Background: an optimization exercise with open tools, aiming at small area, a short achievable clock period and few clock cycles per item. Do not read the settings as production practice.
Function was checked by simulation only, so behaviour that the tests miss may differ from the original.
Some runs may be left out. An edit can pass the tests and still lose a function that they never use.

==> design/flow/design.v <==
module intadder_11_f300_uid1333
  (input wire clk,
   input wire [10:0] x,
   input wire [10:0] y,
   input wire cin,
   output wire [10:0] r);
  wire [10:0] rtmp;
  wire [10:0] y_d1;
  wire [10:0] y_d2;
  wire [10:0] n443_o;
  wire [10:0] n444_o;
  wire [10:0] n445_o;
  reg [10:0] n446_q;
  reg [10:0] n447_q;
  assign r = rtmp;
  assign rtmp = n445_o;  
  assign y_d1 = n446_q;  
  assign y_d2 = n447_q;  
  assign n443_o = x + y_d2;
  assign n444_o = {10'b0, cin};   
  assign n445_o = n443_o + n444_o;
  always @(posedge clk)
    n446_q <= y;
  always @(posedge clk)
    n447_q <= y_d1;
endmodule
module intadder_8_f300_uid10
  (input wire clk,
   input wire [7:0] x,
   input wire [7:0] y,
   input wire cin,
   output wire [7:0] r);
  wire [7:0] rtmp;
  wire [7:0] x_d1;
  wire [7:0] x_d2;
  wire [7:0] y_d1;
  wire [7:0] y_d2;
  wire [7:0] n429_o;
  wire [7:0] n430_o;
  wire [7:0] n431_o;
  reg [7:0] n432_q;
  reg [7:0] n433_q;
  reg [7:0] n434_q;
  reg [7:0] n435_q;
  assign r = rtmp;
  assign rtmp = n431_o;  
  assign x_d1 = n432_q;  
  assign x_d2 = n433_q;  
  assign y_d1 = n434_q;  
  assign y_d2 = n435_q;  
  assign n429_o = x_d2 + y_d2;
  assign n430_o = {7'b0, cin};   
  assign n431_o = n429_o + n430_o;
  always @(posedge clk)
    n432_q <= x;
  always @(posedge clk)
    n433_q <= x_d1;
  always @(posedge clk)
    n434_q <= y;
  always @(posedge clk)
    n435_q <= y_d1;
endmodule
module rightshiftersticky5_by_max_7_f300_uid8
  (input wire clk,
   input wire [4:0] x,
   input wire [2:0] s,
   output wire [6:0] r,
   output wire sticky);
  wire [2:0] ps;
  wire [2:0] ps_d1;
  wire [2:0] ps_d2;
  wire [6:0] xpadded;
  wire [6:0] level3;
  wire [6:0] level3_d1;
  wire stk2;
  wire [6:0] level2;
  wire [6:0] level2_d1;
  wire stk1;
  wire stk1_d1;
  wire [6:0] level1;
  wire [6:0] level1_d1;
  wire [6:0] level1_d2;
  wire stk0;
  wire [6:0] level0;
  wire [6:0] n368_o;
  wire [3:0] n370_o;
  wire n372_o;
  wire n373_o;
  wire n374_o;
  wire n375_o;
  wire n377_o;
  wire n378_o;
  wire [6:0] n379_o;
  wire [2:0] n380_o;
  wire [6:0] n382_o;
  wire [1:0] n384_o;
  wire n386_o;
  wire n387_o;
  wire n388_o;
  wire n389_o;
  wire n390_o;
  wire n392_o;
  wire n393_o;
  wire [6:0] n394_o;
  wire [4:0] n395_o;
  wire [6:0] n397_o;
  wire n399_o;
  wire n401_o;
  wire n402_o;
  wire n403_o;
  wire n404_o;
  wire n405_o;
  wire n407_o;
  wire n408_o;
  wire [6:0] n409_o;
  wire [5:0] n410_o;
  wire [6:0] n412_o;
  reg [2:0] n413_q;
  reg [2:0] n414_q;
  reg [6:0] n415_q;
  reg [6:0] n416_q;
  reg n417_q;
  reg [6:0] n418_q;
  reg [6:0] n419_q;
  assign r = level0;
  assign sticky = stk0;
  assign ps = s;  
  assign ps_d1 = n413_q;  
  assign ps_d2 = n414_q;  
  assign xpadded = n368_o;  
  assign level3 = xpadded;  
  assign level3_d1 = n415_q;  
  assign stk2 = n375_o;  
  assign level2 = n379_o;  
  assign level2_d1 = n416_q;  
  assign stk1 = n390_o;  
  assign stk1_d1 = n417_q;  
  assign level1 = n394_o;  
  assign level1_d1 = n418_q;  
  assign level1_d2 = n419_q;  
  assign stk0 = n405_o;  
  assign level0 = n409_o;  
  assign n368_o = {x, 2'b00};
  assign n370_o = level3_d1[3:0];
  assign n372_o = n370_o != 4'b0000;
  assign n373_o = ps_d1[2];
  assign n374_o = n372_o & n373_o;
  assign n375_o = n374_o ? 1'b1 : 1'b0;
  assign n377_o = ps[2];
  assign n378_o = ~n377_o;
  assign n379_o = n378_o ? level3 : n382_o;
  assign n380_o = level3[6:4];
  assign n382_o = {4'b0000, n380_o};
  assign n384_o = level2_d1[1:0];
  assign n386_o = n384_o != 2'b00;
  assign n387_o = ps_d1[1];
  assign n388_o = n386_o & n387_o;
  assign n389_o = n388_o | stk2;
  assign n390_o = n389_o ? 1'b1 : 1'b0;
  assign n392_o = ps[1];
  assign n393_o = ~n392_o;
  assign n394_o = n393_o ? level2 : n397_o;
  assign n395_o = level2[6:2];
  assign n397_o = {2'b00, n395_o};
  assign n399_o = level1_d2[0];
  assign n401_o = n399_o != 1'b0;
  assign n402_o = ps_d2[0];
  assign n403_o = n401_o & n402_o;
  assign n404_o = n403_o | stk1_d1;
  assign n405_o = n404_o ? 1'b1 : 1'b0;
  assign n407_o = ps[0];
  assign n408_o = ~n407_o;
  assign n409_o = n408_o ? level1 : n412_o;
  assign n410_o = level1[6:1];
  assign n412_o = {1'b0, n410_o};
  always @(posedge clk)
    n413_q <= ps;
  always @(posedge clk)
    n414_q <= ps_d1;
  always @(posedge clk)
    n415_q <= level3;
  always @(posedge clk)
    n416_q <= level2;
  always @(posedge clk)
    n417_q <= stk1;
  always @(posedge clk)
    n418_q <= level1;
  always @(posedge clk)
    n419_q <= level1_d1;
endmodule
module normalizer_z_6_6_6_f300_uid6
  (input wire clk,
   input wire [5:0] x,
   output wire [2:0] count,
   output wire [5:0] r);
  wire [5:0] level3;
  wire [5:0] level3_d1;
  wire count2;
  wire [5:0] level2;
  wire count1;
  wire [5:0] level1;
  wire [5:0] level1_d1;
  wire count0;
  wire count0_d1;
  wire [5:0] level0;
  wire [2:0] scount;
  wire [3:0] n317_o;
  wire n319_o;
  wire n320_o;
  wire n322_o;
  wire [5:0] n323_o;
  wire [1:0] n324_o;
  wire [5:0] n326_o;
  wire [1:0] n328_o;
  wire n330_o;
  wire n331_o;
  wire n333_o;
  wire [5:0] n334_o;
  wire [3:0] n335_o;
  wire [5:0] n337_o;
  wire n339_o;
  wire n341_o;
  wire n342_o;
  wire n344_o;
  wire [5:0] n345_o;
  wire [4:0] n346_o;
  wire [5:0] n348_o;
  wire [1:0] n349_o;
  wire [2:0] n350_o;
  reg [5:0] n351_q;
  reg [5:0] n352_q;
  reg n353_q;
  assign count = scount;
  assign r = level0;
  assign level3 = x;  
  assign level3_d1 = n351_q;  
  assign count2 = n320_o;  
  assign level2 = n323_o;  
  assign count1 = n331_o;  
  assign level1 = n334_o;  
  assign level1_d1 = n352_q;  
  assign count0 = n342_o;  
  assign count0_d1 = n353_q;  
  assign level0 = n345_o;  
  assign scount = n350_o;  
  assign n317_o = level3_d1[5:2];
  assign n319_o = n317_o == 4'b0000;
  assign n320_o = n319_o ? 1'b1 : 1'b0;
  assign n322_o = ~count2;
  assign n323_o = n322_o ? level3_d1 : n326_o;
  assign n324_o = level3_d1[1:0];
  assign n326_o = {n324_o, 4'b0000};
  assign n328_o = level2[5:4];
  assign n330_o = n328_o == 2'b00;
  assign n331_o = n330_o ? 1'b1 : 1'b0;
  assign n333_o = ~count1;
  assign n334_o = n333_o ? level2 : n337_o;
  assign n335_o = level2[3:0];
  assign n337_o = {n335_o, 2'b00};
  assign n339_o = level1[5];
  assign n341_o = n339_o == 1'b0;
  assign n342_o = n341_o ? 1'b1 : 1'b0;
  assign n344_o = ~count0_d1;
  assign n345_o = n344_o ? level1_d1 : n348_o;
  assign n346_o = level1_d1[4:0];
  assign n348_o = {n346_o, 1'b0};
  assign n349_o = {count2, count1};
  assign n350_o = {n349_o, count0};
  always @(posedge clk)
    n351_q <= level3;
  always @(posedge clk)
    n352_q <= level1;
  always @(posedge clk)
    n353_q <= count0;
endmodule
module intdualsub_7_f300_uid4
  (input wire clk,
   input wire [6:0] x,
   input wire [6:0] y,
   output wire [6:0] xmy,
   output wire [6:0] ymx);
  wire [6:0] temprxmy;
  wire [6:0] temprymx;
  wire [6:0] n297_o;
  wire [6:0] n298_o;
  wire [6:0] n301_o;
  wire [6:0] n302_o;
  wire [6:0] n303_o;
  wire [6:0] n306_o;
  assign xmy = temprxmy;
  assign ymx = temprymx;
  assign temprxmy = n301_o;  
  assign temprymx = n306_o;  
  assign n297_o = ~y;
  assign n298_o = x + n297_o;
  assign n301_o = n298_o + 7'b0000001;
  assign n302_o = ~x;
  assign n303_o = y + n302_o;
  assign n306_o = n303_o + 7'b0000001;
endmodule
module fadd #(parameter ID=1)
  (input wire clk,
   input wire [11:0] X,
   input wire [11:0] Y,
   output wire [11:0] R);
  wire [11:0] inx;
  wire [11:0] iny;
  wire exceptionxsuperiory;
  wire exceptionxequaly;
  wire [5:0] signedexponentx;
  wire [5:0] signedexponenty;
  wire [5:0] exponentdifferencexy;
  wire [4:0] exponentdifferenceyx;
  wire swap;
  wire [11:0] newx;
  wire [11:0] newx_d1;
  wire [11:0] newy;
  wire [4:0] exponentdifference;
  wire shiftedout;
  wire [2:0] shiftval;
  wire effsub;
  wire effsub_d1;
  wire effsub_d2;
  wire selectclosepath;
  wire selectclosepath_d1;
  wire selectclosepath_d2;
  wire [3:0] sdexnxy;
  wire pipesigny;
  wire [6:0] fracxclose1;
  wire [6:0] fracyclose1;
  wire [6:0] fracrclosexmy;
  wire [6:0] fracrcloseymx;
  wire fracsignclose;
  wire [5:0] fracrclose1;
  wire ressign;
  wire [2:0] nzerosnew;
  wire [5:0] shiftedfrac;
  wire roundclose0;
  wire resultcloseiszero0;
  wire [6:0] exponentresultclose;
  wire [6:0] exponentresultclose_d1;
  wire [10:0] resultbeforeroundclose;
  wire roundclose;
  wire resultcloseiszero;
  wire [4:0] fracnewy;
  wire [6:0] shiftedfracy;
  wire sticky;
  wire [7:0] fracyfar;
  wire [7:0] effsubvector;
  wire [7:0] fracyfarxorop;
  wire [7:0] fracxfar;
  wire cinaddfar;
  wire [7:0] fracresultfar0;
  wire [7:0] fracresultfarnormstage;
  wire [1:0] fracleadingbits;
  wire [3:0] fracresultfar1;
  wire fracresultroundbit;
  wire fracresultstickybit;
  wire roundfar1;
  wire [1:0] expoperationsel;
  wire [6:0] exponentupdate;
  wire [6:0] exponentresultfar0;
  wire [6:0] exponentresultfar0_d1;
  wire [6:0] exponentresultfar0_d2;
  wire [6:0] exponentresultfar1;
  wire [10:0] resultbeforeroundfar;
  wire roundfar;
  wire [10:0] resultbeforeround;
  wire round;
  wire zerofromclose;
  wire zerofromclose_d1;
  wire [10:0] resultrounded;
  wire synceffsub;
  wire synceffsub_d1;
  wire synceffsub_d2;
  wire [11:0] syncx;
  wire [11:0] syncx_d1;
  wire [11:0] syncx_d2;
  wire syncsigny;
  wire syncsigny_d1;
  wire syncsigny_d2;
  wire syncressign;
  wire syncressign_d1;
  wire syncressign_d2;
  wire [1:0] underflowoverflow;
  wire [11:0] resultnoexn;
  wire [3:0] syncexnxy;
  wire [3:0] syncexnxy_d1;
  wire [3:0] syncexnxy_d2;
  wire [1:0] exnr;
  wire sgnr;
  wire [8:0] expsigr;
  wire [1:0] n25_o;
  wire [1:0] n26_o;
  wire n27_o;
  wire n28_o;
  wire [1:0] n31_o;
  wire [1:0] n32_o;
  wire n33_o;
  wire n34_o;
  wire [4:0] n36_o;
  wire [5:0] n38_o;
  wire [4:0] n39_o;
  wire [5:0] n41_o;
  wire [5:0] n42_o;
  wire [4:0] n43_o;
  wire [4:0] n44_o;
  wire [4:0] n45_o;
  wire n46_o;
  wire n47_o;
  wire n48_o;
  wire n49_o;
  wire [11:0] n50_o;
  wire [11:0] n51_o;
  wire [4:0] n52_o;
  wire [4:0] n53_o;
  wire n54_o;
  wire n55_o;
  wire n56_o;
  wire [2:0] n57_o;
  wire n58_o;
  wire [2:0] n59_o;
  wire n61_o;
  wire n62_o;
  wire n63_o;
  wire [3:0] n64_o;
  wire n66_o;
  wire n67_o;
  wire [1:0] n69_o;
  wire [1:0] n70_o;
  wire [3:0] n71_o;
  wire n72_o;
  wire [3:0] n73_o;
  wire [5:0] n75_o;
  wire [6:0] n77_o;
  wire n78_o;
  wire [3:0] n79_o;
  wire [5:0] n81_o;
  wire [6:0] n83_o;
  wire n85_o;
  wire [3:0] n86_o;
  wire [6:0] n88_o;
  reg [6:0] n89_o;
  wire [6:0] fpadd_5_4_f300_uid2_dualsubclose_n90;
  wire [6:0] fpadd_5_4_f300_uid2_dualsubclose_n91;
  wire [6:0] fpadd_5_4_f300_uid2_dualsubclose_xmy;
  wire [6:0] fpadd_5_4_f300_uid2_dualsubclose_ymx;
  wire n96_o;
  wire [5:0] n97_o;
  wire n98_o;
  wire [5:0] n99_o;
  wire [5:0] n100_o;
  wire n103_o;
  wire n104_o;
  wire n105_o;
  wire n106_o;
  wire n107_o;
  wire n108_o;
  wire [2:0] norm_n109;
  wire [5:0] norm_n110;
  wire [2:0] norm_count;
  wire [5:0] norm_r;
  wire n115_o;
  wire n116_o;
  wire n117_o;
  wire n120_o;
  wire n121_o;
  wire [4:0] n123_o;
  wire [6:0] n125_o;
  wire [6:0] n127_o;
  wire [6:0] n128_o;
  wire [3:0] n129_o;
  wire [10:0] n130_o;
  wire [3:0] n131_o;
  wire [4:0] n133_o;
  wire [6:0] rightshiftercomponent_n134;
  wire rightshiftercomponent_n135;
  wire [6:0] rightshiftercomponent_r;
  wire rightshiftercomponent_sticky;
  wire [7:0] n141_o;
  wire [3:0] n142_o;
  wire [3:0] n143_o;
  wire [7:0] n144_o;
  wire [7:0] n145_o;
  wire [3:0] n146_o;
  wire [5:0] n148_o;
  wire [7:0] n150_o;
  wire n151_o;
  wire n152_o;
  wire [7:0] fpadd_5_4_f300_uid2_fracaddfar_n153;
  wire [7:0] fpadd_5_4_f300_uid2_fracaddfar_r;
  wire [1:0] n156_o;
  wire [3:0] n157_o;
  wire n159_o;
  wire [3:0] n160_o;
  wire [3:0] n161_o;
  wire n163_o;
  wire [3:0] n164_o;
  wire [3:0] n165_o;
  wire n166_o;
  wire n168_o;
  wire n169_o;
  wire n170_o;
  wire n172_o;
  wire n173_o;
  wire n174_o;
  wire n176_o;
  wire n177_o;
  wire n178_o;
  wire n179_o;
  wire n181_o;
  wire n182_o;
  wire n183_o;
  wire n184_o;
  wire n185_o;
  wire n186_o;
  wire n187_o;
  wire n188_o;
  wire n189_o;
  wire n192_o;
  wire [1:0] n193_o;
  wire n196_o;
  wire [1:0] n197_o;
  wire n199_o;
  wire n200_o;
  wire n201_o;
  wire n202_o;
  wire n203_o;
  wire n204_o;
  wire [3:0] n205_o;
  wire [1:0] n206_o;
  wire [5:0] n207_o;
  wire n208_o;
  wire [6:0] n209_o;
  wire [4:0] n210_o;
  wire [6:0] n212_o;
  wire [6:0] n213_o;
  wire [10:0] n214_o;
  wire n216_o;
  reg [10:0] n217_o;
  wire n219_o;
  reg n220_o;
  wire n221_o;
  localparam [10:0] n222_o = 11'b00000000000;
  wire [10:0] fpadd_5_4_f300_uid2_finalroundadd_n223;
  wire [10:0] fpadd_5_4_f300_uid2_finalroundadd_r;
  wire [1:0] n226_o;
  wire n227_o;
  wire [1:0] n229_o;
  wire n231_o;
  wire n234_o;
  wire n236_o;
  wire n237_o;
  wire n238_o;
  wire [1:0] n240_o;
  wire [1:0] n241_o;
  reg [1:0] n242_o;
  wire [8:0] n243_o;
  wire [9:0] n244_o;
  wire [1:0] n245_o;
  wire n247_o;
  wire [1:0] n249_o;
  wire n251_o;
  wire n254_o;
  wire [1:0] n255_o;
  wire [2:0] n256_o;
  reg [1:0] n257_o;
  wire n258_o;
  wire n260_o;
  wire n261_o;
  wire n262_o;
  wire n264_o;
  wire n265_o;
  wire [1:0] n266_o;
  reg n267_o;
  wire [8:0] n268_o;
  wire n270_o;
  wire [8:0] n271_o;
  reg [8:0] n272_o;
  wire [2:0] n273_o;
  wire [11:0] n274_o;
  reg [11:0] n275_q;
  reg n276_q;
  reg n277_q;
  reg n278_q;
  reg n279_q;
  reg [6:0] n280_q;
  reg [6:0] n281_q;
  reg [6:0] n282_q;
  reg n283_q;
  reg n284_q;
  reg n285_q;
  reg [11:0] n286_q;
  reg [11:0] n287_q;
  reg n288_q;
  reg n289_q;
  reg n290_q;
  reg n291_q;
  wire [11:0] n292_o;
  reg [3:0] n293_q;
  reg [3:0] n294_q;
  assign R = n274_o;
  assign inx = X;  
  assign iny = Y;  
  assign exceptionxsuperiory = n28_o;  
  assign exceptionxequaly = n34_o;  
  assign signedexponentx = n38_o;  
  assign signedexponenty = n41_o;  
  assign exponentdifferencexy = n42_o;  
  assign exponentdifferenceyx = n45_o;  
  assign swap = n49_o;  
  assign newx = n50_o;  
  assign newx_d1 = n275_q;  
  assign newy = n51_o;  
  assign exponentdifference = n52_o;  
  assign shiftedout = n56_o;  
  assign shiftval = n59_o;  
  assign effsub = n63_o;  
  assign effsub_d1 = n276_q;  
  assign effsub_d2 = n277_q;  
  assign selectclosepath = n67_o;  
  assign selectclosepath_d1 = n278_q;  
  assign selectclosepath_d2 = n279_q;  
  assign sdexnxy = n71_o;  
  assign pipesigny = n72_o;  
  assign fracxclose1 = n77_o;  
  assign fracyclose1 = n89_o;  
  assign fracrclosexmy = fpadd_5_4_f300_uid2_dualsubclose_n90;  
  assign fracrcloseymx = fpadd_5_4_f300_uid2_dualsubclose_n91;  
  assign fracsignclose = n96_o;  
  assign fracrclose1 = n99_o;  
  assign ressign = n105_o;  
  assign nzerosnew = norm_n109;  
  assign shiftedfrac = norm_n110;  
  assign roundclose0 = n117_o;  
  assign resultcloseiszero0 = n121_o;  
  assign exponentresultclose = n128_o;  
  assign exponentresultclose_d1 = n280_q;  
  assign resultbeforeroundclose = n130_o;  
  assign roundclose = roundclose0;  
  assign resultcloseiszero = resultcloseiszero0;  
  assign fracnewy = n133_o;  
  assign shiftedfracy = rightshiftercomponent_n134;  
  assign sticky = rightshiftercomponent_n135;  
  assign fracyfar = n141_o;  
  assign effsubvector = n144_o;  
  assign fracyfarxorop = n145_o;  
  assign fracxfar = n150_o;  
  assign cinaddfar = n152_o;  
  assign fracresultfar0 = fpadd_5_4_f300_uid2_fracaddfar_n153;  
  assign fracresultfarnormstage = fracresultfar0;  
  assign fracleadingbits = n156_o;  
  assign fracresultfar1 = n160_o;  
  assign fracresultroundbit = n169_o;  
  assign fracresultstickybit = n177_o;  
  assign roundfar1 = n189_o;  
  assign expoperationsel = n193_o;  
  assign exponentupdate = n209_o;  
  assign exponentresultfar0 = n212_o;  
  assign exponentresultfar0_d1 = n281_q;  
  assign exponentresultfar0_d2 = n282_q;  
  assign exponentresultfar1 = n213_o;  
  assign resultbeforeroundfar = n214_o;  
  assign roundfar = roundfar1;  
  assign resultbeforeround = n217_o;  
  assign round = n220_o;  
  assign zerofromclose = n221_o;  
  assign zerofromclose_d1 = n283_q;  
  assign resultrounded = fpadd_5_4_f300_uid2_finalroundadd_n223;  
  assign synceffsub = effsub;  
  assign synceffsub_d1 = n284_q;  
  assign synceffsub_d2 = n285_q;  
  assign syncx = newx;  
  assign syncx_d1 = n286_q;  
  assign syncx_d2 = n287_q;  
  assign syncsigny = pipesigny;  
  assign syncsigny_d1 = n288_q;  
  assign syncsigny_d2 = n289_q;  
  assign syncressign = ressign;  
  assign syncressign_d1 = n290_q;  
  assign syncressign_d2 = n291_q;  
  assign underflowoverflow = n226_o;  
  assign resultnoexn = n292_o;  
  assign syncexnxy = sdexnxy;  
  assign syncexnxy_d1 = n293_q;  
  assign syncexnxy_d2 = n294_q;  
  assign exnr = n257_o;  
  assign sgnr = n267_o;  
  assign expsigr = n272_o;  
  assign n25_o = inx[11:10];
  assign n26_o = iny[11:10];
  assign n27_o = $unsigned(n25_o) >= $unsigned(n26_o);
  assign n28_o = n27_o ? 1'b1 : 1'b0;
  assign n31_o = inx[11:10];
  assign n32_o = iny[11:10];
  assign n33_o = n31_o == n32_o;
  assign n34_o = n33_o ? 1'b1 : 1'b0;
  assign n36_o = inx[8:4];
  assign n38_o = {1'b0, n36_o};
  assign n39_o = iny[8:4];
  assign n41_o = {1'b0, n39_o};
  assign n42_o = signedexponentx - signedexponenty;
  assign n43_o = signedexponenty[4:0];
  assign n44_o = signedexponentx[4:0];
  assign n45_o = n43_o - n44_o;
  assign n46_o = exponentdifferencexy[5];
  assign n47_o = exceptionxequaly & n46_o;
  assign n48_o = ~exceptionxsuperiory;
  assign n49_o = n47_o | n48_o;
  assign n50_o = swap ? iny : inx;
  assign n51_o = swap ? inx : iny;
  assign n52_o = swap ? exponentdifferenceyx : n53_o;
  assign n53_o = exponentdifferencexy[4:0];
  assign n54_o = exponentdifference[4];
  assign n55_o = exponentdifference[3];
  assign n56_o = n54_o | n55_o;
  assign n57_o = exponentdifference[2:0];
  assign n58_o = ~shiftedout;
  assign n59_o = n58_o ? n57_o : 3'b111;
  assign n61_o = newx[9];
  assign n62_o = newy[9];
  assign n63_o = n61_o ^ n62_o;
  assign n64_o = exponentdifference[4:1];
  assign n66_o = n64_o == 4'b0000;
  assign n67_o = n66_o ? effsub : 1'b0;
  assign n69_o = newx[11:10];
  assign n70_o = newy[11:10];
  assign n71_o = {n69_o, n70_o};
  assign n72_o = newy[9];
  assign n73_o = newx[3:0];
  assign n75_o = {2'b01, n73_o};
  assign n77_o = {n75_o, 1'b0};
  assign n78_o = exponentdifference[0];
  assign n79_o = newy[3:0];
  assign n81_o = {2'b01, n79_o};
  assign n83_o = {n81_o, 1'b0};
  assign n85_o = n78_o == 1'b0;
  assign n86_o = newy[3:0];
  assign n88_o = {3'b001, n86_o};
  always @*
    case (n85_o)
      1'b1: n89_o = n83_o;
      default: n89_o = n88_o;
    endcase
  assign fpadd_5_4_f300_uid2_dualsubclose_n90 = fpadd_5_4_f300_uid2_dualsubclose_xmy;  
  assign fpadd_5_4_f300_uid2_dualsubclose_n91 = fpadd_5_4_f300_uid2_dualsubclose_ymx;  
  intdualsub_7_f300_uid4 fpadd_5_4_f300_uid2_dualsubclose (
    .clk(clk),
    .x(fracxclose1),
    .y(fracyclose1),
    .xmy(fpadd_5_4_f300_uid2_dualsubclose_xmy),
    .ymx(fpadd_5_4_f300_uid2_dualsubclose_ymx));
  assign n96_o = fracrclosexmy[6];
  assign n97_o = fracrclosexmy[5:0];
  assign n98_o = ~fracsignclose;
  assign n99_o = n98_o ? n97_o : n100_o;
  assign n100_o = fracrcloseymx[5:0];
  assign n103_o = fracrclose1 == 6'b000000;
  assign n104_o = selectclosepath & n103_o;
  assign n105_o = n104_o ? 1'b0 : n108_o;
  assign n106_o = newx[9];
  assign n107_o = selectclosepath & fracsignclose;
  assign n108_o = n106_o ^ n107_o;
  assign norm_n109 = norm_count;  
  assign norm_n110 = norm_r;  
  normalizer_z_6_6_6_f300_uid6 norm (
    .clk(clk),
    .x(fracrclose1),
    .count(norm_count),
    .r(norm_r));
  assign n115_o = shiftedfrac[0];
  assign n116_o = shiftedfrac[1];
  assign n117_o = n115_o & n116_o;
  assign n120_o = nzerosnew == 3'b111;
  assign n121_o = n120_o ? 1'b1 : 1'b0;
  assign n123_o = newx_d1[8:4];
  assign n125_o = {2'b00, n123_o};
  assign n127_o = {4'b0000, nzerosnew};
  assign n128_o = n125_o - n127_o;
  assign n129_o = shiftedfrac[4:1];
  assign n130_o = {exponentresultclose_d1, n129_o};
  assign n131_o = newy[3:0];
  assign n133_o = {1'b1, n131_o};
  assign rightshiftercomponent_n134 = rightshiftercomponent_r;  
  assign rightshiftercomponent_n135 = rightshiftercomponent_sticky;  
  rightshiftersticky5_by_max_7_f300_uid8 rightshiftercomponent (
    .clk(clk),
    .x(fracnewy),
    .s(shiftval),
    .r(rightshiftercomponent_r),
    .sticky(rightshiftercomponent_sticky));
  assign n141_o = {1'b0, shiftedfracy};
  assign n142_o = {effsub, effsub, effsub, effsub};
  assign n143_o = {effsub, effsub, effsub, effsub};
  assign n144_o = {n142_o, n143_o};
  assign n145_o = fracyfar ^ effsubvector;
  assign n146_o = newx[3:0];
  assign n148_o = {2'b01, n146_o};
  assign n150_o = {n148_o, 2'b00};
  assign n151_o = ~sticky;
  assign n152_o = effsub_d2 & n151_o;
  assign fpadd_5_4_f300_uid2_fracaddfar_n153 = fpadd_5_4_f300_uid2_fracaddfar_r;  
  intadder_8_f300_uid10 fpadd_5_4_f300_uid2_fracaddfar (
    .clk(clk),
    .x(fracxfar),
    .y(fracyfarxorop),
    .cin(cinaddfar),
    .r(fpadd_5_4_f300_uid2_fracaddfar_r));
  assign n156_o = fracresultfarnormstage[7:6];
  assign n157_o = fracresultfarnormstage[4:1];
  assign n159_o = fracleadingbits == 2'b00;
  assign n160_o = n159_o ? n157_o : n164_o;
  assign n161_o = fracresultfarnormstage[5:2];
  assign n163_o = fracleadingbits == 2'b01;
  assign n164_o = n163_o ? n161_o : n165_o;
  assign n165_o = fracresultfarnormstage[6:3];
  assign n166_o = fracresultfarnormstage[0];
  assign n168_o = fracleadingbits == 2'b00;
  assign n169_o = n168_o ? n166_o : n173_o;
  assign n170_o = fracresultfarnormstage[1];
  assign n172_o = fracleadingbits == 2'b01;
  assign n173_o = n172_o ? n170_o : n174_o;
  assign n174_o = fracresultfarnormstage[2];
  assign n176_o = fracleadingbits == 2'b00;
  assign n177_o = n176_o ? sticky : n182_o;
  assign n178_o = fracresultfarnormstage[0];
  assign n179_o = n178_o | sticky;
  assign n181_o = fracleadingbits == 2'b01;
  assign n182_o = n181_o ? n179_o : n186_o;
  assign n183_o = fracresultfarnormstage[1];
  assign n184_o = fracresultfarnormstage[0];
  assign n185_o = n183_o | n184_o;
  assign n186_o = n185_o | sticky;
  assign n187_o = fracresultfar1[0];
  assign n188_o = fracresultstickybit | n187_o;
  assign n189_o = fracresultroundbit & n188_o;
  assign n192_o = fracleadingbits == 2'b00;
  assign n193_o = n192_o ? 2'b11 : n197_o;
  assign n196_o = fracleadingbits == 2'b01;
  assign n197_o = n196_o ? 2'b00 : 2'b01;
  assign n199_o = expoperationsel[1];
  assign n200_o = expoperationsel[1];
  assign n201_o = expoperationsel[1];
  assign n202_o = expoperationsel[1];
  assign n203_o = expoperationsel[1];
  assign n204_o = expoperationsel[1];
  assign n205_o = {n204_o, n203_o, n202_o, n201_o};
  assign n206_o = {n200_o, n199_o};
  assign n207_o = {n205_o, n206_o};
  assign n208_o = expoperationsel[0];
  assign n209_o = {n207_o, n208_o};
  assign n210_o = newx[8:4];
  assign n212_o = {2'b00, n210_o};
  assign n213_o = exponentresultfar0_d2 + exponentupdate;
  assign n214_o = {exponentresultfar1, fracresultfar1};
  assign n216_o = selectclosepath_d2 == 1'b1;
  always @*
    case (n216_o)
      1'b1: n217_o = resultbeforeroundclose;
      default: n217_o = resultbeforeroundfar;
    endcase
  assign n219_o = selectclosepath_d2 == 1'b1;
  always @*
    case (n219_o)
      1'b1: n220_o = roundclose;
      default: n220_o = roundfar;
    endcase
  assign n221_o = selectclosepath_d1 & resultcloseiszero;
  assign fpadd_5_4_f300_uid2_finalroundadd_n223 = fpadd_5_4_f300_uid2_finalroundadd_r;  
  intadder_11_f300_uid1333 fpadd_5_4_f300_uid2_finalroundadd (
    .clk(clk),
    .x(resultbeforeround),
    .y(n222_o),
    .cin(round),
    .r(fpadd_5_4_f300_uid2_finalroundadd_r));
  assign n226_o = resultrounded[10:9];
  assign n227_o = ~zerofromclose_d1;
  assign n229_o = {n227_o, 1'b0};
  assign n231_o = underflowoverflow == 2'b01;
  assign n234_o = underflowoverflow == 2'b10;
  assign n236_o = underflowoverflow == 2'b11;
  assign n237_o = n234_o | n236_o;
  assign n238_o = ~zerofromclose_d1;
  assign n240_o = {1'b0, n238_o};
  assign n241_o = {n237_o, n231_o};
  always @*
    case (n241_o)
      2'b10: n242_o = 2'b00;
      2'b01: n242_o = n229_o;
      default: n242_o = n240_o;
    endcase
  assign n243_o = resultrounded[8:0];
  assign n244_o = {syncressign_d2, n243_o};
  assign n245_o = resultnoexn[11:10];
  assign n247_o = syncexnxy_d2 == 4'b0101;
  assign n249_o = {1'b1, synceffsub_d2};
  assign n251_o = syncexnxy_d2 == 4'b1010;
  assign n254_o = syncexnxy_d2 == 4'b1110;
  assign n255_o = syncexnxy_d2[3:2];
  assign n256_o = {n254_o, n251_o, n247_o};
  always @*
    case (n256_o)
      3'b100: n257_o = 2'b11;
      3'b010: n257_o = n249_o;
      3'b001: n257_o = n245_o;
      default: n257_o = n255_o;
    endcase
  assign n258_o = resultnoexn[9];
  assign n260_o = syncexnxy_d2 == 4'b0101;
  assign n261_o = syncx_d2[9];
  assign n262_o = n261_o & syncsigny_d2;
  assign n264_o = syncexnxy_d2 == 4'b0000;
  assign n265_o = syncx_d2[9];
  assign n266_o = {n264_o, n260_o};
  always @*
    case (n266_o)
      2'b10: n267_o = n262_o;
      2'b01: n267_o = n258_o;
      default: n267_o = n265_o;
    endcase
  assign n268_o = resultnoexn[8:0];
  assign n270_o = syncexnxy_d2 == 4'b0101;
  assign n271_o = syncx_d2[8:0];
  always @*
    case (n270_o)
      1'b1: n272_o = n268_o;
      default: n272_o = n271_o;
    endcase
  assign n273_o = {exnr, sgnr};
  assign n274_o = {n273_o, expsigr};
  always @(posedge clk)
    n275_q <= newx;
  always @(posedge clk)
    n276_q <= effsub;
  always @(posedge clk)
    n277_q <= effsub_d1;
  always @(posedge clk)
    n278_q <= selectclosepath;
  always @(posedge clk)
    n279_q <= selectclosepath_d1;
  always @(posedge clk)
    n280_q <= exponentresultclose;
  always @(posedge clk)
    n281_q <= exponentresultfar0;
  always @(posedge clk)
    n282_q <= exponentresultfar0_d1;
  always @(posedge clk)
    n283_q <= zerofromclose;
  always @(posedge clk)
    n284_q <= synceffsub;
  always @(posedge clk)
    n285_q <= synceffsub_d1;
  always @(posedge clk)
    n286_q <= syncx;
  always @(posedge clk)
    n287_q <= syncx_d1;
  always @(posedge clk)
    n288_q <= syncsigny;
  always @(posedge clk)
    n289_q <= syncsigny_d1;
  always @(posedge clk)
    n290_q <= syncressign;
  always @(posedge clk)
    n291_q <= syncressign_d1;
  assign n292_o = {n242_o, n244_o};
  always @(posedge clk)
    n293_q <= syncexnxy;
  always @(posedge clk)
    n294_q <= syncexnxy_d1;
endmodule
module dspblock_5x5_f300_uid9
  (input wire clk,
   input wire [4:0] x,
   input wire [4:0] y,
   output wire [9:0] r);
  wire [9:0] mint;
  wire [9:0] m;
  wire [9:0] rtmp;
  wire [9:0] n158_o;
  wire [9:0] n159_o;
  wire [9:0] n160_o;
  assign r = rtmp;
  assign mint = n160_o;  
  assign m = mint;  
  assign rtmp = m;  
  assign n158_o = {5'b0, x};   
  assign n159_o = {5'b0, y};   
  assign n160_o = n158_o * n159_o;  
endmodule
module intadder_11_f300_uid13
  (input wire clk,
   input wire [10:0] x,
   input wire [10:0] y,
   input wire cin,
   output wire [10:0] r);
  wire cin_1;
  wire cin_1_d1;
  wire [11:0] x_1;
  wire [11:0] x_1_d1;
  wire [11:0] y_1;
  wire [11:0] y_1_d1;
  wire [11:0] s_1;
  wire [10:0] r_1;
  wire [11:0] n147_o;
  wire [11:0] n149_o;
  wire [11:0] n150_o;
  wire [11:0] n151_o;
  wire [11:0] n152_o;
  wire [10:0] n153_o;
  reg n154_q;
  reg [11:0] n155_q;
  reg [11:0] n156_q;
  assign r = r_1;
  assign cin_1 = cin;  
  assign cin_1_d1 = n154_q;  
  assign x_1 = n147_o;  
  assign x_1_d1 = n155_q;  
  assign y_1 = n149_o;  
  assign y_1_d1 = n156_q;  
  assign s_1 = n152_o;  
  assign r_1 = n153_o;  
  assign n147_o = {1'b0, x};
  assign n149_o = {1'b0, y};
  assign n150_o = x_1_d1 + y_1_d1;
  assign n151_o = {11'b0, cin_1_d1};   
  assign n152_o = n150_o + n151_o;
  assign n153_o = s_1[10:0];
  always @(posedge clk)
    n154_q <= cin_1;
  always @(posedge clk)
    n155_q <= x_1;
  always @(posedge clk)
    n156_q <= y_1;
endmodule
module intmultiplier_f300_uid5
  (input wire clk,
   input wire [4:0] x,
   input wire [4:0] y,
   output wire [9:0] r);
  wire [4:0] tile_0_x;
  wire [4:0] tile_0_y;
  wire [9:0] tile_0_output;
  wire [9:0] tile_0_filtered_output;
  wire bh7_w0_0;
  wire bh7_w1_0;
  wire bh7_w2_0;
  wire bh7_w3_0;
  wire bh7_w4_0;
  wire bh7_w5_0;
  wire bh7_w6_0;
  wire bh7_w7_0;
  wire bh7_w8_0;
  wire bh7_w9_0;
  wire [9:0] tmp_bitheapresult_bh7_9;
  wire [9:0] bitheapresult_bh7;
  wire [9:0] tile_0_mult_n116;
  wire [9:0] tile_0_mult_r;
  wire n119_o;
  wire n120_o;
  wire n121_o;
  wire n122_o;
  wire n123_o;
  wire n124_o;
  wire n125_o;
  wire n126_o;
  wire n127_o;
  wire n128_o;
  wire [1:0] n129_o;
  wire [2:0] n130_o;
  wire [3:0] n131_o;
  wire [4:0] n132_o;
  wire [5:0] n133_o;
  wire [6:0] n134_o;
  wire [7:0] n135_o;
  wire [8:0] n136_o;
  wire [9:0] n137_o;
  assign r = bitheapresult_bh7;
  assign tile_0_x = x;  
  assign tile_0_y = y;  
  assign tile_0_output = tile_0_mult_n116;  
  assign tile_0_filtered_output = tile_0_output;  
  assign bh7_w0_0 = n119_o;  
  assign bh7_w1_0 = n120_o;  
  assign bh7_w2_0 = n121_o;  
  assign bh7_w3_0 = n122_o;  
  assign bh7_w4_0 = n123_o;  
  assign bh7_w5_0 = n124_o;  
  assign bh7_w6_0 = n125_o;  
  assign bh7_w7_0 = n126_o;  
  assign bh7_w8_0 = n127_o;  
  assign bh7_w9_0 = n128_o;  
  assign tmp_bitheapresult_bh7_9 = n137_o;  
  assign bitheapresult_bh7 = tmp_bitheapresult_bh7_9;  
  assign tile_0_mult_n116 = tile_0_mult_r;  
  dspblock_5x5_f300_uid9 tile_0_mult (
    .clk(clk),
    .x(tile_0_x),
    .y(tile_0_y),
    .r(tile_0_mult_r));
  assign n119_o = tile_0_filtered_output[0];
  assign n120_o = tile_0_filtered_output[1];
  assign n121_o = tile_0_filtered_output[2];
  assign n122_o = tile_0_filtered_output[3];
  assign n123_o = tile_0_filtered_output[4];
  assign n124_o = tile_0_filtered_output[5];
  assign n125_o = tile_0_filtered_output[6];
  assign n126_o = tile_0_filtered_output[7];
  assign n127_o = tile_0_filtered_output[8];
  assign n128_o = tile_0_filtered_output[9];
  assign n129_o = {bh7_w9_0, bh7_w8_0};
  assign n130_o = {n129_o, bh7_w7_0};
  assign n131_o = {n130_o, bh7_w6_0};
  assign n132_o = {n131_o, bh7_w5_0};
  assign n133_o = {n132_o, bh7_w4_0};
  assign n134_o = {n133_o, bh7_w3_0};
  assign n135_o = {n134_o, bh7_w2_0};
  assign n136_o = {n135_o, bh7_w1_0};
  assign n137_o = {n136_o, bh7_w0_0};
endmodule
module fmul #(parameter ID=1)
  (input wire clk,
   input wire [11:0] X,
   input wire [11:0] Y,
   output wire [11:0] R);
  wire sign;
  wire sign_d1;
  wire [4:0] expx;
  wire [4:0] expy;
  wire [6:0] expsumpresub;
  wire [6:0] bias;
  wire [6:0] expsum;
  wire [4:0] sigx;
  wire [4:0] sigy;
  wire [9:0] sigprod;
  wire [3:0] excsel;
  wire [1:0] exc;
  wire [1:0] exc_d1;
  wire norm;
  wire [6:0] exppostnorm;
  wire [9:0] sigprodext;
  wire [10:0] expsig;
  wire sticky;
  wire guard;
  wire round;
  wire [10:0] expsigpostround;
  wire [1:0] excpostnorm;
  wire [1:0] finalexc;
  wire n7_o;
  wire n8_o;
  wire n9_o;
  wire [4:0] n10_o;
  wire [4:0] n11_o;
  wire [6:0] n13_o;
  wire [6:0] n15_o;
  wire [6:0] n16_o;
  wire [6:0] n18_o;
  wire [3:0] n19_o;
  wire [4:0] n21_o;
  wire [3:0] n22_o;
  wire [4:0] n24_o;
  wire [9:0] significandmultiplication_n25;
  wire [9:0] significandmultiplication_r;
  wire [1:0] n28_o;
  wire [1:0] n29_o;
  wire [3:0] n30_o;
  wire n33_o;
  wire n35_o;
  wire n36_o;
  wire n38_o;
  wire n39_o;
  wire n42_o;
  wire n45_o;
  wire n47_o;
  wire n48_o;
  wire n50_o;
  wire n51_o;
  wire [2:0] n53_o;
  reg [1:0] n54_o;
  wire n55_o;
  wire [6:0] n57_o;
  wire [6:0] n58_o;
  wire [8:0] n59_o;
  wire [9:0] n61_o;
  wire [9:0] n62_o;
  wire [7:0] n63_o;
  wire [9:0] n65_o;
  wire [3:0] n66_o;
  wire [10:0] n67_o;
  wire n68_o;
  wire [4:0] n70_o;
  wire n72_o;
  wire n73_o;
  wire n75_o;
  wire n76_o;
  wire n77_o;
  wire n78_o;
  wire n79_o;
  wire n80_o;
  localparam [10:0] n81_o = 11'b00000000000;
  wire [10:0] roundingadder_n82;
  wire [10:0] roundingadder_r;
  wire [1:0] n85_o;
  wire n88_o;
  wire n91_o;
  wire n94_o;
  wire n96_o;
  wire n97_o;
  wire [2:0] n99_o;
  reg [1:0] n100_o;
  wire n102_o;
  wire n104_o;
  wire n105_o;
  wire n107_o;
  wire n108_o;
  reg [1:0] n109_o;
  wire [2:0] n110_o;
  wire [8:0] n111_o;
  wire [11:0] n112_o;
  reg n113_q;
  reg [1:0] n114_q;
  assign R = n112_o;
  assign sign = n9_o;  
  assign sign_d1 = n113_q;  
  assign expx = n10_o;  
  assign expy = n11_o;  
  assign expsumpresub = n16_o;  
  assign bias = 7'b0001111;  
  assign expsum = n18_o;  
  assign sigx = n21_o;  
  assign sigy = n24_o;  
  assign sigprod = significandmultiplication_n25;  
  assign excsel = n30_o;  
  assign exc = n54_o;  
  assign exc_d1 = n114_q;  
  assign norm = n55_o;  
  assign exppostnorm = n58_o;  
  assign sigprodext = n62_o;  
  assign expsig = n67_o;  
  assign sticky = n68_o;  
  assign guard = n73_o;  
  assign round = n80_o;  
  assign expsigpostround = roundingadder_n82;  
  assign excpostnorm = n100_o;  
  assign finalexc = n109_o;  
  assign n7_o = X[9];
  assign n8_o = Y[9];
  assign n9_o = n7_o ^ n8_o;
  assign n10_o = X[8:4];
  assign n11_o = Y[8:4];
  assign n13_o = {2'b00, expx};
  assign n15_o = {2'b00, expy};
  assign n16_o = n13_o + n15_o;
  assign n18_o = expsumpresub - bias;
  assign n19_o = X[3:0];
  assign n21_o = {1'b1, n19_o};
  assign n22_o = Y[3:0];
  assign n24_o = {1'b1, n22_o};
  assign significandmultiplication_n25 = significandmultiplication_r;  
  intmultiplier_f300_uid5 significandmultiplication (
    .clk(clk),
    .x(sigx),
    .y(sigy),
    .r(significandmultiplication_r));
  assign n28_o = X[11:10];
  assign n29_o = Y[11:10];
  assign n30_o = {n28_o, n29_o};
  assign n33_o = excsel == 4'b0000;
  assign n35_o = excsel == 4'b0001;
  assign n36_o = n33_o | n35_o;
  assign n38_o = excsel == 4'b0100;
  assign n39_o = n36_o | n38_o;
  assign n42_o = excsel == 4'b0101;
  assign n45_o = excsel == 4'b0110;
  assign n47_o = excsel == 4'b1001;
  assign n48_o = n45_o | n47_o;
  assign n50_o = excsel == 4'b1010;
  assign n51_o = n48_o | n50_o;
  assign n53_o = {n51_o, n42_o, n39_o};
  always @*
    case (n53_o)
      3'b100: n54_o = 2'b10;
      3'b010: n54_o = 2'b01;
      3'b001: n54_o = 2'b00;
      default: n54_o = 2'b11;
    endcase
  assign n55_o = sigprod[9];
  assign n57_o = {6'b000000, norm};
  assign n58_o = expsum + n57_o;
  assign n59_o = sigprod[8:0];
  assign n61_o = {n59_o, 1'b0};
  assign n62_o = norm ? n61_o : n65_o;
  assign n63_o = sigprod[7:0];
  assign n65_o = {n63_o, 2'b00};
  assign n66_o = sigprodext[9:6];
  assign n67_o = {exppostnorm, n66_o};
  assign n68_o = sigprodext[5];
  assign n70_o = sigprodext[4:0];
  assign n72_o = n70_o == 5'b00000;
  assign n73_o = n72_o ? 1'b0 : 1'b1;
  assign n75_o = sigprodext[6];
  assign n76_o = ~n75_o;
  assign n77_o = guard & n76_o;
  assign n78_o = sigprodext[6];
  assign n79_o = n77_o | n78_o;
  assign n80_o = sticky & n79_o;
  assign roundingadder_n82 = roundingadder_r;  
  intadder_11_f300_uid13 roundingadder (
    .clk(clk),
    .x(expsig),
    .y(n81_o),
    .cin(round),
    .r(roundingadder_r));
  assign n85_o = expsigpostround[10:9];
  assign n88_o = n85_o == 2'b00;
  assign n91_o = n85_o == 2'b01;
  assign n94_o = n85_o == 2'b11;
  assign n96_o = n85_o == 2'b10;
  assign n97_o = n94_o | n96_o;
  assign n99_o = {n97_o, n91_o, n88_o};
  always @*
    case (n99_o)
      3'b100: n100_o = 2'b00;
      3'b010: n100_o = 2'b10;
      3'b001: n100_o = 2'b01;
      default: n100_o = 2'b11;
    endcase
  assign n102_o = exc_d1 == 2'b11;
  assign n104_o = exc_d1 == 2'b10;
  assign n105_o = n102_o | n104_o;
  assign n107_o = exc_d1 == 2'b00;
  assign n108_o = n105_o | n107_o;
  always @*
    case (n108_o)
      1'b1: n109_o = exc_d1;
      default: n109_o = excpostnorm;
    endcase
  assign n110_o = {finalexc, sign_d1};
  assign n111_o = expsigpostround[8:0];
  assign n112_o = {n110_o, n111_o};
  always @(posedge clk)
    n113_q <= sign;
  always @(posedge clk)
    n114_q <= exc;
endmodule
`default_nettype none
module linear (
	clk,
	rst,
	start,
	ready,
	done,
	p__arg0_0_0,
	p__arg0_0_1,
	p__arg0_0_10,
	p__arg0_0_2,
	p__arg0_0_3,
	p__arg0_0_4,
	p__arg0_0_5,
	p__arg0_0_6,
	p__arg0_0_7,
	p__arg0_0_8,
	p__arg0_0_9,
	p___constant_11x11xf32_0_0,
	p___constant_11x11xf32_0_1,
	p___constant_11x11xf32_0_10,
	p___constant_11x11xf32_0_2,
	p___constant_11x11xf32_0_3,
	p___constant_11x11xf32_0_4,
	p___constant_11x11xf32_0_5,
	p___constant_11x11xf32_0_6,
	p___constant_11x11xf32_0_7,
	p___constant_11x11xf32_0_8,
	p___constant_11x11xf32_0_9,
	p___constant_11x11xf32_10_0,
	p___constant_11x11xf32_10_1,
	p___constant_11x11xf32_10_10,
	p___constant_11x11xf32_10_2,
	p___constant_11x11xf32_10_3,
	p___constant_11x11xf32_10_4,
	p___constant_11x11xf32_10_5,
	p___constant_11x11xf32_10_6,
	p___constant_11x11xf32_10_7,
	p___constant_11x11xf32_10_8,
	p___constant_11x11xf32_10_9,
	p___constant_11x11xf32_1_0,
	p___constant_11x11xf32_1_1,
	p___constant_11x11xf32_1_10,
	p___constant_11x11xf32_1_2,
	p___constant_11x11xf32_1_3,
	p___constant_11x11xf32_1_4,
	p___constant_11x11xf32_1_5,
	p___constant_11x11xf32_1_6,
	p___constant_11x11xf32_1_7,
	p___constant_11x11xf32_1_8,
	p___constant_11x11xf32_1_9,
	p___constant_11x11xf32_2_0,
	p___constant_11x11xf32_2_1,
	p___constant_11x11xf32_2_10,
	p___constant_11x11xf32_2_2,
	p___constant_11x11xf32_2_3,
	p___constant_11x11xf32_2_4,
	p___constant_11x11xf32_2_5,
	p___constant_11x11xf32_2_6,
	p___constant_11x11xf32_2_7,
	p___constant_11x11xf32_2_8,
	p___constant_11x11xf32_2_9,
	p___constant_11x11xf32_3_0,
	p___constant_11x11xf32_3_1,
	p___constant_11x11xf32_3_10,
	p___constant_11x11xf32_3_2,
	p___constant_11x11xf32_3_3,
	p___constant_11x11xf32_3_4,
	p___constant_11x11xf32_3_5,
	p___constant_11x11xf32_3_6,
	p___constant_11x11xf32_3_7,
	p___constant_11x11xf32_3_8,
	p___constant_11x11xf32_3_9,
	p___constant_11x11xf32_4_0,
	p___constant_11x11xf32_4_1,
	p___constant_11x11xf32_4_10,
	p___constant_11x11xf32_4_2,
	p___constant_11x11xf32_4_3,
	p___constant_11x11xf32_4_4,
	p___constant_11x11xf32_4_5,
	p___constant_11x11xf32_4_6,
	p___constant_11x11xf32_4_7,
	p___constant_11x11xf32_4_8,
	p___constant_11x11xf32_4_9,
	p___constant_11x11xf32_5_0,
	p___constant_11x11xf32_5_1,
	p___constant_11x11xf32_5_10,
	p___constant_11x11xf32_5_2,
	p___constant_11x11xf32_5_3,
	p___constant_11x11xf32_5_4,
	p___constant_11x11xf32_5_5,
	p___constant_11x11xf32_5_6,
	p___constant_11x11xf32_5_7,
	p___constant_11x11xf32_5_8,
	p___constant_11x11xf32_5_9,
	p___constant_11x11xf32_6_0,
	p___constant_11x11xf32_6_1,
	p___constant_11x11xf32_6_10,
	p___constant_11x11xf32_6_2,
	p___constant_11x11xf32_6_3,
	p___constant_11x11xf32_6_4,
	p___constant_11x11xf32_6_5,
	p___constant_11x11xf32_6_6,
	p___constant_11x11xf32_6_7,
	p___constant_11x11xf32_6_8,
	p___constant_11x11xf32_6_9,
	p___constant_11x11xf32_7_0,
	p___constant_11x11xf32_7_1,
	p___constant_11x11xf32_7_10,
	p___constant_11x11xf32_7_2,
	p___constant_11x11xf32_7_3,
	p___constant_11x11xf32_7_4,
	p___constant_11x11xf32_7_5,
	p___constant_11x11xf32_7_6,
	p___constant_11x11xf32_7_7,
	p___constant_11x11xf32_7_8,
	p___constant_11x11xf32_7_9,
	p___constant_11x11xf32_8_0,
	p___constant_11x11xf32_8_1,
	p___constant_11x11xf32_8_10,
	p___constant_11x11xf32_8_2,
	p___constant_11x11xf32_8_3,
	p___constant_11x11xf32_8_4,
	p___constant_11x11xf32_8_5,
	p___constant_11x11xf32_8_6,
	p___constant_11x11xf32_8_7,
	p___constant_11x11xf32_8_8,
	p___constant_11x11xf32_8_9,
	p___constant_11x11xf32_9_0,
	p___constant_11x11xf32_9_1,
	p___constant_11x11xf32_9_10,
	p___constant_11x11xf32_9_2,
	p___constant_11x11xf32_9_3,
	p___constant_11x11xf32_9_4,
	p___constant_11x11xf32_9_5,
	p___constant_11x11xf32_9_6,
	p___constant_11x11xf32_9_7,
	p___constant_11x11xf32_9_8,
	p___constant_11x11xf32_9_9,
	p___constant_11xf32_0,
	p___constant_11xf32_1,
	p___constant_11xf32_10,
	p___constant_11xf32_2,
	p___constant_11xf32_3,
	p___constant_11xf32_4,
	p___constant_11xf32_5,
	p___constant_11xf32_6,
	p___constant_11xf32_7,
	p___constant_11xf32_8,
	p___constant_11xf32_9,
	output_p_val_313
);
	input wire clk;
	input wire rst;
	input wire start;
	output wire ready;
	output wire done;
	input wire [11:0] p__arg0_0_0;
	input wire [11:0] p__arg0_0_1;
	input wire [11:0] p__arg0_0_10;
	input wire [11:0] p__arg0_0_2;
	input wire [11:0] p__arg0_0_3;
	input wire [11:0] p__arg0_0_4;
	input wire [11:0] p__arg0_0_5;
	input wire [11:0] p__arg0_0_6;
	input wire [11:0] p__arg0_0_7;
	input wire [11:0] p__arg0_0_8;
	input wire [11:0] p__arg0_0_9;
	input wire [11:0] p___constant_11x11xf32_0_0;
	input wire [11:0] p___constant_11x11xf32_0_1;
	input wire [11:0] p___constant_11x11xf32_0_10;
	input wire [11:0] p___constant_11x11xf32_0_2;
	input wire [11:0] p___constant_11x11xf32_0_3;
	input wire [11:0] p___constant_11x11xf32_0_4;
	input wire [11:0] p___constant_11x11xf32_0_5;
	input wire [11:0] p___constant_11x11xf32_0_6;
	input wire [11:0] p___constant_11x11xf32_0_7;
	input wire [11:0] p___constant_11x11xf32_0_8;
	input wire [11:0] p___constant_11x11xf32_0_9;
	input wire [11:0] p___constant_11x11xf32_10_0;
	input wire [11:0] p___constant_11x11xf32_10_1;
	input wire [11:0] p___constant_11x11xf32_10_10;
	input wire [11:0] p___constant_11x11xf32_10_2;
	input wire [11:0] p___constant_11x11xf32_10_3;
	input wire [11:0] p___constant_11x11xf32_10_4;
	input wire [11:0] p___constant_11x11xf32_10_5;
	input wire [11:0] p___constant_11x11xf32_10_6;
	input wire [11:0] p___constant_11x11xf32_10_7;
	input wire [11:0] p___constant_11x11xf32_10_8;
	input wire [11:0] p___constant_11x11xf32_10_9;
	input wire [11:0] p___constant_11x11xf32_1_0;
	input wire [11:0] p___constant_11x11xf32_1_1;
	input wire [11:0] p___constant_11x11xf32_1_10;
	input wire [11:0] p___constant_11x11xf32_1_2;
	input wire [11:0] p___constant_11x11xf32_1_3;
	input wire [11:0] p___constant_11x11xf32_1_4;
	input wire [11:0] p___constant_11x11xf32_1_5;
	input wire [11:0] p___constant_11x11xf32_1_6;
	input wire [11:0] p___constant_11x11xf32_1_7;
	input wire [11:0] p___constant_11x11xf32_1_8;
	input wire [11:0] p___constant_11x11xf32_1_9;
	input wire [11:0] p___constant_11x11xf32_2_0;
	input wire [11:0] p___constant_11x11xf32_2_1;
	input wire [11:0] p___constant_11x11xf32_2_10;
	input wire [11:0] p___constant_11x11xf32_2_2;
	input wire [11:0] p___constant_11x11xf32_2_3;
	input wire [11:0] p___constant_11x11xf32_2_4;
	input wire [11:0] p___constant_11x11xf32_2_5;
	input wire [11:0] p___constant_11x11xf32_2_6;
	input wire [11:0] p___constant_11x11xf32_2_7;
	input wire [11:0] p___constant_11x11xf32_2_8;
	input wire [11:0] p___constant_11x11xf32_2_9;
	input wire [11:0] p___constant_11x11xf32_3_0;
	input wire [11:0] p___constant_11x11xf32_3_1;
	input wire [11:0] p___constant_11x11xf32_3_10;
	input wire [11:0] p___constant_11x11xf32_3_2;
	input wire [11:0] p___constant_11x11xf32_3_3;
	input wire [11:0] p___constant_11x11xf32_3_4;
	input wire [11:0] p___constant_11x11xf32_3_5;
	input wire [11:0] p___constant_11x11xf32_3_6;
	input wire [11:0] p___constant_11x11xf32_3_7;
	input wire [11:0] p___constant_11x11xf32_3_8;
	input wire [11:0] p___constant_11x11xf32_3_9;
	input wire [11:0] p___constant_11x11xf32_4_0;
	input wire [11:0] p___constant_11x11xf32_4_1;
	input wire [11:0] p___constant_11x11xf32_4_10;
	input wire [11:0] p___constant_11x11xf32_4_2;
	input wire [11:0] p___constant_11x11xf32_4_3;
	input wire [11:0] p___constant_11x11xf32_4_4;
	input wire [11:0] p___constant_11x11xf32_4_5;
	input wire [11:0] p___constant_11x11xf32_4_6;
	input wire [11:0] p___constant_11x11xf32_4_7;
	input wire [11:0] p___constant_11x11xf32_4_8;
	input wire [11:0] p___constant_11x11xf32_4_9;
	input wire [11:0] p___constant_11x11xf32_5_0;
	input wire [11:0] p___constant_11x11xf32_5_1;
	input wire [11:0] p___constant_11x11xf32_5_10;
	input wire [11:0] p___constant_11x11xf32_5_2;
	input wire [11:0] p___constant_11x11xf32_5_3;
	input wire [11:0] p___constant_11x11xf32_5_4;
	input wire [11:0] p___constant_11x11xf32_5_5;
	input wire [11:0] p___constant_11x11xf32_5_6;
	input wire [11:0] p___constant_11x11xf32_5_7;
	input wire [11:0] p___constant_11x11xf32_5_8;
	input wire [11:0] p___constant_11x11xf32_5_9;
	input wire [11:0] p___constant_11x11xf32_6_0;
	input wire [11:0] p___constant_11x11xf32_6_1;
	input wire [11:0] p___constant_11x11xf32_6_10;
	input wire [11:0] p___constant_11x11xf32_6_2;
	input wire [11:0] p___constant_11x11xf32_6_3;
	input wire [11:0] p___constant_11x11xf32_6_4;
	input wire [11:0] p___constant_11x11xf32_6_5;
	input wire [11:0] p___constant_11x11xf32_6_6;
	input wire [11:0] p___constant_11x11xf32_6_7;
	input wire [11:0] p___constant_11x11xf32_6_8;
	input wire [11:0] p___constant_11x11xf32_6_9;
	input wire [11:0] p___constant_11x11xf32_7_0;
	input wire [11:0] p___constant_11x11xf32_7_1;
	input wire [11:0] p___constant_11x11xf32_7_10;
	input wire [11:0] p___constant_11x11xf32_7_2;
	input wire [11:0] p___constant_11x11xf32_7_3;
	input wire [11:0] p___constant_11x11xf32_7_4;
	input wire [11:0] p___constant_11x11xf32_7_5;
	input wire [11:0] p___constant_11x11xf32_7_6;
	input wire [11:0] p___constant_11x11xf32_7_7;
	input wire [11:0] p___constant_11x11xf32_7_8;
	input wire [11:0] p___constant_11x11xf32_7_9;
	input wire [11:0] p___constant_11x11xf32_8_0;
	input wire [11:0] p___constant_11x11xf32_8_1;
	input wire [11:0] p___constant_11x11xf32_8_10;
	input wire [11:0] p___constant_11x11xf32_8_2;
	input wire [11:0] p___constant_11x11xf32_8_3;
	input wire [11:0] p___constant_11x11xf32_8_4;
	input wire [11:0] p___constant_11x11xf32_8_5;
	input wire [11:0] p___constant_11x11xf32_8_6;
	input wire [11:0] p___constant_11x11xf32_8_7;
	input wire [11:0] p___constant_11x11xf32_8_8;
	input wire [11:0] p___constant_11x11xf32_8_9;
	input wire [11:0] p___constant_11x11xf32_9_0;
	input wire [11:0] p___constant_11x11xf32_9_1;
	input wire [11:0] p___constant_11x11xf32_9_10;
	input wire [11:0] p___constant_11x11xf32_9_2;
	input wire [11:0] p___constant_11x11xf32_9_3;
	input wire [11:0] p___constant_11x11xf32_9_4;
	input wire [11:0] p___constant_11x11xf32_9_5;
	input wire [11:0] p___constant_11x11xf32_9_6;
	input wire [11:0] p___constant_11x11xf32_9_7;
	input wire [11:0] p___constant_11x11xf32_9_8;
	input wire [11:0] p___constant_11x11xf32_9_9;
	input wire [11:0] p___constant_11xf32_0;
	input wire [11:0] p___constant_11xf32_1;
	input wire [11:0] p___constant_11xf32_10;
	input wire [11:0] p___constant_11xf32_2;
	input wire [11:0] p___constant_11xf32_3;
	input wire [11:0] p___constant_11xf32_4;
	input wire [11:0] p___constant_11xf32_5;
	input wire [11:0] p___constant_11xf32_6;
	input wire [11:0] p___constant_11xf32_7;
	input wire [11:0] p___constant_11xf32_8;
	input wire [11:0] p___constant_11xf32_9;
	output wire [11:0] output_p_val_313;
reg [11:0] p_val_106;
reg [11:0] p_val_107;
reg [11:0] p_val_130;
reg [11:0] p_val_131;
reg [11:0] p_val_154;
reg [11:0] p_val_155;
reg [11:0] p_val_178;
reg [11:0] p_val_179;
reg [11:0] p_val_202;
reg [11:0] p_val_203;
reg [11:0] p_val_226;
reg [11:0] p_val_227;
reg [11:0] p_val_250;
reg [11:0] p_val_251;
reg [11:0] p_val_274;
reg [11:0] p_val_275;
reg [11:0] p_val_276;
reg [11:0] p_val_277;
reg [11:0] p_val_278;
reg [11:0] p_val_279;
reg [11:0] p_val_280;
reg [11:0] p_val_281;
reg [11:0] p_val_282;
reg [11:0] p_val_283;
reg [11:0] p_val_284;
reg [11:0] p_val_285;
reg [11:0] p_val_286;
reg [11:0] p_val_287;
reg [11:0] p_val_288;
reg [11:0] p_val_289;
reg [11:0] p_val_290;
reg [11:0] p_val_291;
reg [11:0] p_val_292;
reg [11:0] p_val_293;
reg [11:0] p_val_294;
reg [11:0] p_val_295;
reg [11:0] p_val_296;
reg [11:0] p_val_297;
reg [11:0] p_val_299;
reg [11:0] p_val_300;
reg [11:0] p_val_301;
reg [11:0] p_val_302;
reg [11:0] p_val_303;
reg [11:0] p_val_304;
reg [11:0] p_val_305;
reg [11:0] p_val_306;
reg [11:0] p_val_307;
reg [11:0] p_val_308;
reg [11:0] p_val_309;
reg [11:0] p_val_310;
reg [11:0] p_val_311;
reg [11:0] p_val_312;
reg [11:0] p_val_313;
reg [11:0] p_val_34;
reg [11:0] p_val_35;
reg [11:0] p_val_58;
reg [11:0] p_val_59;
reg [11:0] p_val_82;
reg [11:0] p_val_83;
wire [11:0] p_val_cst_0_point_0000000000000000000000000 = 12'b000000000000;  
parameter fsm_state01 = 56'd1;
parameter fsm_state02 = 56'd2;
parameter fsm_state03 = 56'd4;
parameter fsm_state04 = 56'd8;
parameter fsm_state05 = 56'd16;
parameter fsm_state06 = 56'd32;
parameter fsm_state07 = 56'd64;
parameter fsm_state08 = 56'd128;
parameter fsm_state09 = 56'd256;
parameter fsm_state10 = 56'd512;
parameter fsm_state11 = 56'd1024;
parameter fsm_state12 = 56'd2048;
parameter fsm_state13 = 56'd4096;
parameter fsm_state14 = 56'd8192;
parameter fsm_state15 = 56'd16384;
parameter fsm_state16 = 56'd32768;
parameter fsm_state17 = 56'd65536;
parameter fsm_state18 = 56'd131072;
parameter fsm_state19 = 56'd262144;
parameter fsm_state20 = 56'd524288;
parameter fsm_state21 = 56'd1048576;
parameter fsm_state22 = 56'd2097152;
parameter fsm_state23 = 56'd4194304;
parameter fsm_state24 = 56'd8388608;
parameter fsm_state25 = 56'd16777216;
parameter fsm_state26 = 56'd33554432;
parameter fsm_state27 = 56'd67108864;
parameter fsm_state28 = 56'd134217728;
parameter fsm_state29 = 56'd268435456;
parameter fsm_state30 = 56'd536870912;
parameter fsm_state31 = 56'd1073741824;
parameter fsm_state32 = 56'd2147483648;
parameter fsm_state33 = 56'd4294967296;
parameter fsm_state34 = 56'd8589934592;
parameter fsm_state35 = 56'd17179869184;
parameter fsm_state36 = 56'd34359738368;
parameter fsm_state37 = 56'd68719476736;
parameter fsm_state38 = 56'd137438953472;
parameter fsm_state39 = 56'd274877906944;
parameter fsm_state40 = 56'd549755813888;
parameter fsm_state41 = 56'd1099511627776;
parameter fsm_state42 = 56'd2199023255552;
parameter fsm_state43 = 56'd4398046511104;
parameter fsm_state44 = 56'd8796093022208;
parameter fsm_state45 = 56'd17592186044416;
parameter fsm_state46 = 56'd35184372088832;
parameter fsm_state47 = 56'd70368744177664;
parameter fsm_state48 = 56'd140737488355328;
parameter fsm_state49 = 56'd281474976710656;
parameter fsm_state50 = 56'd562949953421312;
parameter fsm_state51 = 56'd1125899906842624;
parameter fsm_state52 = 56'd2251799813685248;
parameter fsm_state53 = 56'd4503599627370496;
parameter fsm_state54 = 56'd9007199254740992;
parameter fsm_state55 = 56'd18014398509481984;
(* max_fanout = 50, fsm_encoding = "none" *) reg [55:0] current_fsm;
reg [55:0] next_state_fsm;
wire current_fsm_state01;
wire current_fsm_state02;
wire current_fsm_state03;
wire current_fsm_state04;
wire current_fsm_state05;
wire current_fsm_state06;
wire current_fsm_state07;
wire current_fsm_state08;
wire current_fsm_state09;
wire current_fsm_state10;
wire current_fsm_state11;
wire current_fsm_state12;
wire current_fsm_state13;
wire current_fsm_state14;
wire current_fsm_state15;
wire current_fsm_state16;
wire current_fsm_state17;
wire current_fsm_state18;
wire current_fsm_state19;
wire current_fsm_state20;
wire current_fsm_state21;
wire current_fsm_state22;
wire current_fsm_state23;
wire current_fsm_state24;
wire current_fsm_state25;
wire current_fsm_state26;
wire current_fsm_state27;
wire current_fsm_state28;
wire current_fsm_state29;
wire current_fsm_state30;
wire current_fsm_state31;
wire current_fsm_state32;
wire current_fsm_state33;
wire current_fsm_state34;
wire current_fsm_state35;
wire current_fsm_state36;
wire current_fsm_state37;
wire current_fsm_state38;
wire current_fsm_state39;
wire current_fsm_state40;
wire current_fsm_state41;
wire current_fsm_state42;
wire current_fsm_state43;
wire current_fsm_state44;
wire current_fsm_state45;
wire current_fsm_state46;
wire current_fsm_state47;
wire current_fsm_state48;
wire current_fsm_state49;
wire current_fsm_state50;
wire current_fsm_state51;
wire current_fsm_state52;
wire current_fsm_state53;
wire current_fsm_state54;
wire current_fsm_state55;
reg [11:0] fadd_0_0_0_0_0_x;
reg [11:0] fadd_0_0_0_0_0_y;
wire [11:0] fadd_0_0_0_0_0_r;
fadd #(1) fadd_0_0_0_0_0(
    .clk(clk),
    .X(fadd_0_0_0_0_0_x),
    .Y(fadd_0_0_0_0_0_y),
    .R(fadd_0_0_0_0_0_r)
);
reg [11:0] fmul_0_0_0_0_0_x;
reg [11:0] fmul_0_0_0_0_0_y;
wire [11:0] fmul_0_0_0_0_0_r;
fmul #(1) fmul_0_0_0_0_0(
    .clk(clk),
    .X(fmul_0_0_0_0_0_x),
    .Y(fmul_0_0_0_0_0_y),
    .R(fmul_0_0_0_0_0_r)
);
reg [11:0] fadd_0_0_0_0_1_x;
reg [11:0] fadd_0_0_0_0_1_y;
wire [11:0] fadd_0_0_0_0_1_r;
fadd #(1) fadd_0_0_0_0_1(
    .clk(clk),
    .X(fadd_0_0_0_0_1_x),
    .Y(fadd_0_0_0_0_1_y),
    .R(fadd_0_0_0_0_1_r)
);
reg [11:0] fmul_0_0_0_0_1_x;
reg [11:0] fmul_0_0_0_0_1_y;
wire [11:0] fmul_0_0_0_0_1_r;
fmul #(1) fmul_0_0_0_0_1(
    .clk(clk),
    .X(fmul_0_0_0_0_1_x),
    .Y(fmul_0_0_0_0_1_y),
    .R(fmul_0_0_0_0_1_r)
);
reg [11:0] fadd_0_0_0_0_2_x;
reg [11:0] fadd_0_0_0_0_2_y;
wire [11:0] fadd_0_0_0_0_2_r;
fadd #(1) fadd_0_0_0_0_2(
    .clk(clk),
    .X(fadd_0_0_0_0_2_x),
    .Y(fadd_0_0_0_0_2_y),
    .R(fadd_0_0_0_0_2_r)
);
reg [11:0] fmul_0_0_0_0_2_x;
reg [11:0] fmul_0_0_0_0_2_y;
wire [11:0] fmul_0_0_0_0_2_r;
fmul #(1) fmul_0_0_0_0_2(
    .clk(clk),
    .X(fmul_0_0_0_0_2_x),
    .Y(fmul_0_0_0_0_2_y),
    .R(fmul_0_0_0_0_2_r)
);
reg [11:0] fadd_0_0_0_0_3_x;
reg [11:0] fadd_0_0_0_0_3_y;
wire [11:0] fadd_0_0_0_0_3_r;
fadd #(1) fadd_0_0_0_0_3(
    .clk(clk),
    .X(fadd_0_0_0_0_3_x),
    .Y(fadd_0_0_0_0_3_y),
    .R(fadd_0_0_0_0_3_r)
);
reg [11:0] fmul_0_0_0_0_3_x;
reg [11:0] fmul_0_0_0_0_3_y;
wire [11:0] fmul_0_0_0_0_3_r;
fmul #(1) fmul_0_0_0_0_3(
    .clk(clk),
    .X(fmul_0_0_0_0_3_x),
    .Y(fmul_0_0_0_0_3_y),
    .R(fmul_0_0_0_0_3_r)
);
reg [11:0] fadd_0_0_0_0_4_x;
reg [11:0] fadd_0_0_0_0_4_y;
wire [11:0] fadd_0_0_0_0_4_r;
fadd #(1) fadd_0_0_0_0_4(
    .clk(clk),
    .X(fadd_0_0_0_0_4_x),
    .Y(fadd_0_0_0_0_4_y),
    .R(fadd_0_0_0_0_4_r)
);
reg [11:0] fmul_0_0_0_0_4_x;
reg [11:0] fmul_0_0_0_0_4_y;
wire [11:0] fmul_0_0_0_0_4_r;
fmul #(1) fmul_0_0_0_0_4(
    .clk(clk),
    .X(fmul_0_0_0_0_4_x),
    .Y(fmul_0_0_0_0_4_y),
    .R(fmul_0_0_0_0_4_r)
);
reg [11:0] fadd_0_0_0_0_5_x;
reg [11:0] fadd_0_0_0_0_5_y;
wire [11:0] fadd_0_0_0_0_5_r;
fadd #(1) fadd_0_0_0_0_5(
    .clk(clk),
    .X(fadd_0_0_0_0_5_x),
    .Y(fadd_0_0_0_0_5_y),
    .R(fadd_0_0_0_0_5_r)
);
reg [11:0] fmul_0_0_0_0_5_x;
reg [11:0] fmul_0_0_0_0_5_y;
wire [11:0] fmul_0_0_0_0_5_r;
fmul #(1) fmul_0_0_0_0_5(
    .clk(clk),
    .X(fmul_0_0_0_0_5_x),
    .Y(fmul_0_0_0_0_5_y),
    .R(fmul_0_0_0_0_5_r)
);
reg [11:0] fadd_0_0_0_0_6_x;
reg [11:0] fadd_0_0_0_0_6_y;
wire [11:0] fadd_0_0_0_0_6_r;
fadd #(1) fadd_0_0_0_0_6(
    .clk(clk),
    .X(fadd_0_0_0_0_6_x),
    .Y(fadd_0_0_0_0_6_y),
    .R(fadd_0_0_0_0_6_r)
);
reg [11:0] fmul_0_0_0_0_6_x;
reg [11:0] fmul_0_0_0_0_6_y;
wire [11:0] fmul_0_0_0_0_6_r;
fmul #(1) fmul_0_0_0_0_6(
    .clk(clk),
    .X(fmul_0_0_0_0_6_x),
    .Y(fmul_0_0_0_0_6_y),
    .R(fmul_0_0_0_0_6_r)
);
reg [11:0] fadd_0_0_0_0_7_x;
reg [11:0] fadd_0_0_0_0_7_y;
wire [11:0] fadd_0_0_0_0_7_r;
fadd #(1) fadd_0_0_0_0_7(
    .clk(clk),
    .X(fadd_0_0_0_0_7_x),
    .Y(fadd_0_0_0_0_7_y),
    .R(fadd_0_0_0_0_7_r)
);
reg [11:0] fmul_0_0_0_0_7_x;
reg [11:0] fmul_0_0_0_0_7_y;
wire [11:0] fmul_0_0_0_0_7_r;
fmul #(1) fmul_0_0_0_0_7(
    .clk(clk),
    .X(fmul_0_0_0_0_7_x),
    .Y(fmul_0_0_0_0_7_y),
    .R(fmul_0_0_0_0_7_r)
);
reg [11:0] fadd_0_0_0_0_8_x;
reg [11:0] fadd_0_0_0_0_8_y;
wire [11:0] fadd_0_0_0_0_8_r;
fadd #(1) fadd_0_0_0_0_8(
    .clk(clk),
    .X(fadd_0_0_0_0_8_x),
    .Y(fadd_0_0_0_0_8_y),
    .R(fadd_0_0_0_0_8_r)
);
reg [11:0] fmul_0_0_0_0_8_x;
reg [11:0] fmul_0_0_0_0_8_y;
wire [11:0] fmul_0_0_0_0_8_r;
fmul #(1) fmul_0_0_0_0_8(
    .clk(clk),
    .X(fmul_0_0_0_0_8_x),
    .Y(fmul_0_0_0_0_8_y),
    .R(fmul_0_0_0_0_8_r)
);
reg [11:0] fadd_0_0_0_0_9_x;
reg [11:0] fadd_0_0_0_0_9_y;
wire [11:0] fadd_0_0_0_0_9_r;
fadd #(1) fadd_0_0_0_0_9(
    .clk(clk),
    .X(fadd_0_0_0_0_9_x),
    .Y(fadd_0_0_0_0_9_y),
    .R(fadd_0_0_0_0_9_r)
);
reg [11:0] fmul_0_0_0_0_9_x;
reg [11:0] fmul_0_0_0_0_9_y;
wire [11:0] fmul_0_0_0_0_9_r;
fmul #(1) fmul_0_0_0_0_9(
    .clk(clk),
    .X(fmul_0_0_0_0_9_x),
    .Y(fmul_0_0_0_0_9_y),
    .R(fmul_0_0_0_0_9_r)
);
reg [11:0] fadd_0_0_0_0_10_x;
reg [11:0] fadd_0_0_0_0_10_y;
wire [11:0] fadd_0_0_0_0_10_r;
fadd #(1) fadd_0_0_0_0_10(
    .clk(clk),
    .X(fadd_0_0_0_0_10_x),
    .Y(fadd_0_0_0_0_10_y),
    .R(fadd_0_0_0_0_10_r)
);
reg [11:0] fmul_0_0_0_0_10_x;
reg [11:0] fmul_0_0_0_0_10_y;
wire [11:0] fmul_0_0_0_0_10_r;
fmul #(1) fmul_0_0_0_0_10(
    .clk(clk),
    .X(fmul_0_0_0_0_10_x),
    .Y(fmul_0_0_0_0_10_y),
    .R(fmul_0_0_0_0_10_r)
);
always @ (posedge clk) begin
	if (1'b1 == current_fsm_state01) begin
	    fmul_0_0_0_0_0_x <= p__arg0_0_0;
	    fmul_0_0_0_0_0_y <= p___constant_11x11xf32_0_0;
	end
	if (1'b1 == current_fsm_state03) begin
	    fadd_0_0_0_0_0_x <= p_val_cst_0_point_0000000000000000000000000;
	    fadd_0_0_0_0_0_y <= fmul_0_0_0_0_0_r;
	end
	if (1'b1 == current_fsm_state04) begin
	    fmul_0_0_0_0_0_x <= p__arg0_0_1;
	    fmul_0_0_0_0_0_y <= p___constant_11x11xf32_0_1;
	end
	if (1'b1 == current_fsm_state06) begin
	    fadd_0_0_0_0_0_x <= fadd_0_0_0_0_0_r;
	    fadd_0_0_0_0_0_y <= fmul_0_0_0_0_0_r;
	end
	if (1'b1 == current_fsm_state07) begin
	    fmul_0_0_0_0_0_x <= p__arg0_0_2;
	    fmul_0_0_0_0_0_y <= p___constant_11x11xf32_0_2;
	end
	if (1'b1 == current_fsm_state09) begin
	    fadd_0_0_0_0_0_x <= fadd_0_0_0_0_0_r;
	    fadd_0_0_0_0_0_y <= fmul_0_0_0_0_0_r;
	end
	if (1'b1 == current_fsm_state10) begin
	    fmul_0_0_0_0_0_x <= p__arg0_0_3;
	    fmul_0_0_0_0_0_y <= p___constant_11x11xf32_0_3;
	end
	if (1'b1 == current_fsm_state12) begin
	    fadd_0_0_0_0_0_x <= fadd_0_0_0_0_0_r;
	    fadd_0_0_0_0_0_y <= fmul_0_0_0_0_0_r;
	end
	if (1'b1 == current_fsm_state13) begin
	    fmul_0_0_0_0_0_x <= p__arg0_0_4;
	    fmul_0_0_0_0_0_y <= p___constant_11x11xf32_0_4;
	end
	if (1'b1 == current_fsm_state15) begin
	    fadd_0_0_0_0_0_x <= fadd_0_0_0_0_0_r;
	    fadd_0_0_0_0_0_y <= fmul_0_0_0_0_0_r;
	end
	if (1'b1 == current_fsm_state16) begin
	    fmul_0_0_0_0_0_x <= p__arg0_0_5;
	    fmul_0_0_0_0_0_y <= p___constant_11x11xf32_0_5;
	end
	if (1'b1 == current_fsm_state18) begin
	    fadd_0_0_0_0_0_x <= fadd_0_0_0_0_0_r;
	    fadd_0_0_0_0_0_y <= fmul_0_0_0_0_0_r;
	end
	if (1'b1 == current_fsm_state19) begin
	    fmul_0_0_0_0_0_x <= p__arg0_0_6;
	    fmul_0_0_0_0_0_y <= p___constant_11x11xf32_0_6;
	end
	if (1'b1 == current_fsm_state21) begin
	    fadd_0_0_0_0_0_x <= fadd_0_0_0_0_0_r;
	    fadd_0_0_0_0_0_y <= fmul_0_0_0_0_0_r;
	end
	if (1'b1 == current_fsm_state22) begin
	    fmul_0_0_0_0_0_x <= p__arg0_0_7;
	    fmul_0_0_0_0_0_y <= p___constant_11x11xf32_0_7;
	end
	if (1'b1 == current_fsm_state24) begin
	    fadd_0_0_0_0_0_x <= fadd_0_0_0_0_0_r;
	    fadd_0_0_0_0_0_y <= fmul_0_0_0_0_0_r;
	end
	if (1'b1 == current_fsm_state25) begin
	    fmul_0_0_0_0_0_x <= p__arg0_0_8;
	    fmul_0_0_0_0_0_y <= p___constant_11x11xf32_0_8;
	end
	if (1'b1 == current_fsm_state27) begin
	    fadd_0_0_0_0_0_x <= fadd_0_0_0_0_0_r;
	    fadd_0_0_0_0_0_y <= fmul_0_0_0_0_0_r;
	end
	if (1'b1 == current_fsm_state28) begin
	    fmul_0_0_0_0_0_x <= p__arg0_0_9;
	    fmul_0_0_0_0_0_y <= p___constant_11x11xf32_0_9;
	end
	if (1'b1 == current_fsm_state30) begin
	    fadd_0_0_0_0_0_x <= fadd_0_0_0_0_0_r;
	    fadd_0_0_0_0_0_y <= fmul_0_0_0_0_0_r;
	end
	if (1'b1 == current_fsm_state31) begin
	    fmul_0_0_0_0_0_x <= p__arg0_0_10;
	    fmul_0_0_0_0_0_y <= p___constant_11x11xf32_0_10;
	end
	if (1'b1 == current_fsm_state33) begin
	    fadd_0_0_0_0_0_x <= fadd_0_0_0_0_0_r;
	    fadd_0_0_0_0_0_y <= fmul_0_0_0_0_0_r;
	end
	if (1'b1 == current_fsm_state36) begin
	    p_val_35 <= fadd_0_0_0_0_0_r;
	end
	if (1'b1 == current_fsm_state37) begin
	    fadd_0_0_0_0_0_x <= p_val_35;
	    fadd_0_0_0_0_0_y <= p___constant_11xf32_0;
	end
	if (1'b1 == current_fsm_state40) begin
	    p_val_287 <= fadd_0_0_0_0_0_r;
	end
	if (1'b1 == current_fsm_state41) begin
	    fadd_0_0_0_0_0_x <= p_val_287;
	    fadd_0_0_0_0_0_y <= p_val_288;
	end
	if (1'b1 == current_fsm_state44) begin
	    fadd_0_0_0_0_0_x <= fadd_0_0_0_0_0_r;
	    fadd_0_0_0_0_0_y <= fadd_0_0_0_0_2_r;
	end
	if (1'b1 == current_fsm_state47) begin
	    fadd_0_0_0_0_0_x <= fadd_0_0_0_0_0_r;
	    fadd_0_0_0_0_0_y <= fadd_0_0_0_0_4_r;
	end
end
always @ (posedge clk) begin
	if (1'b1 == current_fsm_state01) begin
	    fmul_0_0_0_0_1_x <= p__arg0_0_0;
	    fmul_0_0_0_0_1_y <= p___constant_11x11xf32_1_0;
	end
	if (1'b1 == current_fsm_state03) begin
	    fadd_0_0_0_0_1_x <= p_val_cst_0_point_0000000000000000000000000;
	    fadd_0_0_0_0_1_y <= fmul_0_0_0_0_1_r;
	end
	if (1'b1 == current_fsm_state04) begin
	    fmul_0_0_0_0_1_x <= p__arg0_0_1;
	    fmul_0_0_0_0_1_y <= p___constant_11x11xf32_1_1;
	end
	if (1'b1 == current_fsm_state06) begin
	    fadd_0_0_0_0_1_x <= fadd_0_0_0_0_1_r;
	    fadd_0_0_0_0_1_y <= fmul_0_0_0_0_1_r;
	end
	if (1'b1 == current_fsm_state07) begin
	    fmul_0_0_0_0_1_x <= p__arg0_0_2;
	    fmul_0_0_0_0_1_y <= p___constant_11x11xf32_1_2;
	end
	if (1'b1 == current_fsm_state09) begin
	    fadd_0_0_0_0_1_x <= fadd_0_0_0_0_1_r;
	    fadd_0_0_0_0_1_y <= fmul_0_0_0_0_1_r;
	end
	if (1'b1 == current_fsm_state10) begin
	    fmul_0_0_0_0_1_x <= p__arg0_0_3;
	    fmul_0_0_0_0_1_y <= p___constant_11x11xf32_1_3;
	end
	if (1'b1 == current_fsm_state12) begin
	    fadd_0_0_0_0_1_x <= fadd_0_0_0_0_1_r;
	    fadd_0_0_0_0_1_y <= fmul_0_0_0_0_1_r;
	end
	if (1'b1 == current_fsm_state13) begin
	    fmul_0_0_0_0_1_x <= p__arg0_0_4;
	    fmul_0_0_0_0_1_y <= p___constant_11x11xf32_1_4;
	end
	if (1'b1 == current_fsm_state15) begin
	    fadd_0_0_0_0_1_x <= fadd_0_0_0_0_1_r;
	    fadd_0_0_0_0_1_y <= fmul_0_0_0_0_1_r;
	end
	if (1'b1 == current_fsm_state16) begin
	    fmul_0_0_0_0_1_x <= p__arg0_0_5;
	    fmul_0_0_0_0_1_y <= p___constant_11x11xf32_1_5;
	end
	if (1'b1 == current_fsm_state18) begin
	    fadd_0_0_0_0_1_x <= fadd_0_0_0_0_1_r;
	    fadd_0_0_0_0_1_y <= fmul_0_0_0_0_1_r;
	end
	if (1'b1 == current_fsm_state19) begin
	    fmul_0_0_0_0_1_x <= p__arg0_0_6;
	    fmul_0_0_0_0_1_y <= p___constant_11x11xf32_1_6;
	end
	if (1'b1 == current_fsm_state21) begin
	    fadd_0_0_0_0_1_x <= fadd_0_0_0_0_1_r;
	    fadd_0_0_0_0_1_y <= fmul_0_0_0_0_1_r;
	end
	if (1'b1 == current_fsm_state22) begin
	    fmul_0_0_0_0_1_x <= p__arg0_0_7;
	    fmul_0_0_0_0_1_y <= p___constant_11x11xf32_1_7;
	end
	if (1'b1 == current_fsm_state24) begin
	    fadd_0_0_0_0_1_x <= fadd_0_0_0_0_1_r;
	    fadd_0_0_0_0_1_y <= fmul_0_0_0_0_1_r;
	end
	if (1'b1 == current_fsm_state25) begin
	    fmul_0_0_0_0_1_x <= p__arg0_0_8;
	    fmul_0_0_0_0_1_y <= p___constant_11x11xf32_1_8;
	end
	if (1'b1 == current_fsm_state27) begin
	    fadd_0_0_0_0_1_x <= fadd_0_0_0_0_1_r;
	    fadd_0_0_0_0_1_y <= fmul_0_0_0_0_1_r;
	end
	if (1'b1 == current_fsm_state28) begin
	    fmul_0_0_0_0_1_x <= p__arg0_0_9;
	    fmul_0_0_0_0_1_y <= p___constant_11x11xf32_1_9;
	end
	if (1'b1 == current_fsm_state30) begin
	    fadd_0_0_0_0_1_x <= fadd_0_0_0_0_1_r;
	    fadd_0_0_0_0_1_y <= fmul_0_0_0_0_1_r;
	end
	if (1'b1 == current_fsm_state31) begin
	    fmul_0_0_0_0_1_x <= p__arg0_0_10;
	    fmul_0_0_0_0_1_y <= p___constant_11x11xf32_1_10;
	end
	if (1'b1 == current_fsm_state33) begin
	    fadd_0_0_0_0_1_x <= fadd_0_0_0_0_1_r;
	    fadd_0_0_0_0_1_y <= fmul_0_0_0_0_1_r;
	end
	if (1'b1 == current_fsm_state36) begin
	    p_val_59 <= fadd_0_0_0_0_1_r;
	end
	if (1'b1 == current_fsm_state37) begin
	    fadd_0_0_0_0_1_x <= p_val_59;
	    fadd_0_0_0_0_1_y <= p___constant_11xf32_1;
	end
	if (1'b1 == current_fsm_state40) begin
	    p_val_288 <= fadd_0_0_0_0_1_r;
	end
end
always @ (posedge clk) begin
	if (1'b1 == current_fsm_state01) begin
	    fmul_0_0_0_0_2_x <= p__arg0_0_0;
	    fmul_0_0_0_0_2_y <= p___constant_11x11xf32_2_0;
	end
	if (1'b1 == current_fsm_state03) begin
	    fadd_0_0_0_0_2_x <= p_val_cst_0_point_0000000000000000000000000;
	    fadd_0_0_0_0_2_y <= fmul_0_0_0_0_2_r;
	end
	if (1'b1 == current_fsm_state04) begin
	    fmul_0_0_0_0_2_x <= p__arg0_0_1;
	    fmul_0_0_0_0_2_y <= p___constant_11x11xf32_2_1;
	end
	if (1'b1 == current_fsm_state06) begin
	    fadd_0_0_0_0_2_x <= fadd_0_0_0_0_2_r;
	    fadd_0_0_0_0_2_y <= fmul_0_0_0_0_2_r;
	end
	if (1'b1 == current_fsm_state07) begin
	    fmul_0_0_0_0_2_x <= p__arg0_0_2;
	    fmul_0_0_0_0_2_y <= p___constant_11x11xf32_2_2;
	end
	if (1'b1 == current_fsm_state09) begin
	    fadd_0_0_0_0_2_x <= fadd_0_0_0_0_2_r;
	    fadd_0_0_0_0_2_y <= fmul_0_0_0_0_2_r;
	end
	if (1'b1 == current_fsm_state10) begin
	    fmul_0_0_0_0_2_x <= p__arg0_0_3;
	    fmul_0_0_0_0_2_y <= p___constant_11x11xf32_2_3;
	end
	if (1'b1 == current_fsm_state12) begin
	    fadd_0_0_0_0_2_x <= fadd_0_0_0_0_2_r;
	    fadd_0_0_0_0_2_y <= fmul_0_0_0_0_2_r;
	end
	if (1'b1 == current_fsm_state13) begin
	    fmul_0_0_0_0_2_x <= p__arg0_0_4;
	    fmul_0_0_0_0_2_y <= p___constant_11x11xf32_2_4;
	end
	if (1'b1 == current_fsm_state15) begin
	    fadd_0_0_0_0_2_x <= fadd_0_0_0_0_2_r;
	    fadd_0_0_0_0_2_y <= fmul_0_0_0_0_2_r;
	end
	if (1'b1 == current_fsm_state16) begin
	    fmul_0_0_0_0_2_x <= p__arg0_0_5;
	    fmul_0_0_0_0_2_y <= p___constant_11x11xf32_2_5;
	end
	if (1'b1 == current_fsm_state18) begin
	    fadd_0_0_0_0_2_x <= fadd_0_0_0_0_2_r;
	    fadd_0_0_0_0_2_y <= fmul_0_0_0_0_2_r;
	end
	if (1'b1 == current_fsm_state19) begin
	    fmul_0_0_0_0_2_x <= p__arg0_0_6;
	    fmul_0_0_0_0_2_y <= p___constant_11x11xf32_2_6;
	end
	if (1'b1 == current_fsm_state21) begin
	    fadd_0_0_0_0_2_x <= fadd_0_0_0_0_2_r;
	    fadd_0_0_0_0_2_y <= fmul_0_0_0_0_2_r;
	end
	if (1'b1 == current_fsm_state22) begin
	    fmul_0_0_0_0_2_x <= p__arg0_0_7;
	    fmul_0_0_0_0_2_y <= p___constant_11x11xf32_2_7;
	end
	if (1'b1 == current_fsm_state24) begin
	    fadd_0_0_0_0_2_x <= fadd_0_0_0_0_2_r;
	    fadd_0_0_0_0_2_y <= fmul_0_0_0_0_2_r;
	end
	if (1'b1 == current_fsm_state25) begin
	    fmul_0_0_0_0_2_x <= p__arg0_0_8;
	    fmul_0_0_0_0_2_y <= p___constant_11x11xf32_2_8;
	end
	if (1'b1 == current_fsm_state27) begin
	    fadd_0_0_0_0_2_x <= fadd_0_0_0_0_2_r;
	    fadd_0_0_0_0_2_y <= fmul_0_0_0_0_2_r;
	end
	if (1'b1 == current_fsm_state28) begin
	    fmul_0_0_0_0_2_x <= p__arg0_0_9;
	    fmul_0_0_0_0_2_y <= p___constant_11x11xf32_2_9;
	end
	if (1'b1 == current_fsm_state30) begin
	    fadd_0_0_0_0_2_x <= fadd_0_0_0_0_2_r;
	    fadd_0_0_0_0_2_y <= fmul_0_0_0_0_2_r;
	end
	if (1'b1 == current_fsm_state31) begin
	    fmul_0_0_0_0_2_x <= p__arg0_0_10;
	    fmul_0_0_0_0_2_y <= p___constant_11x11xf32_2_10;
	end
	if (1'b1 == current_fsm_state33) begin
	    fadd_0_0_0_0_2_x <= fadd_0_0_0_0_2_r;
	    fadd_0_0_0_0_2_y <= fmul_0_0_0_0_2_r;
	end
	if (1'b1 == current_fsm_state36) begin
	    p_val_83 <= fadd_0_0_0_0_2_r;
	end
	if (1'b1 == current_fsm_state37) begin
	    fadd_0_0_0_0_2_x <= p_val_83;
	    fadd_0_0_0_0_2_y <= p___constant_11xf32_2;
	end
	if (1'b1 == current_fsm_state40) begin
	    p_val_289 <= fadd_0_0_0_0_2_r;
	end
	if (1'b1 == current_fsm_state41) begin
	    fadd_0_0_0_0_2_x <= p_val_289;
	    fadd_0_0_0_0_2_y <= p_val_290;
	end
end
always @ (posedge clk) begin
	if (1'b1 == current_fsm_state01) begin
	    fmul_0_0_0_0_3_x <= p__arg0_0_0;
	    fmul_0_0_0_0_3_y <= p___constant_11x11xf32_3_0;
	end
	if (1'b1 == current_fsm_state03) begin
	    fadd_0_0_0_0_3_x <= p_val_cst_0_point_0000000000000000000000000;
	    fadd_0_0_0_0_3_y <= fmul_0_0_0_0_3_r;
	end
	if (1'b1 == current_fsm_state04) begin
	    fmul_0_0_0_0_3_x <= p__arg0_0_1;
	    fmul_0_0_0_0_3_y <= p___constant_11x11xf32_3_1;
	end
	if (1'b1 == current_fsm_state06) begin
	    fadd_0_0_0_0_3_x <= fadd_0_0_0_0_3_r;
	    fadd_0_0_0_0_3_y <= fmul_0_0_0_0_3_r;
	end
	if (1'b1 == current_fsm_state07) begin
	    fmul_0_0_0_0_3_x <= p__arg0_0_2;
	    fmul_0_0_0_0_3_y <= p___constant_11x11xf32_3_2;
	end
	if (1'b1 == current_fsm_state09) begin
	    fadd_0_0_0_0_3_x <= fadd_0_0_0_0_3_r;
	    fadd_0_0_0_0_3_y <= fmul_0_0_0_0_3_r;
	end
	if (1'b1 == current_fsm_state10) begin
	    fmul_0_0_0_0_3_x <= p__arg0_0_3;
	    fmul_0_0_0_0_3_y <= p___constant_11x11xf32_3_3;
	end
	if (1'b1 == current_fsm_state12) begin
	    fadd_0_0_0_0_3_x <= fadd_0_0_0_0_3_r;
	    fadd_0_0_0_0_3_y <= fmul_0_0_0_0_3_r;
	end
	if (1'b1 == current_fsm_state13) begin
	    fmul_0_0_0_0_3_x <= p__arg0_0_4;
	    fmul_0_0_0_0_3_y <= p___constant_11x11xf32_3_4;
	end
	if (1'b1 == current_fsm_state15) begin
	    fadd_0_0_0_0_3_x <= fadd_0_0_0_0_3_r;
	    fadd_0_0_0_0_3_y <= fmul_0_0_0_0_3_r;
	end
	if (1'b1 == current_fsm_state16) begin
	    fmul_0_0_0_0_3_x <= p__arg0_0_5;
	    fmul_0_0_0_0_3_y <= p___constant_11x11xf32_3_5;
	end
	if (1'b1 == current_fsm_state18) begin
	    fadd_0_0_0_0_3_x <= fadd_0_0_0_0_3_r;
	    fadd_0_0_0_0_3_y <= fmul_0_0_0_0_3_r;
	end
	if (1'b1 == current_fsm_state19) begin
	    fmul_0_0_0_0_3_x <= p__arg0_0_6;
	    fmul_0_0_0_0_3_y <= p___constant_11x11xf32_3_6;
	end
	if (1'b1 == current_fsm_state21) begin
	    fadd_0_0_0_0_3_x <= fadd_0_0_0_0_3_r;
	    fadd_0_0_0_0_3_y <= fmul_0_0_0_0_3_r;
	end
	if (1'b1 == current_fsm_state22) begin
	    fmul_0_0_0_0_3_x <= p__arg0_0_7;
	    fmul_0_0_0_0_3_y <= p___constant_11x11xf32_3_7;
	end
	if (1'b1 == current_fsm_state24) begin
	    fadd_0_0_0_0_3_x <= fadd_0_0_0_0_3_r;
	    fadd_0_0_0_0_3_y <= fmul_0_0_0_0_3_r;
	end
	if (1'b1 == current_fsm_state25) begin
	    fmul_0_0_0_0_3_x <= p__arg0_0_8;
	    fmul_0_0_0_0_3_y <= p___constant_11x11xf32_3_8;
	end
	if (1'b1 == current_fsm_state27) begin
	    fadd_0_0_0_0_3_x <= fadd_0_0_0_0_3_r;
	    fadd_0_0_0_0_3_y <= fmul_0_0_0_0_3_r;
	end
	if (1'b1 == current_fsm_state28) begin
	    fmul_0_0_0_0_3_x <= p__arg0_0_9;
	    fmul_0_0_0_0_3_y <= p___constant_11x11xf32_3_9;
	end
	if (1'b1 == current_fsm_state30) begin
	    fadd_0_0_0_0_3_x <= fadd_0_0_0_0_3_r;
	    fadd_0_0_0_0_3_y <= fmul_0_0_0_0_3_r;
	end
	if (1'b1 == current_fsm_state31) begin
	    fmul_0_0_0_0_3_x <= p__arg0_0_10;
	    fmul_0_0_0_0_3_y <= p___constant_11x11xf32_3_10;
	end
	if (1'b1 == current_fsm_state33) begin
	    fadd_0_0_0_0_3_x <= fadd_0_0_0_0_3_r;
	    fadd_0_0_0_0_3_y <= fmul_0_0_0_0_3_r;
	end
	if (1'b1 == current_fsm_state36) begin
	    p_val_107 <= fadd_0_0_0_0_3_r;
	end
	if (1'b1 == current_fsm_state37) begin
	    fadd_0_0_0_0_3_x <= p_val_107;
	    fadd_0_0_0_0_3_y <= p___constant_11xf32_3;
	end
	if (1'b1 == current_fsm_state40) begin
	    p_val_290 <= fadd_0_0_0_0_3_r;
	end
end
always @ (posedge clk) begin
	if (1'b1 == current_fsm_state01) begin
	    fmul_0_0_0_0_4_x <= p__arg0_0_0;
	    fmul_0_0_0_0_4_y <= p___constant_11x11xf32_4_0;
	end
	if (1'b1 == current_fsm_state03) begin
	    fadd_0_0_0_0_4_x <= p_val_cst_0_point_0000000000000000000000000;
	    fadd_0_0_0_0_4_y <= fmul_0_0_0_0_4_r;
	end
	if (1'b1 == current_fsm_state04) begin
	    fmul_0_0_0_0_4_x <= p__arg0_0_1;
	    fmul_0_0_0_0_4_y <= p___constant_11x11xf32_4_1;
	end
	if (1'b1 == current_fsm_state06) begin
	    fadd_0_0_0_0_4_x <= fadd_0_0_0_0_4_r;
	    fadd_0_0_0_0_4_y <= fmul_0_0_0_0_4_r;
	end
	if (1'b1 == current_fsm_state07) begin
	    fmul_0_0_0_0_4_x <= p__arg0_0_2;
	    fmul_0_0_0_0_4_y <= p___constant_11x11xf32_4_2;
	end
	if (1'b1 == current_fsm_state09) begin
	    fadd_0_0_0_0_4_x <= fadd_0_0_0_0_4_r;
	    fadd_0_0_0_0_4_y <= fmul_0_0_0_0_4_r;
	end
	if (1'b1 == current_fsm_state10) begin
	    fmul_0_0_0_0_4_x <= p__arg0_0_3;
	    fmul_0_0_0_0_4_y <= p___constant_11x11xf32_4_3;
	end
	if (1'b1 == current_fsm_state12) begin
	    fadd_0_0_0_0_4_x <= fadd_0_0_0_0_4_r;
	    fadd_0_0_0_0_4_y <= fmul_0_0_0_0_4_r;
	end
	if (1'b1 == current_fsm_state13) begin
	    fmul_0_0_0_0_4_x <= p__arg0_0_4;
	    fmul_0_0_0_0_4_y <= p___constant_11x11xf32_4_4;
	end
	if (1'b1 == current_fsm_state15) begin
	    fadd_0_0_0_0_4_x <= fadd_0_0_0_0_4_r;
	    fadd_0_0_0_0_4_y <= fmul_0_0_0_0_4_r;
	end
	if (1'b1 == current_fsm_state16) begin
	    fmul_0_0_0_0_4_x <= p__arg0_0_5;
	    fmul_0_0_0_0_4_y <= p___constant_11x11xf32_4_5;
	end
	if (1'b1 == current_fsm_state18) begin
	    fadd_0_0_0_0_4_x <= fadd_0_0_0_0_4_r;
	    fadd_0_0_0_0_4_y <= fmul_0_0_0_0_4_r;
	end
	if (1'b1 == current_fsm_state19) begin
	    fmul_0_0_0_0_4_x <= p__arg0_0_6;
	    fmul_0_0_0_0_4_y <= p___constant_11x11xf32_4_6;
	end
	if (1'b1 == current_fsm_state21) begin
	    fadd_0_0_0_0_4_x <= fadd_0_0_0_0_4_r;
	    fadd_0_0_0_0_4_y <= fmul_0_0_0_0_4_r;
	end
	if (1'b1 == current_fsm_state22) begin
	    fmul_0_0_0_0_4_x <= p__arg0_0_7;
	    fmul_0_0_0_0_4_y <= p___constant_11x11xf32_4_7;
	end
	if (1'b1 == current_fsm_state24) begin
	    fadd_0_0_0_0_4_x <= fadd_0_0_0_0_4_r;
	    fadd_0_0_0_0_4_y <= fmul_0_0_0_0_4_r;
	end
	if (1'b1 == current_fsm_state25) begin
	    fmul_0_0_0_0_4_x <= p__arg0_0_8;
	    fmul_0_0_0_0_4_y <= p___constant_11x11xf32_4_8;
	end
	if (1'b1 == current_fsm_state27) begin
	    fadd_0_0_0_0_4_x <= fadd_0_0_0_0_4_r;
	    fadd_0_0_0_0_4_y <= fmul_0_0_0_0_4_r;
	end
	if (1'b1 == current_fsm_state28) begin
	    fmul_0_0_0_0_4_x <= p__arg0_0_9;
	    fmul_0_0_0_0_4_y <= p___constant_11x11xf32_4_9;
	end
	if (1'b1 == current_fsm_state30) begin
	    fadd_0_0_0_0_4_x <= fadd_0_0_0_0_4_r;
	    fadd_0_0_0_0_4_y <= fmul_0_0_0_0_4_r;
	end
	if (1'b1 == current_fsm_state31) begin
	    fmul_0_0_0_0_4_x <= p__arg0_0_10;
	    fmul_0_0_0_0_4_y <= p___constant_11x11xf32_4_10;
	end
	if (1'b1 == current_fsm_state33) begin
	    fadd_0_0_0_0_4_x <= fadd_0_0_0_0_4_r;
	    fadd_0_0_0_0_4_y <= fmul_0_0_0_0_4_r;
	end
	if (1'b1 == current_fsm_state36) begin
	    p_val_131 <= fadd_0_0_0_0_4_r;
	end
	if (1'b1 == current_fsm_state37) begin
	    fadd_0_0_0_0_4_x <= p_val_131;
	    fadd_0_0_0_0_4_y <= p___constant_11xf32_4;
	end
	if (1'b1 == current_fsm_state40) begin
	    p_val_291 <= fadd_0_0_0_0_4_r;
	end
	if (1'b1 == current_fsm_state41) begin
	    fadd_0_0_0_0_4_x <= p_val_291;
	    fadd_0_0_0_0_4_y <= p_val_292;
	end
	if (1'b1 == current_fsm_state44) begin
	    fadd_0_0_0_0_4_x <= fadd_0_0_0_0_4_r;
	    fadd_0_0_0_0_4_y <= fadd_0_0_0_0_6_r;
	end
end
always @ (posedge clk) begin
	if (1'b1 == current_fsm_state01) begin
	    fmul_0_0_0_0_5_x <= p__arg0_0_0;
	    fmul_0_0_0_0_5_y <= p___constant_11x11xf32_5_0;
	end
	if (1'b1 == current_fsm_state03) begin
	    fadd_0_0_0_0_5_x <= p_val_cst_0_point_0000000000000000000000000;
	    fadd_0_0_0_0_5_y <= fmul_0_0_0_0_5_r;
	end
	if (1'b1 == current_fsm_state04) begin
	    fmul_0_0_0_0_5_x <= p__arg0_0_1;
	    fmul_0_0_0_0_5_y <= p___constant_11x11xf32_5_1;
	end
	if (1'b1 == current_fsm_state06) begin
	    fadd_0_0_0_0_5_x <= fadd_0_0_0_0_5_r;
	    fadd_0_0_0_0_5_y <= fmul_0_0_0_0_5_r;
	end
	if (1'b1 == current_fsm_state07) begin
	    fmul_0_0_0_0_5_x <= p__arg0_0_2;
	    fmul_0_0_0_0_5_y <= p___constant_11x11xf32_5_2;
	end
	if (1'b1 == current_fsm_state09) begin
	    fadd_0_0_0_0_5_x <= fadd_0_0_0_0_5_r;
	    fadd_0_0_0_0_5_y <= fmul_0_0_0_0_5_r;
	end
	if (1'b1 == current_fsm_state10) begin
	    fmul_0_0_0_0_5_x <= p__arg0_0_3;
	    fmul_0_0_0_0_5_y <= p___constant_11x11xf32_5_3;
	end
	if (1'b1 == current_fsm_state12) begin
	    fadd_0_0_0_0_5_x <= fadd_0_0_0_0_5_r;
	    fadd_0_0_0_0_5_y <= fmul_0_0_0_0_5_r;
	end
	if (1'b1 == current_fsm_state13) begin
	    fmul_0_0_0_0_5_x <= p__arg0_0_4;
	    fmul_0_0_0_0_5_y <= p___constant_11x11xf32_5_4;
	end
	if (1'b1 == current_fsm_state15) begin
	    fadd_0_0_0_0_5_x <= fadd_0_0_0_0_5_r;
	    fadd_0_0_0_0_5_y <= fmul_0_0_0_0_5_r;
	end
	if (1'b1 == current_fsm_state16) begin
	    fmul_0_0_0_0_5_x <= p__arg0_0_5;
	    fmul_0_0_0_0_5_y <= p___constant_11x11xf32_5_5;
	end
	if (1'b1 == current_fsm_state18) begin
	    fadd_0_0_0_0_5_x <= fadd_0_0_0_0_5_r;
	    fadd_0_0_0_0_5_y <= fmul_0_0_0_0_5_r;
	end
	if (1'b1 == current_fsm_state19) begin
	    fmul_0_0_0_0_5_x <= p__arg0_0_6;
	    fmul_0_0_0_0_5_y <= p___constant_11x11xf32_5_6;
	end
	if (1'b1 == current_fsm_state21) begin
	    fadd_0_0_0_0_5_x <= fadd_0_0_0_0_5_r;
	    fadd_0_0_0_0_5_y <= fmul_0_0_0_0_5_r;
	end
	if (1'b1 == current_fsm_state22) begin
	    fmul_0_0_0_0_5_x <= p__arg0_0_7;
	    fmul_0_0_0_0_5_y <= p___constant_11x11xf32_5_7;
	end
	if (1'b1 == current_fsm_state24) begin
	    fadd_0_0_0_0_5_x <= fadd_0_0_0_0_5_r;
	    fadd_0_0_0_0_5_y <= fmul_0_0_0_0_5_r;
	end
	if (1'b1 == current_fsm_state25) begin
	    fmul_0_0_0_0_5_x <= p__arg0_0_8;
	    fmul_0_0_0_0_5_y <= p___constant_11x11xf32_5_8;
	end
	if (1'b1 == current_fsm_state27) begin
	    fadd_0_0_0_0_5_x <= fadd_0_0_0_0_5_r;
	    fadd_0_0_0_0_5_y <= fmul_0_0_0_0_5_r;
	end
	if (1'b1 == current_fsm_state28) begin
	    fmul_0_0_0_0_5_x <= p__arg0_0_9;
	    fmul_0_0_0_0_5_y <= p___constant_11x11xf32_5_9;
	end
	if (1'b1 == current_fsm_state30) begin
	    fadd_0_0_0_0_5_x <= fadd_0_0_0_0_5_r;
	    fadd_0_0_0_0_5_y <= fmul_0_0_0_0_5_r;
	end
	if (1'b1 == current_fsm_state31) begin
	    fmul_0_0_0_0_5_x <= p__arg0_0_10;
	    fmul_0_0_0_0_5_y <= p___constant_11x11xf32_5_10;
	end
	if (1'b1 == current_fsm_state33) begin
	    fadd_0_0_0_0_5_x <= fadd_0_0_0_0_5_r;
	    fadd_0_0_0_0_5_y <= fmul_0_0_0_0_5_r;
	end
	if (1'b1 == current_fsm_state36) begin
	    p_val_155 <= fadd_0_0_0_0_5_r;
	end
	if (1'b1 == current_fsm_state37) begin
	    fadd_0_0_0_0_5_x <= p_val_155;
	    fadd_0_0_0_0_5_y <= p___constant_11xf32_5;
	end
	if (1'b1 == current_fsm_state40) begin
	    p_val_292 <= fadd_0_0_0_0_5_r;
	end
end
always @ (posedge clk) begin
	if (1'b1 == current_fsm_state01) begin
	    fmul_0_0_0_0_6_x <= p__arg0_0_0;
	    fmul_0_0_0_0_6_y <= p___constant_11x11xf32_6_0;
	end
	if (1'b1 == current_fsm_state03) begin
	    fadd_0_0_0_0_6_x <= p_val_cst_0_point_0000000000000000000000000;
	    fadd_0_0_0_0_6_y <= fmul_0_0_0_0_6_r;
	end
	if (1'b1 == current_fsm_state04) begin
	    fmul_0_0_0_0_6_x <= p__arg0_0_1;
	    fmul_0_0_0_0_6_y <= p___constant_11x11xf32_6_1;
	end
	if (1'b1 == current_fsm_state06) begin
	    fadd_0_0_0_0_6_x <= fadd_0_0_0_0_6_r;
	    fadd_0_0_0_0_6_y <= fmul_0_0_0_0_6_r;
	end
	if (1'b1 == current_fsm_state07) begin
	    fmul_0_0_0_0_6_x <= p__arg0_0_2;
	    fmul_0_0_0_0_6_y <= p___constant_11x11xf32_6_2;
	end
	if (1'b1 == current_fsm_state09) begin
	    fadd_0_0_0_0_6_x <= fadd_0_0_0_0_6_r;
	    fadd_0_0_0_0_6_y <= fmul_0_0_0_0_6_r;
	end
	if (1'b1 == current_fsm_state10) begin
	    fmul_0_0_0_0_6_x <= p__arg0_0_3;
	    fmul_0_0_0_0_6_y <= p___constant_11x11xf32_6_3;
	end
	if (1'b1 == current_fsm_state12) begin
	    fadd_0_0_0_0_6_x <= fadd_0_0_0_0_6_r;
	    fadd_0_0_0_0_6_y <= fmul_0_0_0_0_6_r;
	end
	if (1'b1 == current_fsm_state13) begin
	    fmul_0_0_0_0_6_x <= p__arg0_0_4;
	    fmul_0_0_0_0_6_y <= p___constant_11x11xf32_6_4;
	end
	if (1'b1 == current_fsm_state15) begin
	    fadd_0_0_0_0_6_x <= fadd_0_0_0_0_6_r;
	    fadd_0_0_0_0_6_y <= fmul_0_0_0_0_6_r;
	end
	if (1'b1 == current_fsm_state16) begin
	    fmul_0_0_0_0_6_x <= p__arg0_0_5;
	    fmul_0_0_0_0_6_y <= p___constant_11x11xf32_6_5;
	end
	if (1'b1 == current_fsm_state18) begin
	    fadd_0_0_0_0_6_x <= fadd_0_0_0_0_6_r;
	    fadd_0_0_0_0_6_y <= fmul_0_0_0_0_6_r;
	end
	if (1'b1 == current_fsm_state19) begin
	    fmul_0_0_0_0_6_x <= p__arg0_0_6;
	    fmul_0_0_0_0_6_y <= p___constant_11x11xf32_6_6;
	end
	if (1'b1 == current_fsm_state21) begin
	    fadd_0_0_0_0_6_x <= fadd_0_0_0_0_6_r;
	    fadd_0_0_0_0_6_y <= fmul_0_0_0_0_6_r;
	end
	if (1'b1 == current_fsm_state22) begin
	    fmul_0_0_0_0_6_x <= p__arg0_0_7;
	    fmul_0_0_0_0_6_y <= p___constant_11x11xf32_6_7;
	end
	if (1'b1 == current_fsm_state24) begin
	    fadd_0_0_0_0_6_x <= fadd_0_0_0_0_6_r;
	    fadd_0_0_0_0_6_y <= fmul_0_0_0_0_6_r;
	end
	if (1'b1 == current_fsm_state25) begin
	    fmul_0_0_0_0_6_x <= p__arg0_0_8;
	    fmul_0_0_0_0_6_y <= p___constant_11x11xf32_6_8;
	end
	if (1'b1 == current_fsm_state27) begin
	    fadd_0_0_0_0_6_x <= fadd_0_0_0_0_6_r;
	    fadd_0_0_0_0_6_y <= fmul_0_0_0_0_6_r;
	end
	if (1'b1 == current_fsm_state28) begin
	    fmul_0_0_0_0_6_x <= p__arg0_0_9;
	    fmul_0_0_0_0_6_y <= p___constant_11x11xf32_6_9;
	end
	if (1'b1 == current_fsm_state30) begin
	    fadd_0_0_0_0_6_x <= fadd_0_0_0_0_6_r;
	    fadd_0_0_0_0_6_y <= fmul_0_0_0_0_6_r;
	end
	if (1'b1 == current_fsm_state31) begin
	    fmul_0_0_0_0_6_x <= p__arg0_0_10;
	    fmul_0_0_0_0_6_y <= p___constant_11x11xf32_6_10;
	end
	if (1'b1 == current_fsm_state33) begin
	    fadd_0_0_0_0_6_x <= fadd_0_0_0_0_6_r;
	    fadd_0_0_0_0_6_y <= fmul_0_0_0_0_6_r;
	end
	if (1'b1 == current_fsm_state36) begin
	    p_val_179 <= fadd_0_0_0_0_6_r;
	end
	if (1'b1 == current_fsm_state37) begin
	    fadd_0_0_0_0_6_x <= p_val_179;
	    fadd_0_0_0_0_6_y <= p___constant_11xf32_6;
	end
	if (1'b1 == current_fsm_state40) begin
	    p_val_293 <= fadd_0_0_0_0_6_r;
	end
	if (1'b1 == current_fsm_state41) begin
	    fadd_0_0_0_0_6_x <= p_val_293;
	    fadd_0_0_0_0_6_y <= p_val_294;
	end
end
always @ (posedge clk) begin
	if (1'b1 == current_fsm_state01) begin
	    fmul_0_0_0_0_7_x <= p__arg0_0_0;
	    fmul_0_0_0_0_7_y <= p___constant_11x11xf32_7_0;
	end
	if (1'b1 == current_fsm_state03) begin
	    fadd_0_0_0_0_7_x <= p_val_cst_0_point_0000000000000000000000000;
	    fadd_0_0_0_0_7_y <= fmul_0_0_0_0_7_r;
	end
	if (1'b1 == current_fsm_state04) begin
	    fmul_0_0_0_0_7_x <= p__arg0_0_1;
	    fmul_0_0_0_0_7_y <= p___constant_11x11xf32_7_1;
	end
	if (1'b1 == current_fsm_state06) begin
	    fadd_0_0_0_0_7_x <= fadd_0_0_0_0_7_r;
	    fadd_0_0_0_0_7_y <= fmul_0_0_0_0_7_r;
	end
	if (1'b1 == current_fsm_state07) begin
	    fmul_0_0_0_0_7_x <= p__arg0_0_2;
	    fmul_0_0_0_0_7_y <= p___constant_11x11xf32_7_2;
	end
	if (1'b1 == current_fsm_state09) begin
	    fadd_0_0_0_0_7_x <= fadd_0_0_0_0_7_r;
	    fadd_0_0_0_0_7_y <= fmul_0_0_0_0_7_r;
	end
	if (1'b1 == current_fsm_state10) begin
	    fmul_0_0_0_0_7_x <= p__arg0_0_3;
	    fmul_0_0_0_0_7_y <= p___constant_11x11xf32_7_3;
	end
	if (1'b1 == current_fsm_state12) begin
	    fadd_0_0_0_0_7_x <= fadd_0_0_0_0_7_r;
	    fadd_0_0_0_0_7_y <= fmul_0_0_0_0_7_r;
	end
	if (1'b1 == current_fsm_state13) begin
	    fmul_0_0_0_0_7_x <= p__arg0_0_4;
	    fmul_0_0_0_0_7_y <= p___constant_11x11xf32_7_4;
	end
	if (1'b1 == current_fsm_state15) begin
	    fadd_0_0_0_0_7_x <= fadd_0_0_0_0_7_r;
	    fadd_0_0_0_0_7_y <= fmul_0_0_0_0_7_r;
	end
	if (1'b1 == current_fsm_state16) begin
	    fmul_0_0_0_0_7_x <= p__arg0_0_5;
	    fmul_0_0_0_0_7_y <= p___constant_11x11xf32_7_5;
	end
	if (1'b1 == current_fsm_state18) begin
	    fadd_0_0_0_0_7_x <= fadd_0_0_0_0_7_r;
	    fadd_0_0_0_0_7_y <= fmul_0_0_0_0_7_r;
	end
	if (1'b1 == current_fsm_state19) begin
	    fmul_0_0_0_0_7_x <= p__arg0_0_6;
	    fmul_0_0_0_0_7_y <= p___constant_11x11xf32_7_6;
	end
	if (1'b1 == current_fsm_state21) begin
	    fadd_0_0_0_0_7_x <= fadd_0_0_0_0_7_r;
	    fadd_0_0_0_0_7_y <= fmul_0_0_0_0_7_r;
	end
	if (1'b1 == current_fsm_state22) begin
	    fmul_0_0_0_0_7_x <= p__arg0_0_7;
	    fmul_0_0_0_0_7_y <= p___constant_11x11xf32_7_7;
	end
	if (1'b1 == current_fsm_state24) begin
	    fadd_0_0_0_0_7_x <= fadd_0_0_0_0_7_r;
	    fadd_0_0_0_0_7_y <= fmul_0_0_0_0_7_r;
	end
	if (1'b1 == current_fsm_state25) begin
	    fmul_0_0_0_0_7_x <= p__arg0_0_8;
	    fmul_0_0_0_0_7_y <= p___constant_11x11xf32_7_8;
	end
	if (1'b1 == current_fsm_state27) begin
	    fadd_0_0_0_0_7_x <= fadd_0_0_0_0_7_r;
	    fadd_0_0_0_0_7_y <= fmul_0_0_0_0_7_r;
	end
	if (1'b1 == current_fsm_state28) begin
	    fmul_0_0_0_0_7_x <= p__arg0_0_9;
	    fmul_0_0_0_0_7_y <= p___constant_11x11xf32_7_9;
	end
	if (1'b1 == current_fsm_state30) begin
	    fadd_0_0_0_0_7_x <= fadd_0_0_0_0_7_r;
	    fadd_0_0_0_0_7_y <= fmul_0_0_0_0_7_r;
	end
	if (1'b1 == current_fsm_state31) begin
	    fmul_0_0_0_0_7_x <= p__arg0_0_10;
	    fmul_0_0_0_0_7_y <= p___constant_11x11xf32_7_10;
	end
	if (1'b1 == current_fsm_state33) begin
	    fadd_0_0_0_0_7_x <= fadd_0_0_0_0_7_r;
	    fadd_0_0_0_0_7_y <= fmul_0_0_0_0_7_r;
	end
	if (1'b1 == current_fsm_state36) begin
	    p_val_203 <= fadd_0_0_0_0_7_r;
	end
	if (1'b1 == current_fsm_state37) begin
	    fadd_0_0_0_0_7_x <= p_val_203;
	    fadd_0_0_0_0_7_y <= p___constant_11xf32_7;
	end
	if (1'b1 == current_fsm_state40) begin
	    p_val_294 <= fadd_0_0_0_0_7_r;
	end
end
always @ (posedge clk) begin
	if (1'b1 == current_fsm_state01) begin
	    fmul_0_0_0_0_8_x <= p__arg0_0_0;
	    fmul_0_0_0_0_8_y <= p___constant_11x11xf32_8_0;
	end
	if (1'b1 == current_fsm_state03) begin
	    fadd_0_0_0_0_8_x <= p_val_cst_0_point_0000000000000000000000000;
	    fadd_0_0_0_0_8_y <= fmul_0_0_0_0_8_r;
	end
	if (1'b1 == current_fsm_state04) begin
	    fmul_0_0_0_0_8_x <= p__arg0_0_1;
	    fmul_0_0_0_0_8_y <= p___constant_11x11xf32_8_1;
	end
	if (1'b1 == current_fsm_state06) begin
	    fadd_0_0_0_0_8_x <= fadd_0_0_0_0_8_r;
	    fadd_0_0_0_0_8_y <= fmul_0_0_0_0_8_r;
	end
	if (1'b1 == current_fsm_state07) begin
	    fmul_0_0_0_0_8_x <= p__arg0_0_2;
	    fmul_0_0_0_0_8_y <= p___constant_11x11xf32_8_2;
	end
	if (1'b1 == current_fsm_state09) begin
	    fadd_0_0_0_0_8_x <= fadd_0_0_0_0_8_r;
	    fadd_0_0_0_0_8_y <= fmul_0_0_0_0_8_r;
	end
	if (1'b1 == current_fsm_state10) begin
	    fmul_0_0_0_0_8_x <= p__arg0_0_3;
	    fmul_0_0_0_0_8_y <= p___constant_11x11xf32_8_3;
	end
	if (1'b1 == current_fsm_state12) begin
	    fadd_0_0_0_0_8_x <= fadd_0_0_0_0_8_r;
	    fadd_0_0_0_0_8_y <= fmul_0_0_0_0_8_r;
	end
	if (1'b1 == current_fsm_state13) begin
	    fmul_0_0_0_0_8_x <= p__arg0_0_4;
	    fmul_0_0_0_0_8_y <= p___constant_11x11xf32_8_4;
	end
	if (1'b1 == current_fsm_state15) begin
	    fadd_0_0_0_0_8_x <= fadd_0_0_0_0_8_r;
	    fadd_0_0_0_0_8_y <= fmul_0_0_0_0_8_r;
	end
	if (1'b1 == current_fsm_state16) begin
	    fmul_0_0_0_0_8_x <= p__arg0_0_5;
	    fmul_0_0_0_0_8_y <= p___constant_11x11xf32_8_5;
	end
	if (1'b1 == current_fsm_state18) begin
	    fadd_0_0_0_0_8_x <= fadd_0_0_0_0_8_r;
	    fadd_0_0_0_0_8_y <= fmul_0_0_0_0_8_r;
	end
	if (1'b1 == current_fsm_state19) begin
	    fmul_0_0_0_0_8_x <= p__arg0_0_6;
	    fmul_0_0_0_0_8_y <= p___constant_11x11xf32_8_6;
	end
	if (1'b1 == current_fsm_state21) begin
	    fadd_0_0_0_0_8_x <= fadd_0_0_0_0_8_r;
	    fadd_0_0_0_0_8_y <= fmul_0_0_0_0_8_r;
	end
	if (1'b1 == current_fsm_state22) begin
	    fmul_0_0_0_0_8_x <= p__arg0_0_7;
	    fmul_0_0_0_0_8_y <= p___constant_11x11xf32_8_7;
	end
	if (1'b1 == current_fsm_state24) begin
	    fadd_0_0_0_0_8_x <= fadd_0_0_0_0_8_r;
	    fadd_0_0_0_0_8_y <= fmul_0_0_0_0_8_r;
	end
	if (1'b1 == current_fsm_state25) begin
	    fmul_0_0_0_0_8_x <= p__arg0_0_8;
	    fmul_0_0_0_0_8_y <= p___constant_11x11xf32_8_8;
	end
	if (1'b1 == current_fsm_state27) begin
	    fadd_0_0_0_0_8_x <= fadd_0_0_0_0_8_r;
	    fadd_0_0_0_0_8_y <= fmul_0_0_0_0_8_r;
	end
	if (1'b1 == current_fsm_state28) begin
	    fmul_0_0_0_0_8_x <= p__arg0_0_9;
	    fmul_0_0_0_0_8_y <= p___constant_11x11xf32_8_9;
	end
	if (1'b1 == current_fsm_state30) begin
	    fadd_0_0_0_0_8_x <= fadd_0_0_0_0_8_r;
	    fadd_0_0_0_0_8_y <= fmul_0_0_0_0_8_r;
	end
	if (1'b1 == current_fsm_state31) begin
	    fmul_0_0_0_0_8_x <= p__arg0_0_10;
	    fmul_0_0_0_0_8_y <= p___constant_11x11xf32_8_10;
	end
	if (1'b1 == current_fsm_state33) begin
	    fadd_0_0_0_0_8_x <= fadd_0_0_0_0_8_r;
	    fadd_0_0_0_0_8_y <= fmul_0_0_0_0_8_r;
	end
	if (1'b1 == current_fsm_state36) begin
	    p_val_227 <= fadd_0_0_0_0_8_r;
	end
	if (1'b1 == current_fsm_state37) begin
	    fadd_0_0_0_0_8_x <= p_val_227;
	    fadd_0_0_0_0_8_y <= p___constant_11xf32_8;
	end
	if (1'b1 == current_fsm_state40) begin
	    p_val_295 <= fadd_0_0_0_0_8_r;
	end
	if (1'b1 == current_fsm_state41) begin
	    fadd_0_0_0_0_8_x <= p_val_295;
	    fadd_0_0_0_0_8_y <= p_val_296;
	end
	if (1'b1 == current_fsm_state41) begin
	    p_val_307 <= p_val_297;
	end
	if (1'b1 == current_fsm_state44) begin
	    p_val_308 <= fadd_0_0_0_0_8_r;
	end
	if (1'b1 == current_fsm_state46) begin
	    fadd_0_0_0_0_8_x <= p_val_308;
	    fadd_0_0_0_0_8_y <= p_val_307;
	end
	if (1'b1 == current_fsm_state49) begin
	    p_val_310 <= fadd_0_0_0_0_8_r;
	end
	if (1'b1 == current_fsm_state50) begin
	    p_val_311 <= fadd_0_0_0_0_0_r;
	end
	if (1'b1 == current_fsm_state51) begin
	    fadd_0_0_0_0_8_x <= p_val_311;
	    fadd_0_0_0_0_8_y <= p_val_310;
	end
	if (1'b1 == current_fsm_state54) begin
	    p_val_313 <= fadd_0_0_0_0_8_r;
	end
end
always @ (posedge clk) begin
	if (1'b1 == current_fsm_state01) begin
	    fmul_0_0_0_0_9_x <= p__arg0_0_0;
	    fmul_0_0_0_0_9_y <= p___constant_11x11xf32_9_0;
	end
	if (1'b1 == current_fsm_state03) begin
	    fadd_0_0_0_0_9_x <= p_val_cst_0_point_0000000000000000000000000;
	    fadd_0_0_0_0_9_y <= fmul_0_0_0_0_9_r;
	end
	if (1'b1 == current_fsm_state04) begin
	    fmul_0_0_0_0_9_x <= p__arg0_0_1;
	    fmul_0_0_0_0_9_y <= p___constant_11x11xf32_9_1;
	end
	if (1'b1 == current_fsm_state06) begin
	    fadd_0_0_0_0_9_x <= fadd_0_0_0_0_9_r;
	    fadd_0_0_0_0_9_y <= fmul_0_0_0_0_9_r;
	end
	if (1'b1 == current_fsm_state07) begin
	    fmul_0_0_0_0_9_x <= p__arg0_0_2;
	    fmul_0_0_0_0_9_y <= p___constant_11x11xf32_9_2;
	end
	if (1'b1 == current_fsm_state09) begin
	    fadd_0_0_0_0_9_x <= fadd_0_0_0_0_9_r;
	    fadd_0_0_0_0_9_y <= fmul_0_0_0_0_9_r;
	end
	if (1'b1 == current_fsm_state10) begin
	    fmul_0_0_0_0_9_x <= p__arg0_0_3;
	    fmul_0_0_0_0_9_y <= p___constant_11x11xf32_9_3;
	end
	if (1'b1 == current_fsm_state12) begin
	    fadd_0_0_0_0_9_x <= fadd_0_0_0_0_9_r;
	    fadd_0_0_0_0_9_y <= fmul_0_0_0_0_9_r;
	end
	if (1'b1 == current_fsm_state13) begin
	    fmul_0_0_0_0_9_x <= p__arg0_0_4;
	    fmul_0_0_0_0_9_y <= p___constant_11x11xf32_9_4;
	end
	if (1'b1 == current_fsm_state15) begin
	    fadd_0_0_0_0_9_x <= fadd_0_0_0_0_9_r;
	    fadd_0_0_0_0_9_y <= fmul_0_0_0_0_9_r;
	end
	if (1'b1 == current_fsm_state16) begin
	    fmul_0_0_0_0_9_x <= p__arg0_0_5;
	    fmul_0_0_0_0_9_y <= p___constant_11x11xf32_9_5;
	end
	if (1'b1 == current_fsm_state18) begin
	    fadd_0_0_0_0_9_x <= fadd_0_0_0_0_9_r;
	    fadd_0_0_0_0_9_y <= fmul_0_0_0_0_9_r;
	end
	if (1'b1 == current_fsm_state19) begin
	    fmul_0_0_0_0_9_x <= p__arg0_0_6;
	    fmul_0_0_0_0_9_y <= p___constant_11x11xf32_9_6;
	end
	if (1'b1 == current_fsm_state21) begin
	    fadd_0_0_0_0_9_x <= fadd_0_0_0_0_9_r;
	    fadd_0_0_0_0_9_y <= fmul_0_0_0_0_9_r;
	end
	if (1'b1 == current_fsm_state22) begin
	    fmul_0_0_0_0_9_x <= p__arg0_0_7;
	    fmul_0_0_0_0_9_y <= p___constant_11x11xf32_9_7;
	end
	if (1'b1 == current_fsm_state24) begin
	    fadd_0_0_0_0_9_x <= fadd_0_0_0_0_9_r;
	    fadd_0_0_0_0_9_y <= fmul_0_0_0_0_9_r;
	end
	if (1'b1 == current_fsm_state25) begin
	    fmul_0_0_0_0_9_x <= p__arg0_0_8;
	    fmul_0_0_0_0_9_y <= p___constant_11x11xf32_9_8;
	end
	if (1'b1 == current_fsm_state27) begin
	    fadd_0_0_0_0_9_x <= fadd_0_0_0_0_9_r;
	    fadd_0_0_0_0_9_y <= fmul_0_0_0_0_9_r;
	end
	if (1'b1 == current_fsm_state28) begin
	    fmul_0_0_0_0_9_x <= p__arg0_0_9;
	    fmul_0_0_0_0_9_y <= p___constant_11x11xf32_9_9;
	end
	if (1'b1 == current_fsm_state30) begin
	    fadd_0_0_0_0_9_x <= fadd_0_0_0_0_9_r;
	    fadd_0_0_0_0_9_y <= fmul_0_0_0_0_9_r;
	end
	if (1'b1 == current_fsm_state31) begin
	    fmul_0_0_0_0_9_x <= p__arg0_0_10;
	    fmul_0_0_0_0_9_y <= p___constant_11x11xf32_9_10;
	end
	if (1'b1 == current_fsm_state33) begin
	    fadd_0_0_0_0_9_x <= fadd_0_0_0_0_9_r;
	    fadd_0_0_0_0_9_y <= fmul_0_0_0_0_9_r;
	end
	if (1'b1 == current_fsm_state36) begin
	    p_val_251 <= fadd_0_0_0_0_9_r;
	end
	if (1'b1 == current_fsm_state37) begin
	    fadd_0_0_0_0_9_x <= p_val_251;
	    fadd_0_0_0_0_9_y <= p___constant_11xf32_9;
	end
	if (1'b1 == current_fsm_state40) begin
	    p_val_296 <= fadd_0_0_0_0_9_r;
	end
end
always @ (posedge clk) begin
	if (1'b1 == current_fsm_state01) begin
	    fmul_0_0_0_0_10_x <= p__arg0_0_0;
	    fmul_0_0_0_0_10_y <= p___constant_11x11xf32_10_0;
	end
	if (1'b1 == current_fsm_state03) begin
	    fadd_0_0_0_0_10_x <= p_val_cst_0_point_0000000000000000000000000;
	    fadd_0_0_0_0_10_y <= fmul_0_0_0_0_10_r;
	end
	if (1'b1 == current_fsm_state04) begin
	    fmul_0_0_0_0_10_x <= p__arg0_0_1;
	    fmul_0_0_0_0_10_y <= p___constant_11x11xf32_10_1;
	end
	if (1'b1 == current_fsm_state06) begin
	    fadd_0_0_0_0_10_x <= fadd_0_0_0_0_10_r;
	    fadd_0_0_0_0_10_y <= fmul_0_0_0_0_10_r;
	end
	if (1'b1 == current_fsm_state07) begin
	    fmul_0_0_0_0_10_x <= p__arg0_0_2;
	    fmul_0_0_0_0_10_y <= p___constant_11x11xf32_10_2;
	end
	if (1'b1 == current_fsm_state09) begin
	    fadd_0_0_0_0_10_x <= fadd_0_0_0_0_10_r;
	    fadd_0_0_0_0_10_y <= fmul_0_0_0_0_10_r;
	end
	if (1'b1 == current_fsm_state10) begin
	    fmul_0_0_0_0_10_x <= p__arg0_0_3;
	    fmul_0_0_0_0_10_y <= p___constant_11x11xf32_10_3;
	end
	if (1'b1 == current_fsm_state12) begin
	    fadd_0_0_0_0_10_x <= fadd_0_0_0_0_10_r;
	    fadd_0_0_0_0_10_y <= fmul_0_0_0_0_10_r;
	end
	if (1'b1 == current_fsm_state13) begin
	    fmul_0_0_0_0_10_x <= p__arg0_0_4;
	    fmul_0_0_0_0_10_y <= p___constant_11x11xf32_10_4;
	end
	if (1'b1 == current_fsm_state15) begin
	    fadd_0_0_0_0_10_x <= fadd_0_0_0_0_10_r;
	    fadd_0_0_0_0_10_y <= fmul_0_0_0_0_10_r;
	end
	if (1'b1 == current_fsm_state16) begin
	    fmul_0_0_0_0_10_x <= p__arg0_0_5;
	    fmul_0_0_0_0_10_y <= p___constant_11x11xf32_10_5;
	end
	if (1'b1 == current_fsm_state18) begin
	    fadd_0_0_0_0_10_x <= fadd_0_0_0_0_10_r;
	    fadd_0_0_0_0_10_y <= fmul_0_0_0_0_10_r;
	end
	if (1'b1 == current_fsm_state19) begin
	    fmul_0_0_0_0_10_x <= p__arg0_0_6;
	    fmul_0_0_0_0_10_y <= p___constant_11x11xf32_10_6;
	end
	if (1'b1 == current_fsm_state21) begin
	    fadd_0_0_0_0_10_x <= fadd_0_0_0_0_10_r;
	    fadd_0_0_0_0_10_y <= fmul_0_0_0_0_10_r;
	end
	if (1'b1 == current_fsm_state22) begin
	    fmul_0_0_0_0_10_x <= p__arg0_0_7;
	    fmul_0_0_0_0_10_y <= p___constant_11x11xf32_10_7;
	end
	if (1'b1 == current_fsm_state24) begin
	    fadd_0_0_0_0_10_x <= fadd_0_0_0_0_10_r;
	    fadd_0_0_0_0_10_y <= fmul_0_0_0_0_10_r;
	end
	if (1'b1 == current_fsm_state25) begin
	    fmul_0_0_0_0_10_x <= p__arg0_0_8;
	    fmul_0_0_0_0_10_y <= p___constant_11x11xf32_10_8;
	end
	if (1'b1 == current_fsm_state27) begin
	    fadd_0_0_0_0_10_x <= fadd_0_0_0_0_10_r;
	    fadd_0_0_0_0_10_y <= fmul_0_0_0_0_10_r;
	end
	if (1'b1 == current_fsm_state28) begin
	    fmul_0_0_0_0_10_x <= p__arg0_0_9;
	    fmul_0_0_0_0_10_y <= p___constant_11x11xf32_10_9;
	end
	if (1'b1 == current_fsm_state30) begin
	    fadd_0_0_0_0_10_x <= fadd_0_0_0_0_10_r;
	    fadd_0_0_0_0_10_y <= fmul_0_0_0_0_10_r;
	end
	if (1'b1 == current_fsm_state31) begin
	    fmul_0_0_0_0_10_x <= p__arg0_0_10;
	    fmul_0_0_0_0_10_y <= p___constant_11x11xf32_10_10;
	end
	if (1'b1 == current_fsm_state33) begin
	    fadd_0_0_0_0_10_x <= fadd_0_0_0_0_10_r;
	    fadd_0_0_0_0_10_y <= fmul_0_0_0_0_10_r;
	end
	if (1'b1 == current_fsm_state36) begin
	    p_val_275 <= fadd_0_0_0_0_10_r;
	end
	if (1'b1 == current_fsm_state37) begin
	    fadd_0_0_0_0_10_x <= p_val_275;
	    fadd_0_0_0_0_10_y <= p___constant_11xf32_10;
	end
	if (1'b1 == current_fsm_state40) begin
	    p_val_297 <= fadd_0_0_0_0_10_r;
	end
end
always @ (posedge clk) begin
    if (rst == 1'b1) begin
        current_fsm <= fsm_state01;
    end else begin
        current_fsm <= next_state_fsm;
    end
end
always @ (*) begin
    case (current_fsm)
		fsm_state01 : begin
		    if (start == 1'b1)
		        next_state_fsm = fsm_state02;
		    else
		        next_state_fsm = fsm_state01;
		end
		fsm_state02 : begin
		    next_state_fsm = fsm_state03;
		end
		fsm_state03 : begin
		    next_state_fsm = fsm_state04;
		end
		fsm_state04 : begin
		    next_state_fsm = fsm_state05;
		end
		fsm_state05 : begin
		    next_state_fsm = fsm_state06;
		end
		fsm_state06 : begin
		    next_state_fsm = fsm_state07;
		end
		fsm_state07 : begin
		    next_state_fsm = fsm_state08;
		end
		fsm_state08 : begin
		    next_state_fsm = fsm_state09;
		end
		fsm_state09 : begin
		    next_state_fsm = fsm_state10;
		end
		fsm_state10 : begin
		    next_state_fsm = fsm_state11;
		end
		fsm_state11 : begin
		    next_state_fsm = fsm_state12;
		end
		fsm_state12 : begin
		    next_state_fsm = fsm_state13;
		end
		fsm_state13 : begin
		    next_state_fsm = fsm_state14;
		end
		fsm_state14 : begin
		    next_state_fsm = fsm_state15;
		end
		fsm_state15 : begin
		    next_state_fsm = fsm_state16;
		end
		fsm_state16 : begin
		    next_state_fsm = fsm_state17;
		end
		fsm_state17 : begin
		    next_state_fsm = fsm_state18;
		end
		fsm_state18 : begin
		    next_state_fsm = fsm_state19;
		end
		fsm_state19 : begin
		    next_state_fsm = fsm_state20;
		end
		fsm_state20 : begin
		    next_state_fsm = fsm_state21;
		end
		fsm_state21 : begin
		    next_state_fsm = fsm_state22;
		end
		fsm_state22 : begin
		    next_state_fsm = fsm_state23;
		end
		fsm_state23 : begin
		    next_state_fsm = fsm_state24;
		end
		fsm_state24 : begin
		    next_state_fsm = fsm_state25;
		end
		fsm_state25 : begin
		    next_state_fsm = fsm_state26;
		end
		fsm_state26 : begin
		    next_state_fsm = fsm_state27;
		end
		fsm_state27 : begin
		    next_state_fsm = fsm_state28;
		end
		fsm_state28 : begin
		    next_state_fsm = fsm_state29;
		end
		fsm_state29 : begin
		    next_state_fsm = fsm_state30;
		end
		fsm_state30 : begin
		    next_state_fsm = fsm_state31;
		end
		fsm_state31 : begin
		    next_state_fsm = fsm_state32;
		end
		fsm_state32 : begin
		    next_state_fsm = fsm_state33;
		end
		fsm_state33 : begin
		    next_state_fsm = fsm_state34;
		end
		fsm_state34 : begin
		    next_state_fsm = fsm_state35;
		end
		fsm_state35 : begin
		    next_state_fsm = fsm_state36;
		end
		fsm_state36 : begin
		    next_state_fsm = fsm_state37;
		end
		fsm_state37 : begin
		    next_state_fsm = fsm_state38;
		end
		fsm_state38 : begin
		    next_state_fsm = fsm_state39;
		end
		fsm_state39 : begin
		    next_state_fsm = fsm_state40;
		end
		fsm_state40 : begin
		    next_state_fsm = fsm_state41;
		end
		fsm_state41 : begin
		    next_state_fsm = fsm_state42;
		end
		fsm_state42 : begin
		    next_state_fsm = fsm_state43;
		end
		fsm_state43 : begin
		    next_state_fsm = fsm_state44;
		end
		fsm_state44 : begin
		    next_state_fsm = fsm_state45;
		end
		fsm_state45 : begin
		    next_state_fsm = fsm_state46;
		end
		fsm_state46 : begin
		    next_state_fsm = fsm_state47;
		end
		fsm_state47 : begin
		    next_state_fsm = fsm_state48;
		end
		fsm_state48 : begin
		    next_state_fsm = fsm_state49;
		end
		fsm_state49 : begin
		    next_state_fsm = fsm_state50;
		end
		fsm_state50 : begin
		    next_state_fsm = fsm_state51;
		end
		fsm_state51 : begin
		    next_state_fsm = fsm_state52;
		end
		fsm_state52 : begin
		    next_state_fsm = fsm_state53;
		end
		fsm_state53 : begin
		    next_state_fsm = fsm_state54;
		end
		fsm_state54 : begin
		    next_state_fsm = fsm_state55;
		end
		fsm_state55 : begin
		    next_state_fsm = fsm_state01;
		end
		default : begin
		    next_state_fsm = 'bx;
		end
    endcase
end
assign current_fsm_state01 = current_fsm[6'd0];
assign current_fsm_state02 = current_fsm[6'd1];
assign current_fsm_state03 = current_fsm[6'd2];
assign current_fsm_state04 = current_fsm[6'd3];
assign current_fsm_state05 = current_fsm[6'd4];
assign current_fsm_state06 = current_fsm[6'd5];
assign current_fsm_state07 = current_fsm[6'd6];
assign current_fsm_state08 = current_fsm[6'd7];
assign current_fsm_state09 = current_fsm[6'd8];
assign current_fsm_state10 = current_fsm[6'd9];
assign current_fsm_state11 = current_fsm[6'd10];
assign current_fsm_state12 = current_fsm[6'd11];
assign current_fsm_state13 = current_fsm[6'd12];
assign current_fsm_state14 = current_fsm[6'd13];
assign current_fsm_state15 = current_fsm[6'd14];
assign current_fsm_state16 = current_fsm[6'd15];
assign current_fsm_state17 = current_fsm[6'd16];
assign current_fsm_state18 = current_fsm[6'd17];
assign current_fsm_state19 = current_fsm[6'd18];
assign current_fsm_state20 = current_fsm[6'd19];
assign current_fsm_state21 = current_fsm[6'd20];
assign current_fsm_state22 = current_fsm[6'd21];
assign current_fsm_state23 = current_fsm[6'd22];
assign current_fsm_state24 = current_fsm[6'd23];
assign current_fsm_state25 = current_fsm[6'd24];
assign current_fsm_state26 = current_fsm[6'd25];
assign current_fsm_state27 = current_fsm[6'd26];
assign current_fsm_state28 = current_fsm[6'd27];
assign current_fsm_state29 = current_fsm[6'd28];
assign current_fsm_state30 = current_fsm[6'd29];
assign current_fsm_state31 = current_fsm[6'd30];
assign current_fsm_state32 = current_fsm[6'd31];
assign current_fsm_state33 = current_fsm[6'd32];
assign current_fsm_state34 = current_fsm[6'd33];
assign current_fsm_state35 = current_fsm[6'd34];
assign current_fsm_state36 = current_fsm[6'd35];
assign current_fsm_state37 = current_fsm[6'd36];
assign current_fsm_state38 = current_fsm[6'd37];
assign current_fsm_state39 = current_fsm[6'd38];
assign current_fsm_state40 = current_fsm[6'd39];
assign current_fsm_state41 = current_fsm[6'd40];
assign current_fsm_state42 = current_fsm[6'd41];
assign current_fsm_state43 = current_fsm[6'd42];
assign current_fsm_state44 = current_fsm[6'd43];
assign current_fsm_state45 = current_fsm[6'd44];
assign current_fsm_state46 = current_fsm[6'd45];
assign current_fsm_state47 = current_fsm[6'd46];
assign current_fsm_state48 = current_fsm[6'd47];
assign current_fsm_state49 = current_fsm[6'd48];
assign current_fsm_state50 = current_fsm[6'd49];
assign current_fsm_state51 = current_fsm[6'd50];
assign current_fsm_state52 = current_fsm[6'd51];
assign current_fsm_state53 = current_fsm[6'd52];
assign current_fsm_state54 = current_fsm[6'd53];
assign current_fsm_state55 = current_fsm[6'd54];
assign output_p_val_313 = p_val_313;
assign ready = current_fsm_state01;
assign done = current_fsm_state55;
endmodule
==> design/flow/run.sh <==
#!/bin/bash
# synth_recipe.tcl (not shown) runs the flow's synth.tcl, then flattens the netlist and writes it again
# the make line also repeats each setting of config.mk as NAME=value (left out here)
make -C /OpenROAD-flow-scripts/flow DESIGN_CONFIG=/design/flow/config.mk WORK_HOME=/design/flow/orfs CLKGATE_MAP_FILE= SYNTH_SCRIPT=/design/flow/synth_recipe.tcl finish
==> design/flow/config.mk <==
export PLATFORM = sky130hd
export DESIGN_NAME = linear
export DESIGN_NICKNAME = linear
export VERILOG_FILES = /design/flow/design.v
export SDC_FILE = /design/flow/constraint.sdc
export NUM_CORES = 4
export LEC_CHECK = 0
export CAP_MARGIN = 30
export CORE_AREA = 5 5 615 615
export DIE_AREA = 0 0 620 620
export PLACE_DENSITY = 0.5
export SLEW_MARGIN = 30
==> design/flow/constraint.sdc <==
create_clock -name core_clock -period 8.0 [get_ports {clk}]
set_input_delay 1.6000 -clock core_clock [delete_from_list [all_inputs] [get_ports {clk}]]
set_output_delay 1.6000 -clock core_clock [all_outputs]
set_load 0.01 [all_outputs]
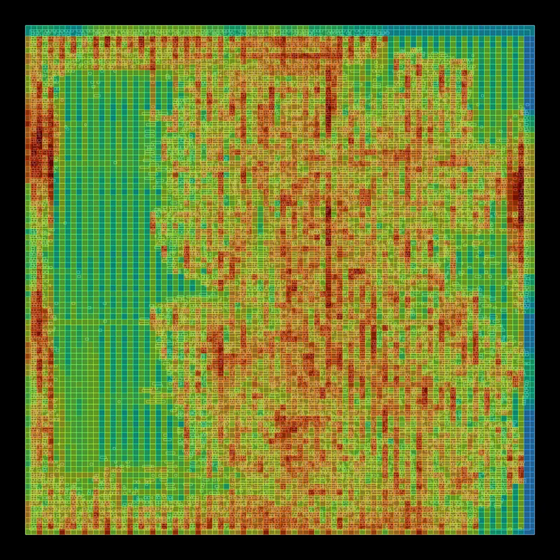
Run 1: track usage over the die
GRT met2 Usage: 0.3956
total routing usage reported by global routing: 0.2441
Finished Core Util: 0.3775
GR met1 Demand/Resource: 0.3232

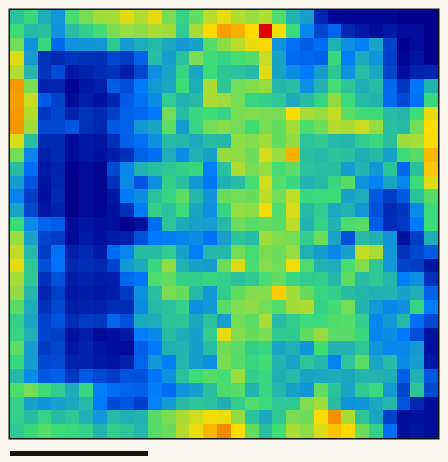
Run 1: wire density map
The bar under the picture is 200 µm long. The die is cut into 31 by 31 equal tiles; dark blue is low, red is high, scaled to the fullest tile. Values are wire area over tile area, all layers added.
tiles over half the peak = 27%
nearly empty tiles = 2.4%
emptiest ninth of the die = west
mean over tiles = 0.21
fullest tile = 0.57
overall routed net length: 493100 µm
routed wirelength normalized by instance count: 26.45 µm
routed vias: 93130

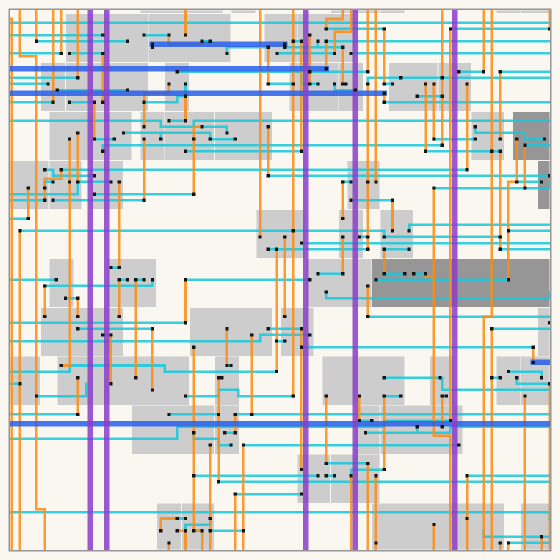
Run 1: zoomed window
Window x 295 to 325, y 419 to 449 µm. Cells in gray, sequential cells in the stronger gray; small squares are vias.
met4 -> purple
met3 -> blue
met1 -> cyan
met2 -> orange
netlist names of flops here include = fadd_0_0_0_0_4_y (1)
sequential cells in the window = 1
cells with their middle in the window = 45
most frequent = a21oi_1 (9), inv_1 (8), ha_1 (8)

==> reports/results.env, run 1 <==
STATUS='no timing/DRC/antenna violations'
HOLD_BUFFERS=0
DRIVE_ABOVE_1_SHARE=0.06013
POST_SYNTH_AND_OR_NAND_NOR_AREA_FRACTION=0.1424
LARGEST_REGISTER_FFS=55
VIA_PER_INST=4.995
LAYOUT.CELLS.MOST_COMMON_LIST='1731 x clkdlybuf4s50_1, 1257 x nand2_1, 1128 x o21ai_0'
NUMPLACEDINSTANCES=18150
MIN_PERIOD_OVER_PERIOD=0.7337
WORST_TRAN_PIN_VALUE_NS=1.143
REG2REG_DEPTH=20
DRC_ERRORS=0
CRIT_FAMILY='compound AO/OA/AOI/OAI gates'
CLOCK_INSERTION_DELAY_WORST_SKEW_NS=0.87
CLOCK_TREE.BUFFER_DEPTH=4
CP_DATA_REQUIRED_TIME_NS=8.61
IO_BUFFERS=1732
SEQ_AREA_FRAC_SYNTH=0.4009
FP-ROW-COUNT=224
NETLIST_INSTANCES=11830
HOLD_VIO_CNT_FINAL=0
MULTI_INPUT_COMB_AREA_UM2=61050
YS_FF_LATCH=1832
FMAX_MHz=170.4
SLEW_HEADROOM=0.2161
HIGHEST_UTILIZATION_ROUTING_LAYER_AT_THE_GLOBAL_ROUTE_STAGE='met2'
SEQCELLAREA_UM2=44060
MIN-DELAY-PATH-CLASS='flip-flop to flip-flop'
GRTUSAGEMET3=0.04377
CTS.ROOT.BUFFER_CELL='clkbuf_16'
PATH_MAX_FANOUT=12
SYNTH.YOSYS.WARNINGS=8
CRIT_START='fadd_0_0_0_0_2.n285_q'
CTS_RESIZED=0
SYN_AREA_UM2=109800
WORST_HOLD_SLACK_NS=0.3093
POST_SYNTHESIS_COMPOUND_GATE_AREA_FRACTION=0.1577
PORTION_OF_SYNTHESIZED_CELL_AREA_OCCUPIED_BY_THE_LEADING_CELL_TYPE=0.2006
POSTPLACECELLAREA_UM2=133000
WORST-PATH-STAGES=20
FLOORPLAN.DIE.HEIGHT_UM=620
SHARE_OF_THE_SYNTHESIZED_NETLIST_AREA_TAKEN_BY_XOR_AND_XNOR_GATES=0.04860
YS_ASYNC_SR_FRACTION=0
WORSTPATHBUFFERINVERTERCOUNT=1
POST_SYNTH_EDFFS=732
CLOCK_SINKS=1832
FLOORPLAN.DIE.WIDTH_UM=620
TOP_LAYER='met5'
H-TREE-DEPTH=4
FIN_SKEW_NS=0.04939
FINISH_STAGE_SETUP_VIOLS=0
START_KIND='flip-flop'
ANTENNA_VIOLATING_NETS_POST_ROUTE=0
WIRE_LENGTH_OF_THE_FIRST_GLOBAL_ROUTING_PASS_UM=673600
TIMING.CRITICAL_PATH.SLOWEST_STAGE_CELL='o32ai_1'
GRT.OVERFLOW.TOTAL=0
CRITPATHCAPTURETYPE='flip-flop'
DOMINANT_COMBINATIONAL_CELL_FAMILY_BY_AREA_AFTER_SYNTHESIS='compound AO/OA/AOI/OAI gates'
WL_MET1_UM=213900
RSZ0062_AT_GRT='false'
TRITONCTS_CLOCK_TREE='yes'
GRT_PASS1_VIAS=88520
MOSTFREQUENTLAYOUTCELL='clkdlybuf4s50_1'
DETAILROUTE.WIRELENGTH.MET3_UM=31790
PRECTSSETUPSLACK_NS=2.140
SYNTHADDERAREAFRAC=0.1136
CTS.REPORTEDPATHS.CLKPINSLEW_NS=0.08
FINAL.SETUP.WORST_SLACK_NS=2.131
INITIAL_ANTENNA_VIOLATION_COUNT=113
PLACE_CONGESTION=0.9268
FINAL.MIN_CLOCK_PERIOD_NS=5.869
POST_CTS_SETUP_INSERTS=0
WORST_HOLD_PATH.NUM_CELLS=0
TIMING.MAX_CAP.VIOLATIONS=0
PLACE_HPWL_UM=401700
PINS_OVER_SLEW_LIMIT=0
SYN-NUM-NETS=14440
WORSTREG2REGSTART='fadd_0_0_0_0_2.n285_q'
AREAGROWTHSYNTHTOFINISH_PCT=27.73
PREDOMINANT_POST_SYNTHESIS_FLOP_CELL='dfxtp_1'
CRITPATHKIND='flip-flop to flip-flop'
Testbench counts for the RTL of run 1, summed over its fixed seeds: cycles 44,000, items 800.
run 1: cells in the mapped netlist (15+ instances only):
cell and n:
o21a_1 43, nor3b_1 66, xnor2_1 379, o22ai_1 36, edfxtp_1 732, xor2_1 230
nand3b_1 37, a211o_1 16, o21ai_1 32, or4_1 35, nor4b_1 15, o31ai_1 56
a21oi_1 716, o21ai_0 1161, a221oi_1 29, a22o_1 57, nand3_1 187, dfxtp_1 1100
nand4_1 47, and3_1 107, a31oi_1 51, nand2_1 1258, clkbuf_1 434, o21bai_1 78
o211ai_1 47, ha_1 715, or2_2 39, or3_1 42, nor3_1 186, a211oi_1 88
inv_1 776, mux2_2 172, mux2i_1 807, nor4_1 51, a21o_1 99, nor2b_1 146
nand2b_1 123, buf_1 104, fa_1 176, a22oi_1 179, nor2_1 712, o31a_1 15
and2_1 186
run 1: final cells by class:
type / instances / area share
antenna: 115 / 0.002053
tap: 4972 / 0.04437
inverter: 788 / 0.02110
clock inverter: 92 / 0.005712
clock buffer: 284 / 0.04314
timing repair buffer: 1889 / 0.1339
sequential: 1832 / 0.3142
multi-input combinational: 8670 / 0.4355
Run 1, final layout:
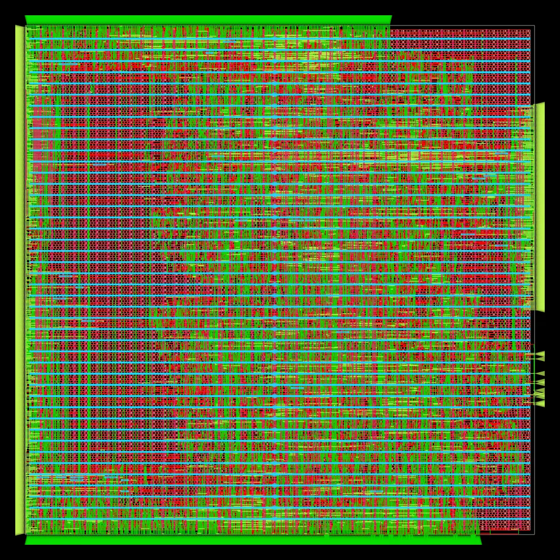

## Run 2: files that changed since run 1, shown whole
==> design/flow/design.v <==
module fadd_s1 (
  input  wire [11:0] X,
  input  wire [11:0] Y,
  output wire [31:0] M);
  wire [1:0] exnX = X[11:10], exnY = Y[11:10];
  wire [5:0] dXY = {1'b0, X[8:4]} - {1'b0, Y[8:4]};
  wire [4:0] dYX = Y[8:4] - X[8:4];
  wire swap = ((exnX == exnY) & dXY[5]) | (exnX < exnY);
  wire [11:0] nX = swap ? Y : X;
  wire [11:0] nY = swap ? X : Y;
  wire [4:0] ed = swap ? dYX : dXY[4:0];
  wire [2:0] sv = (ed[4] | ed[3]) ? 3'b111 : ed[2:0];
  wire effSub = nX[9] ^ nY[9];
  wire selClose = (ed[4:1] == 4'b0000) & effSub;
  wire [6:0] fxc = {2'b01, nX[3:0], 1'b0};
  wire [6:0] fyc = ed[0] ? {3'b001, nY[3:0]} : {2'b01, nY[3:0], 1'b0};
  wire [6:0] xmy = fxc - fyc;
  wire [6:0] ymx = fyc - fxc;
  wire fsc = xmy[6];
  wire [5:0] frc1 = fsc ? ymx[5:0] : xmy[5:0];
  wire resSign = (selClose & (frc1 == 6'd0)) ? 1'b0 : (nX[9] ^ (selClose & fsc));
  wire [6:0] l3 = {1'b1, nY[3:0], 2'b00};
  wire stk2 = (l3[3:0] != 4'd0) & sv[2];
  wire [6:0] l2 = sv[2] ? {4'b0000, l3[6:4]} : l3;
  wire stk1 = ((l2[1:0] != 2'd0) & sv[1]) | stk2;
  wire [6:0] l1 = sv[1] ? {2'b00, l2[6:2]} : l2;
  wire sticky = (l1[0] & sv[0]) | stk1;
  wire [6:0] sfy = sv[0] ? {1'b0, l1[6:1]} : l1;
  assign M = {nX[11:10], nY[11:10], nX[9:0], nY[9], effSub, selClose, resSign, frc1, sfy, sticky};
endmodule
module fadd_s2 (
  input  wire [31:0] M,
  output wire [11:0] R);
  wire [3:0] exnXY = M[31:28];
  wire [9:0] nX = M[27:18];
  wire nYs = M[17];
  wire effSub = M[16];
  wire selClose = M[15];
  wire resSign = M[14];
  wire [5:0] frc1 = M[13:8];
  wire [6:0] sfy = M[7:1];
  wire sticky = M[0];
  wire c2 = (frc1[5:2] == 4'd0);
  wire [5:0] n2 = c2 ? {frc1[1:0], 4'b0000} : frc1;
  wire c1 = (n2[5:4] == 2'd0);
  wire [5:0] n1 = c1 ? {n2[3:0], 2'b00} : n2;
  wire c0 = ~n1[5];
  wire [5:0] n0 = c0 ? {n1[4:0], 1'b0} : n1;
  wire [2:0] nz = {c2, c1, c0};
  wire roundClose = n0[0] & n0[1];
  wire closeZero = (nz == 3'b111);
  wire [6:0] expClose = {2'b00, nX[8:4]} - {4'b0000, nz};
  wire [10:0] rbrClose = {expClose, n0[4:1]};
  wire [7:0] fyf = {1'b0, sfy} ^ {8{effSub}};
  wire [7:0] fxf = {2'b01, nX[3:0], 2'b00};
  wire [7:0] r0 = fxf + fyf + {7'd0, effSub & ~sticky};
  wire [1:0] lb = r0[7:6];
  wire [3:0] f1 = (lb == 2'b00) ? r0[4:1] : (lb == 2'b01) ? r0[5:2] : r0[6:3];
  wire rb = (lb == 2'b00) ? r0[0] : (lb == 2'b01) ? r0[1] : r0[2];
  wire sb = (lb == 2'b00) ? sticky : (lb == 2'b01) ? (r0[0] | sticky) : (r0[1] | r0[0] | sticky);
  wire roundFar = rb & (sb | f1[0]);
  wire [6:0] upd = (lb == 2'b00) ? 7'b1111111 : (lb == 2'b01) ? 7'd0 : 7'd1;
  wire [6:0] expFar = {2'b00, nX[8:4]} + upd;
  wire [10:0] rbrFar = {expFar, f1};
  wire [10:0] rbr = selClose ? rbrClose : rbrFar;
  wire rnd = selClose ? roundClose : roundFar;
  wire zfc = selClose & closeZero;
  wire [10:0] rr = rbr + {10'd0, rnd};
  wire [1:0] uo = rr[10:9];
  wire [1:0] exn2 = uo[1] ? 2'b00 : uo[0] ? {~zfc, 1'b0} : {1'b0, ~zfc};
  wire n0101 = (exnXY == 4'b0101);
  wire [1:0] exnR = (exnXY == 4'b1110) ? 2'b11 :
                    (exnXY == 4'b1010) ? {1'b1, effSub} :
                    n0101 ? exn2 : exnXY[3:2];
  wire sgnR = (exnXY == 4'b0000) ? (nX[9] & nYs) : n0101 ? resSign : nX[9];
  wire [8:0] es = n0101 ? rr[8:0] : nX[8:0];
  assign R = {exnR, sgnR, es};
endmodule
module fmul_s1 (
  input  wire [11:0] X,
  input  wire [11:0] Y,
  output wire [19:0] M);
  wire sign = X[9] ^ Y[9];
  wire [6:0] expSum = {2'b00, X[8:4]} + {2'b00, Y[8:4]} - 7'd15;
  wire [9:0] sigProd = {1'b1, X[3:0]} * {1'b1, Y[3:0]};
  wire [3:0] es = {X[11:10], Y[11:10]};
  wire [1:0] exc = (es == 4'b0000 || es == 4'b0001 || es == 4'b0100) ? 2'b00 :
                   (es == 4'b0101) ? 2'b01 :
                   (es == 4'b0110 || es == 4'b1001 || es == 4'b1010) ? 2'b10 : 2'b11;
  assign M = {exc, sign, expSum, sigProd};
endmodule
module fmul_s2 (
  input  wire [19:0] M,
  output wire [11:0] R);
  wire [1:0] exc = M[19:18];
  wire sign = M[17];
  wire [6:0] expSum = M[16:10];
  wire [9:0] sigProd = M[9:0];
  wire norm = sigProd[9];
  wire [6:0] expPost = expSum + {6'd0, norm};
  wire [9:0] spe = norm ? {sigProd[8:0], 1'b0} : {sigProd[7:0], 2'b00};
  wire guard = (spe[4:0] != 5'd0);
  wire rnd = spe[5] & (guard | spe[6]);
  wire [10:0] esr = {expPost, spe[9:6]} + {10'd0, rnd};
  wire [1:0] excPost = (esr[10:9] == 2'b00) ? 2'b01 : (esr[10:9] == 2'b01) ? 2'b10 : 2'b00;
  wire [1:0] fexc = (exc == 2'b01) ? excPost : exc;
  assign R = {fexc, sign, esr[8:0]};
endmodule
`default_nettype none
module linear (
	clk,
	rst,
	start,
	ready,
	done,
	p__arg0_0_0,
	p__arg0_0_1,
	p__arg0_0_10,
	p__arg0_0_2,
	p__arg0_0_3,
	p__arg0_0_4,
	p__arg0_0_5,
	p__arg0_0_6,
	p__arg0_0_7,
	p__arg0_0_8,
	p__arg0_0_9,
	p___constant_11x11xf32_0_0,
	p___constant_11x11xf32_0_1,
	p___constant_11x11xf32_0_10,
	p___constant_11x11xf32_0_2,
	p___constant_11x11xf32_0_3,
	p___constant_11x11xf32_0_4,
	p___constant_11x11xf32_0_5,
	p___constant_11x11xf32_0_6,
	p___constant_11x11xf32_0_7,
	p___constant_11x11xf32_0_8,
	p___constant_11x11xf32_0_9,
	p___constant_11x11xf32_10_0,
	p___constant_11x11xf32_10_1,
	p___constant_11x11xf32_10_10,
	p___constant_11x11xf32_10_2,
	p___constant_11x11xf32_10_3,
	p___constant_11x11xf32_10_4,
	p___constant_11x11xf32_10_5,
	p___constant_11x11xf32_10_6,
	p___constant_11x11xf32_10_7,
	p___constant_11x11xf32_10_8,
	p___constant_11x11xf32_10_9,
	p___constant_11x11xf32_1_0,
	p___constant_11x11xf32_1_1,
	p___constant_11x11xf32_1_10,
	p___constant_11x11xf32_1_2,
	p___constant_11x11xf32_1_3,
	p___constant_11x11xf32_1_4,
	p___constant_11x11xf32_1_5,
	p___constant_11x11xf32_1_6,
	p___constant_11x11xf32_1_7,
	p___constant_11x11xf32_1_8,
	p___constant_11x11xf32_1_9,
	p___constant_11x11xf32_2_0,
	p___constant_11x11xf32_2_1,
	p___constant_11x11xf32_2_10,
	p___constant_11x11xf32_2_2,
	p___constant_11x11xf32_2_3,
	p___constant_11x11xf32_2_4,
	p___constant_11x11xf32_2_5,
	p___constant_11x11xf32_2_6,
	p___constant_11x11xf32_2_7,
	p___constant_11x11xf32_2_8,
	p___constant_11x11xf32_2_9,
	p___constant_11x11xf32_3_0,
	p___constant_11x11xf32_3_1,
	p___constant_11x11xf32_3_10,
	p___constant_11x11xf32_3_2,
	p___constant_11x11xf32_3_3,
	p___constant_11x11xf32_3_4,
	p___constant_11x11xf32_3_5,
	p___constant_11x11xf32_3_6,
	p___constant_11x11xf32_3_7,
	p___constant_11x11xf32_3_8,
	p___constant_11x11xf32_3_9,
	p___constant_11x11xf32_4_0,
	p___constant_11x11xf32_4_1,
	p___constant_11x11xf32_4_10,
	p___constant_11x11xf32_4_2,
	p___constant_11x11xf32_4_3,
	p___constant_11x11xf32_4_4,
	p___constant_11x11xf32_4_5,
	p___constant_11x11xf32_4_6,
	p___constant_11x11xf32_4_7,
	p___constant_11x11xf32_4_8,
	p___constant_11x11xf32_4_9,
	p___constant_11x11xf32_5_0,
	p___constant_11x11xf32_5_1,
	p___constant_11x11xf32_5_10,
	p___constant_11x11xf32_5_2,
	p___constant_11x11xf32_5_3,
	p___constant_11x11xf32_5_4,
	p___constant_11x11xf32_5_5,
	p___constant_11x11xf32_5_6,
	p___constant_11x11xf32_5_7,
	p___constant_11x11xf32_5_8,
	p___constant_11x11xf32_5_9,
	p___constant_11x11xf32_6_0,
	p___constant_11x11xf32_6_1,
	p___constant_11x11xf32_6_10,
	p___constant_11x11xf32_6_2,
	p___constant_11x11xf32_6_3,
	p___constant_11x11xf32_6_4,
	p___constant_11x11xf32_6_5,
	p___constant_11x11xf32_6_6,
	p___constant_11x11xf32_6_7,
	p___constant_11x11xf32_6_8,
	p___constant_11x11xf32_6_9,
	p___constant_11x11xf32_7_0,
	p___constant_11x11xf32_7_1,
	p___constant_11x11xf32_7_10,
	p___constant_11x11xf32_7_2,
	p___constant_11x11xf32_7_3,
	p___constant_11x11xf32_7_4,
	p___constant_11x11xf32_7_5,
	p___constant_11x11xf32_7_6,
	p___constant_11x11xf32_7_7,
	p___constant_11x11xf32_7_8,
	p___constant_11x11xf32_7_9,
	p___constant_11x11xf32_8_0,
	p___constant_11x11xf32_8_1,
	p___constant_11x11xf32_8_10,
	p___constant_11x11xf32_8_2,
	p___constant_11x11xf32_8_3,
	p___constant_11x11xf32_8_4,
	p___constant_11x11xf32_8_5,
	p___constant_11x11xf32_8_6,
	p___constant_11x11xf32_8_7,
	p___constant_11x11xf32_8_8,
	p___constant_11x11xf32_8_9,
	p___constant_11x11xf32_9_0,
	p___constant_11x11xf32_9_1,
	p___constant_11x11xf32_9_10,
	p___constant_11x11xf32_9_2,
	p___constant_11x11xf32_9_3,
	p___constant_11x11xf32_9_4,
	p___constant_11x11xf32_9_5,
	p___constant_11x11xf32_9_6,
	p___constant_11x11xf32_9_7,
	p___constant_11x11xf32_9_8,
	p___constant_11x11xf32_9_9,
	p___constant_11xf32_0,
	p___constant_11xf32_1,
	p___constant_11xf32_10,
	p___constant_11xf32_2,
	p___constant_11xf32_3,
	p___constant_11xf32_4,
	p___constant_11xf32_5,
	p___constant_11xf32_6,
	p___constant_11xf32_7,
	p___constant_11xf32_8,
	p___constant_11xf32_9,
	output_p_val_313
);
	input wire clk;
	input wire rst;
	input wire start;
	output wire ready;
	output wire done;
	input wire [11:0] p__arg0_0_0;
	input wire [11:0] p__arg0_0_1;
	input wire [11:0] p__arg0_0_10;
	input wire [11:0] p__arg0_0_2;
	input wire [11:0] p__arg0_0_3;
	input wire [11:0] p__arg0_0_4;
	input wire [11:0] p__arg0_0_5;
	input wire [11:0] p__arg0_0_6;
	input wire [11:0] p__arg0_0_7;
	input wire [11:0] p__arg0_0_8;
	input wire [11:0] p__arg0_0_9;
	input wire [11:0] p___constant_11x11xf32_0_0;
	input wire [11:0] p___constant_11x11xf32_0_1;
	input wire [11:0] p___constant_11x11xf32_0_10;
	input wire [11:0] p___constant_11x11xf32_0_2;
	input wire [11:0] p___constant_11x11xf32_0_3;
	input wire [11:0] p___constant_11x11xf32_0_4;
	input wire [11:0] p___constant_11x11xf32_0_5;
	input wire [11:0] p___constant_11x11xf32_0_6;
	input wire [11:0] p___constant_11x11xf32_0_7;
	input wire [11:0] p___constant_11x11xf32_0_8;
	input wire [11:0] p___constant_11x11xf32_0_9;
	input wire [11:0] p___constant_11x11xf32_10_0;
	input wire [11:0] p___constant_11x11xf32_10_1;
	input wire [11:0] p___constant_11x11xf32_10_10;
	input wire [11:0] p___constant_11x11xf32_10_2;
	input wire [11:0] p___constant_11x11xf32_10_3;
	input wire [11:0] p___constant_11x11xf32_10_4;
	input wire [11:0] p___constant_11x11xf32_10_5;
	input wire [11:0] p___constant_11x11xf32_10_6;
	input wire [11:0] p___constant_11x11xf32_10_7;
	input wire [11:0] p___constant_11x11xf32_10_8;
	input wire [11:0] p___constant_11x11xf32_10_9;
	input wire [11:0] p___constant_11x11xf32_1_0;
	input wire [11:0] p___constant_11x11xf32_1_1;
	input wire [11:0] p___constant_11x11xf32_1_10;
	input wire [11:0] p___constant_11x11xf32_1_2;
	input wire [11:0] p___constant_11x11xf32_1_3;
	input wire [11:0] p___constant_11x11xf32_1_4;
	input wire [11:0] p___constant_11x11xf32_1_5;
	input wire [11:0] p___constant_11x11xf32_1_6;
	input wire [11:0] p___constant_11x11xf32_1_7;
	input wire [11:0] p___constant_11x11xf32_1_8;
	input wire [11:0] p___constant_11x11xf32_1_9;
	input wire [11:0] p___constant_11x11xf32_2_0;
	input wire [11:0] p___constant_11x11xf32_2_1;
	input wire [11:0] p___constant_11x11xf32_2_10;
	input wire [11:0] p___constant_11x11xf32_2_2;
	input wire [11:0] p___constant_11x11xf32_2_3;
	input wire [11:0] p___constant_11x11xf32_2_4;
	input wire [11:0] p___constant_11x11xf32_2_5;
	input wire [11:0] p___constant_11x11xf32_2_6;
	input wire [11:0] p___constant_11x11xf32_2_7;
	input wire [11:0] p___constant_11x11xf32_2_8;
	input wire [11:0] p___constant_11x11xf32_2_9;
	input wire [11:0] p___constant_11x11xf32_3_0;
	input wire [11:0] p___constant_11x11xf32_3_1;
	input wire [11:0] p___constant_11x11xf32_3_10;
	input wire [11:0] p___constant_11x11xf32_3_2;
	input wire [11:0] p___constant_11x11xf32_3_3;
	input wire [11:0] p___constant_11x11xf32_3_4;
	input wire [11:0] p___constant_11x11xf32_3_5;
	input wire [11:0] p___constant_11x11xf32_3_6;
	input wire [11:0] p___constant_11x11xf32_3_7;
	input wire [11:0] p___constant_11x11xf32_3_8;
	input wire [11:0] p___constant_11x11xf32_3_9;
	input wire [11:0] p___constant_11x11xf32_4_0;
	input wire [11:0] p___constant_11x11xf32_4_1;
	input wire [11:0] p___constant_11x11xf32_4_10;
	input wire [11:0] p___constant_11x11xf32_4_2;
	input wire [11:0] p___constant_11x11xf32_4_3;
	input wire [11:0] p___constant_11x11xf32_4_4;
	input wire [11:0] p___constant_11x11xf32_4_5;
	input wire [11:0] p___constant_11x11xf32_4_6;
	input wire [11:0] p___constant_11x11xf32_4_7;
	input wire [11:0] p___constant_11x11xf32_4_8;
	input wire [11:0] p___constant_11x11xf32_4_9;
	input wire [11:0] p___constant_11x11xf32_5_0;
	input wire [11:0] p___constant_11x11xf32_5_1;
	input wire [11:0] p___constant_11x11xf32_5_10;
	input wire [11:0] p___constant_11x11xf32_5_2;
	input wire [11:0] p___constant_11x11xf32_5_3;
	input wire [11:0] p___constant_11x11xf32_5_4;
	input wire [11:0] p___constant_11x11xf32_5_5;
	input wire [11:0] p___constant_11x11xf32_5_6;
	input wire [11:0] p___constant_11x11xf32_5_7;
	input wire [11:0] p___constant_11x11xf32_5_8;
	input wire [11:0] p___constant_11x11xf32_5_9;
	input wire [11:0] p___constant_11x11xf32_6_0;
	input wire [11:0] p___constant_11x11xf32_6_1;
	input wire [11:0] p___constant_11x11xf32_6_10;
	input wire [11:0] p___constant_11x11xf32_6_2;
	input wire [11:0] p___constant_11x11xf32_6_3;
	input wire [11:0] p___constant_11x11xf32_6_4;
	input wire [11:0] p___constant_11x11xf32_6_5;
	input wire [11:0] p___constant_11x11xf32_6_6;
	input wire [11:0] p___constant_11x11xf32_6_7;
	input wire [11:0] p___constant_11x11xf32_6_8;
	input wire [11:0] p___constant_11x11xf32_6_9;
	input wire [11:0] p___constant_11x11xf32_7_0;
	input wire [11:0] p___constant_11x11xf32_7_1;
	input wire [11:0] p___constant_11x11xf32_7_10;
	input wire [11:0] p___constant_11x11xf32_7_2;
	input wire [11:0] p___constant_11x11xf32_7_3;
	input wire [11:0] p___constant_11x11xf32_7_4;
	input wire [11:0] p___constant_11x11xf32_7_5;
	input wire [11:0] p___constant_11x11xf32_7_6;
	input wire [11:0] p___constant_11x11xf32_7_7;
	input wire [11:0] p___constant_11x11xf32_7_8;
	input wire [11:0] p___constant_11x11xf32_7_9;
	input wire [11:0] p___constant_11x11xf32_8_0;
	input wire [11:0] p___constant_11x11xf32_8_1;
	input wire [11:0] p___constant_11x11xf32_8_10;
	input wire [11:0] p___constant_11x11xf32_8_2;
	input wire [11:0] p___constant_11x11xf32_8_3;
	input wire [11:0] p___constant_11x11xf32_8_4;
	input wire [11:0] p___constant_11x11xf32_8_5;
	input wire [11:0] p___constant_11x11xf32_8_6;
	input wire [11:0] p___constant_11x11xf32_8_7;
	input wire [11:0] p___constant_11x11xf32_8_8;
	input wire [11:0] p___constant_11x11xf32_8_9;
	input wire [11:0] p___constant_11x11xf32_9_0;
	input wire [11:0] p___constant_11x11xf32_9_1;
	input wire [11:0] p___constant_11x11xf32_9_10;
	input wire [11:0] p___constant_11x11xf32_9_2;
	input wire [11:0] p___constant_11x11xf32_9_3;
	input wire [11:0] p___constant_11x11xf32_9_4;
	input wire [11:0] p___constant_11x11xf32_9_5;
	input wire [11:0] p___constant_11x11xf32_9_6;
	input wire [11:0] p___constant_11x11xf32_9_7;
	input wire [11:0] p___constant_11x11xf32_9_8;
	input wire [11:0] p___constant_11x11xf32_9_9;
	input wire [11:0] p___constant_11xf32_0;
	input wire [11:0] p___constant_11xf32_1;
	input wire [11:0] p___constant_11xf32_10;
	input wire [11:0] p___constant_11xf32_2;
	input wire [11:0] p___constant_11xf32_3;
	input wire [11:0] p___constant_11xf32_4;
	input wire [11:0] p___constant_11xf32_5;
	input wire [11:0] p___constant_11xf32_6;
	input wire [11:0] p___constant_11xf32_7;
	input wire [11:0] p___constant_11xf32_8;
	input wire [11:0] p___constant_11xf32_9;
	output wire [11:0] output_p_val_313;
reg busy;
reg [5:0] cnt;
always @(posedge clk) begin
  if (rst) begin
    busy <= 1'b0;
    cnt <= 6'd0;
  end else if (!busy) begin
    if (start) begin
      busy <= 1'b1;
      cnt <= 6'd1;
    end
  end else if (cnt == 6'd36) begin
    busy <= 1'b0;
    cnt <= 6'd0;
  end else begin
    cnt <= cnt + 6'd1;
  end
end
assign ready = ~busy;
assign done = busy & (cnt == 6'd36);
reg [11:0] xr;
always @(posedge clk) begin
  case (cnt[4:1])
    4'd0: xr <= p__arg0_0_0;
    4'd1: xr <= p__arg0_0_1;
    4'd2: xr <= p__arg0_0_2;
    4'd3: xr <= p__arg0_0_3;
    4'd4: xr <= p__arg0_0_4;
    4'd5: xr <= p__arg0_0_5;
    4'd6: xr <= p__arg0_0_6;
    4'd7: xr <= p__arg0_0_7;
    4'd8: xr <= p__arg0_0_8;
    4'd9: xr <= p__arg0_0_9;
    4'd10: xr <= p__arg0_0_10;
    default: xr <= p__arg0_0_0;
  endcase
end
wire zx = (cnt == 6'd2) | (cnt == 6'd3);    
wire yb0 = (cnt == 6'd24);                   
wire yb1 = (cnt == 6'd25);                   
wire t1 = (cnt == 6'd27);                    
wire t2 = (cnt == 6'd29);
wire t3 = (cnt == 6'd31);
wire t4 = (cnt == 6'd33);
reg [11:0] wr0;
always @(posedge clk) begin
  case (cnt[4:0])
    5'd0: wr0 <= p___constant_11x11xf32_0_0;
    5'd1: wr0 <= p___constant_11x11xf32_1_0;
    5'd2: wr0 <= p___constant_11x11xf32_0_1;
    5'd3: wr0 <= p___constant_11x11xf32_1_1;
    5'd4: wr0 <= p___constant_11x11xf32_0_2;
    5'd5: wr0 <= p___constant_11x11xf32_1_2;
    5'd6: wr0 <= p___constant_11x11xf32_0_3;
    5'd7: wr0 <= p___constant_11x11xf32_1_3;
    5'd8: wr0 <= p___constant_11x11xf32_0_4;
    5'd9: wr0 <= p___constant_11x11xf32_1_4;
    5'd10: wr0 <= p___constant_11x11xf32_0_5;
    5'd11: wr0 <= p___constant_11x11xf32_1_5;
    5'd12: wr0 <= p___constant_11x11xf32_0_6;
    5'd13: wr0 <= p___constant_11x11xf32_1_6;
    5'd14: wr0 <= p___constant_11x11xf32_0_7;
    5'd15: wr0 <= p___constant_11x11xf32_1_7;
    5'd16: wr0 <= p___constant_11x11xf32_0_8;
    5'd17: wr0 <= p___constant_11x11xf32_1_8;
    5'd18: wr0 <= p___constant_11x11xf32_0_9;
    5'd19: wr0 <= p___constant_11x11xf32_1_9;
    5'd20: wr0 <= p___constant_11x11xf32_0_10;
    5'd21: wr0 <= p___constant_11x11xf32_1_10;
    default: wr0 <= p___constant_11x11xf32_0_0;
  endcase
end
reg [19:0] mm0;
wire [19:0] mmd0;
wire [11:0] m0;
fmul_s1 mul1_0 (.X(xr), .Y(wr0), .M(mmd0));
always @(posedge clk) mm0 <= mmd0;
fmul_s2 mul2_0 (.M(mm0), .R(m0));
reg [11:0] ax0, ay0;
reg [31:0] am0;
wire [31:0] amd0;
wire [11:0] s0;
fadd_s1 add1_0 (.X(ax0), .Y(ay0), .M(amd0));
always @(posedge clk) am0 <= amd0;
fadd_s2 add2_0 (.M(am0), .R(s0));
reg [11:0] wr1;
always @(posedge clk) begin
  case (cnt[4:0])
    5'd0: wr1 <= p___constant_11x11xf32_2_0;
    5'd1: wr1 <= p___constant_11x11xf32_3_0;
    5'd2: wr1 <= p___constant_11x11xf32_2_1;
    5'd3: wr1 <= p___constant_11x11xf32_3_1;
    5'd4: wr1 <= p___constant_11x11xf32_2_2;
    5'd5: wr1 <= p___constant_11x11xf32_3_2;
    5'd6: wr1 <= p___constant_11x11xf32_2_3;
    5'd7: wr1 <= p___constant_11x11xf32_3_3;
    5'd8: wr1 <= p___constant_11x11xf32_2_4;
    5'd9: wr1 <= p___constant_11x11xf32_3_4;
    5'd10: wr1 <= p___constant_11x11xf32_2_5;
    5'd11: wr1 <= p___constant_11x11xf32_3_5;
    5'd12: wr1 <= p___constant_11x11xf32_2_6;
    5'd13: wr1 <= p___constant_11x11xf32_3_6;
    5'd14: wr1 <= p___constant_11x11xf32_2_7;
    5'd15: wr1 <= p___constant_11x11xf32_3_7;
    5'd16: wr1 <= p___constant_11x11xf32_2_8;
    5'd17: wr1 <= p___constant_11x11xf32_3_8;
    5'd18: wr1 <= p___constant_11x11xf32_2_9;
    5'd19: wr1 <= p___constant_11x11xf32_3_9;
    5'd20: wr1 <= p___constant_11x11xf32_2_10;
    5'd21: wr1 <= p___constant_11x11xf32_3_10;
    default: wr1 <= p___constant_11x11xf32_2_0;
  endcase
end
reg [19:0] mm1;
wire [19:0] mmd1;
wire [11:0] m1;
fmul_s1 mul1_1 (.X(xr), .Y(wr1), .M(mmd1));
always @(posedge clk) mm1 <= mmd1;
fmul_s2 mul2_1 (.M(mm1), .R(m1));
reg [11:0] ax1, ay1;
reg [31:0] am1;
wire [31:0] amd1;
wire [11:0] s1;
fadd_s1 add1_1 (.X(ax1), .Y(ay1), .M(amd1));
always @(posedge clk) am1 <= amd1;
fadd_s2 add2_1 (.M(am1), .R(s1));
reg [11:0] wr2;
always @(posedge clk) begin
  case (cnt[4:0])
    5'd0: wr2 <= p___constant_11x11xf32_4_0;
    5'd1: wr2 <= p___constant_11x11xf32_5_0;
    5'd2: wr2 <= p___constant_11x11xf32_4_1;
    5'd3: wr2 <= p___constant_11x11xf32_5_1;
    5'd4: wr2 <= p___constant_11x11xf32_4_2;
    5'd5: wr2 <= p___constant_11x11xf32_5_2;
    5'd6: wr2 <= p___constant_11x11xf32_4_3;
    5'd7: wr2 <= p___constant_11x11xf32_5_3;
    5'd8: wr2 <= p___constant_11x11xf32_4_4;
    5'd9: wr2 <= p___constant_11x11xf32_5_4;
    5'd10: wr2 <= p___constant_11x11xf32_4_5;
    5'd11: wr2 <= p___constant_11x11xf32_5_5;
    5'd12: wr2 <= p___constant_11x11xf32_4_6;
    5'd13: wr2 <= p___constant_11x11xf32_5_6;
    5'd14: wr2 <= p___constant_11x11xf32_4_7;
    5'd15: wr2 <= p___constant_11x11xf32_5_7;
    5'd16: wr2 <= p___constant_11x11xf32_4_8;
    5'd17: wr2 <= p___constant_11x11xf32_5_8;
    5'd18: wr2 <= p___constant_11x11xf32_4_9;
    5'd19: wr2 <= p___constant_11x11xf32_5_9;
    5'd20: wr2 <= p___constant_11x11xf32_4_10;
    5'd21: wr2 <= p___constant_11x11xf32_5_10;
    default: wr2 <= p___constant_11x11xf32_4_0;
  endcase
end
reg [19:0] mm2;
wire [19:0] mmd2;
wire [11:0] m2;
fmul_s1 mul1_2 (.X(xr), .Y(wr2), .M(mmd2));
always @(posedge clk) mm2 <= mmd2;
fmul_s2 mul2_2 (.M(mm2), .R(m2));
reg [11:0] ax2, ay2;
reg [31:0] am2;
wire [31:0] amd2;
wire [11:0] s2;
fadd_s1 add1_2 (.X(ax2), .Y(ay2), .M(amd2));
always @(posedge clk) am2 <= amd2;
fadd_s2 add2_2 (.M(am2), .R(s2));
reg [11:0] wr3;
always @(posedge clk) begin
  case (cnt[4:0])
    5'd0: wr3 <= p___constant_11x11xf32_6_0;
    5'd1: wr3 <= p___constant_11x11xf32_7_0;
    5'd2: wr3 <= p___constant_11x11xf32_6_1;
    5'd3: wr3 <= p___constant_11x11xf32_7_1;
    5'd4: wr3 <= p___constant_11x11xf32_6_2;
    5'd5: wr3 <= p___constant_11x11xf32_7_2;
    5'd6: wr3 <= p___constant_11x11xf32_6_3;
    5'd7: wr3 <= p___constant_11x11xf32_7_3;
    5'd8: wr3 <= p___constant_11x11xf32_6_4;
    5'd9: wr3 <= p___constant_11x11xf32_7_4;
    5'd10: wr3 <= p___constant_11x11xf32_6_5;
    5'd11: wr3 <= p___constant_11x11xf32_7_5;
    5'd12: wr3 <= p___constant_11x11xf32_6_6;
    5'd13: wr3 <= p___constant_11x11xf32_7_6;
    5'd14: wr3 <= p___constant_11x11xf32_6_7;
    5'd15: wr3 <= p___constant_11x11xf32_7_7;
    5'd16: wr3 <= p___constant_11x11xf32_6_8;
    5'd17: wr3 <= p___constant_11x11xf32_7_8;
    5'd18: wr3 <= p___constant_11x11xf32_6_9;
    5'd19: wr3 <= p___constant_11x11xf32_7_9;
    5'd20: wr3 <= p___constant_11x11xf32_6_10;
    5'd21: wr3 <= p___constant_11x11xf32_7_10;
    default: wr3 <= p___constant_11x11xf32_6_0;
  endcase
end
reg [19:0] mm3;
wire [19:0] mmd3;
wire [11:0] m3;
fmul_s1 mul1_3 (.X(xr), .Y(wr3), .M(mmd3));
always @(posedge clk) mm3 <= mmd3;
fmul_s2 mul2_3 (.M(mm3), .R(m3));
reg [11:0] ax3, ay3;
reg [31:0] am3;
wire [31:0] amd3;
wire [11:0] s3;
fadd_s1 add1_3 (.X(ax3), .Y(ay3), .M(amd3));
always @(posedge clk) am3 <= amd3;
fadd_s2 add2_3 (.M(am3), .R(s3));
reg [11:0] wr4;
always @(posedge clk) begin
  case (cnt[4:0])
    5'd0: wr4 <= p___constant_11x11xf32_8_0;
    5'd1: wr4 <= p___constant_11x11xf32_9_0;
    5'd2: wr4 <= p___constant_11x11xf32_8_1;
    5'd3: wr4 <= p___constant_11x11xf32_9_1;
    5'd4: wr4 <= p___constant_11x11xf32_8_2;
    5'd5: wr4 <= p___constant_11x11xf32_9_2;
    5'd6: wr4 <= p___constant_11x11xf32_8_3;
    5'd7: wr4 <= p___constant_11x11xf32_9_3;
    5'd8: wr4 <= p___constant_11x11xf32_8_4;
    5'd9: wr4 <= p___constant_11x11xf32_9_4;
    5'd10: wr4 <= p___constant_11x11xf32_8_5;
    5'd11: wr4 <= p___constant_11x11xf32_9_5;
    5'd12: wr4 <= p___constant_11x11xf32_8_6;
    5'd13: wr4 <= p___constant_11x11xf32_9_6;
    5'd14: wr4 <= p___constant_11x11xf32_8_7;
    5'd15: wr4 <= p___constant_11x11xf32_9_7;
    5'd16: wr4 <= p___constant_11x11xf32_8_8;
    5'd17: wr4 <= p___constant_11x11xf32_9_8;
    5'd18: wr4 <= p___constant_11x11xf32_8_9;
    5'd19: wr4 <= p___constant_11x11xf32_9_9;
    5'd20: wr4 <= p___constant_11x11xf32_8_10;
    5'd21: wr4 <= p___constant_11x11xf32_9_10;
    default: wr4 <= p___constant_11x11xf32_8_0;
  endcase
end
reg [19:0] mm4;
wire [19:0] mmd4;
wire [11:0] m4;
fmul_s1 mul1_4 (.X(xr), .Y(wr4), .M(mmd4));
always @(posedge clk) mm4 <= mmd4;
fmul_s2 mul2_4 (.M(mm4), .R(m4));
reg [11:0] ax4, ay4;
reg [31:0] am4;
wire [31:0] amd4;
wire [11:0] s4;
fadd_s1 add1_4 (.X(ax4), .Y(ay4), .M(amd4));
always @(posedge clk) am4 <= amd4;
fadd_s2 add2_4 (.M(am4), .R(s4));
reg [11:0] wr5;
always @(posedge clk) begin
  case (cnt[4:0])
    5'd0: wr5 <= p___constant_11x11xf32_10_0;
    5'd1: wr5 <= p___constant_11x11xf32_10_0;
    5'd2: wr5 <= p___constant_11x11xf32_10_1;
    5'd3: wr5 <= p___constant_11x11xf32_10_1;
    5'd4: wr5 <= p___constant_11x11xf32_10_2;
    5'd5: wr5 <= p___constant_11x11xf32_10_2;
    5'd6: wr5 <= p___constant_11x11xf32_10_3;
    5'd7: wr5 <= p___constant_11x11xf32_10_3;
    5'd8: wr5 <= p___constant_11x11xf32_10_4;
    5'd9: wr5 <= p___constant_11x11xf32_10_4;
    5'd10: wr5 <= p___constant_11x11xf32_10_5;
    5'd11: wr5 <= p___constant_11x11xf32_10_5;
    5'd12: wr5 <= p___constant_11x11xf32_10_6;
    5'd13: wr5 <= p___constant_11x11xf32_10_6;
    5'd14: wr5 <= p___constant_11x11xf32_10_7;
    5'd15: wr5 <= p___constant_11x11xf32_10_7;
    5'd16: wr5 <= p___constant_11x11xf32_10_8;
    5'd17: wr5 <= p___constant_11x11xf32_10_8;
    5'd18: wr5 <= p___constant_11x11xf32_10_9;
    5'd19: wr5 <= p___constant_11x11xf32_10_9;
    5'd20: wr5 <= p___constant_11x11xf32_10_10;
    5'd21: wr5 <= p___constant_11x11xf32_10_10;
    default: wr5 <= p___constant_11x11xf32_10_0;
  endcase
end
reg [19:0] mm5;
wire [19:0] mmd5;
wire [11:0] m5;
fmul_s1 mul1_5 (.X(xr), .Y(wr5), .M(mmd5));
always @(posedge clk) mm5 <= mmd5;
fmul_s2 mul2_5 (.M(mm5), .R(m5));
reg [11:0] ax5, ay5;
reg [31:0] am5;
wire [31:0] amd5;
wire [11:0] s5;
fadd_s1 add1_5 (.X(ax5), .Y(ay5), .M(amd5));
always @(posedge clk) am5 <= amd5;
fadd_s2 add2_5 (.M(am5), .R(s5));
always @(posedge clk) begin
  if (zx) ax0 <= 12'd0;
  else if (!(t1)) ax0 <= s0;
end
always @(posedge clk) begin
  if (yb0) ay0 <= p___constant_11xf32_0;
  else if (yb1) ay0 <= p___constant_11xf32_1;
  else if (t1) ay0 <= s0;
  else if (t2) ay0 <= s1;
  else if (t3) ay0 <= s2;
  else if (t4) ay0 <= ax4;
  else ay0 <= m0;
end
always @(posedge clk) begin
  if (zx) ax1 <= 12'd0;
  else if (!(t1)) ax1 <= s1;
end
always @(posedge clk) begin
  if (yb0) ay1 <= p___constant_11xf32_2;
  else if (yb1) ay1 <= p___constant_11xf32_3;
  else if (t1) ay1 <= s1;
  else ay1 <= m1;
end
always @(posedge clk) begin
  if (zx) ax2 <= 12'd0;
  else if (!(t1)) ax2 <= s2;
end
always @(posedge clk) begin
  if (yb0) ay2 <= p___constant_11xf32_4;
  else if (yb1) ay2 <= p___constant_11xf32_5;
  else if (t1) ay2 <= s2;
  else if (t2) ay2 <= s3;
  else ay2 <= m2;
end
always @(posedge clk) begin
  if (zx) ax3 <= 12'd0;
  else if (!(t1)) ax3 <= s3;
end
always @(posedge clk) begin
  if (yb0) ay3 <= p___constant_11xf32_6;
  else if (yb1) ay3 <= p___constant_11xf32_7;
  else if (t1) ay3 <= s3;
  else ay3 <= m3;
end
always @(posedge clk) begin
  if (zx) ax4 <= 12'd0;
  else if (!(t1 | (cnt == 6'd32))) ax4 <= s4;
end
always @(posedge clk) begin
  if (yb0) ay4 <= p___constant_11xf32_8;
  else if (yb1) ay4 <= p___constant_11xf32_9;
  else if (t1) ay4 <= s4;
  else if (t2) ay4 <= ax5;
  else ay4 <= m4;
end
always @(posedge clk) begin
  if (zx) ax5 <= 12'd0;
  else if (!((cnt == 6'd27) | (cnt == 6'd28))) ax5 <= s5;
end
always @(posedge clk) begin
  if (yb0) ay5 <= p___constant_11xf32_10;
  else if (yb1) ay5 <= p___constant_11xf32_10;
  else if (t1) ay5 <= s5;
  else ay5 <= m5;
end
assign output_p_val_313 = ax0;
endmodule
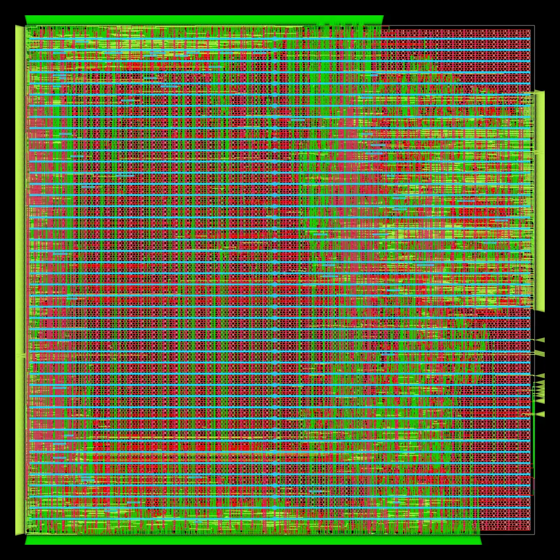
Run 2: final layout
I/O Pins: 1733
overall routed net length: 479900 µm
Chip Height: 620 µm
standard-cell row count: 224
final non-filler cell area: 76270 µm²

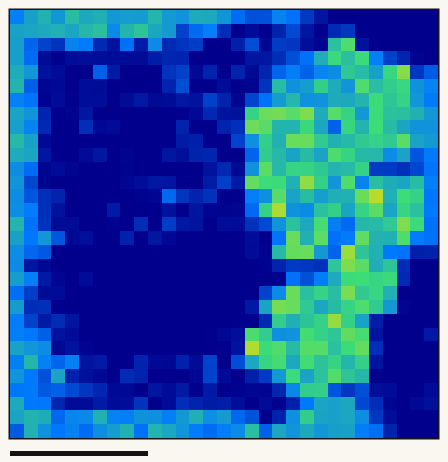
Run 2: placement density heat map
The bar under the picture is 200 µm long. The die is cut into 31 by 31 equal tiles; dark blue is low, red is high, 0 to 100% covered.
emptiest ninth of the die = west
fullest tile = 66%
nearly empty tiles = 34%
mean over tiles = 18%
densest ninth of the die = east
core area: 371400 µm²
Finished Core Util: 0.2054
starting utilization of the core area: 0.1315

==> run 2 against run 1 <==
Die area did not move. Non-clock buffer count fell by 5. Global-route usage decreased by 0.82 points. Largest cell class unchanged.
==> reports/results.env, run 2 <==
STATUS='no timing/DRC/antenna violations'
WL_PER_CELL_UM=36.42
IO_BUFFERS=1732
SYNTH.CELLS.MOST_FREQUENT='547 x dfxtp_1, 517 x nor2_1, 498 x nand2_1'
ANTENNA_VIOLATING_NETS_POST_ROUTE=0
MIN-DELAY-PATH-CLASS='flip-flop to flip-flop'
SYN-NUM-NETS=8404
PLACE_CONGESTION=1.009
POST_CTS_SETUP_INSERTS=0
CRIT_START='ax0[5]'
TOP_LAYER='met5'
PORTION_OF_SYNTHESIZED_CELL_AREA_OCCUPIED_BY_THE_LEADING_CELL_TYPE=0.2243
SYNTH.YOSYS.WARNINGS=1
WORST_HOLD_SLACK_NS=0.4539
HOLD_VIO_CNT_FINAL=0
TIMING.CRITICAL_PATH.SLOWEST_STAGE_CELL='a21oi_1'
PREDOMINANT_POST_SYNTHESIS_FLOP_CELL='dfxtp_1'
SEQ_AREA_FRAC_SYNTH=0.2243
START_KIND='flip-flop'
PRECTSSETUPSLACK_NS=2.044
TRITONCTS_CLOCK_TREE='yes'
DETAILROUTE.WIRELENGTH.MET3_UM=38910
AREAGROWTHSYNTHTOFINISH_PCT=56.19
RSZ0062_AT_GRT='false'
GRT.OVERFLOW.TOTAL=0
FMAX_MHz=164.1
HOLD_BUFFERS=0
DETAILROUTE.VIA_COUNT=60190
FLOORPLAN.DIE.WIDTH_UM=620
WORST-PATH-STAGES=21
PINS_OVER_SLEW_LIMIT=0
CLOCK_TREE.BUFFER_DEPTH=3
NETLIST_INSTANCES=6199
YS_FF_LATCH=547
CLOCK_INSERTION_DELAY_WORST_SKEW_NS=0.72
WORSTREG2REGSTART='ax0[5]'
TIMING.MAX_CAP.VIOLATIONS=0
WORST_HOLD_PATH.NUM_CELLS=2
SLEW_HEADROOM=0.2426
GR-USAGE-MET2=0.3959
WORSTPATHBUFFERINVERTERCOUNT=3
H-TREE-DEPTH=3
WORST_TRAN_PIN_VALUE_NS=1.136
CRITPATHCAPTURETYPE='flip-flop'
LAYOUT.CELLS.MOST_COMMON_LIST='1732 x clkdlybuf4s50_1, 543 x dfxtp_1, 501 x nor2_1'
SYN_AREA_UM2=48830
REG2REG_DEPTH=21
FIN_SKEW_NS=0.05610
YS_ASYNC_SR_FRACTION=0
CRIT_FAMILY='compound AO/OA/AOI/OAI gates'
HIGHEST_UTILIZATION_ROUTING_LAYER_AT_THE_GLOBAL_ROUTE_STAGE='met2'
CLOCK_SINKS=547
CRITPATHKIND='flip-flop to flip-flop'
NUMPLACEDINSTANCES=12700
WL_MET1_UM=175000
PLACE_HPWL_UM=415100
MOSTFREQUENTLAYOUTCELL='clkdlybuf4s50_1'
MIN_PERIOD_OVER_PERIOD=0.7618
DRC_ERRORS=0
POSTPLACECELLAREA_UM2=72730
Testbench counts for the RTL of run 2, summed over its fixed seeds: cycles 29,600, items 800.
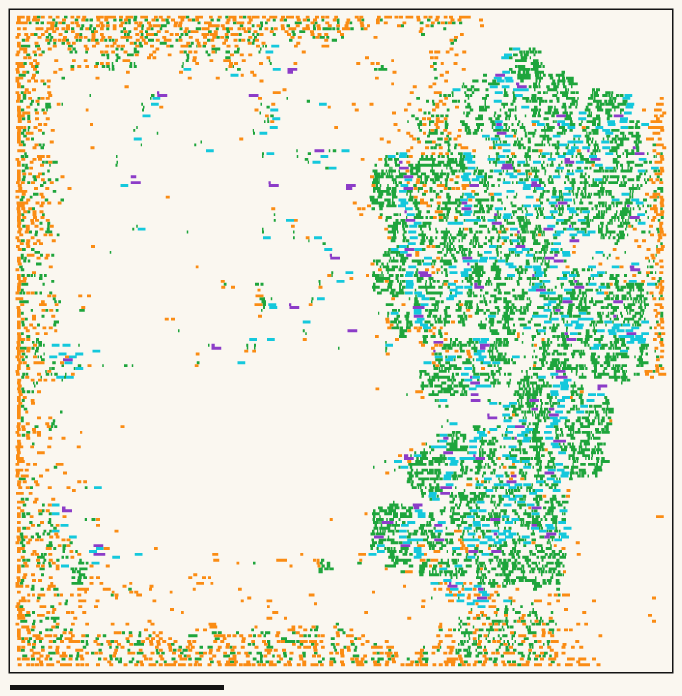
Run 2: placement by cell class
The bar under the picture is 200 µm long.
all other logic -> green  # cells 5298
flops -> cyan  # cells 547
clock drivers and dummy loads -> purple  # cells 140
other buffers and delay cells -> orange  # cells 1884
sequential portion of the cell area: 0.1436

[run 2: final cells by class]
type / instances / area, µm²
flip-flops and latches: 547 / 10960
well taps: 4972 / 6221
multi-input cells: 4906 / 35400
fillers: 41620 / 295100
clock buffers: 104 / 2210
diodes: 337 / 843.3
clock inverters: 36 / 475.5
inverters: 392 / 1471
repair buffers: 1884 / 18700
[run 2: worst register-to-register path, delay by kind of cell (launching register included)]
kind | cells | cell delay (ns)
buffers and inverters | 3 | 0.45
AOI/OAI and AO/OA | 8 | 2.00
muxes | 1 | 0.49
adders and majority gates | 2 | 0.75
DFF | 1 | 0.43
and+or+nand+nor | 7 | 1.85
[run 2: logic make-up after synthesis]
kind of cell | share of synthesized area
AND/OR/NAND/NOR | 0.1782
XOR/XNOR | 0.05901
multiplexers | 0.04525
flip-flops | 0.2243
AO/OA/AOI/OAI | 0.2961
buffers and inverters | 0.05770
adder cells (fa/ha/maj) | 0.1395
Run 2, wire density map:
The bar under the picture is 200 µm long. The die is cut into 31 by 31 equal tiles; dark blue is low, red is high, scaled to the fullest tile. Values are wire area over tile area, all layers added.
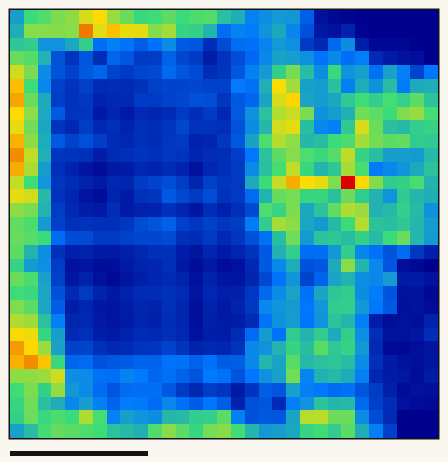

==> run 3: changes to the inputs <==
--- a/design/flow/config.mk
+++ b/design/flow/config.mk
@@ -5,8 +5,11 @@
 export SDC_FILE = /design/flow/constraint.sdc
 export NUM_CORES = 4
 export LEC_CHECK = 0
+export ABC_CLOCK_PERIOD_IN_PS = 3000
 export CAP_MARGIN = 30
 export CORE_AREA = 5 5 615 615
 export DIE_AREA = 0 0 620 620
 export PLACE_DENSITY = 0.5
+export SETUP_SLACK_MARGIN = 4.5
 export SLEW_MARGIN = 30
+export TNS_END_PERCENT = 100
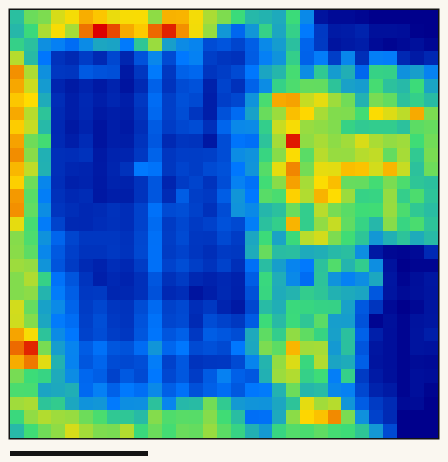
Run 3: wire density map
The bar under the picture is 200 µm long. The die is cut into 31 by 31 equal tiles; dark blue is low, red is high, scaled to the fullest tile. Values are wire area over tile area, all layers added.
mean over tiles = 0.22
fullest tile = 0.67
densest ninth of the die = east
total routing usage reported by global routing: 0.2389
routed wirelength normalized by instance count: 36.20 µm
overall routed net length: 489600 µm
routed vias: 62210

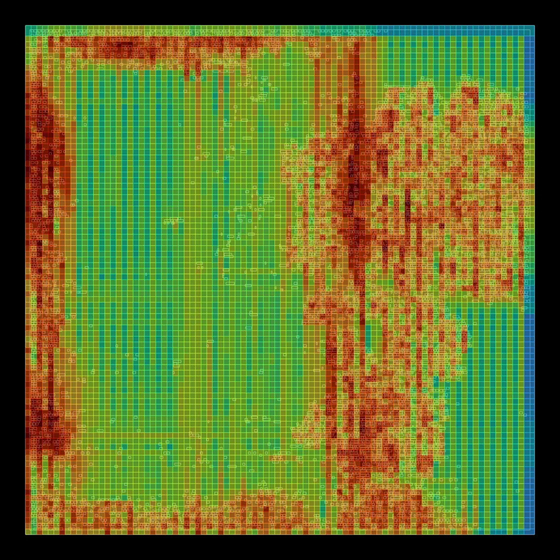
Run 3: track usage over the die
GRT met2 Usage: 0.4075
Finished Core Util: 0.2298
highest-utilization routing layer at the global route stage: met2
met3 Resource Use GR: 0.06088

==> run 3 against run 2 <==
Maximum frequency up 27%. Worst hold slack gained 0.019 ns. Die area is the same. Critical endpoint is now ay0[11]. Largest cell class unchanged.
==> reports/results.env, run 3 <==
STATUS='no timing/DRC/antenna violations'
SYN-NUM-NETS=8404
PORTION_OF_SYNTHESIZED_CELL_AREA_OCCUPIED_BY_THE_LEADING_CELL_TYPE=0.2243
GRT.OVERFLOW.TOTAL=0
SEQCELLAREA_UM2=11070
DRIVE_ABOVE_1_SHARE=0.1970
NUM-FILL-CELLS=40880
FLOORPLAN.DIE.WIDTH_UM=620
TRITONCTS_CLOCK_TREE='yes'
FINISH.INSTANCE_AREA_UM2=85350
MIN_PERIOD_OVER_PERIOD=0.5985
INITIAL_ANTENNA_VIOLATION_COUNT=330
FINISH_STAGE_SETUP_VIOLS=0
WIRE_LENGTH_OF_THE_FIRST_GLOBAL_ROUTING_PASS_UM=603800
SLEW_HEADROOM=0.2563
PRECTSSETUPSLACK_NS=2.539
POSTPLACECELLAREA_UM2=73910
TIMING.MAX_CAP.VIOLATIONS=0
SHARE_OF_THE_SYNTHESIZED_NETLIST_AREA_TAKEN_BY_XOR_AND_XNOR_GATES=0.05901
CLOCK_TREE.BUFFER_DEPTH=3
WORST_TRAN_PIN_VALUE_NS=1.108
CRITPATHKIND='flip-flop to flip-flop'
PLACE_CONGESTION=1.001
TOP_LAYER='met5'
CTS.ROOT.BUFFER_CELL='clkbuf_16'
CRIT_FAMILY='simple AND/OR/NAND/NOR gates'
POST_SYNTH_AND_OR_NAND_NOR_AREA_FRACTION=0.1782
DOMINANT_COMBINATIONAL_CELL_FAMILY_BY_AREA_AFTER_SYNTHESIS='compound AO/OA/AOI/OAI gates'
DRC_ERRORS=0
ANTENNA_VIOLATING_NETS_POST_ROUTE=0
SYNTHMOSTINSTANTIATEDCELL='dfxtp_1'
WORST-PATH-STAGES=20
YS_ASYNC_SR_FRACTION=0
MOSTFREQUENTLAYOUTCELL='clkdlybuf4s50_1'
SYN_AREA_UM2=48830
CRIT_START='am1[16]'
GRT_PASS1_VIAS=58070
IO_PINS=1733
MULTIPLEXER_SHARE_OF_THE_SYNTHESIZED_AREA=0.04525
START_KIND='flip-flop'
CTS_RESIZED=666
WORST_HOLD_SLACK_NS=0.4729
RSZ0062_AT_GRT='true'
PATH_MAX_FANOUT=7
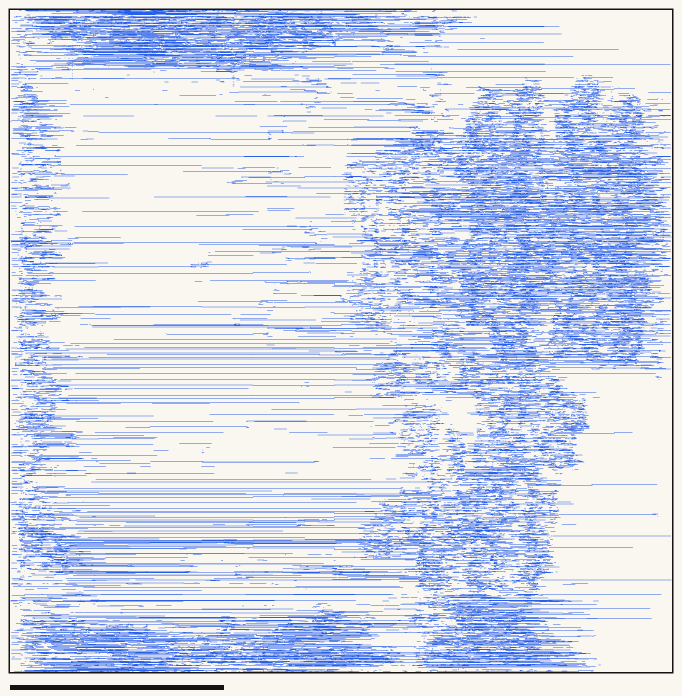
Run 3: signal wires on met1
The bar under the picture is 200 µm long.
share of all routed wire = 37%
longest straight run = 341 µm
GR met1 Demand/Resource: 0.2679

## run 3: changes by cell type in the layout (fill, tap and decap cells not counted), moves of 42 or more
| cell | change |
|---|---|
| buf_4 | +295 |
| diode_2 | -80 |
| o21ai_2 | +42 |
| ha_4 | +62 |
| a21oi_1 | -93 |
| o21ai_1 | +56 |
| mux2i_1 | -64 |
| ha_1 | -96 |
| mux2i_4 | +44 |
| a21oi_2 | +68 |
| o21ai_0 | -108 |
| buf_6 | +81 |
## run 3: cell families after synthesis
family / Yosys count
AOI/OAI and AO/OA: 2071
and+or+nand+nor: 1807
buffers and inverters: 746
DFF: 547
adders and majority gates: 487
xor gates and xnor gates: 329
muxes: 212
## run 3: layout make-up
class / instances / share of cell area
Antenna cell: 257 / 0.007535
Inverter: 392 / 0.01793
Sequential cell: 547 / 0.1297
Multi-Input combinational cell: 4910 / 0.4730
Timing Repair inverter: 1 / 0.00005864
Tap cell: 4972 / 0.07288
Clock inverter: 38 / 0.005219
Timing Repair Buffer: 2305 / 0.2680
Clock buffer: 101 / 0.02567
Run 3, zoomed window:
Window x 295 to 325, y 419 to 449 µm. Cells in gray, sequential cells in the stronger gray; small squares are vias.
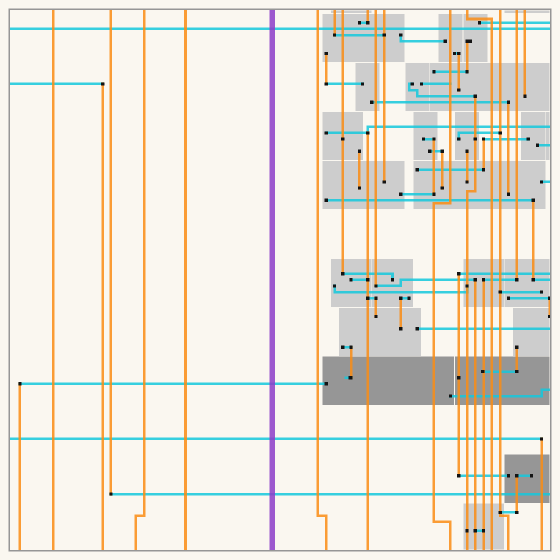

==> run 4: changes to the inputs <==
--- a/design/flow/design.v
+++ b/design/flow/design.v
@@ -1,7 +1,91 @@
+module fadd_rsh (
+  input  wire [3:0] f,
+  input  wire [2:0] s,
+  output wire [6:0] r,
+  output wire sticky);
+  wire [6:0] l3 = {1'b1, f, 2'b00};
+  wire stk2 = (l3[3:0] != 4'd0) & s[2];
+  wire [6:0] l2 = s[2] ? {4'b0000, l3[6:4]} : l3;
+  wire stk1 = ((l2[1:0] != 2'd0) & s[1]) | stk2;
+  wire [6:0] l1 = s[1] ? {2'b00, l2[6:2]} : l2;
+  assign sticky = (l1[0] & s[0]) | stk1;
+  assign r = s[0] ? {1'b0, l1[6:1]} : l1;
+endmodule
 module fadd_s1 (
   input  wire [11:0] X,
   input  wire [11:0] Y,
-  output wire [31:0] M);
+  output wire [32:0] M);
+  function [2:0] sub3(input [2:0] a, input [2:0] b);
+    begin
+      case ({a, b})
+        6'd0: sub3 = 3'd0;
+        6'd1: sub3 = 3'd7;
+        6'd2: sub3 = 3'd6;
+        6'd3: sub3 = 3'd5;
+        6'd4: sub3 = 3'd4;
+        6'd5: sub3 = 3'd3;
+        6'd6: sub3 = 3'd2;
+        6'd7: sub3 = 3'd1;
+        6'd8: sub3 = 3'd1;
+        6'd9: sub3 = 3'd0;
+        6'd10: sub3 = 3'd7;
+        6'd11: sub3 = 3'd6;
+        6'd12: sub3 = 3'd5;
+        6'd13: sub3 = 3'd4;
+        6'd14: sub3 = 3'd3;
+        6'd15: sub3 = 3'd2;
+        6'd16: sub3 = 3'd2;
+        6'd17: sub3 = 3'd1;
+        6'd18: sub3 = 3'd0;
+        6'd19: sub3 = 3'd7;
+        6'd20: sub3 = 3'd6;
+        6'd21: sub3 = 3'd5;
+        6'd22: sub3 = 3'd4;
+        6'd23: sub3 = 3'd3;
+        6'd24: sub3 = 3'd3;
+        6'd25: sub3 = 3'd2;
+        6'd26: sub3 = 3'd1;
+        6'd27: sub3 = 3'd0;
+        6'd28: sub3 = 3'd7;
+        6'd29: sub3 = 3'd6;
+        6'd30: sub3 = 3'd5;
+        6'd31: sub3 = 3'd4;
+        6'd32: sub3 = 3'd4;
+        6'd33: sub3 = 3'd3;
+        6'd34: sub3 = 3'd2;
+        6'd35: sub3 = 3'd1;
+        6'd36: sub3 = 3'd0;
+        6'd37: sub3 = 3'd7;
+        6'd38: sub3 = 3'd6;
+        6'd39: sub3 = 3'd5;
+        6'd40: sub3 = 3'd5;
+        6'd41: sub3 = 3'd4;
+        6'd42: sub3 = 3'd3;
+        6'd43: sub3 = 3'd2;
+        6'd44: sub3 = 3'd1;
+        6'd45: sub3 = 3'd0;
+        6'd46: sub3 = 3'd7;
+        6'd47: sub3 = 3'd6;
+        6'd48: sub3 = 3'd6;
+        6'd49: sub3 = 3'd5;
+        6'd50: sub3 = 3'd4;
+        6'd51: sub3 = 3'd3;
+        6'd52: sub3 = 3'd2;
+        6'd53: sub3 = 3'd1;
+        6'd54: sub3 = 3'd0;
+        6'd55: sub3 = 3'd7;
+        6'd56: sub3 = 3'd7;
+        6'd57: sub3 = 3'd6;
+        6'd58: sub3 = 3'd5;
+        6'd59: sub3 = 3'd4;
+        6'd60: sub3 = 3'd3;
+        6'd61: sub3 = 3'd2;
+        6'd62: sub3 = 3'd1;
+        6'd63: sub3 = 3'd0;
+        default: sub3 = 3'd0;
+      endcase
+    end
+  endfunction
   wire [1:0] exnX = X[11:10], exnY = Y[11:10];
   wire [5:0] dXY = {1'b0, X[8:4]} - {1'b0, Y[8:4]};
   wire [4:0] dYX = Y[8:4] - X[8:4];
@@ -9,37 +93,55 @@
   wire [11:0] nX = swap ? Y : X;
   wire [11:0] nY = swap ? X : Y;
   wire [4:0] ed = swap ? dYX : dXY[4:0];
-  wire [2:0] sv = (ed[4] | ed[3]) ? 3'b111 : ed[2:0];
-  wire effSub = nX[9] ^ nY[9];
+  wire ed0 = X[4] ^ Y[4];
+  wire effSub = X[9] ^ Y[9];
   wire selClose = (ed[4:1] == 4'b0000) & effSub;
-  wire [6:0] fxc = {2'b01, nX[3:0], 1'b0};
-  wire [6:0] fyc = ed[0] ? {3'b001, nY[3:0]} : {2'b01, nY[3:0], 1'b0};
-  wire [6:0] xmy = fxc - fyc;
-  wire [6:0] ymx = fyc - fxc;
-  wire fsc = xmy[6];
-  wire [5:0] frc1 = fsc ? ymx[5:0] : xmy[5:0];
-  wire resSign = (selClose & (frc1 == 6'd0)) ? 1'b0 : (nX[9] ^ (selClose & fsc));
-  wire [6:0] l3 = {1'b1, nY[3:0], 2'b00};
-  wire stk2 = (l3[3:0] != 4'd0) & sv[2];
-  wire [6:0] l2 = sv[2] ? {4'b0000, l3[6:4]} : l3;
-  wire stk1 = ((l2[1:0] != 2'd0) & sv[1]) | stk2;
-  wire [6:0] l1 = sv[1] ? {2'b00, l2[6:2]} : l2;
-  wire sticky = (l1[0] & sv[0]) | stk1;
-  wire [6:0] sfy = sv[0] ? {1'b0, l1[6:1]} : l1;
-  assign M = {nX[11:10], nY[11:10], nX[9:0], nY[9], effSub, selClose, resSign, frc1, sfy, sticky};
+  wire [6:0] A  = {2'b01, X[3:0], 1'b0};
+  wire [6:0] Bv = {2'b01, Y[3:0], 1'b0};
+  wire [6:0] A1 = {3'b001, X[3:0]};
+  wire [6:0] B1 = {3'b001, Y[3:0]};
+  wire [6:0] amb = A - Bv;
+  wire [6:0] bma = Bv - A;
+  wire [6:0] amb1 = A - B1;
+  wire [6:0] bma1 = Bv - A1;
+  wire [5:0] frcE = amb[6] ? bma[5:0] : amb[5:0];
+  wire fscE = swap ? bma[6] : amb[6];
+  wire [6:0] dO = swap ? bma1 : amb1;
+  wire [5:0] frc1 = ed0 ? dO[5:0] : frcE;
+  wire fsc = ed0 ? dO[6] : fscE;
+  wire [2:0] lXY = sub3(X[6:4], Y[6:4]);
+  wire [2:0] lYX = sub3(Y[6:4], X[6:4]);
+  wire oXY = dXY[4] | dXY[3];
+  wire oYX = dYX[4] | dYX[3];
+  wire [6:0] shY, shX;
+  wire stY, stX;
+  fadd_rsh rY (.f(Y[3:0]), .s(lXY), .r(shY), .sticky(stY));
+  fadd_rsh rX (.f(X[3:0]), .s(lYX), .r(shX), .sticky(stX));
+  wire [7:0] fX = {2'b01, X[3:0], 2'b00};
+  wire [7:0] fY = {2'b01, Y[3:0], 2'b00};
+  wire [7:0] aN = fX + ({1'b0, shY} ^ {8{effSub}}) + {7'd0, effSub & ~stY};
+  wire [7:0] aS = fY + ({1'b0, shX} ^ {8{effSub}}) + {7'd0, effSub & ~stX};
+  wire [7:0] oN = fX - {7'd0, effSub};
+  wire [7:0] oS = fY - {7'd0, effSub};
+  wire [7:0] rN = oXY ? oN : aN;
+  wire [7:0] rS = oYX ? oS : aS;
+  wire [7:0] r0 = swap ? rS : rN;
+  wire sticky = swap ? (oYX | stX) : (oXY | stY);
+  assign M = {nX[11:10], nY[11:10], nX[9:0], nY[9], effSub, selClose, fsc, frc1, r0, sticky};
 endmodule
 module fadd_s2 (
-  input  wire [31:0] M,
+  input  wire [32:0] M,
   output wire [11:0] R);
-  wire [3:0] exnXY = M[31:28];
-  wire [9:0] nX = M[27:18];
-  wire nYs = M[17];
-  wire effSub = M[16];
-  wire selClose = M[15];
-  wire resSign = M[14];
-  wire [5:0] frc1 = M[13:8];
-  wire [6:0] sfy = M[7:1];
+  wire [3:0] exnXY = M[32:29];
+  wire [9:0] nX = M[28:19];
+  wire nYs = M[18];
+  wire effSub = M[17];
+  wire selClose = M[16];
+  wire fsc = M[15];
+  wire [5:0] frc1 = M[14:9];
+  wire [7:0] r0 = M[8:1];
   wire sticky = M[0];
+  wire [6:0] E = {2'b00, nX[8:4]};
   wire c2 = (frc1[5:2] == 4'd0);
   wire [5:0] n2 = c2 ? {frc1[1:0], 4'b0000} : frc1;
   wire c1 = (n2[5:4] == 2'd0);
@@ -48,24 +150,23 @@
   wire [5:0] n0 = c0 ? {n1[4:0], 1'b0} : n1;
   wire [2:0] nz = {c2, c1, c0};
   wire roundClose = n0[0] & n0[1];
-  wire closeZero = (nz == 3'b111);
-  wire [6:0] expClose = {2'b00, nX[8:4]} - {4'b0000, nz};
-  wire [10:0] rbrClose = {expClose, n0[4:1]};
-  wire [7:0] fyf = {1'b0, sfy} ^ {8{effSub}};
-  wire [7:0] fxf = {2'b01, nX[3:0], 2'b00};
-  wire [7:0] r0 = fxf + fyf + {7'd0, effSub & ~sticky};
+  wire closeZero = (frc1 == 6'd0);
+  wire [6:0] expClose = E - {4'b0000, nz};
+  wire [4:0] fracC = {1'b0, n0[4:1]} + {4'd0, roundClose};
+  wire [6:0] expC = expClose + {6'd0, fracC[4]};
   wire [1:0] lb = r0[7:6];
   wire [3:0] f1 = (lb == 2'b00) ? r0[4:1] : (lb == 2'b01) ? r0[5:2] : r0[6:3];
   wire rb = (lb == 2'b00) ? r0[0] : (lb == 2'b01) ? r0[1] : r0[2];
   wire sb = (lb == 2'b00) ? sticky : (lb == 2'b01) ? (r0[0] | sticky) : (r0[1] | r0[0] | sticky);
   wire roundFar = rb & (sb | f1[0]);
-  wire [6:0] upd = (lb == 2'b00) ? 7'b1111111 : (lb == 2'b01) ? 7'd0 : 7'd1;
-  wire [6:0] expFar = {2'b00, nX[8:4]} + upd;
-  wire [10:0] rbrFar = {expFar, f1};
-  wire [10:0] rbr = selClose ? rbrClose : rbrFar;
-  wire rnd = selClose ? roundClose : roundFar;
+  wire [4:0] fracF = {1'b0, f1} + {4'd0, roundFar};
+  wire [6:0] Em1 = E - 7'd1, Ep1 = E + 7'd1, Ep2 = E + 7'd2;
+  wire cf = fracF[4];
+  wire [6:0] expF = (lb == 2'b00) ? (cf ? E : Em1) :
+                    (lb == 2'b01) ? (cf ? Ep1 : E) : (cf ? Ep2 : Ep1);
+  wire [10:0] rr = selClose ? {expC, fracC[3:0]} : {expF, fracF[3:0]};
   wire zfc = selClose & closeZero;
-  wire [10:0] rr = rbr + {10'd0, rnd};
+  wire resSign = (selClose & closeZero) ? 1'b0 : (nX[9] ^ (selClose & fsc));
   wire [1:0] uo = rr[10:9];
   wire [1:0] exn2 = uo[1] ? 2'b00 : uo[0] ? {~zfc, 1'b0} : {1'b0, ~zfc};
   wire n0101 = (exnXY == 4'b0101);
@@ -486,8 +587,8 @@
 always @(posedge clk) mm0 <= mmd0;
 fmul_s2 mul2_0 (.M(mm0), .R(m0));
 reg [11:0] ax0, ay0;
-reg [31:0] am0;
-wire [31:0] amd0;
+reg [32:0] am0;
+wire [32:0] amd0;
 wire [11:0] s0;
 fadd_s1 add1_0 (.X(ax0), .Y(ay0), .M(amd0));
 always @(posedge clk) am0 <= amd0;
@@ -527,8 +628,8 @@
 always @(posedge clk) mm1 <= mmd1;
 fmul_s2 mul2_1 (.M(mm1), .R(m1));
 reg [11:0] ax1, ay1;
-reg [31:0] am1;
-wire [31:0] amd1;
+reg [32:0] am1;
+wire [32:0] amd1;
 wire [11:0] s1;
 fadd_s1 add1_1 (.X(ax1), .Y(ay1), .M(amd1));
 always @(posedge clk) am1 <= amd1;
@@ -568,8 +669,8 @@
 always @(posedge clk) mm2 <= mmd2;
 fmul_s2 mul2_2 (.M(mm2), .R(m2));
 reg [11:0] ax2, ay2;
-reg [31:0] am2;
-wire [31:0] amd2;
+reg [32:0] am2;
+wire [32:0] amd2;
 wire [11:0] s2;
 fadd_s1 add1_2 (.X(ax2), .Y(ay2), .M(amd2));
 always @(posedge clk) am2 <= amd2;
@@ -609,8 +710,8 @@
 always @(posedge clk) mm3 <= mmd3;
 fmul_s2 mul2_3 (.M(mm3), .R(m3));
 reg [11:0] ax3, ay3;
-reg [31:0] am3;
-wire [31:0] amd3;
+reg [32:0] am3;
+wire [32:0] amd3;
 wire [11:0] s3;
 fadd_s1 add1_3 (.X(ax3), .Y(ay3), .M(amd3));
 always @(posedge clk) am3 <= amd3;
@@ -650,8 +751,8 @@
 always @(posedge clk) mm4 <= mmd4;
 fmul_s2 mul2_4 (.M(mm4), .R(m4));
 reg [11:0] ax4, ay4;
-reg [31:0] am4;
-wire [31:0] amd4;
+reg [32:0] am4;
+wire [32:0] amd4;
 wire [11:0] s4;
 fadd_s1 add1_4 (.X(ax4), .Y(ay4), .M(amd4));
 always @(posedge clk) am4 <= amd4;
@@ -691,8 +792,8 @@
 always @(posedge clk) mm5 <= mmd5;
 fmul_s2 mul2_5 (.M(mm5), .R(m5));
 reg [11:0] ax5, ay5;
-reg [31:0] am5;
-wire [31:0] amd5;
+reg [32:0] am5;
+wire [32:0] amd5;
 wire [11:0] s5;
 fadd_s1 add1_5 (.X(ax5), .Y(ay5), .M(amd5));
 always @(posedge clk) am5 <= amd5;
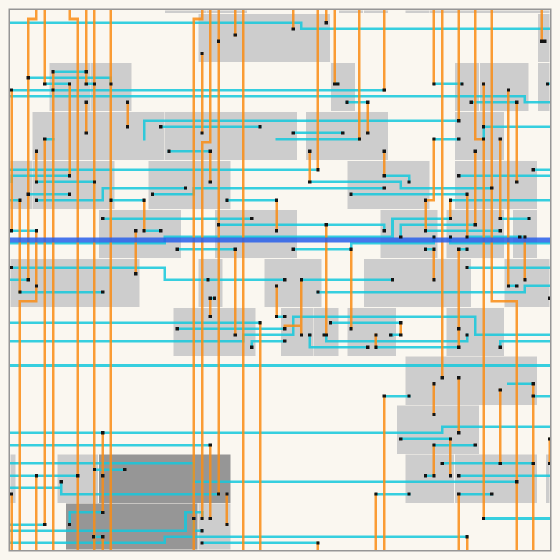
Run 4: zoomed window
Window x 295 to 325, y 419 to 449 µm. Cells in gray, sequential cells in the stronger gray; small squares are vias.
met1 -> cyan
met3 -> blue
met2 -> orange
netlist names of flops here include = mm1 (2)
sequential cells in the window = 2
most frequent = ha_1 (10), inv_1 (7), fa_1 (5)
cells with their middle in the window = 39

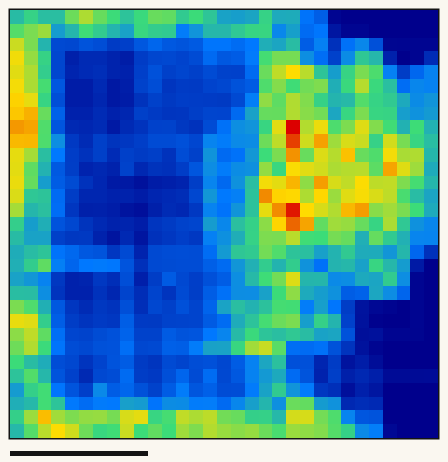
Run 4: wire density map
The bar under the picture is 200 µm long. The die is cut into 31 by 31 equal tiles; dark blue is low, red is high, scaled to the fullest tile. Values are wire area over tile area, all layers added.
nearly empty tiles = 6.8%
tiles over half the peak = 23%
emptiest ninth of the die = south-east
densest ninth of the die = east
fullest tile = 0.71
routed wirelength normalized by instance count: 35.23 µm
total routing usage reported by global routing: 0.2477
routed vias: 69940

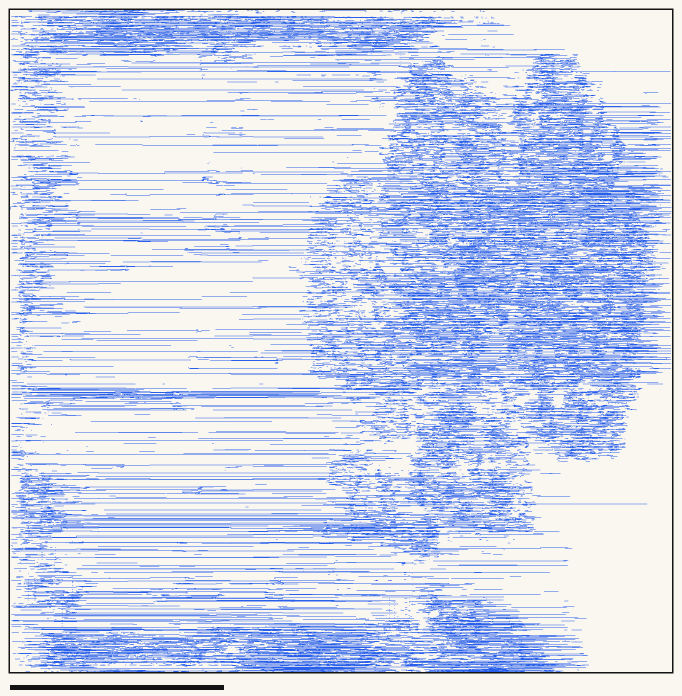
Run 4: signal wires on met1
The bar under the picture is 200 µm long.
main direction = horizontal
longest straight run = 327 µm
GR met1 Demand/Resource: 0.2969
overall routed net length: 507600 µm

==> run 4 against run 3 <==
Register-to-register slack better by 1.1 ns. Cell area up 5.1%. Clock-buffer cell count up 7. Synthesized cell count up 18%. Via count up 12%. Critical path type unchanged. Critical endpoint is now am1[8].
==> reports/results.env, run 4 <==
CLOCK_INSERTION_DELAY_WORST_SKEW_NS=0.73
YS_FF_LATCH=553
PATH_MAX_FANOUT=4
WL_MET1_UM=196000
DOMINANT_COMBINATIONAL_CELL_FAMILY_BY_AREA_AFTER_SYNTHESIS='compound AO/OA/AOI/OAI gates'
GRT.OVERFLOW.TOTAL=0
WORST_TRAN_PIN_VALUE_NS=1.145
POST_SYNTH_AND_OR_NAND_NOR_AREA_FRACTION=0.1731
SYNTHADDERAREAFRAC=0.1480
HOLD_VIO_CNT_FINAL=0
CLOCK_SINKS=553
WORSTPATHBUFFERINVERTERCOUNT=1
ANTENNA_VIOLATING_NETS_POST_ROUTE=0
PORTION_OF_SYNTHESIZED_CELL_AREA_OCCUPIED_BY_THE_LEADING_CELL_TYPE=0.1957
VIA_PER_INST=4.854
DETAILROUTE.WIRELENGTH.MET3_UM=41300
START_KIND='flip-flop'
PLACE_CONGESTION=1.000
LAYOUT.CELLS.MOST_COMMON_LIST='1719 x clkdlybuf4s50_1, 626 x nor2_1, 504 x a21oi_1'
CRIT_FAMILY='compound AO/OA/AOI/OAI gates'
TOP_LAYER='met5'
NUMPLACEDINSTANCES=13700
IO_BUFFERS=1732
SEQCELLAREA_UM2=11290
YS_ASYNC_SR_FRACTION=0
PRECTSSETUPSLACK_NS=3.138
WORST_HOLD_PATH.NUM_CELLS=2
SEQ_AREA_FRAC_SYNTH=0.1957
GRT_PASS1_VIAS=64410
MULTI_INPUT_COMB_AREA_UM2=45740
RSZ0062_AT_GRT='true'
MIN_PERIOD_OVER_PERIOD=0.4605
STATUS='no timing/DRC/antenna violations'
SYN_AREA_UM2=56580
STARTING_UTILIZATION_OF_THE_CORE_AREA=0.1524
POST_SYNTHESIS_COMPOUND_GATE_AREA_FRACTION=0.3073
PINS_OVER_SLEW_LIMIT=0
NUM-FILL-CELLS=40960
H-TREE-DEPTH=3
FINAL.SETUP.WORST_SLACK_NS=4.316
CTS.REPORTEDPATHS.CLKPINSLEW_NS=0.06
DRC_ERRORS=0
WIRE_LENGTH_OF_THE_FIRST_GLOBAL_ROUTING_PASS_UM=636200
CRITPATHKIND='flip-flop to flip-flop'
MIN-DELAY-PATH-CLASS='flip-flop to flip-flop'
POST_SYNTH_EDFFS=0
SYNTHMOSTINSTANTIATEDCELL='nor2_1'
FINAL.MIN_CLOCK_PERIOD_NS=3.684
FINISH.INSTANCE_AREA_UM2=89750
TRITONCTS_CLOCK_TREE='yes'
FINISH_STAGE_SETUP_VIOLS=0
MOSTFREQUENTLAYOUTCELL='clkdlybuf4s50_1'
GR-USAGE-MET2=0.4027
INITIAL_ANTENNA_VIOLATION_COUNT=266
SLEW_HEADROOM=0.2366
CRITPATHCAPTURETYPE='flip-flop'
POST-ROUTE-UTIL=0.2417
FMAX_MHz=271.5
WORST_HOLD_SLACK_NS=0.4768
REG2REG_DEPTH=16
MULTIPLEXER_SHARE_OF_THE_SYNTHESIZED_AREA=0.04489
TIMING.CRITICAL_PATH.SLOWEST_STAGE_CELL='dfxtp_4'
PREDOMINANT_POST_SYNTHESIS_FLOP_CELL='dfxtp_1'
AREAGROWTHSYNTHTOFINISH_PCT=58.63
Testbench counts for the RTL of run 4, summed over its fixed seeds: cycles 29,600, items 800.
run 4: changes by cell type in the layout (fill, tap and decap cells not counted), moves of 65 or more:
cell	change
buf_4	-79
nor2_1	+164
xnor2_1	+171
o21ai_0	+156
mux2i_1	+69
a211oi_1	+65
a21oi_1	+157
ha_1	+157
run 4: final cells by class:
| class | instances | area share |
|---|---|---|
| diodes | 270 | 0.007528 |
| clock inverters | 38 | 0.006162 |
| clock buffers | 108 | 0.02519 |
| well taps | 4972 | 0.06931 |
| repair buffers | 2174 | 0.2382 |
| flip-flops and latches | 553 | 0.1258 |
| inverters | 402 | 0.01819 |
| multi-input cells | 5891 | 0.5097 |
run 4: how the worst max path moves through the flow:
stage / endpoint / depth (start not counted)
floorplan: am3[8] / 20
CTS: am2[6] / 18
global placement: wr1[11] / 5
detailed placement: wr4[9] / 10
global route: am1[8] / 19
finish: am1[8] / 16
run 4: repair_timing:
action / 4_1_cts / 5_1_grt
buffers inserted: 182 / 103
hold buffers: 0 / 0
resized for setup: 413 / 357
cloned: 5 / 4
endpoints found under the setup margin: 280 / 107
pin swaps: 139 / 226
Run 4, placement by cell class:
The bar under the picture is 200 µm long.
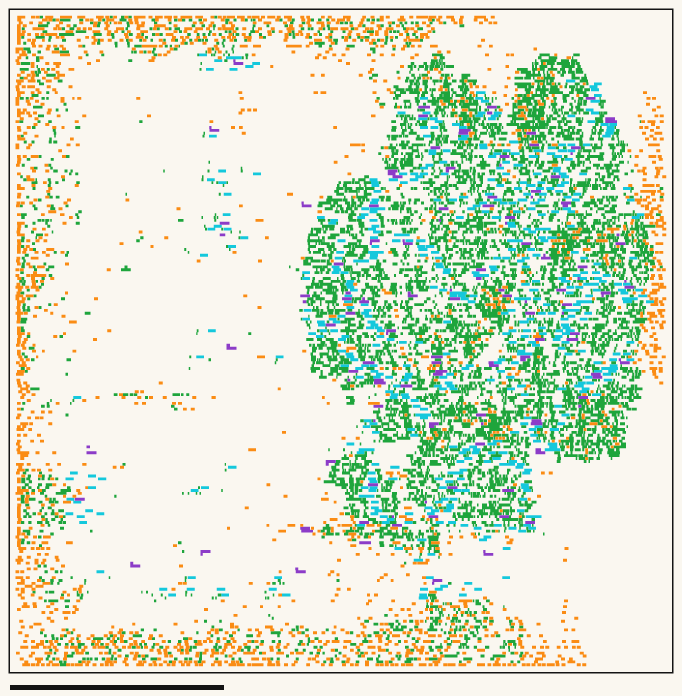

==> run 5: changes to the inputs <==
==> design/flow/flow/run.sh (new file) <==
#!/bin/bash
# The standard layout, with the port buffers made of the smallest buffer
# cell (sky130_fd_sc_hd__buf_1) instead of the one buffer_ports picks itself.
set -euo pipefail
export BUFFER_PORTS_ARGS="-buffer_cell sky130_fd_sc_hd__buf_1"
bash standard.sh > standard_flow.log 2>&1
==> design/flow/standard.sh (new file) <==
#!/bin/bash
# synth_recipe.tcl (not shown) runs the flow's synth.tcl, then flattens the netlist and writes it again
# the make line also repeats each setting of config.mk as NAME=value (left out here)
make -C /OpenROAD-flow-scripts/flow DESIGN_CONFIG=/design/flow/config.mk WORK_HOME=/design/flow/orfs CLKGATE_MAP_FILE= SYNTH_SCRIPT=/design/flow/synth_recipe.tcl "${@:-finish}"
removed: design/flow/run.sh
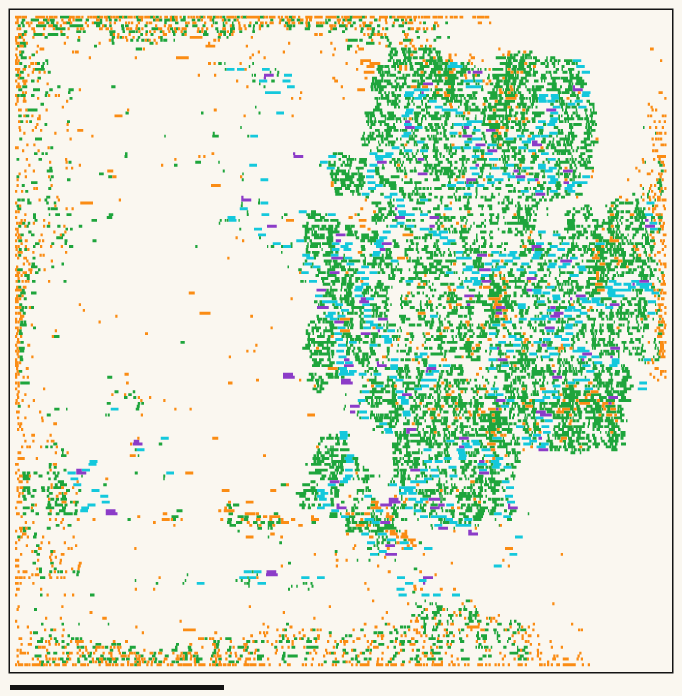
Run 5: placement by cell class
The bar under the picture is 200 µm long.
all other logic -> green  # cells 6297
flops -> cyan  # cells 553
clock drivers and dummy loads -> purple  # cells 141
other buffers and delay cells -> orange  # cells 2220
final non-filler cell area: 80100 µm²
sequential portion of the cell area: 0.1408

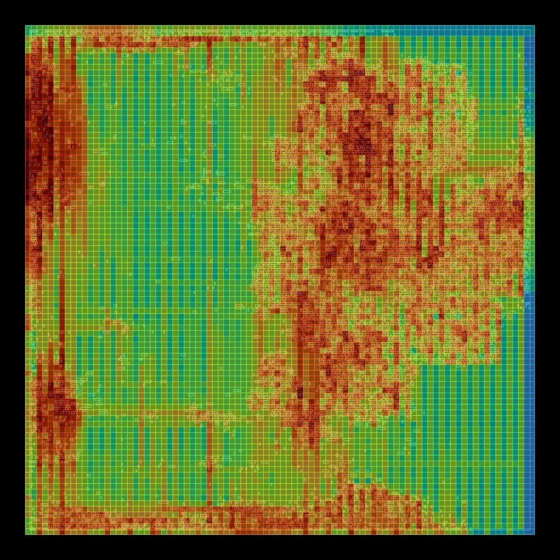
Run 5: track usage over the die
total routing usage reported by global routing: 0.2502
met3 Resource Use GR: 0.06175

==> run 5 against run 4 <==
Still clean on timing, DRC and antenna. Worst hold slack worse by 0.064 ns. Setup slack worse by 0.28 ns. Core utilization decreased by 2.6 points. Cell count rose by 0.62%. Wire length increased by 1.5%. Critical path depth down 5.
==> reports/results.env, run 5 <==
STATUS='no timing/DRC/antenna violations'
ANTENNA_VIOLATING_NETS_POST_ROUTE=0
FINISH_STAGE_SETUP_VIOLS=0
YS_FF_LATCH=553
CORE_AREA_UM2=371400
CRITPATHCAPTURETYPE='output pin'
SYNTH.YOSYS.WARNINGS=2
CTS.ROOT.BUFFER_CELL='clkbuf_16'
PLACE_HPWL_UM=423500
AREAGROWTHSYNTHTOFINISH_PCT=41.58
PATH_MAX_FANOUT=4
REG2REG_DEPTH=18
H-TREE-DEPTH=3
POST_CTS_SETUP_INSERTS=220
SYNTH.CELLS.MOST_FREQUENT='675 x nor2_1, 587 x a21oi_1, 553 x dfxtp_1'
FINAL.SETUP.WORST_SLACK_NS=4.038
DETAILROUTE.WIRELENGTH.MET3_UM=42830
WORST-PATH-STAGES=11
TIMING.CRITICAL_PATH.SLOWEST_STAGE_CELL='dfxtp_4'
WORSTREG2REGSTART='ax0[4]'
CLOCK_INSERTION_DELAY_WORST_SKEW_NS=0.74
STARTING_UTILIZATION_OF_THE_CORE_AREA=0.1524
SYN_AREA_UM2=56580
YS_ASYNC_SR_FRACTION=0
CRITPATHKIND='flip-flop to output pin'
FIN_SKEW_NS=0.05596
WORST_TRAN_PIN_VALUE_NS=1.045
SEQ_AREA_FRAC_SYNTH=0.1957
WL_MET1_UM=198400
PINS_OVER_SLEW_LIMIT=0
SYNTHMOSTINSTANTIATEDCELL='nor2_1'
GR-USAGE-MET2=0.3974
FIRST_PASS_ITERS=10
WORSTSETUPENDPOINT='done'
DRIVE_ABOVE_1_SHARE=0.1564
HIGHEST_UTILIZATION_ROUTING_LAYER_AT_THE_GLOBAL_ROUTE_STAGE='met2'
WL_PER_CELL_UM=35.55
WORST_HOLD_PATH.NUM_CELLS=1
RSZ0062_AT_GRT='true'
SLOWEST_DELAY_NS=0.35
CTS.REPORTEDPATHS.CLKPINSLEW_NS=0.06
GRT_PASS1_VIAS=64360
DRC_ERRORS=0
TOP_LAYER='met5'
MOSTFREQUENTLAYOUTCELL='buf_1'
IO_BUFFERS=1732
CLOCK_TREE.BUFFER_DEPTH=3
MIN_PERIOD_OVER_PERIOD=0.4952
CLOCK_SINKS=553
PRECTSSETUPSLACK_NS=2.401
SLEW_HEADROOM=0.3000
FLOORPLAN.DIE.WIDTH_UM=620
FP-ROW-COUNT=224
TIMING.MAX_CAP.VIOLATIONS=0
FINAL.MIN_CLOCK_PERIOD_NS=3.962
HOLD_BUFFERS=0
FLOORPLAN.DIE.HEIGHT_UM=620
LAYOUT.CELLS.MOST_COMMON_LIST='1731 x buf_1, 613 x nor2_1, 499 x a21oi_1'
HOLD_VIO_CNT_FINAL=0
CP_DATA_REQUIRED_TIME_NS=6.40
CRIT_START='cnt[1]'
SYN-NUM-NETS=9624
VIA_PER_INST=4.902
START_KIND='flip-flop'
IO_PINS=1733
AVERAGE_CELL_AREA_AFTER_SYNTHESIS_UM2=7.750
MIN-DELAY-PATH-CLASS='flip-flop to flip-flop'
PREDOMINANT_POST_SYNTHESIS_FLOP_CELL='dfxtp_1'
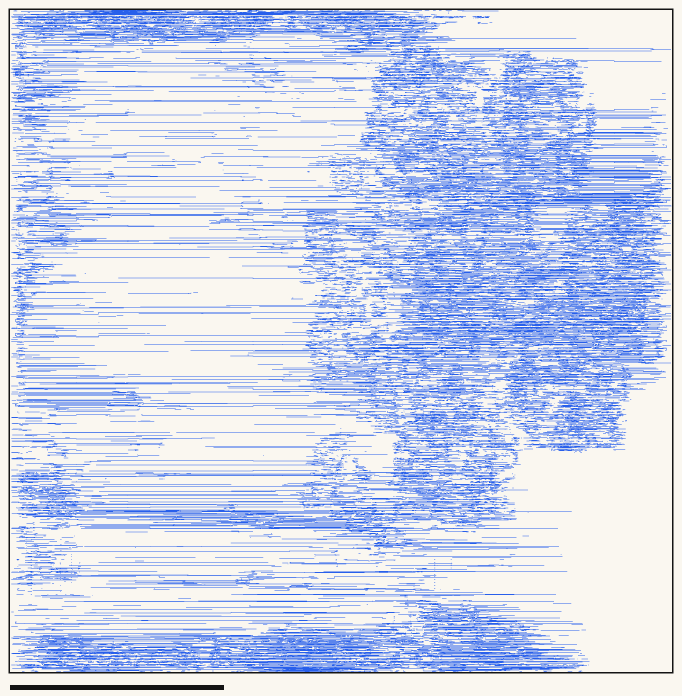
Run 5: signal wires on met1
The bar under the picture is 200 µm long.
nets with wire on the layer = 10615
main direction = horizontal
wire length on this layer = 198 mm
longest straight run = 254 µm
share of all routed wire = 38%
GR met1 Demand/Resource: 0.2987
routed vias: 71080

run 5: per-stage QoR:
step,cell area [µm²],instances,utilization
finish,80100,14500,0.2157
global route,79970,14450,0.2153
CTS,76760,14070,0.2067
detailed placement,69600,13700,0.1874
global placement,69410,13680,0.1869
floorplan,56950,7300,-
run 5: layout make-up:
type | count | area, µm²
Sequential cell | 553 | 11280
Antenna cell | 315 | 788.3
Tap cell | 4972 | 6221
Multi-Input combinational cell | 5895 | 46190
Timing Repair Buffer | 2220 | 11210
Clock inverter | 42 | 586.8
Clock buffer | 99 | 2190
Inverter | 402 | 1632
Fill cell | 41970 | 291300
run 5: cells by family after synthesis:
| group | synth area share |
|---|---|
| AND/OR/NAND/NOR | 0.1731 |
| buffers and inverters | 0.05790 |
| AO/OA/AOI/OAI | 0.3073 |
| multiplexers | 0.04489 |
| adder cells (fa/ha/maj) | 0.1480 |
| XOR/XNOR | 0.07316 |
| flip-flops | 0.1957 |
Run 5, wire density map:
The bar under the picture is 200 µm long. The die is cut into 31 by 31 equal tiles; dark blue is low, red is high, scaled to the fullest tile. Values are wire area over tile area, all layers added.
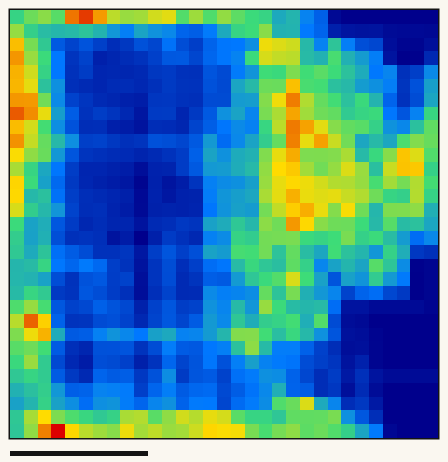

==> run 6: changes to the inputs <==
--- a/design/flow/design.v
+++ b/design/flow/design.v
@@ -510,24 +510,33 @@
 	output wire [11:0] output_p_val_313;
 reg busy;
 reg [5:0] cnt;
+reg ready_r, done_r;
+wire last = (cnt == 6'd36);
 always @(posedge clk) begin
   if (rst) begin
     busy <= 1'b0;
     cnt <= 6'd0;
-  end else if (!busy) begin
-    if (start) begin
-      busy <= 1'b1;
-      cnt <= 6'd1;
-    end
-  end else if (cnt == 6'd36) begin
-    busy <= 1'b0;
-    cnt <= 6'd0;
+    ready_r <= 1'b1;
+    done_r <= 1'b0;
   end else begin
-    cnt <= cnt + 6'd1;
+    done_r <= busy & (cnt == 6'd35);
+    if (!busy) begin
+      if (start) begin
+        busy <= 1'b1;
+        cnt <= 6'd1;
+        ready_r <= 1'b0;
+      end
+    end else if (last) begin
+      busy <= 1'b0;
+      cnt <= 6'd0;
+      ready_r <= 1'b1;
+    end else begin
+      cnt <= cnt + 6'd1;
+    end
   end
 end
-assign ready = ~busy;
-assign done = busy & (cnt == 6'd36);
+assign ready = ready_r;
+assign done = done_r;
 reg [11:0] xr;
 always @(posedge clk) begin
   case (cnt[4:1])
@@ -863,5 +872,7 @@
   else if (t1) ay5 <= s5;
   else ay5 <= m5;
 end
-assign output_p_val_313 = ax0;
+reg [11:0] out_r;
+always @(posedge clk) out_r <= s0;
+assign output_p_val_313 = out_r;
 endmodule
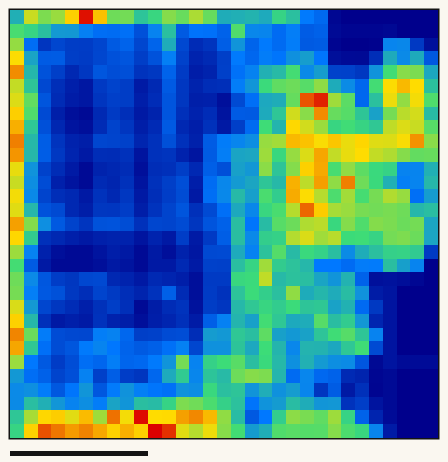
Run 6: wire density map
The bar under the picture is 200 µm long. The die is cut into 31 by 31 equal tiles; dark blue is low, red is high, scaled to the fullest tile. Values are wire area over tile area, all layers added.
fullest tile = 0.68
tiles over half the peak = 22%
mean over tiles = 0.21
nearly empty tiles = 5.7%
densest ninth of the die = east
total routing usage reported by global routing: 0.2292
routed wirelength normalized by instance count: 32.77 µm
overall routed net length: 472400 µm

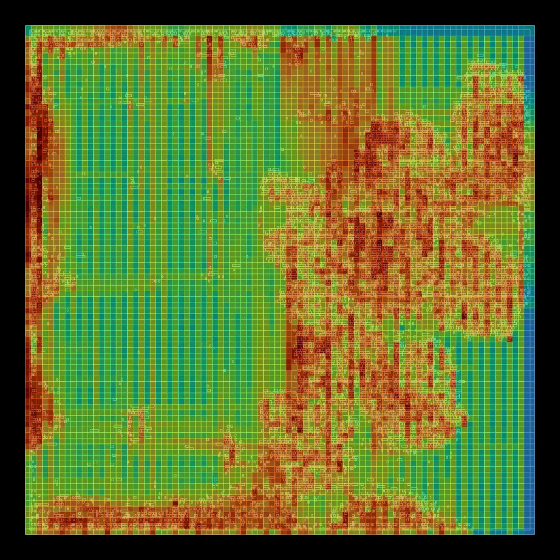
Run 6: track usage over the die
Finished Core Util: 0.2131
met3 Resource Use GR: 0.06429

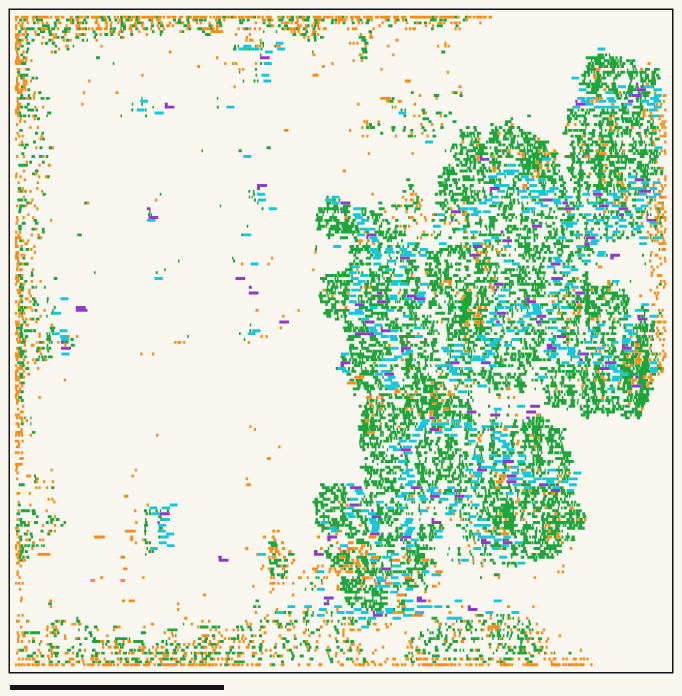
Run 6: placement by cell class
The bar under the picture is 200 µm long.
other buffers and delay cells -> orange  # cells 2174
flops -> cyan  # cells 567
all other logic -> green  # cells 6371
clock drivers and dummy loads -> purple  # cells 149
sequential portion of the cell area: 0.1461
final non-filler cell area: 79140 µm²

==> run 6 against run 5 <==
Critical path depth is 7 higher. Worst hold slack better by 0.039 ns. Core utilization is 0.26 points lower. Critical path type is now flip-flop to flip-flop.
==> reports/results.env, run 6 <==
STATUS='no timing/DRC/antenna violations'
CLOCK_INSERTION_DELAY_WORST_SKEW_NS=0.84
CP_DATA_REQUIRED_TIME_NS=8.72
NON_CLOCK_BUFFER_COUNT=2174
FINAL.MIN_CLOCK_PERIOD_NS=3.767
YS_FF_LATCH=567
AVERAGE_CELL_AREA_AFTER_SYNTHESIS_UM2=7.705
NON_CLOCK_BUFFER_AREA_SHARE=0.1312
WORST-PATH-STAGES=18
WIRE_LENGTH_OF_THE_FIRST_GLOBAL_ROUTING_PASS_UM=597700
MULTI_INPUT_LOGIC_PORTION_OF_THE_CELL_AREA=0.5828
FLOORPLAN.DIE.WIDTH_UM=620
CLOCK_SINKS=567
NETLIST_INSTANCES=7410
CRITPATHKIND='flip-flop to flip-flop'
FLOORPLAN.DIE.HEIGHT_UM=620
GR-USAGE-MET2=0.3753
WORSTREG2REGSTART='ay0[4]'
TRITONCTS_CLOCK_TREE='yes'
TIMING.MAX_CAP.VIOLATIONS=0
FIRST_PASS_ITERS=9
VIA_PER_INST=4.858
WORST_TRAN_PIN_VALUE_NS=1.129
SEQ_AREA_FRAC_SYNTH=0.1988
GRT.OVERFLOW.TOTAL=0
WORST_HOLD_PATH.NUM_CELLS=2
WL_MET1_UM=180400
REG2REG_DEPTH=18
START_KIND='flip-flop'
HIGHEST_UTILIZATION_ROUTING_LAYER_AT_THE_GLOBAL_ROUTE_STAGE='met2'
YS_ASYNC_SR_FRACTION=0
DRIVE_ABOVE_1_SHARE=0.1483
MOSTFREQUENTLAYOUTCELL='buf_1'
DETAILROUTE.WIRELENGTH.MET3_UM=44400
CTS.ROOT.BUFFER_CELL='clkbuf_16'
NNONCLKINVERTERS=403
DETAILROUTE.VIA_COUNT=70020
ANTENNA_VIOLATING_NETS_POST_ROUTE=0
SYNTH.CELLS.MOST_FREQUENT='680 x nor2_1, 613 x a21oi_1, 567 x dfxtp_1'
PLACE_HPWL_UM=391500
FMAX_MHz=265.5
HOLD_VIO_CNT_FINAL=0
FINISH_STAGE_SETUP_VIOLS=0
MIN_PERIOD_OVER_PERIOD=0.4708
N_ANTENNA_CELL=181
SLEW_HEADROOM=0.2474
MET1_USAGE=0.2749
CLOCK_TREE_AREA_FRACTION=0.03546
CRIT_FAMILY='compound AO/OA/AOI/OAI gates'
Testbench counts for the RTL of run 6, summed over its fixed seeds: cycles 29,600, items 800.
## run 6: cell count changes in the layout (fill, tap and decap cells not counted), sizes merged, moves of 19 or more
cell	delta
a21oi	+27
a221oi	-36
a222oi	+21
a22o	-66
and3	+19
buf	-41
diode	-134
mux2i	+29
nand2	+29
nand4	-20
o21ai	+45
xnor2	-24
xor2	+27
## run 6: per-stage QoR
| stage | cells | instance area (µm²) | setup WS, ns | hold slack, ns |
|---|---|---|---|---|
| floorplan | 7410 | 57550 | 4.415 | 0.4056 |
| global placement | 13770 | 69750 | 3.168 | 0.4609 |
| detailed placement | 13780 | 69930 | 3.238 | 0.4688 |
| CTS | 14120 | 76370 | 4.327 | 0.4558 |
| global route | 14360 | 79010 | 4.136 | 0.4916 |
| finish | 14410 | 79140 | 4.233 | 0.4525 |
## run 6: kinds of logic after synthesis
logic type / count (synthesis) / synth area share
compound gates: 2490 / 0.2976
xor+xnor: 465 / 0.07212
fa+ha+maj: 609 / 0.1467
buf+inv: 883 / 0.05886
flops: 567 / 0.1988
mux: 266 / 0.04878
simple gates: 2130 / 0.1771
Run 6, final layout:
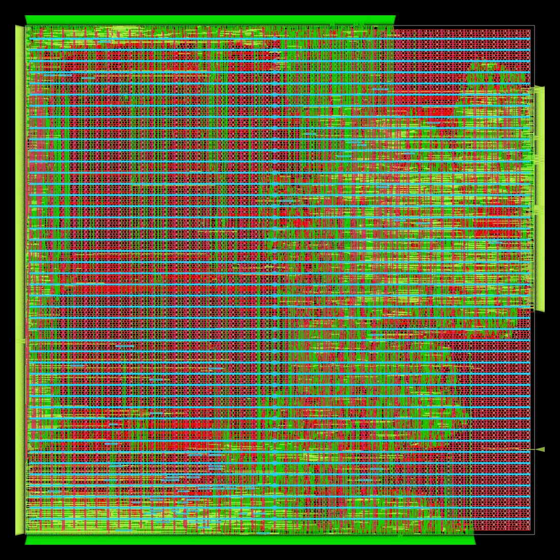

## Run 7: large edit since run 6, in outline
design/flow/design.v: 878 -> 889 lines; modules unchanged: 4
  fmul_s1: edited, 13 -> 25 lines
  linear: edited, 668 -> 667 lines
==> module fmul_s1 as of run 7 <==
module fmul_s1 (
  input  wire [11:0] X,
  input  wire [11:0] Y,
  output wire [19:0] M);
  wire sign = X[9] ^ Y[9];
  wire [6:0] expSum = {2'b00, X[8:4]} + {2'b00, Y[8:4]} - 7'd15;
  wire [4:0] a = {1'b1, X[3:0]};
  wire [9:0] p0 = {5'd0, a & {5{Y[0]}}};
  wire [9:0] p1 = {4'd0, a & {5{Y[1]}}, 1'd0};
  wire [9:0] p2 = {3'd0, a & {5{Y[2]}}, 2'd0};
  wire [9:0] p3 = {2'd0, a & {5{Y[3]}}, 3'd0};
  wire [9:0] p4 = {1'd0, a, 4'd0};
  wire [9:0] s1 = p0 ^ p1 ^ p2;
  wire [9:0] c1 = {(p0[8:0] & p1[8:0]) | (p0[8:0] & p2[8:0]) | (p1[8:0] & p2[8:0]), 1'b0};
  wire [9:0] s2 = s1 ^ c1 ^ p3;
  wire [9:0] c2 = {(s1[8:0] & c1[8:0]) | (s1[8:0] & p3[8:0]) | (c1[8:0] & p3[8:0]), 1'b0};
  wire [9:0] s3 = s2 ^ c2 ^ p4;
  wire [9:0] c3 = {(s2[8:0] & c2[8:0]) | (s2[8:0] & p4[8:0]) | (c2[8:0] & p4[8:0]), 1'b0};
  wire [9:0] sigProd = s3 + c3;
  wire [3:0] es = {X[11:10], Y[11:10]};
  wire [1:0] exc = (es == 4'b0000 || es == 4'b0001 || es == 4'b0100) ? 2'b00 :
                   (es == 4'b0101) ? 2'b01 :
                   (es == 4'b0110 || es == 4'b1001 || es == 4'b1010) ? 2'b10 : 2'b11;
  assign M = {exc, sign, expSum, sigProd};
endmodule
==> design/flow/config.mk (replaced) <==
export PLATFORM = sky130hd
export DESIGN_NAME = linear
export DESIGN_NICKNAME = linear
export VERILOG_FILES = /design/flow/design.v
export SDC_FILE = /design/flow/constraint.sdc
export NUM_CORES = 4
export LEC_CHECK = 0
export CAP_MARGIN = 30
export CORE_AREA = 5 5 555 555
export DIE_AREA = 0 0 560 560
export PLACE_DENSITY = 0.7
export SETUP_SLACK_MARGIN = 4.5
export SLEW_MARGIN = 30
export TNS_END_PERCENT = 100
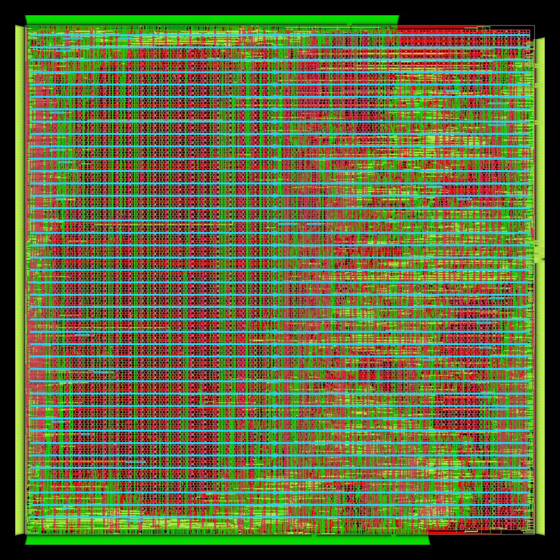
Run 7: final layout
Die ar.: 313600 µm²
overall routed net length: 466400 µm
standard-cell row count: 202
final non-filler cell area: 75360 µm²
Finished Core Util: 0.2495

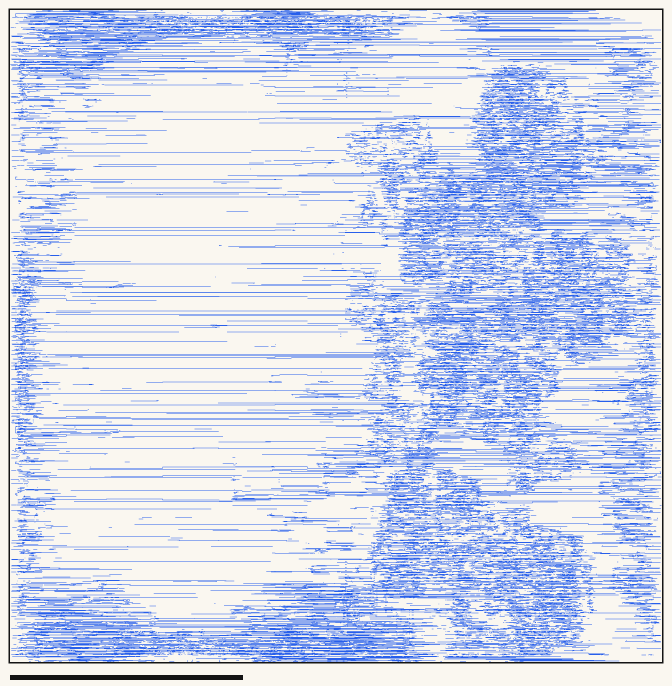
Run 7: signal wires on met1
The bar under the picture is 200 µm long.
share of all routed wire = 34%
main direction = horizontal
longest straight run = 294 µm
wire length on this layer = 157 mm
routed vias: 68140
GR met1 Demand/Resource: 0.2874

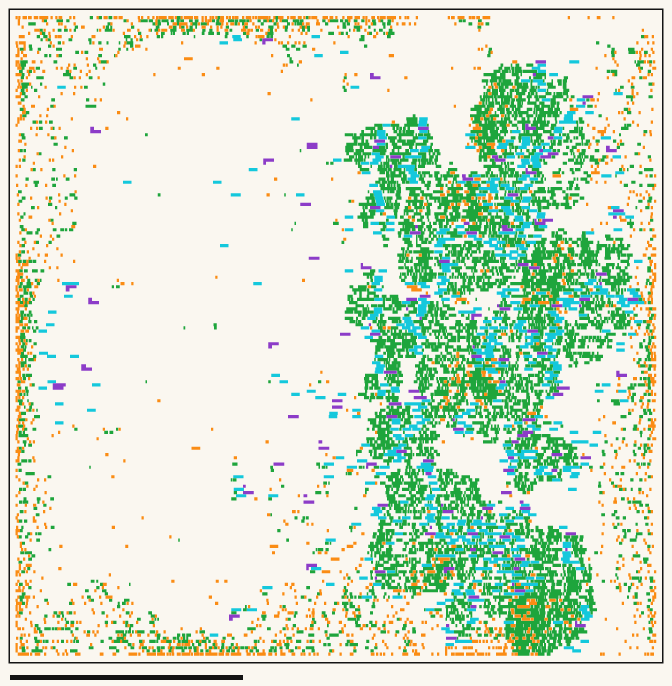
Run 7: placement by cell class
The bar under the picture is 200 µm long.
flops -> cyan  # cells 599
other buffers and delay cells -> orange  # cells 2108
all other logic -> green  # cells 5958
clock drivers and dummy loads -> purple  # cells 156
core area: 302000 µm²
sequential portion of the cell area: 0.1625

==> run 7 against run 6 <==
Cell area fell by 4.8%. Sequential share of layout area rose by 1.6 points. Global-route usage rose by 4.8 points. Core utilization rose by 3.6 points. Via count fell by 2.7%. Area after synthesis fell by 2.5%. Synthesized cell count fell by 5.3%. Register-to-register slack got worse by 0.12 ns. First-iteration DRC count rose by 1.3%. Setup slack got worse by 0.12 ns.
==> reports/results.env, run 7 <==
MULTI_INPUT_GATES=5603
HIGHEST_UTILIZATION_ROUTING_LAYER_AT_THE_GLOBAL_ROUTE_STAGE='met2'
VIA_PER_INST=5.167
SYNTHMOSTINSTANTIATEDCELL='dfxtp_1'
AREAGROWTHSYNTHTOFINISH_PCT=35.44
MOSTFREQUENTLAYOUTCELL='buf_1'
CTS.REPORTEDPATHS.CLKPINSLEW_NS=0.06
MIN-DELAY-PATH-CLASS='flip-flop to flip-flop'
MULTI_INPUT_LOGIC_PORTION_OF_THE_CELL_AREA=0.5722
SYNTH.CELLS.MOST_FREQUENT='599 x dfxtp_1, 543 x nor2_1, 519 x a22oi_1'
CRITPATHCAPTURETYPE='flip-flop'
TOP_LAYER='met5'
IO_PINS=1733
PREDOMINANT_POST_SYNTHESIS_FLOP_CELL='dfxtp_1'
CP_DATA_REQUIRED_TIME_NS=8.72
PORTION_OF_SYNTHESIZED_CELL_AREA_OCCUPIED_BY_THE_LEADING_CELL_TYPE=0.2155
LAYOUT.CELLS.MOST_COMMON_LIST='1732 x buf_1, 518 x nor2_1, 512 x dfxtp_1'
ANTENNA_VIOLATING_NETS_POST_ROUTE=0
NETLIST_INSTANCES=7017
SHARE_OF_THE_SYNTHESIZED_NETLIST_AREA_TAKEN_BY_XOR_AND_XNOR_GATES=0.07194
NNONCLKINVERTERS=355
WL_MET1_UM=157100
TRITONCTS_CLOCK_TREE='yes'
YS_FF_LATCH=599
YS_ASYNC_SR_FRACTION=0
RSZ0062_AT_GRT='true'
START_KIND='flip-flop'
NUM-FILL-CELLS=33390
GRTUSAGEMET3=0.06365
MULTIPLEXER_SHARE_OF_THE_SYNTHESIZED_AREA=0.03917
NUMPLACEDINSTANCES=12420
CTS_RESIZED=256
STARTING_UTILIZATION_OF_THE_CORE_AREA=0.1842
HOLD_VIO_CNT_FINAL=0
GR-USAGE-MET2=0.4784
AVERAGE_CELL_AREA_AFTER_SYNTHESIS_UM2=7.929
SYN_AREA_UM2=55640
CRIT_FAMILY='compound AO/OA/AOI/OAI gates'
FIRST_PASS_ITERS=11
STATUS='no timing/DRC/antenna violations'
CRITPATHKIND='flip-flop to flip-flop'
PLACE_CONGESTION=1.013
DRC_ERRORS=0
HOLD_BUFFERS=0
INITIAL_ANTENNA_VIOLATION_COUNT=254
WORST_TRAN_PIN_VALUE_NS=1.160
SEQ_AREA_FRAC_SYNTH=0.2155
POST_SYNTH_AND_OR_NAND_NOR_AREA_FRACTION=0.1754
FINISH_STAGE_SETUP_VIOLS=0
DOMINANT_COMBINATIONAL_CELL_FAMILY_BY_AREA_AFTER_SYNTHESIS='compound AO/OA/AOI/OAI gates'
GRT.OVERFLOW.TOTAL=0
FIN_SKEW_NS=0.07387
MIN_PERIOD_OVER_PERIOD=0.4860
TIMING.CRITICAL_PATH.SLOWEST_STAGE_CELL='dfxtp_1'
SLEW_HEADROOM=0.2182
FLOORPLAN.DIE.HEIGHT_UM=560
Testbench counts for the RTL of run 7, summed over its fixed seeds: cycles 29,600, items 800.
-- run 7: kinds of logic (layout without fill, tap and decap cells) --
kind of cell / count (synthesis) / after routing
other: 0 / 389
buffers and inverters: 818 / 2619
adders and majority gates: 572 / 572
muxes: 208 / 208
DFF: 599 / 599
xor gates and xnor gates: 451 / 452
AOI/OAI and AO/OA: 2346 / 2347
and+or+nand+nor: 2023 / 2024
-- run 7: worst paths after layout --
kind | from | to | slack (ns) | cells past startpoint
worst max-delay path | ax4[3] | am4[8] | 4.11 | 14
worst min-delay path | wr4[9] | mm4[17] | 0.44 | 1
worst max register to register | ax4[3] | am4[8] | 4.11 | 14
worst min register to register | wr4[9] | mm4[17] | 0.44 | 1
-- run 7: metrics by stage --
step | setup WS, ns | hold slack [ns]
after global placement | 3.172 | 0.4177
final | 4.112 | 0.4381
after detailed placement | 3.179 | 0.4209
after CTS | 4.294 | 0.4396
after floorplan | 4.425 | 0.4056
after global routing | 4.154 | 0.4452
Run 7, track usage over the die:
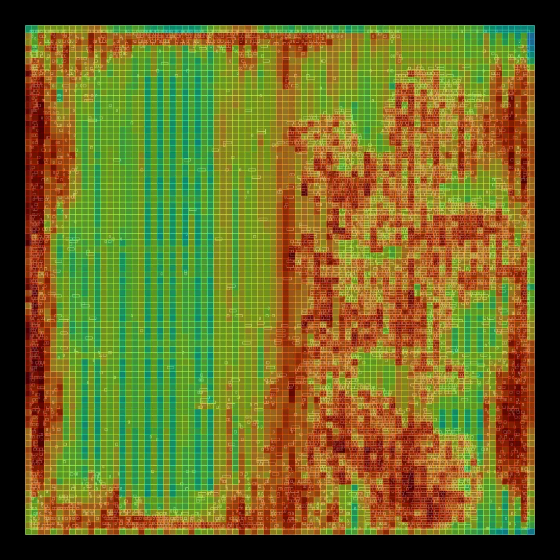

==> run 8: changes to the inputs <==
--- a/design/flow/config.mk
+++ b/design/flow/config.mk
@@ -9,6 +9,6 @@
 export CORE_AREA = 5 5 555 555
 export DIE_AREA = 0 0 560 560
 export PLACE_DENSITY = 0.7
-export SETUP_SLACK_MARGIN = 4.5
+export SETUP_SLACK_MARGIN = 5
 export SLEW_MARGIN = 30
 export TNS_END_PERCENT = 100
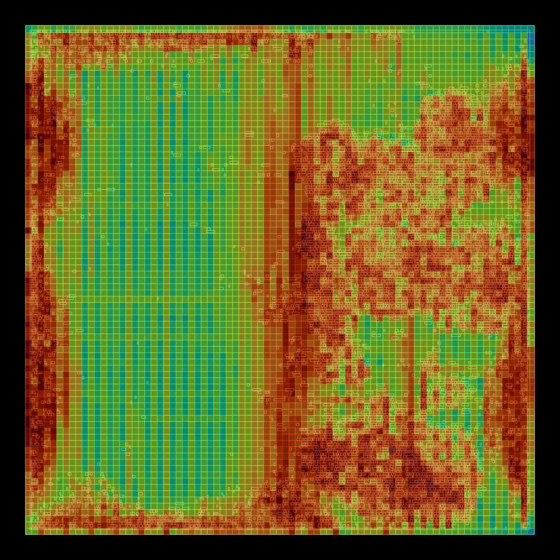
Run 8: track usage over the die
met3 Resource Use GR: 0.07135
GRT met2 Usage: 0.4709
Finished Core Util: 0.2591
routed wirelength normalized by instance count: 35.20 µm

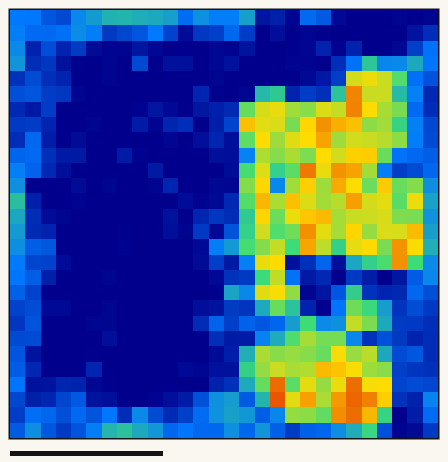
Run 8: placement density heat map
The bar under the picture is 200 µm long. The die is cut into 28 by 28 equal tiles; dark blue is low, red is high, 0 to 100% covered.
fullest tile = 90%
emptiest ninth of the die = west
tiles over 75% full = 5.7%
mean over tiles = 23%
starting utilization of the core area: 0.1842

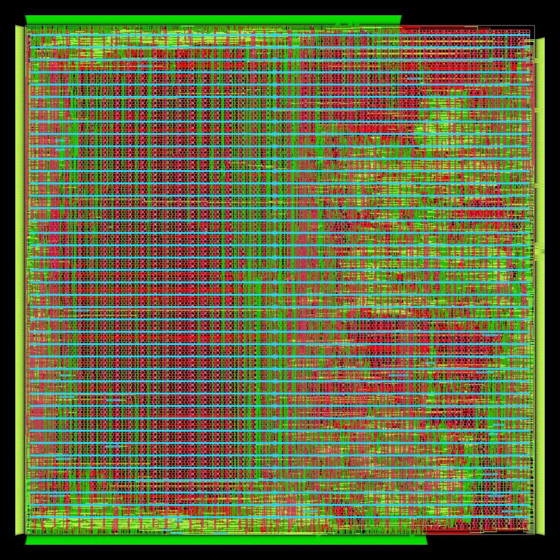
Run 8: final layout
final non-filler cell area: 78260 µm²
final standard cell count with taps included and fillers excluded: 13350
Chip Height: 560 µm
width of the chip: 560 µm
overall routed net length: 469700 µm

==> run 8 against run 7 <==
Still clean on timing, DRC and antenna. Core utilization rose by 0.96 points. Non-clock buffer count grew 134. Critical endpoint unchanged.
==> reports/results.env, run 8 <==
INITIAL_ANTENNA_VIOLATION_COUNT=262
N_TAP_CELL=3978
WIRE_LENGTH_OF_THE_FIRST_GLOBAL_ROUTING_PASS_UM=595700
WORST_HOLD_PATH.NUM_CELLS=1
CLOCK_INSERTION_DELAY_WORST_SKEW_NS=0.83
CRITPATHKIND='flip-flop to flip-flop'
NUMPLACEDINSTANCES=12400
CTS.ROOT.BUFFER_CELL='clkbuf_16'
RSZ0062_AT_GRT='true'
PINS_OVER_SLEW_LIMIT=0
NON_CLOCK_BUFFER_AREA_SHARE=0.1415
FP-ROW-COUNT=202
PLACE_CONGESTION=1.031
GLOBAL_ROUTE.USAGE.TOTAL=0.2803
SLEW_HEADROOM=0.3010
PORTION_OF_SYNTHESIZED_CELL_AREA_OCCUPIED_BY_THE_LEADING_CELL_TYPE=0.2155
SYNTHMOSTINSTANTIATEDCELL='dfxtp_1'
FINISH_STAGE_SETUP_VIOLS=0
MIN_DELAY_WORST_ENDPOINT='mm4[17]'
CRITPATHCAPTURETYPE='flip-flop'
NUM-FILL-CELLS=33100
ANTENNA_VIOLATING_NETS_POST_ROUTE=0
CLOCK_TREE_AREA_FRACTION=0.03661
HOLD_VIO_CNT_FINAL=0
SLOWEST_DELAY_NS=0.42
SYNTH.CELLS.MOST_FREQUENT='599 x dfxtp_1, 543 x nor2_1, 519 x a22oi_1'
CTS_RESIZED=593
SEQCELLAREA_UM2=12360
DIE_AREA_UM2=313600
CTS.REPORTEDPATHS.CLKPINSLEW_NS=0.06
PREDOMINANT_POST_SYNTHESIS_FLOP_CELL='dfxtp_1'
MOSTFREQUENTLAYOUTCELL='buf_1'
MULTI_INPUT_COMB_AREA_UM2=44500
SYNTH.YOSYS.WARNINGS=2
CRITPATHMOSTFREQUENTCELL='a21oi_2'
NON_CLOCK_BUFFER_COUNT=2242
MIN-DELAY-PATH-CLASS='flip-flop to flip-flop'
N_ANTENNA_CELL=412
GRT_PASS1_VIAS=64270
PATH_MAX_FANOUT=10
CORE_AREA_UM2=302000
CLOCK_SINKS=599
WORSTREG2REGSTART='ax4[5]'
FF2FF_SETUP_SLACK_NS=4.36
FINAL.MIN_CLOCK_PERIOD_NS=3.642
AVERAGE_CELL_AREA_AFTER_SYNTHESIS_UM2=7.929
SEQ-CELL-SHARE=0.1579
WORST-PATH-STAGES=17
GRT.OVERFLOW.TOTAL=0
SEQ_AREA_FRAC_SYNTH=0.2155
STATUS='no timing/DRC/antenna violations'
TOP_LAYER='met5'
CLOCK_TREE.BUFFER_DEPTH=4
DRC_ERRORS=0
WORST_TRAN_PIN_VALUE_NS=1.049
YS_ASYNC_SR_FRACTION=0
DRIVE_ABOVE_1_SHARE=0.1771
CRIT-REG2REG-CAPTURE='am4[8]'
CRIT_START='ax4[5]'
MIN_FROM='wr4[9]'
CP_DATA_REQUIRED_TIME_NS=8.71
SYN-NUM-NETS=9304
FMAX_MHz=274.6
WORSTPATHBUFFERINVERTERCOUNT=1
NCLKBUFFERS=106
START_KIND='flip-flop'
YS_FF_LATCH=599
MULTI_INPUT_GATES=5604
HOLD_BUFFERS=0
LAYOUT.CELLS.MOST_COMMON_LIST='1725 x buf_1, 513 x a22oi_1, 509 x nor2_1'
FIRST_PASS_ITERS=9
SYN_AREA_UM2=55640
PLACE_HPWL_UM=379300
POST_CTS_SETUP_INSERTS=269
IO_PINS=1733
DETAILROUTE.WIRELENGTH.MET3_UM=41400
POST_SYNTH_EDFFS=0
HIGHEST_UTILIZATION_ROUTING_LAYER_AT_THE_GLOBAL_ROUTE_STAGE='met2'
CRIT_FAMILY='compound AO/OA/AOI/OAI gates'
NNONCLKINVERTERS=355
REG2REG_DEPTH=17
NETLIST_INSTANCES=7017
WORSTSETUPENDPOINT='am4[8]'
TRITONCTS_CLOCK_TREE='yes'
TIMING.MAX_CAP.VIOLATIONS=0
FIN_SKEW_NS=0.05550
AREAGROWTHSYNTHTOFINISH_PCT=40.66
IO_BUFFERS=1732
[run 8: worst reg2reg max path, cell delays in order, from the launching register on]
cell,delay [ns]
dfxtp_4,0.37
clkinvlp_4,0.11
ha_4,0.16
or2_0,0.21
a21oi_2,0.30
o21ai_4,0.16
nand2_8,0.17
a22oi_2,0.09
nor2_1,0.23
a21oi_2,0.07
and2_1,0.19
ha_4,0.18
nand4_1,0.11
o21ba_4,0.17
a2111oi_4,0.42
a21oi_2,0.12
mux2_4,0.31
a22o_1,0.18
[run 8: stage by stage]
step / worst slack (ns) / hold slack [ns] / cell area [µm²]
finish: 4.358 / 0.4481 / 78260
global route: 4.241 / 0.4618 / 78110
CTS: 4.484 / 0.4412 / 75050
detailed placement: 2.862 / 0.4271 / 67480
global placement: 2.750 / 0.4226 / 67420
floorplan: 4.471 / 0.4056 / 56700
[run 8: logic make-up after synthesis]
kind of cell               after synthesis  synth area share
adders and majority gates              572            0.1446
AOI/OAI and AO/OA                     2346            0.2978
DFF                                    599            0.2155
buffers and inverters                  818           0.05554
and+or+nand+nor                       2023            0.1754
muxes                                  208           0.03917
xor gates and xnor gates               451           0.07194
Run 8, signal wires on met1:
The bar under the picture is 200 µm long.
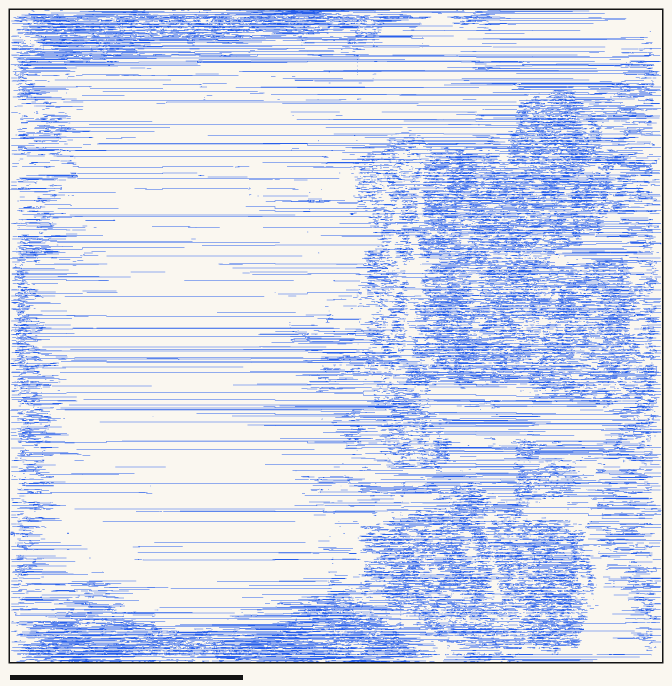

==> run 9: changes to the inputs <==
--- a/design/flow/design.v
+++ b/design/flow/design.v
@@ -1,15 +1,18 @@
 module fadd_rsh (
   input  wire [3:0] f,
   input  wire [2:0] s,
+  input  wire e,
   output wire [6:0] r,
   output wire sticky);
-  wire [6:0] l3 = {1'b1, f, 2'b00};
-  wire stk2 = (l3[3:0] != 4'd0) & s[2];
-  wire [6:0] l2 = s[2] ? {4'b0000, l3[6:4]} : l3;
-  wire stk1 = ((l2[1:0] != 2'd0) & s[1]) | stk2;
-  wire [6:0] l1 = s[1] ? {2'b00, l2[6:2]} : l2;
-  assign sticky = (l1[0] & s[0]) | stk1;
-  assign r = s[0] ? {1'b0, l1[6:1]} : l1;
+  wire [6:0] l3 = {1'b1, f, 2'b00} ^ {7{e}};
+  wire [6:0] l2 = s[2] ? {{4{e}}, l3[6:4]} : l3;
+  wire [6:0] l1 = s[1] ? {{2{e}}, l2[6:2]} : l2;
+  assign r = s[0] ? {e, l1[6:1]} : l1;
+  assign sticky = (s == 3'd3) ? f[0] :
+                  (s == 3'd4) ? (f[1:0] != 2'd0) :
+                  (s == 3'd5) ? (f[2:0] != 3'd0) :
+                  (s == 3'd6) ? (f != 4'd0) :
+                  (s == 3'd7);
 endmodule
 module fadd_s1 (
   input  wire [11:0] X,
@@ -115,18 +118,16 @@
   wire oYX = dYX[4] | dYX[3];
   wire [6:0] shY, shX;
   wire stY, stX;
-  fadd_rsh rY (.f(Y[3:0]), .s(lXY), .r(shY), .sticky(stY));
-  fadd_rsh rX (.f(X[3:0]), .s(lYX), .r(shX), .sticky(stX));
-  wire [7:0] fX = {2'b01, X[3:0], 2'b00};
-  wire [7:0] fY = {2'b01, Y[3:0], 2'b00};
-  wire [7:0] aN = fX + ({1'b0, shY} ^ {8{effSub}}) + {7'd0, effSub & ~stY};
-  wire [7:0] aS = fY + ({1'b0, shX} ^ {8{effSub}}) + {7'd0, effSub & ~stX};
-  wire [7:0] oN = fX - {7'd0, effSub};
-  wire [7:0] oS = fY - {7'd0, effSub};
-  wire [7:0] rN = oXY ? oN : aN;
-  wire [7:0] rS = oYX ? oS : aS;
+  fadd_rsh rY (.f(Y[3:0]), .s(lXY), .e(effSub), .r(shY), .sticky(stY));
+  fadd_rsh rX (.f(X[3:0]), .s(lYX), .e(effSub), .r(shX), .sticky(stX));
+  wire [7:0] opY = oXY ? {8{effSub}} : {effSub, shY};
+  wire [7:0] opX = oYX ? {8{effSub}} : {effSub, shX};
+  wire sN = oXY | stY;
+  wire sS = oYX | stX;
+  wire [7:0] rN = {2'b01, X[3:0], 2'b00} + opY + {7'd0, effSub & ~sN};
+  wire [7:0] rS = {2'b01, Y[3:0], 2'b00} + opX + {7'd0, effSub & ~sS};
   wire [7:0] r0 = swap ? rS : rN;
-  wire sticky = swap ? (oYX | stX) : (oXY | stY);
+  wire sticky = swap ? sS : sN;
   assign M = {nX[11:10], nY[11:10], nX[9:0], nY[9], effSub, selClose, fsc, frc1, r0, sticky};
 endmodule
 module fadd_s2 (
--- a/design/flow/config.mk
+++ b/design/flow/config.mk
@@ -9,6 +9,6 @@
 export CORE_AREA = 5 5 555 555
 export DIE_AREA = 0 0 560 560
 export PLACE_DENSITY = 0.7
-export SETUP_SLACK_MARGIN = 5
+export SETUP_SLACK_MARGIN = 4.5
 export SLEW_MARGIN = 30
 export TNS_END_PERCENT = 100
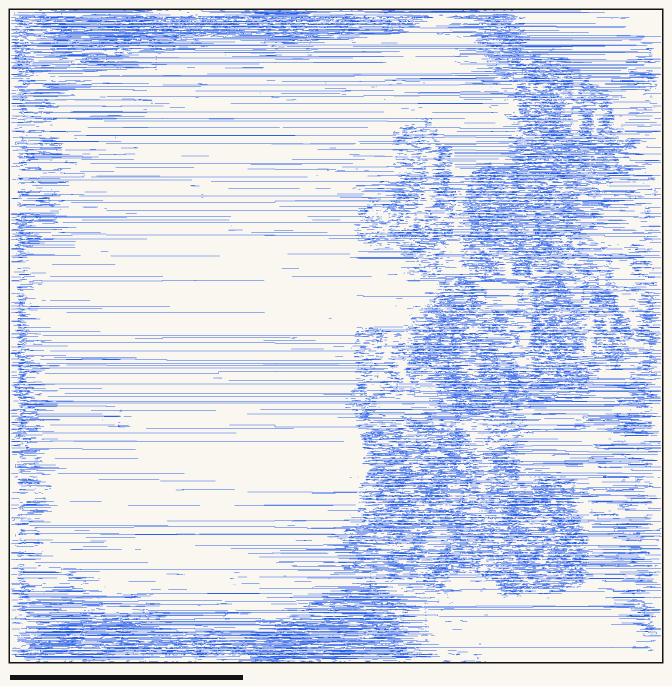
Run 9: signal wires on met1
The bar under the picture is 200 µm long.
wire length on this layer = 148 mm
share of all routed wire = 34%
routed vias: 65510
GR met1 Demand/Resource: 0.2744
overall routed net length: 436800 µm

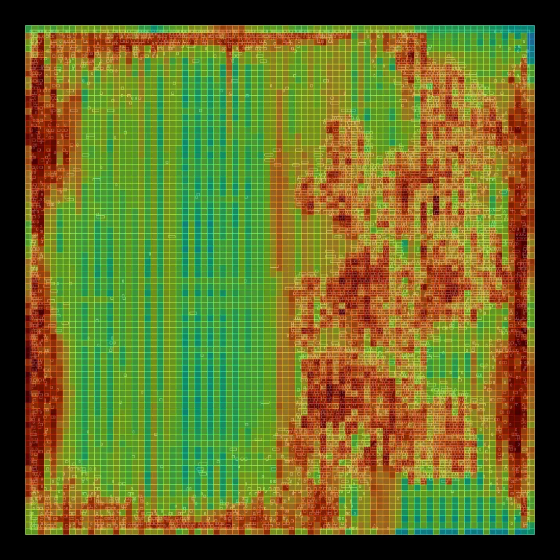
Run 9: track usage over the die
Finished Core Util: 0.2444
routed wirelength normalized by instance count: 34.13 µm
met3 Resource Use GR: 0.06392
GRT met2 Usage: 0.4517
total routing usage reported by global routing: 0.2596

==> run 9 against run 8 <==
Clock-buffer cell count decreased by 10. Global-route usage is 2.1 points lower. Core utilization is 1.5 points lower. Die area stayed put. Wire length decreased by 7.0%. Setup slack got worse by 0.23 ns. Cell count fell by 4.1%. Area after synthesis is 3.0% lower. Largest cell class unchanged.
==> reports/results.env, run 9 <==
INSTANCES_NO_FILL=12800
FINAL.SETUP.WORST_SLACK_NS=4.132
WORSTPATHBUFFERINVERTERCOUNT=2
PORTION_OF_SYNTHESIZED_CELL_AREA_OCCUPIED_BY_THE_LEADING_CELL_TYPE=0.2223
CRITPATHCAPTURETYPE='flip-flop'
NETLIST_INSTANCES=6753
SHARE_OF_THE_SYNTHESIZED_NETLIST_AREA_TAKEN_BY_XOR_AND_XNOR_GATES=0.07289
GRT_PASS1_VIAS=60560
DRC_ERRORS=0
CLOCK_SINKS=599
SYNTH.CELLS.MOST_FREQUENT='599 x dfxtp_1, 531 x nand2_1, 493 x nor2_1'
TIMING.MAX_CAP.VIOLATIONS=0
FIN_SKEW_NS=0.04576
MULTI_INPUT_LOGIC_PORTION_OF_THE_CELL_AREA=0.5673
POSTPLACECELLAREA_UM2=65780
SYNTH.YOSYS.WARNINGS=2
REG2REG_DEPTH=19
SYN-NUM-NETS=9028
CTS.ROOT.BUFFER_CELL='clkbuf_16'
N_ANTENNA_CELL=225
WORST_HOLD_SLACK_NS=0.4402
CORE_AREA_UM2=302000
POST_SYNTHESIS_COMPOUND_GATE_AREA_FRACTION=0.2890
INITIAL_ANTENNA_VIOLATION_COUNT=213
MIN_FROM='wr4[9]'
YS_FF_LATCH=599
SLOWEST_DELAY_NS=0.38
FLOORPLAN.DIE.HEIGHT_UM=560
CTS.REPORTEDPATHS.CLKPINSLEW_NS=0.06
N_TAP_CELL=3978
WIRE_LENGTH_OF_THE_FIRST_GLOBAL_ROUTING_PASS_UM=553900
BIGGESTCELLCATEGORY='multi-input gates'
SEQCELLAREA_UM2=12250
MOSTFREQUENTLAYOUTCELL='buf_1'
AVERAGE_CELL_AREA_AFTER_SYNTHESIS_UM2=7.989
NUMPLACEDINSTANCES=12180
PREDOMINANT_POST_SYNTHESIS_FLOP_CELL='dfxtp_1'
SEQ-CELL-SHARE=0.1660
GRT.OVERFLOW.TOTAL=0
FINAL.MIN_CLOCK_PERIOD_NS=3.868
NUM-FILL-CELLS=33150
YS_ASYNC_SR_FRACTION=0
FF2FF_SETUP_SLACK_NS=4.13
FMAX_MHz=258.5
DOMINANT_COMBINATIONAL_CELL_FAMILY_BY_AREA_AFTER_SYNTHESIS='compound AO/OA/AOI/OAI gates'
RSZ0062_AT_GRT='true'
WORST_TRAN_PIN_VALUE_NS=1.062
CRITPATHMOSTFREQUENTCELL='nor2_1'
NON_CLOCK_BUFFER_COUNT=2147
CLOCK_TREE.BUFFER_DEPTH=3
SYNTHMOSTINSTANTIATEDCELL='dfxtp_1'
IO_PINS=1733
WORST_HOLD_PATH.NUM_CELLS=1
POST_SYNTH_EDFFS=0
STATUS='no timing/DRC/antenna violations'
SEQ_AREA_FRAC_SYNTH=0.2223
PRECTSSETUPSLACK_NS=3.282
TIMING.CRITICAL_PATH.SLOWEST_STAGE_CELL='fa_2'
Testbench counts for the RTL of run 9, summed over its fixed seeds: cycles 29,600, items 800.
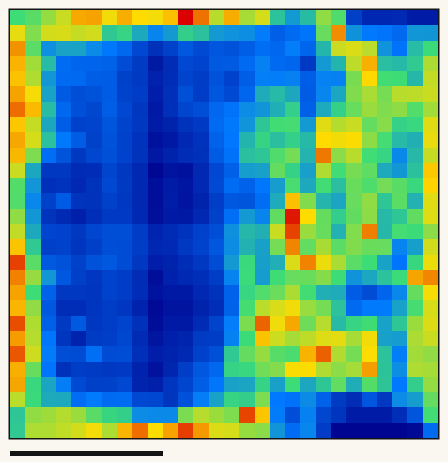
Run 9: wire density map
The bar under the picture is 200 µm long. The die is cut into 28 by 28 equal tiles; dark blue is low, red is high, scaled to the fullest tile. Values are wire area over tile area, all layers added.
fullest tile = 0.67
tiles over half the peak = 33%
nearly empty tiles = 0.80%
emptiest ninth of the die = west
mean over tiles = 0.24
densest ninth of the die = east

-- run 9: what timing repair did --
item / in CTS / in global routing
hold endpoints to repair: 0 / 0
resized for setup: 314 / 306
cloned: 0 / 2
setup endpoints to repair: 110 / 92
hold buffers: 0 / 0
pin swaps: 163 / 207
setup buffers: 151 / 96
-- run 9: worst max-delay path by stage --
stage | startpoint | cells past startpoint | end
2_1_floorplan | ay5[5] | 19 | am5[8]
3_3_place_gp | p___constant_11x11xf32_2_10[10] | 6 | wr1[10]
3_5_place_dp | p___constant_11x11xf32_2_10[10] | 6 | wr1[10]
4_1_cts | ay5[4] | 19 | am5[8]
5_1_grt | ay5[4] | 19 | am5[8]
6_report | ay5[4] | 19 | am5[8]
-- run 9: layer usage --
layer,global-route usage,part of all wire
met4,0.1833,0.087
met3,0.06392,0.086
met5,0,0.0013
met2,0.4517,0.49
met1,0.2744,0.34

-- re-timing with driven ports --
In the flow no input, the clock included, has a driving cell. The finished layouts below were timed again as built, in two steps.
Step 1 sets driving cells, clkbuf_16 on the clock port and buf_2 on the other inputs (assumed; they add their load-dependent delay and slew).
Step 2, shift: input delay + t, output delay - t, t = (earliest + latest rising clock arrival at the registers) / 2. This alone moves slack from input paths to output paths.
Slacks: ideal ports / drivers / drivers and shift; pairs: ideal ports / drivers.
run	shift t [ns]	setup WS [ns]	worst register clock-pin slew, ns	worst slew at a driven data input, ns
run 1	0.930	2.131 / 2.131 / 2.131	0.08 / 0.08	0.53
run 2	0.768	1.905 / 1.905 / 1.905	0.07 / 0.07	0.59
run 3	0.759	3.212 / 3.212 / 3.212	0.08 / 0.08	0.56
run 4	0.814	4.316 / 4.303 / 3.866	0.07 / 0.07	0.71
run 5	0.805	4.038 / 3.942 / 4.154	0.07 / 0.07	0.74
run 6	0.882	4.233 / 4.233 / 4.209	0.07 / 0.07	0.69
run 7	0.881	4.112 / 4.112 / 3.655	0.08 / 0.08	0.62
run 8	0.874	4.358 / 4.358 / 4.104	0.07 / 0.07	0.61
run 9	0.782	4.132 / 4.132 / 4.052	0.08 / 0.08	0.59
After both steps every run listed still meets setup and hold. The setup slack of run 7, which loses most, moves by 0.000 ns with the drivers and by -0.457 ns with both steps.
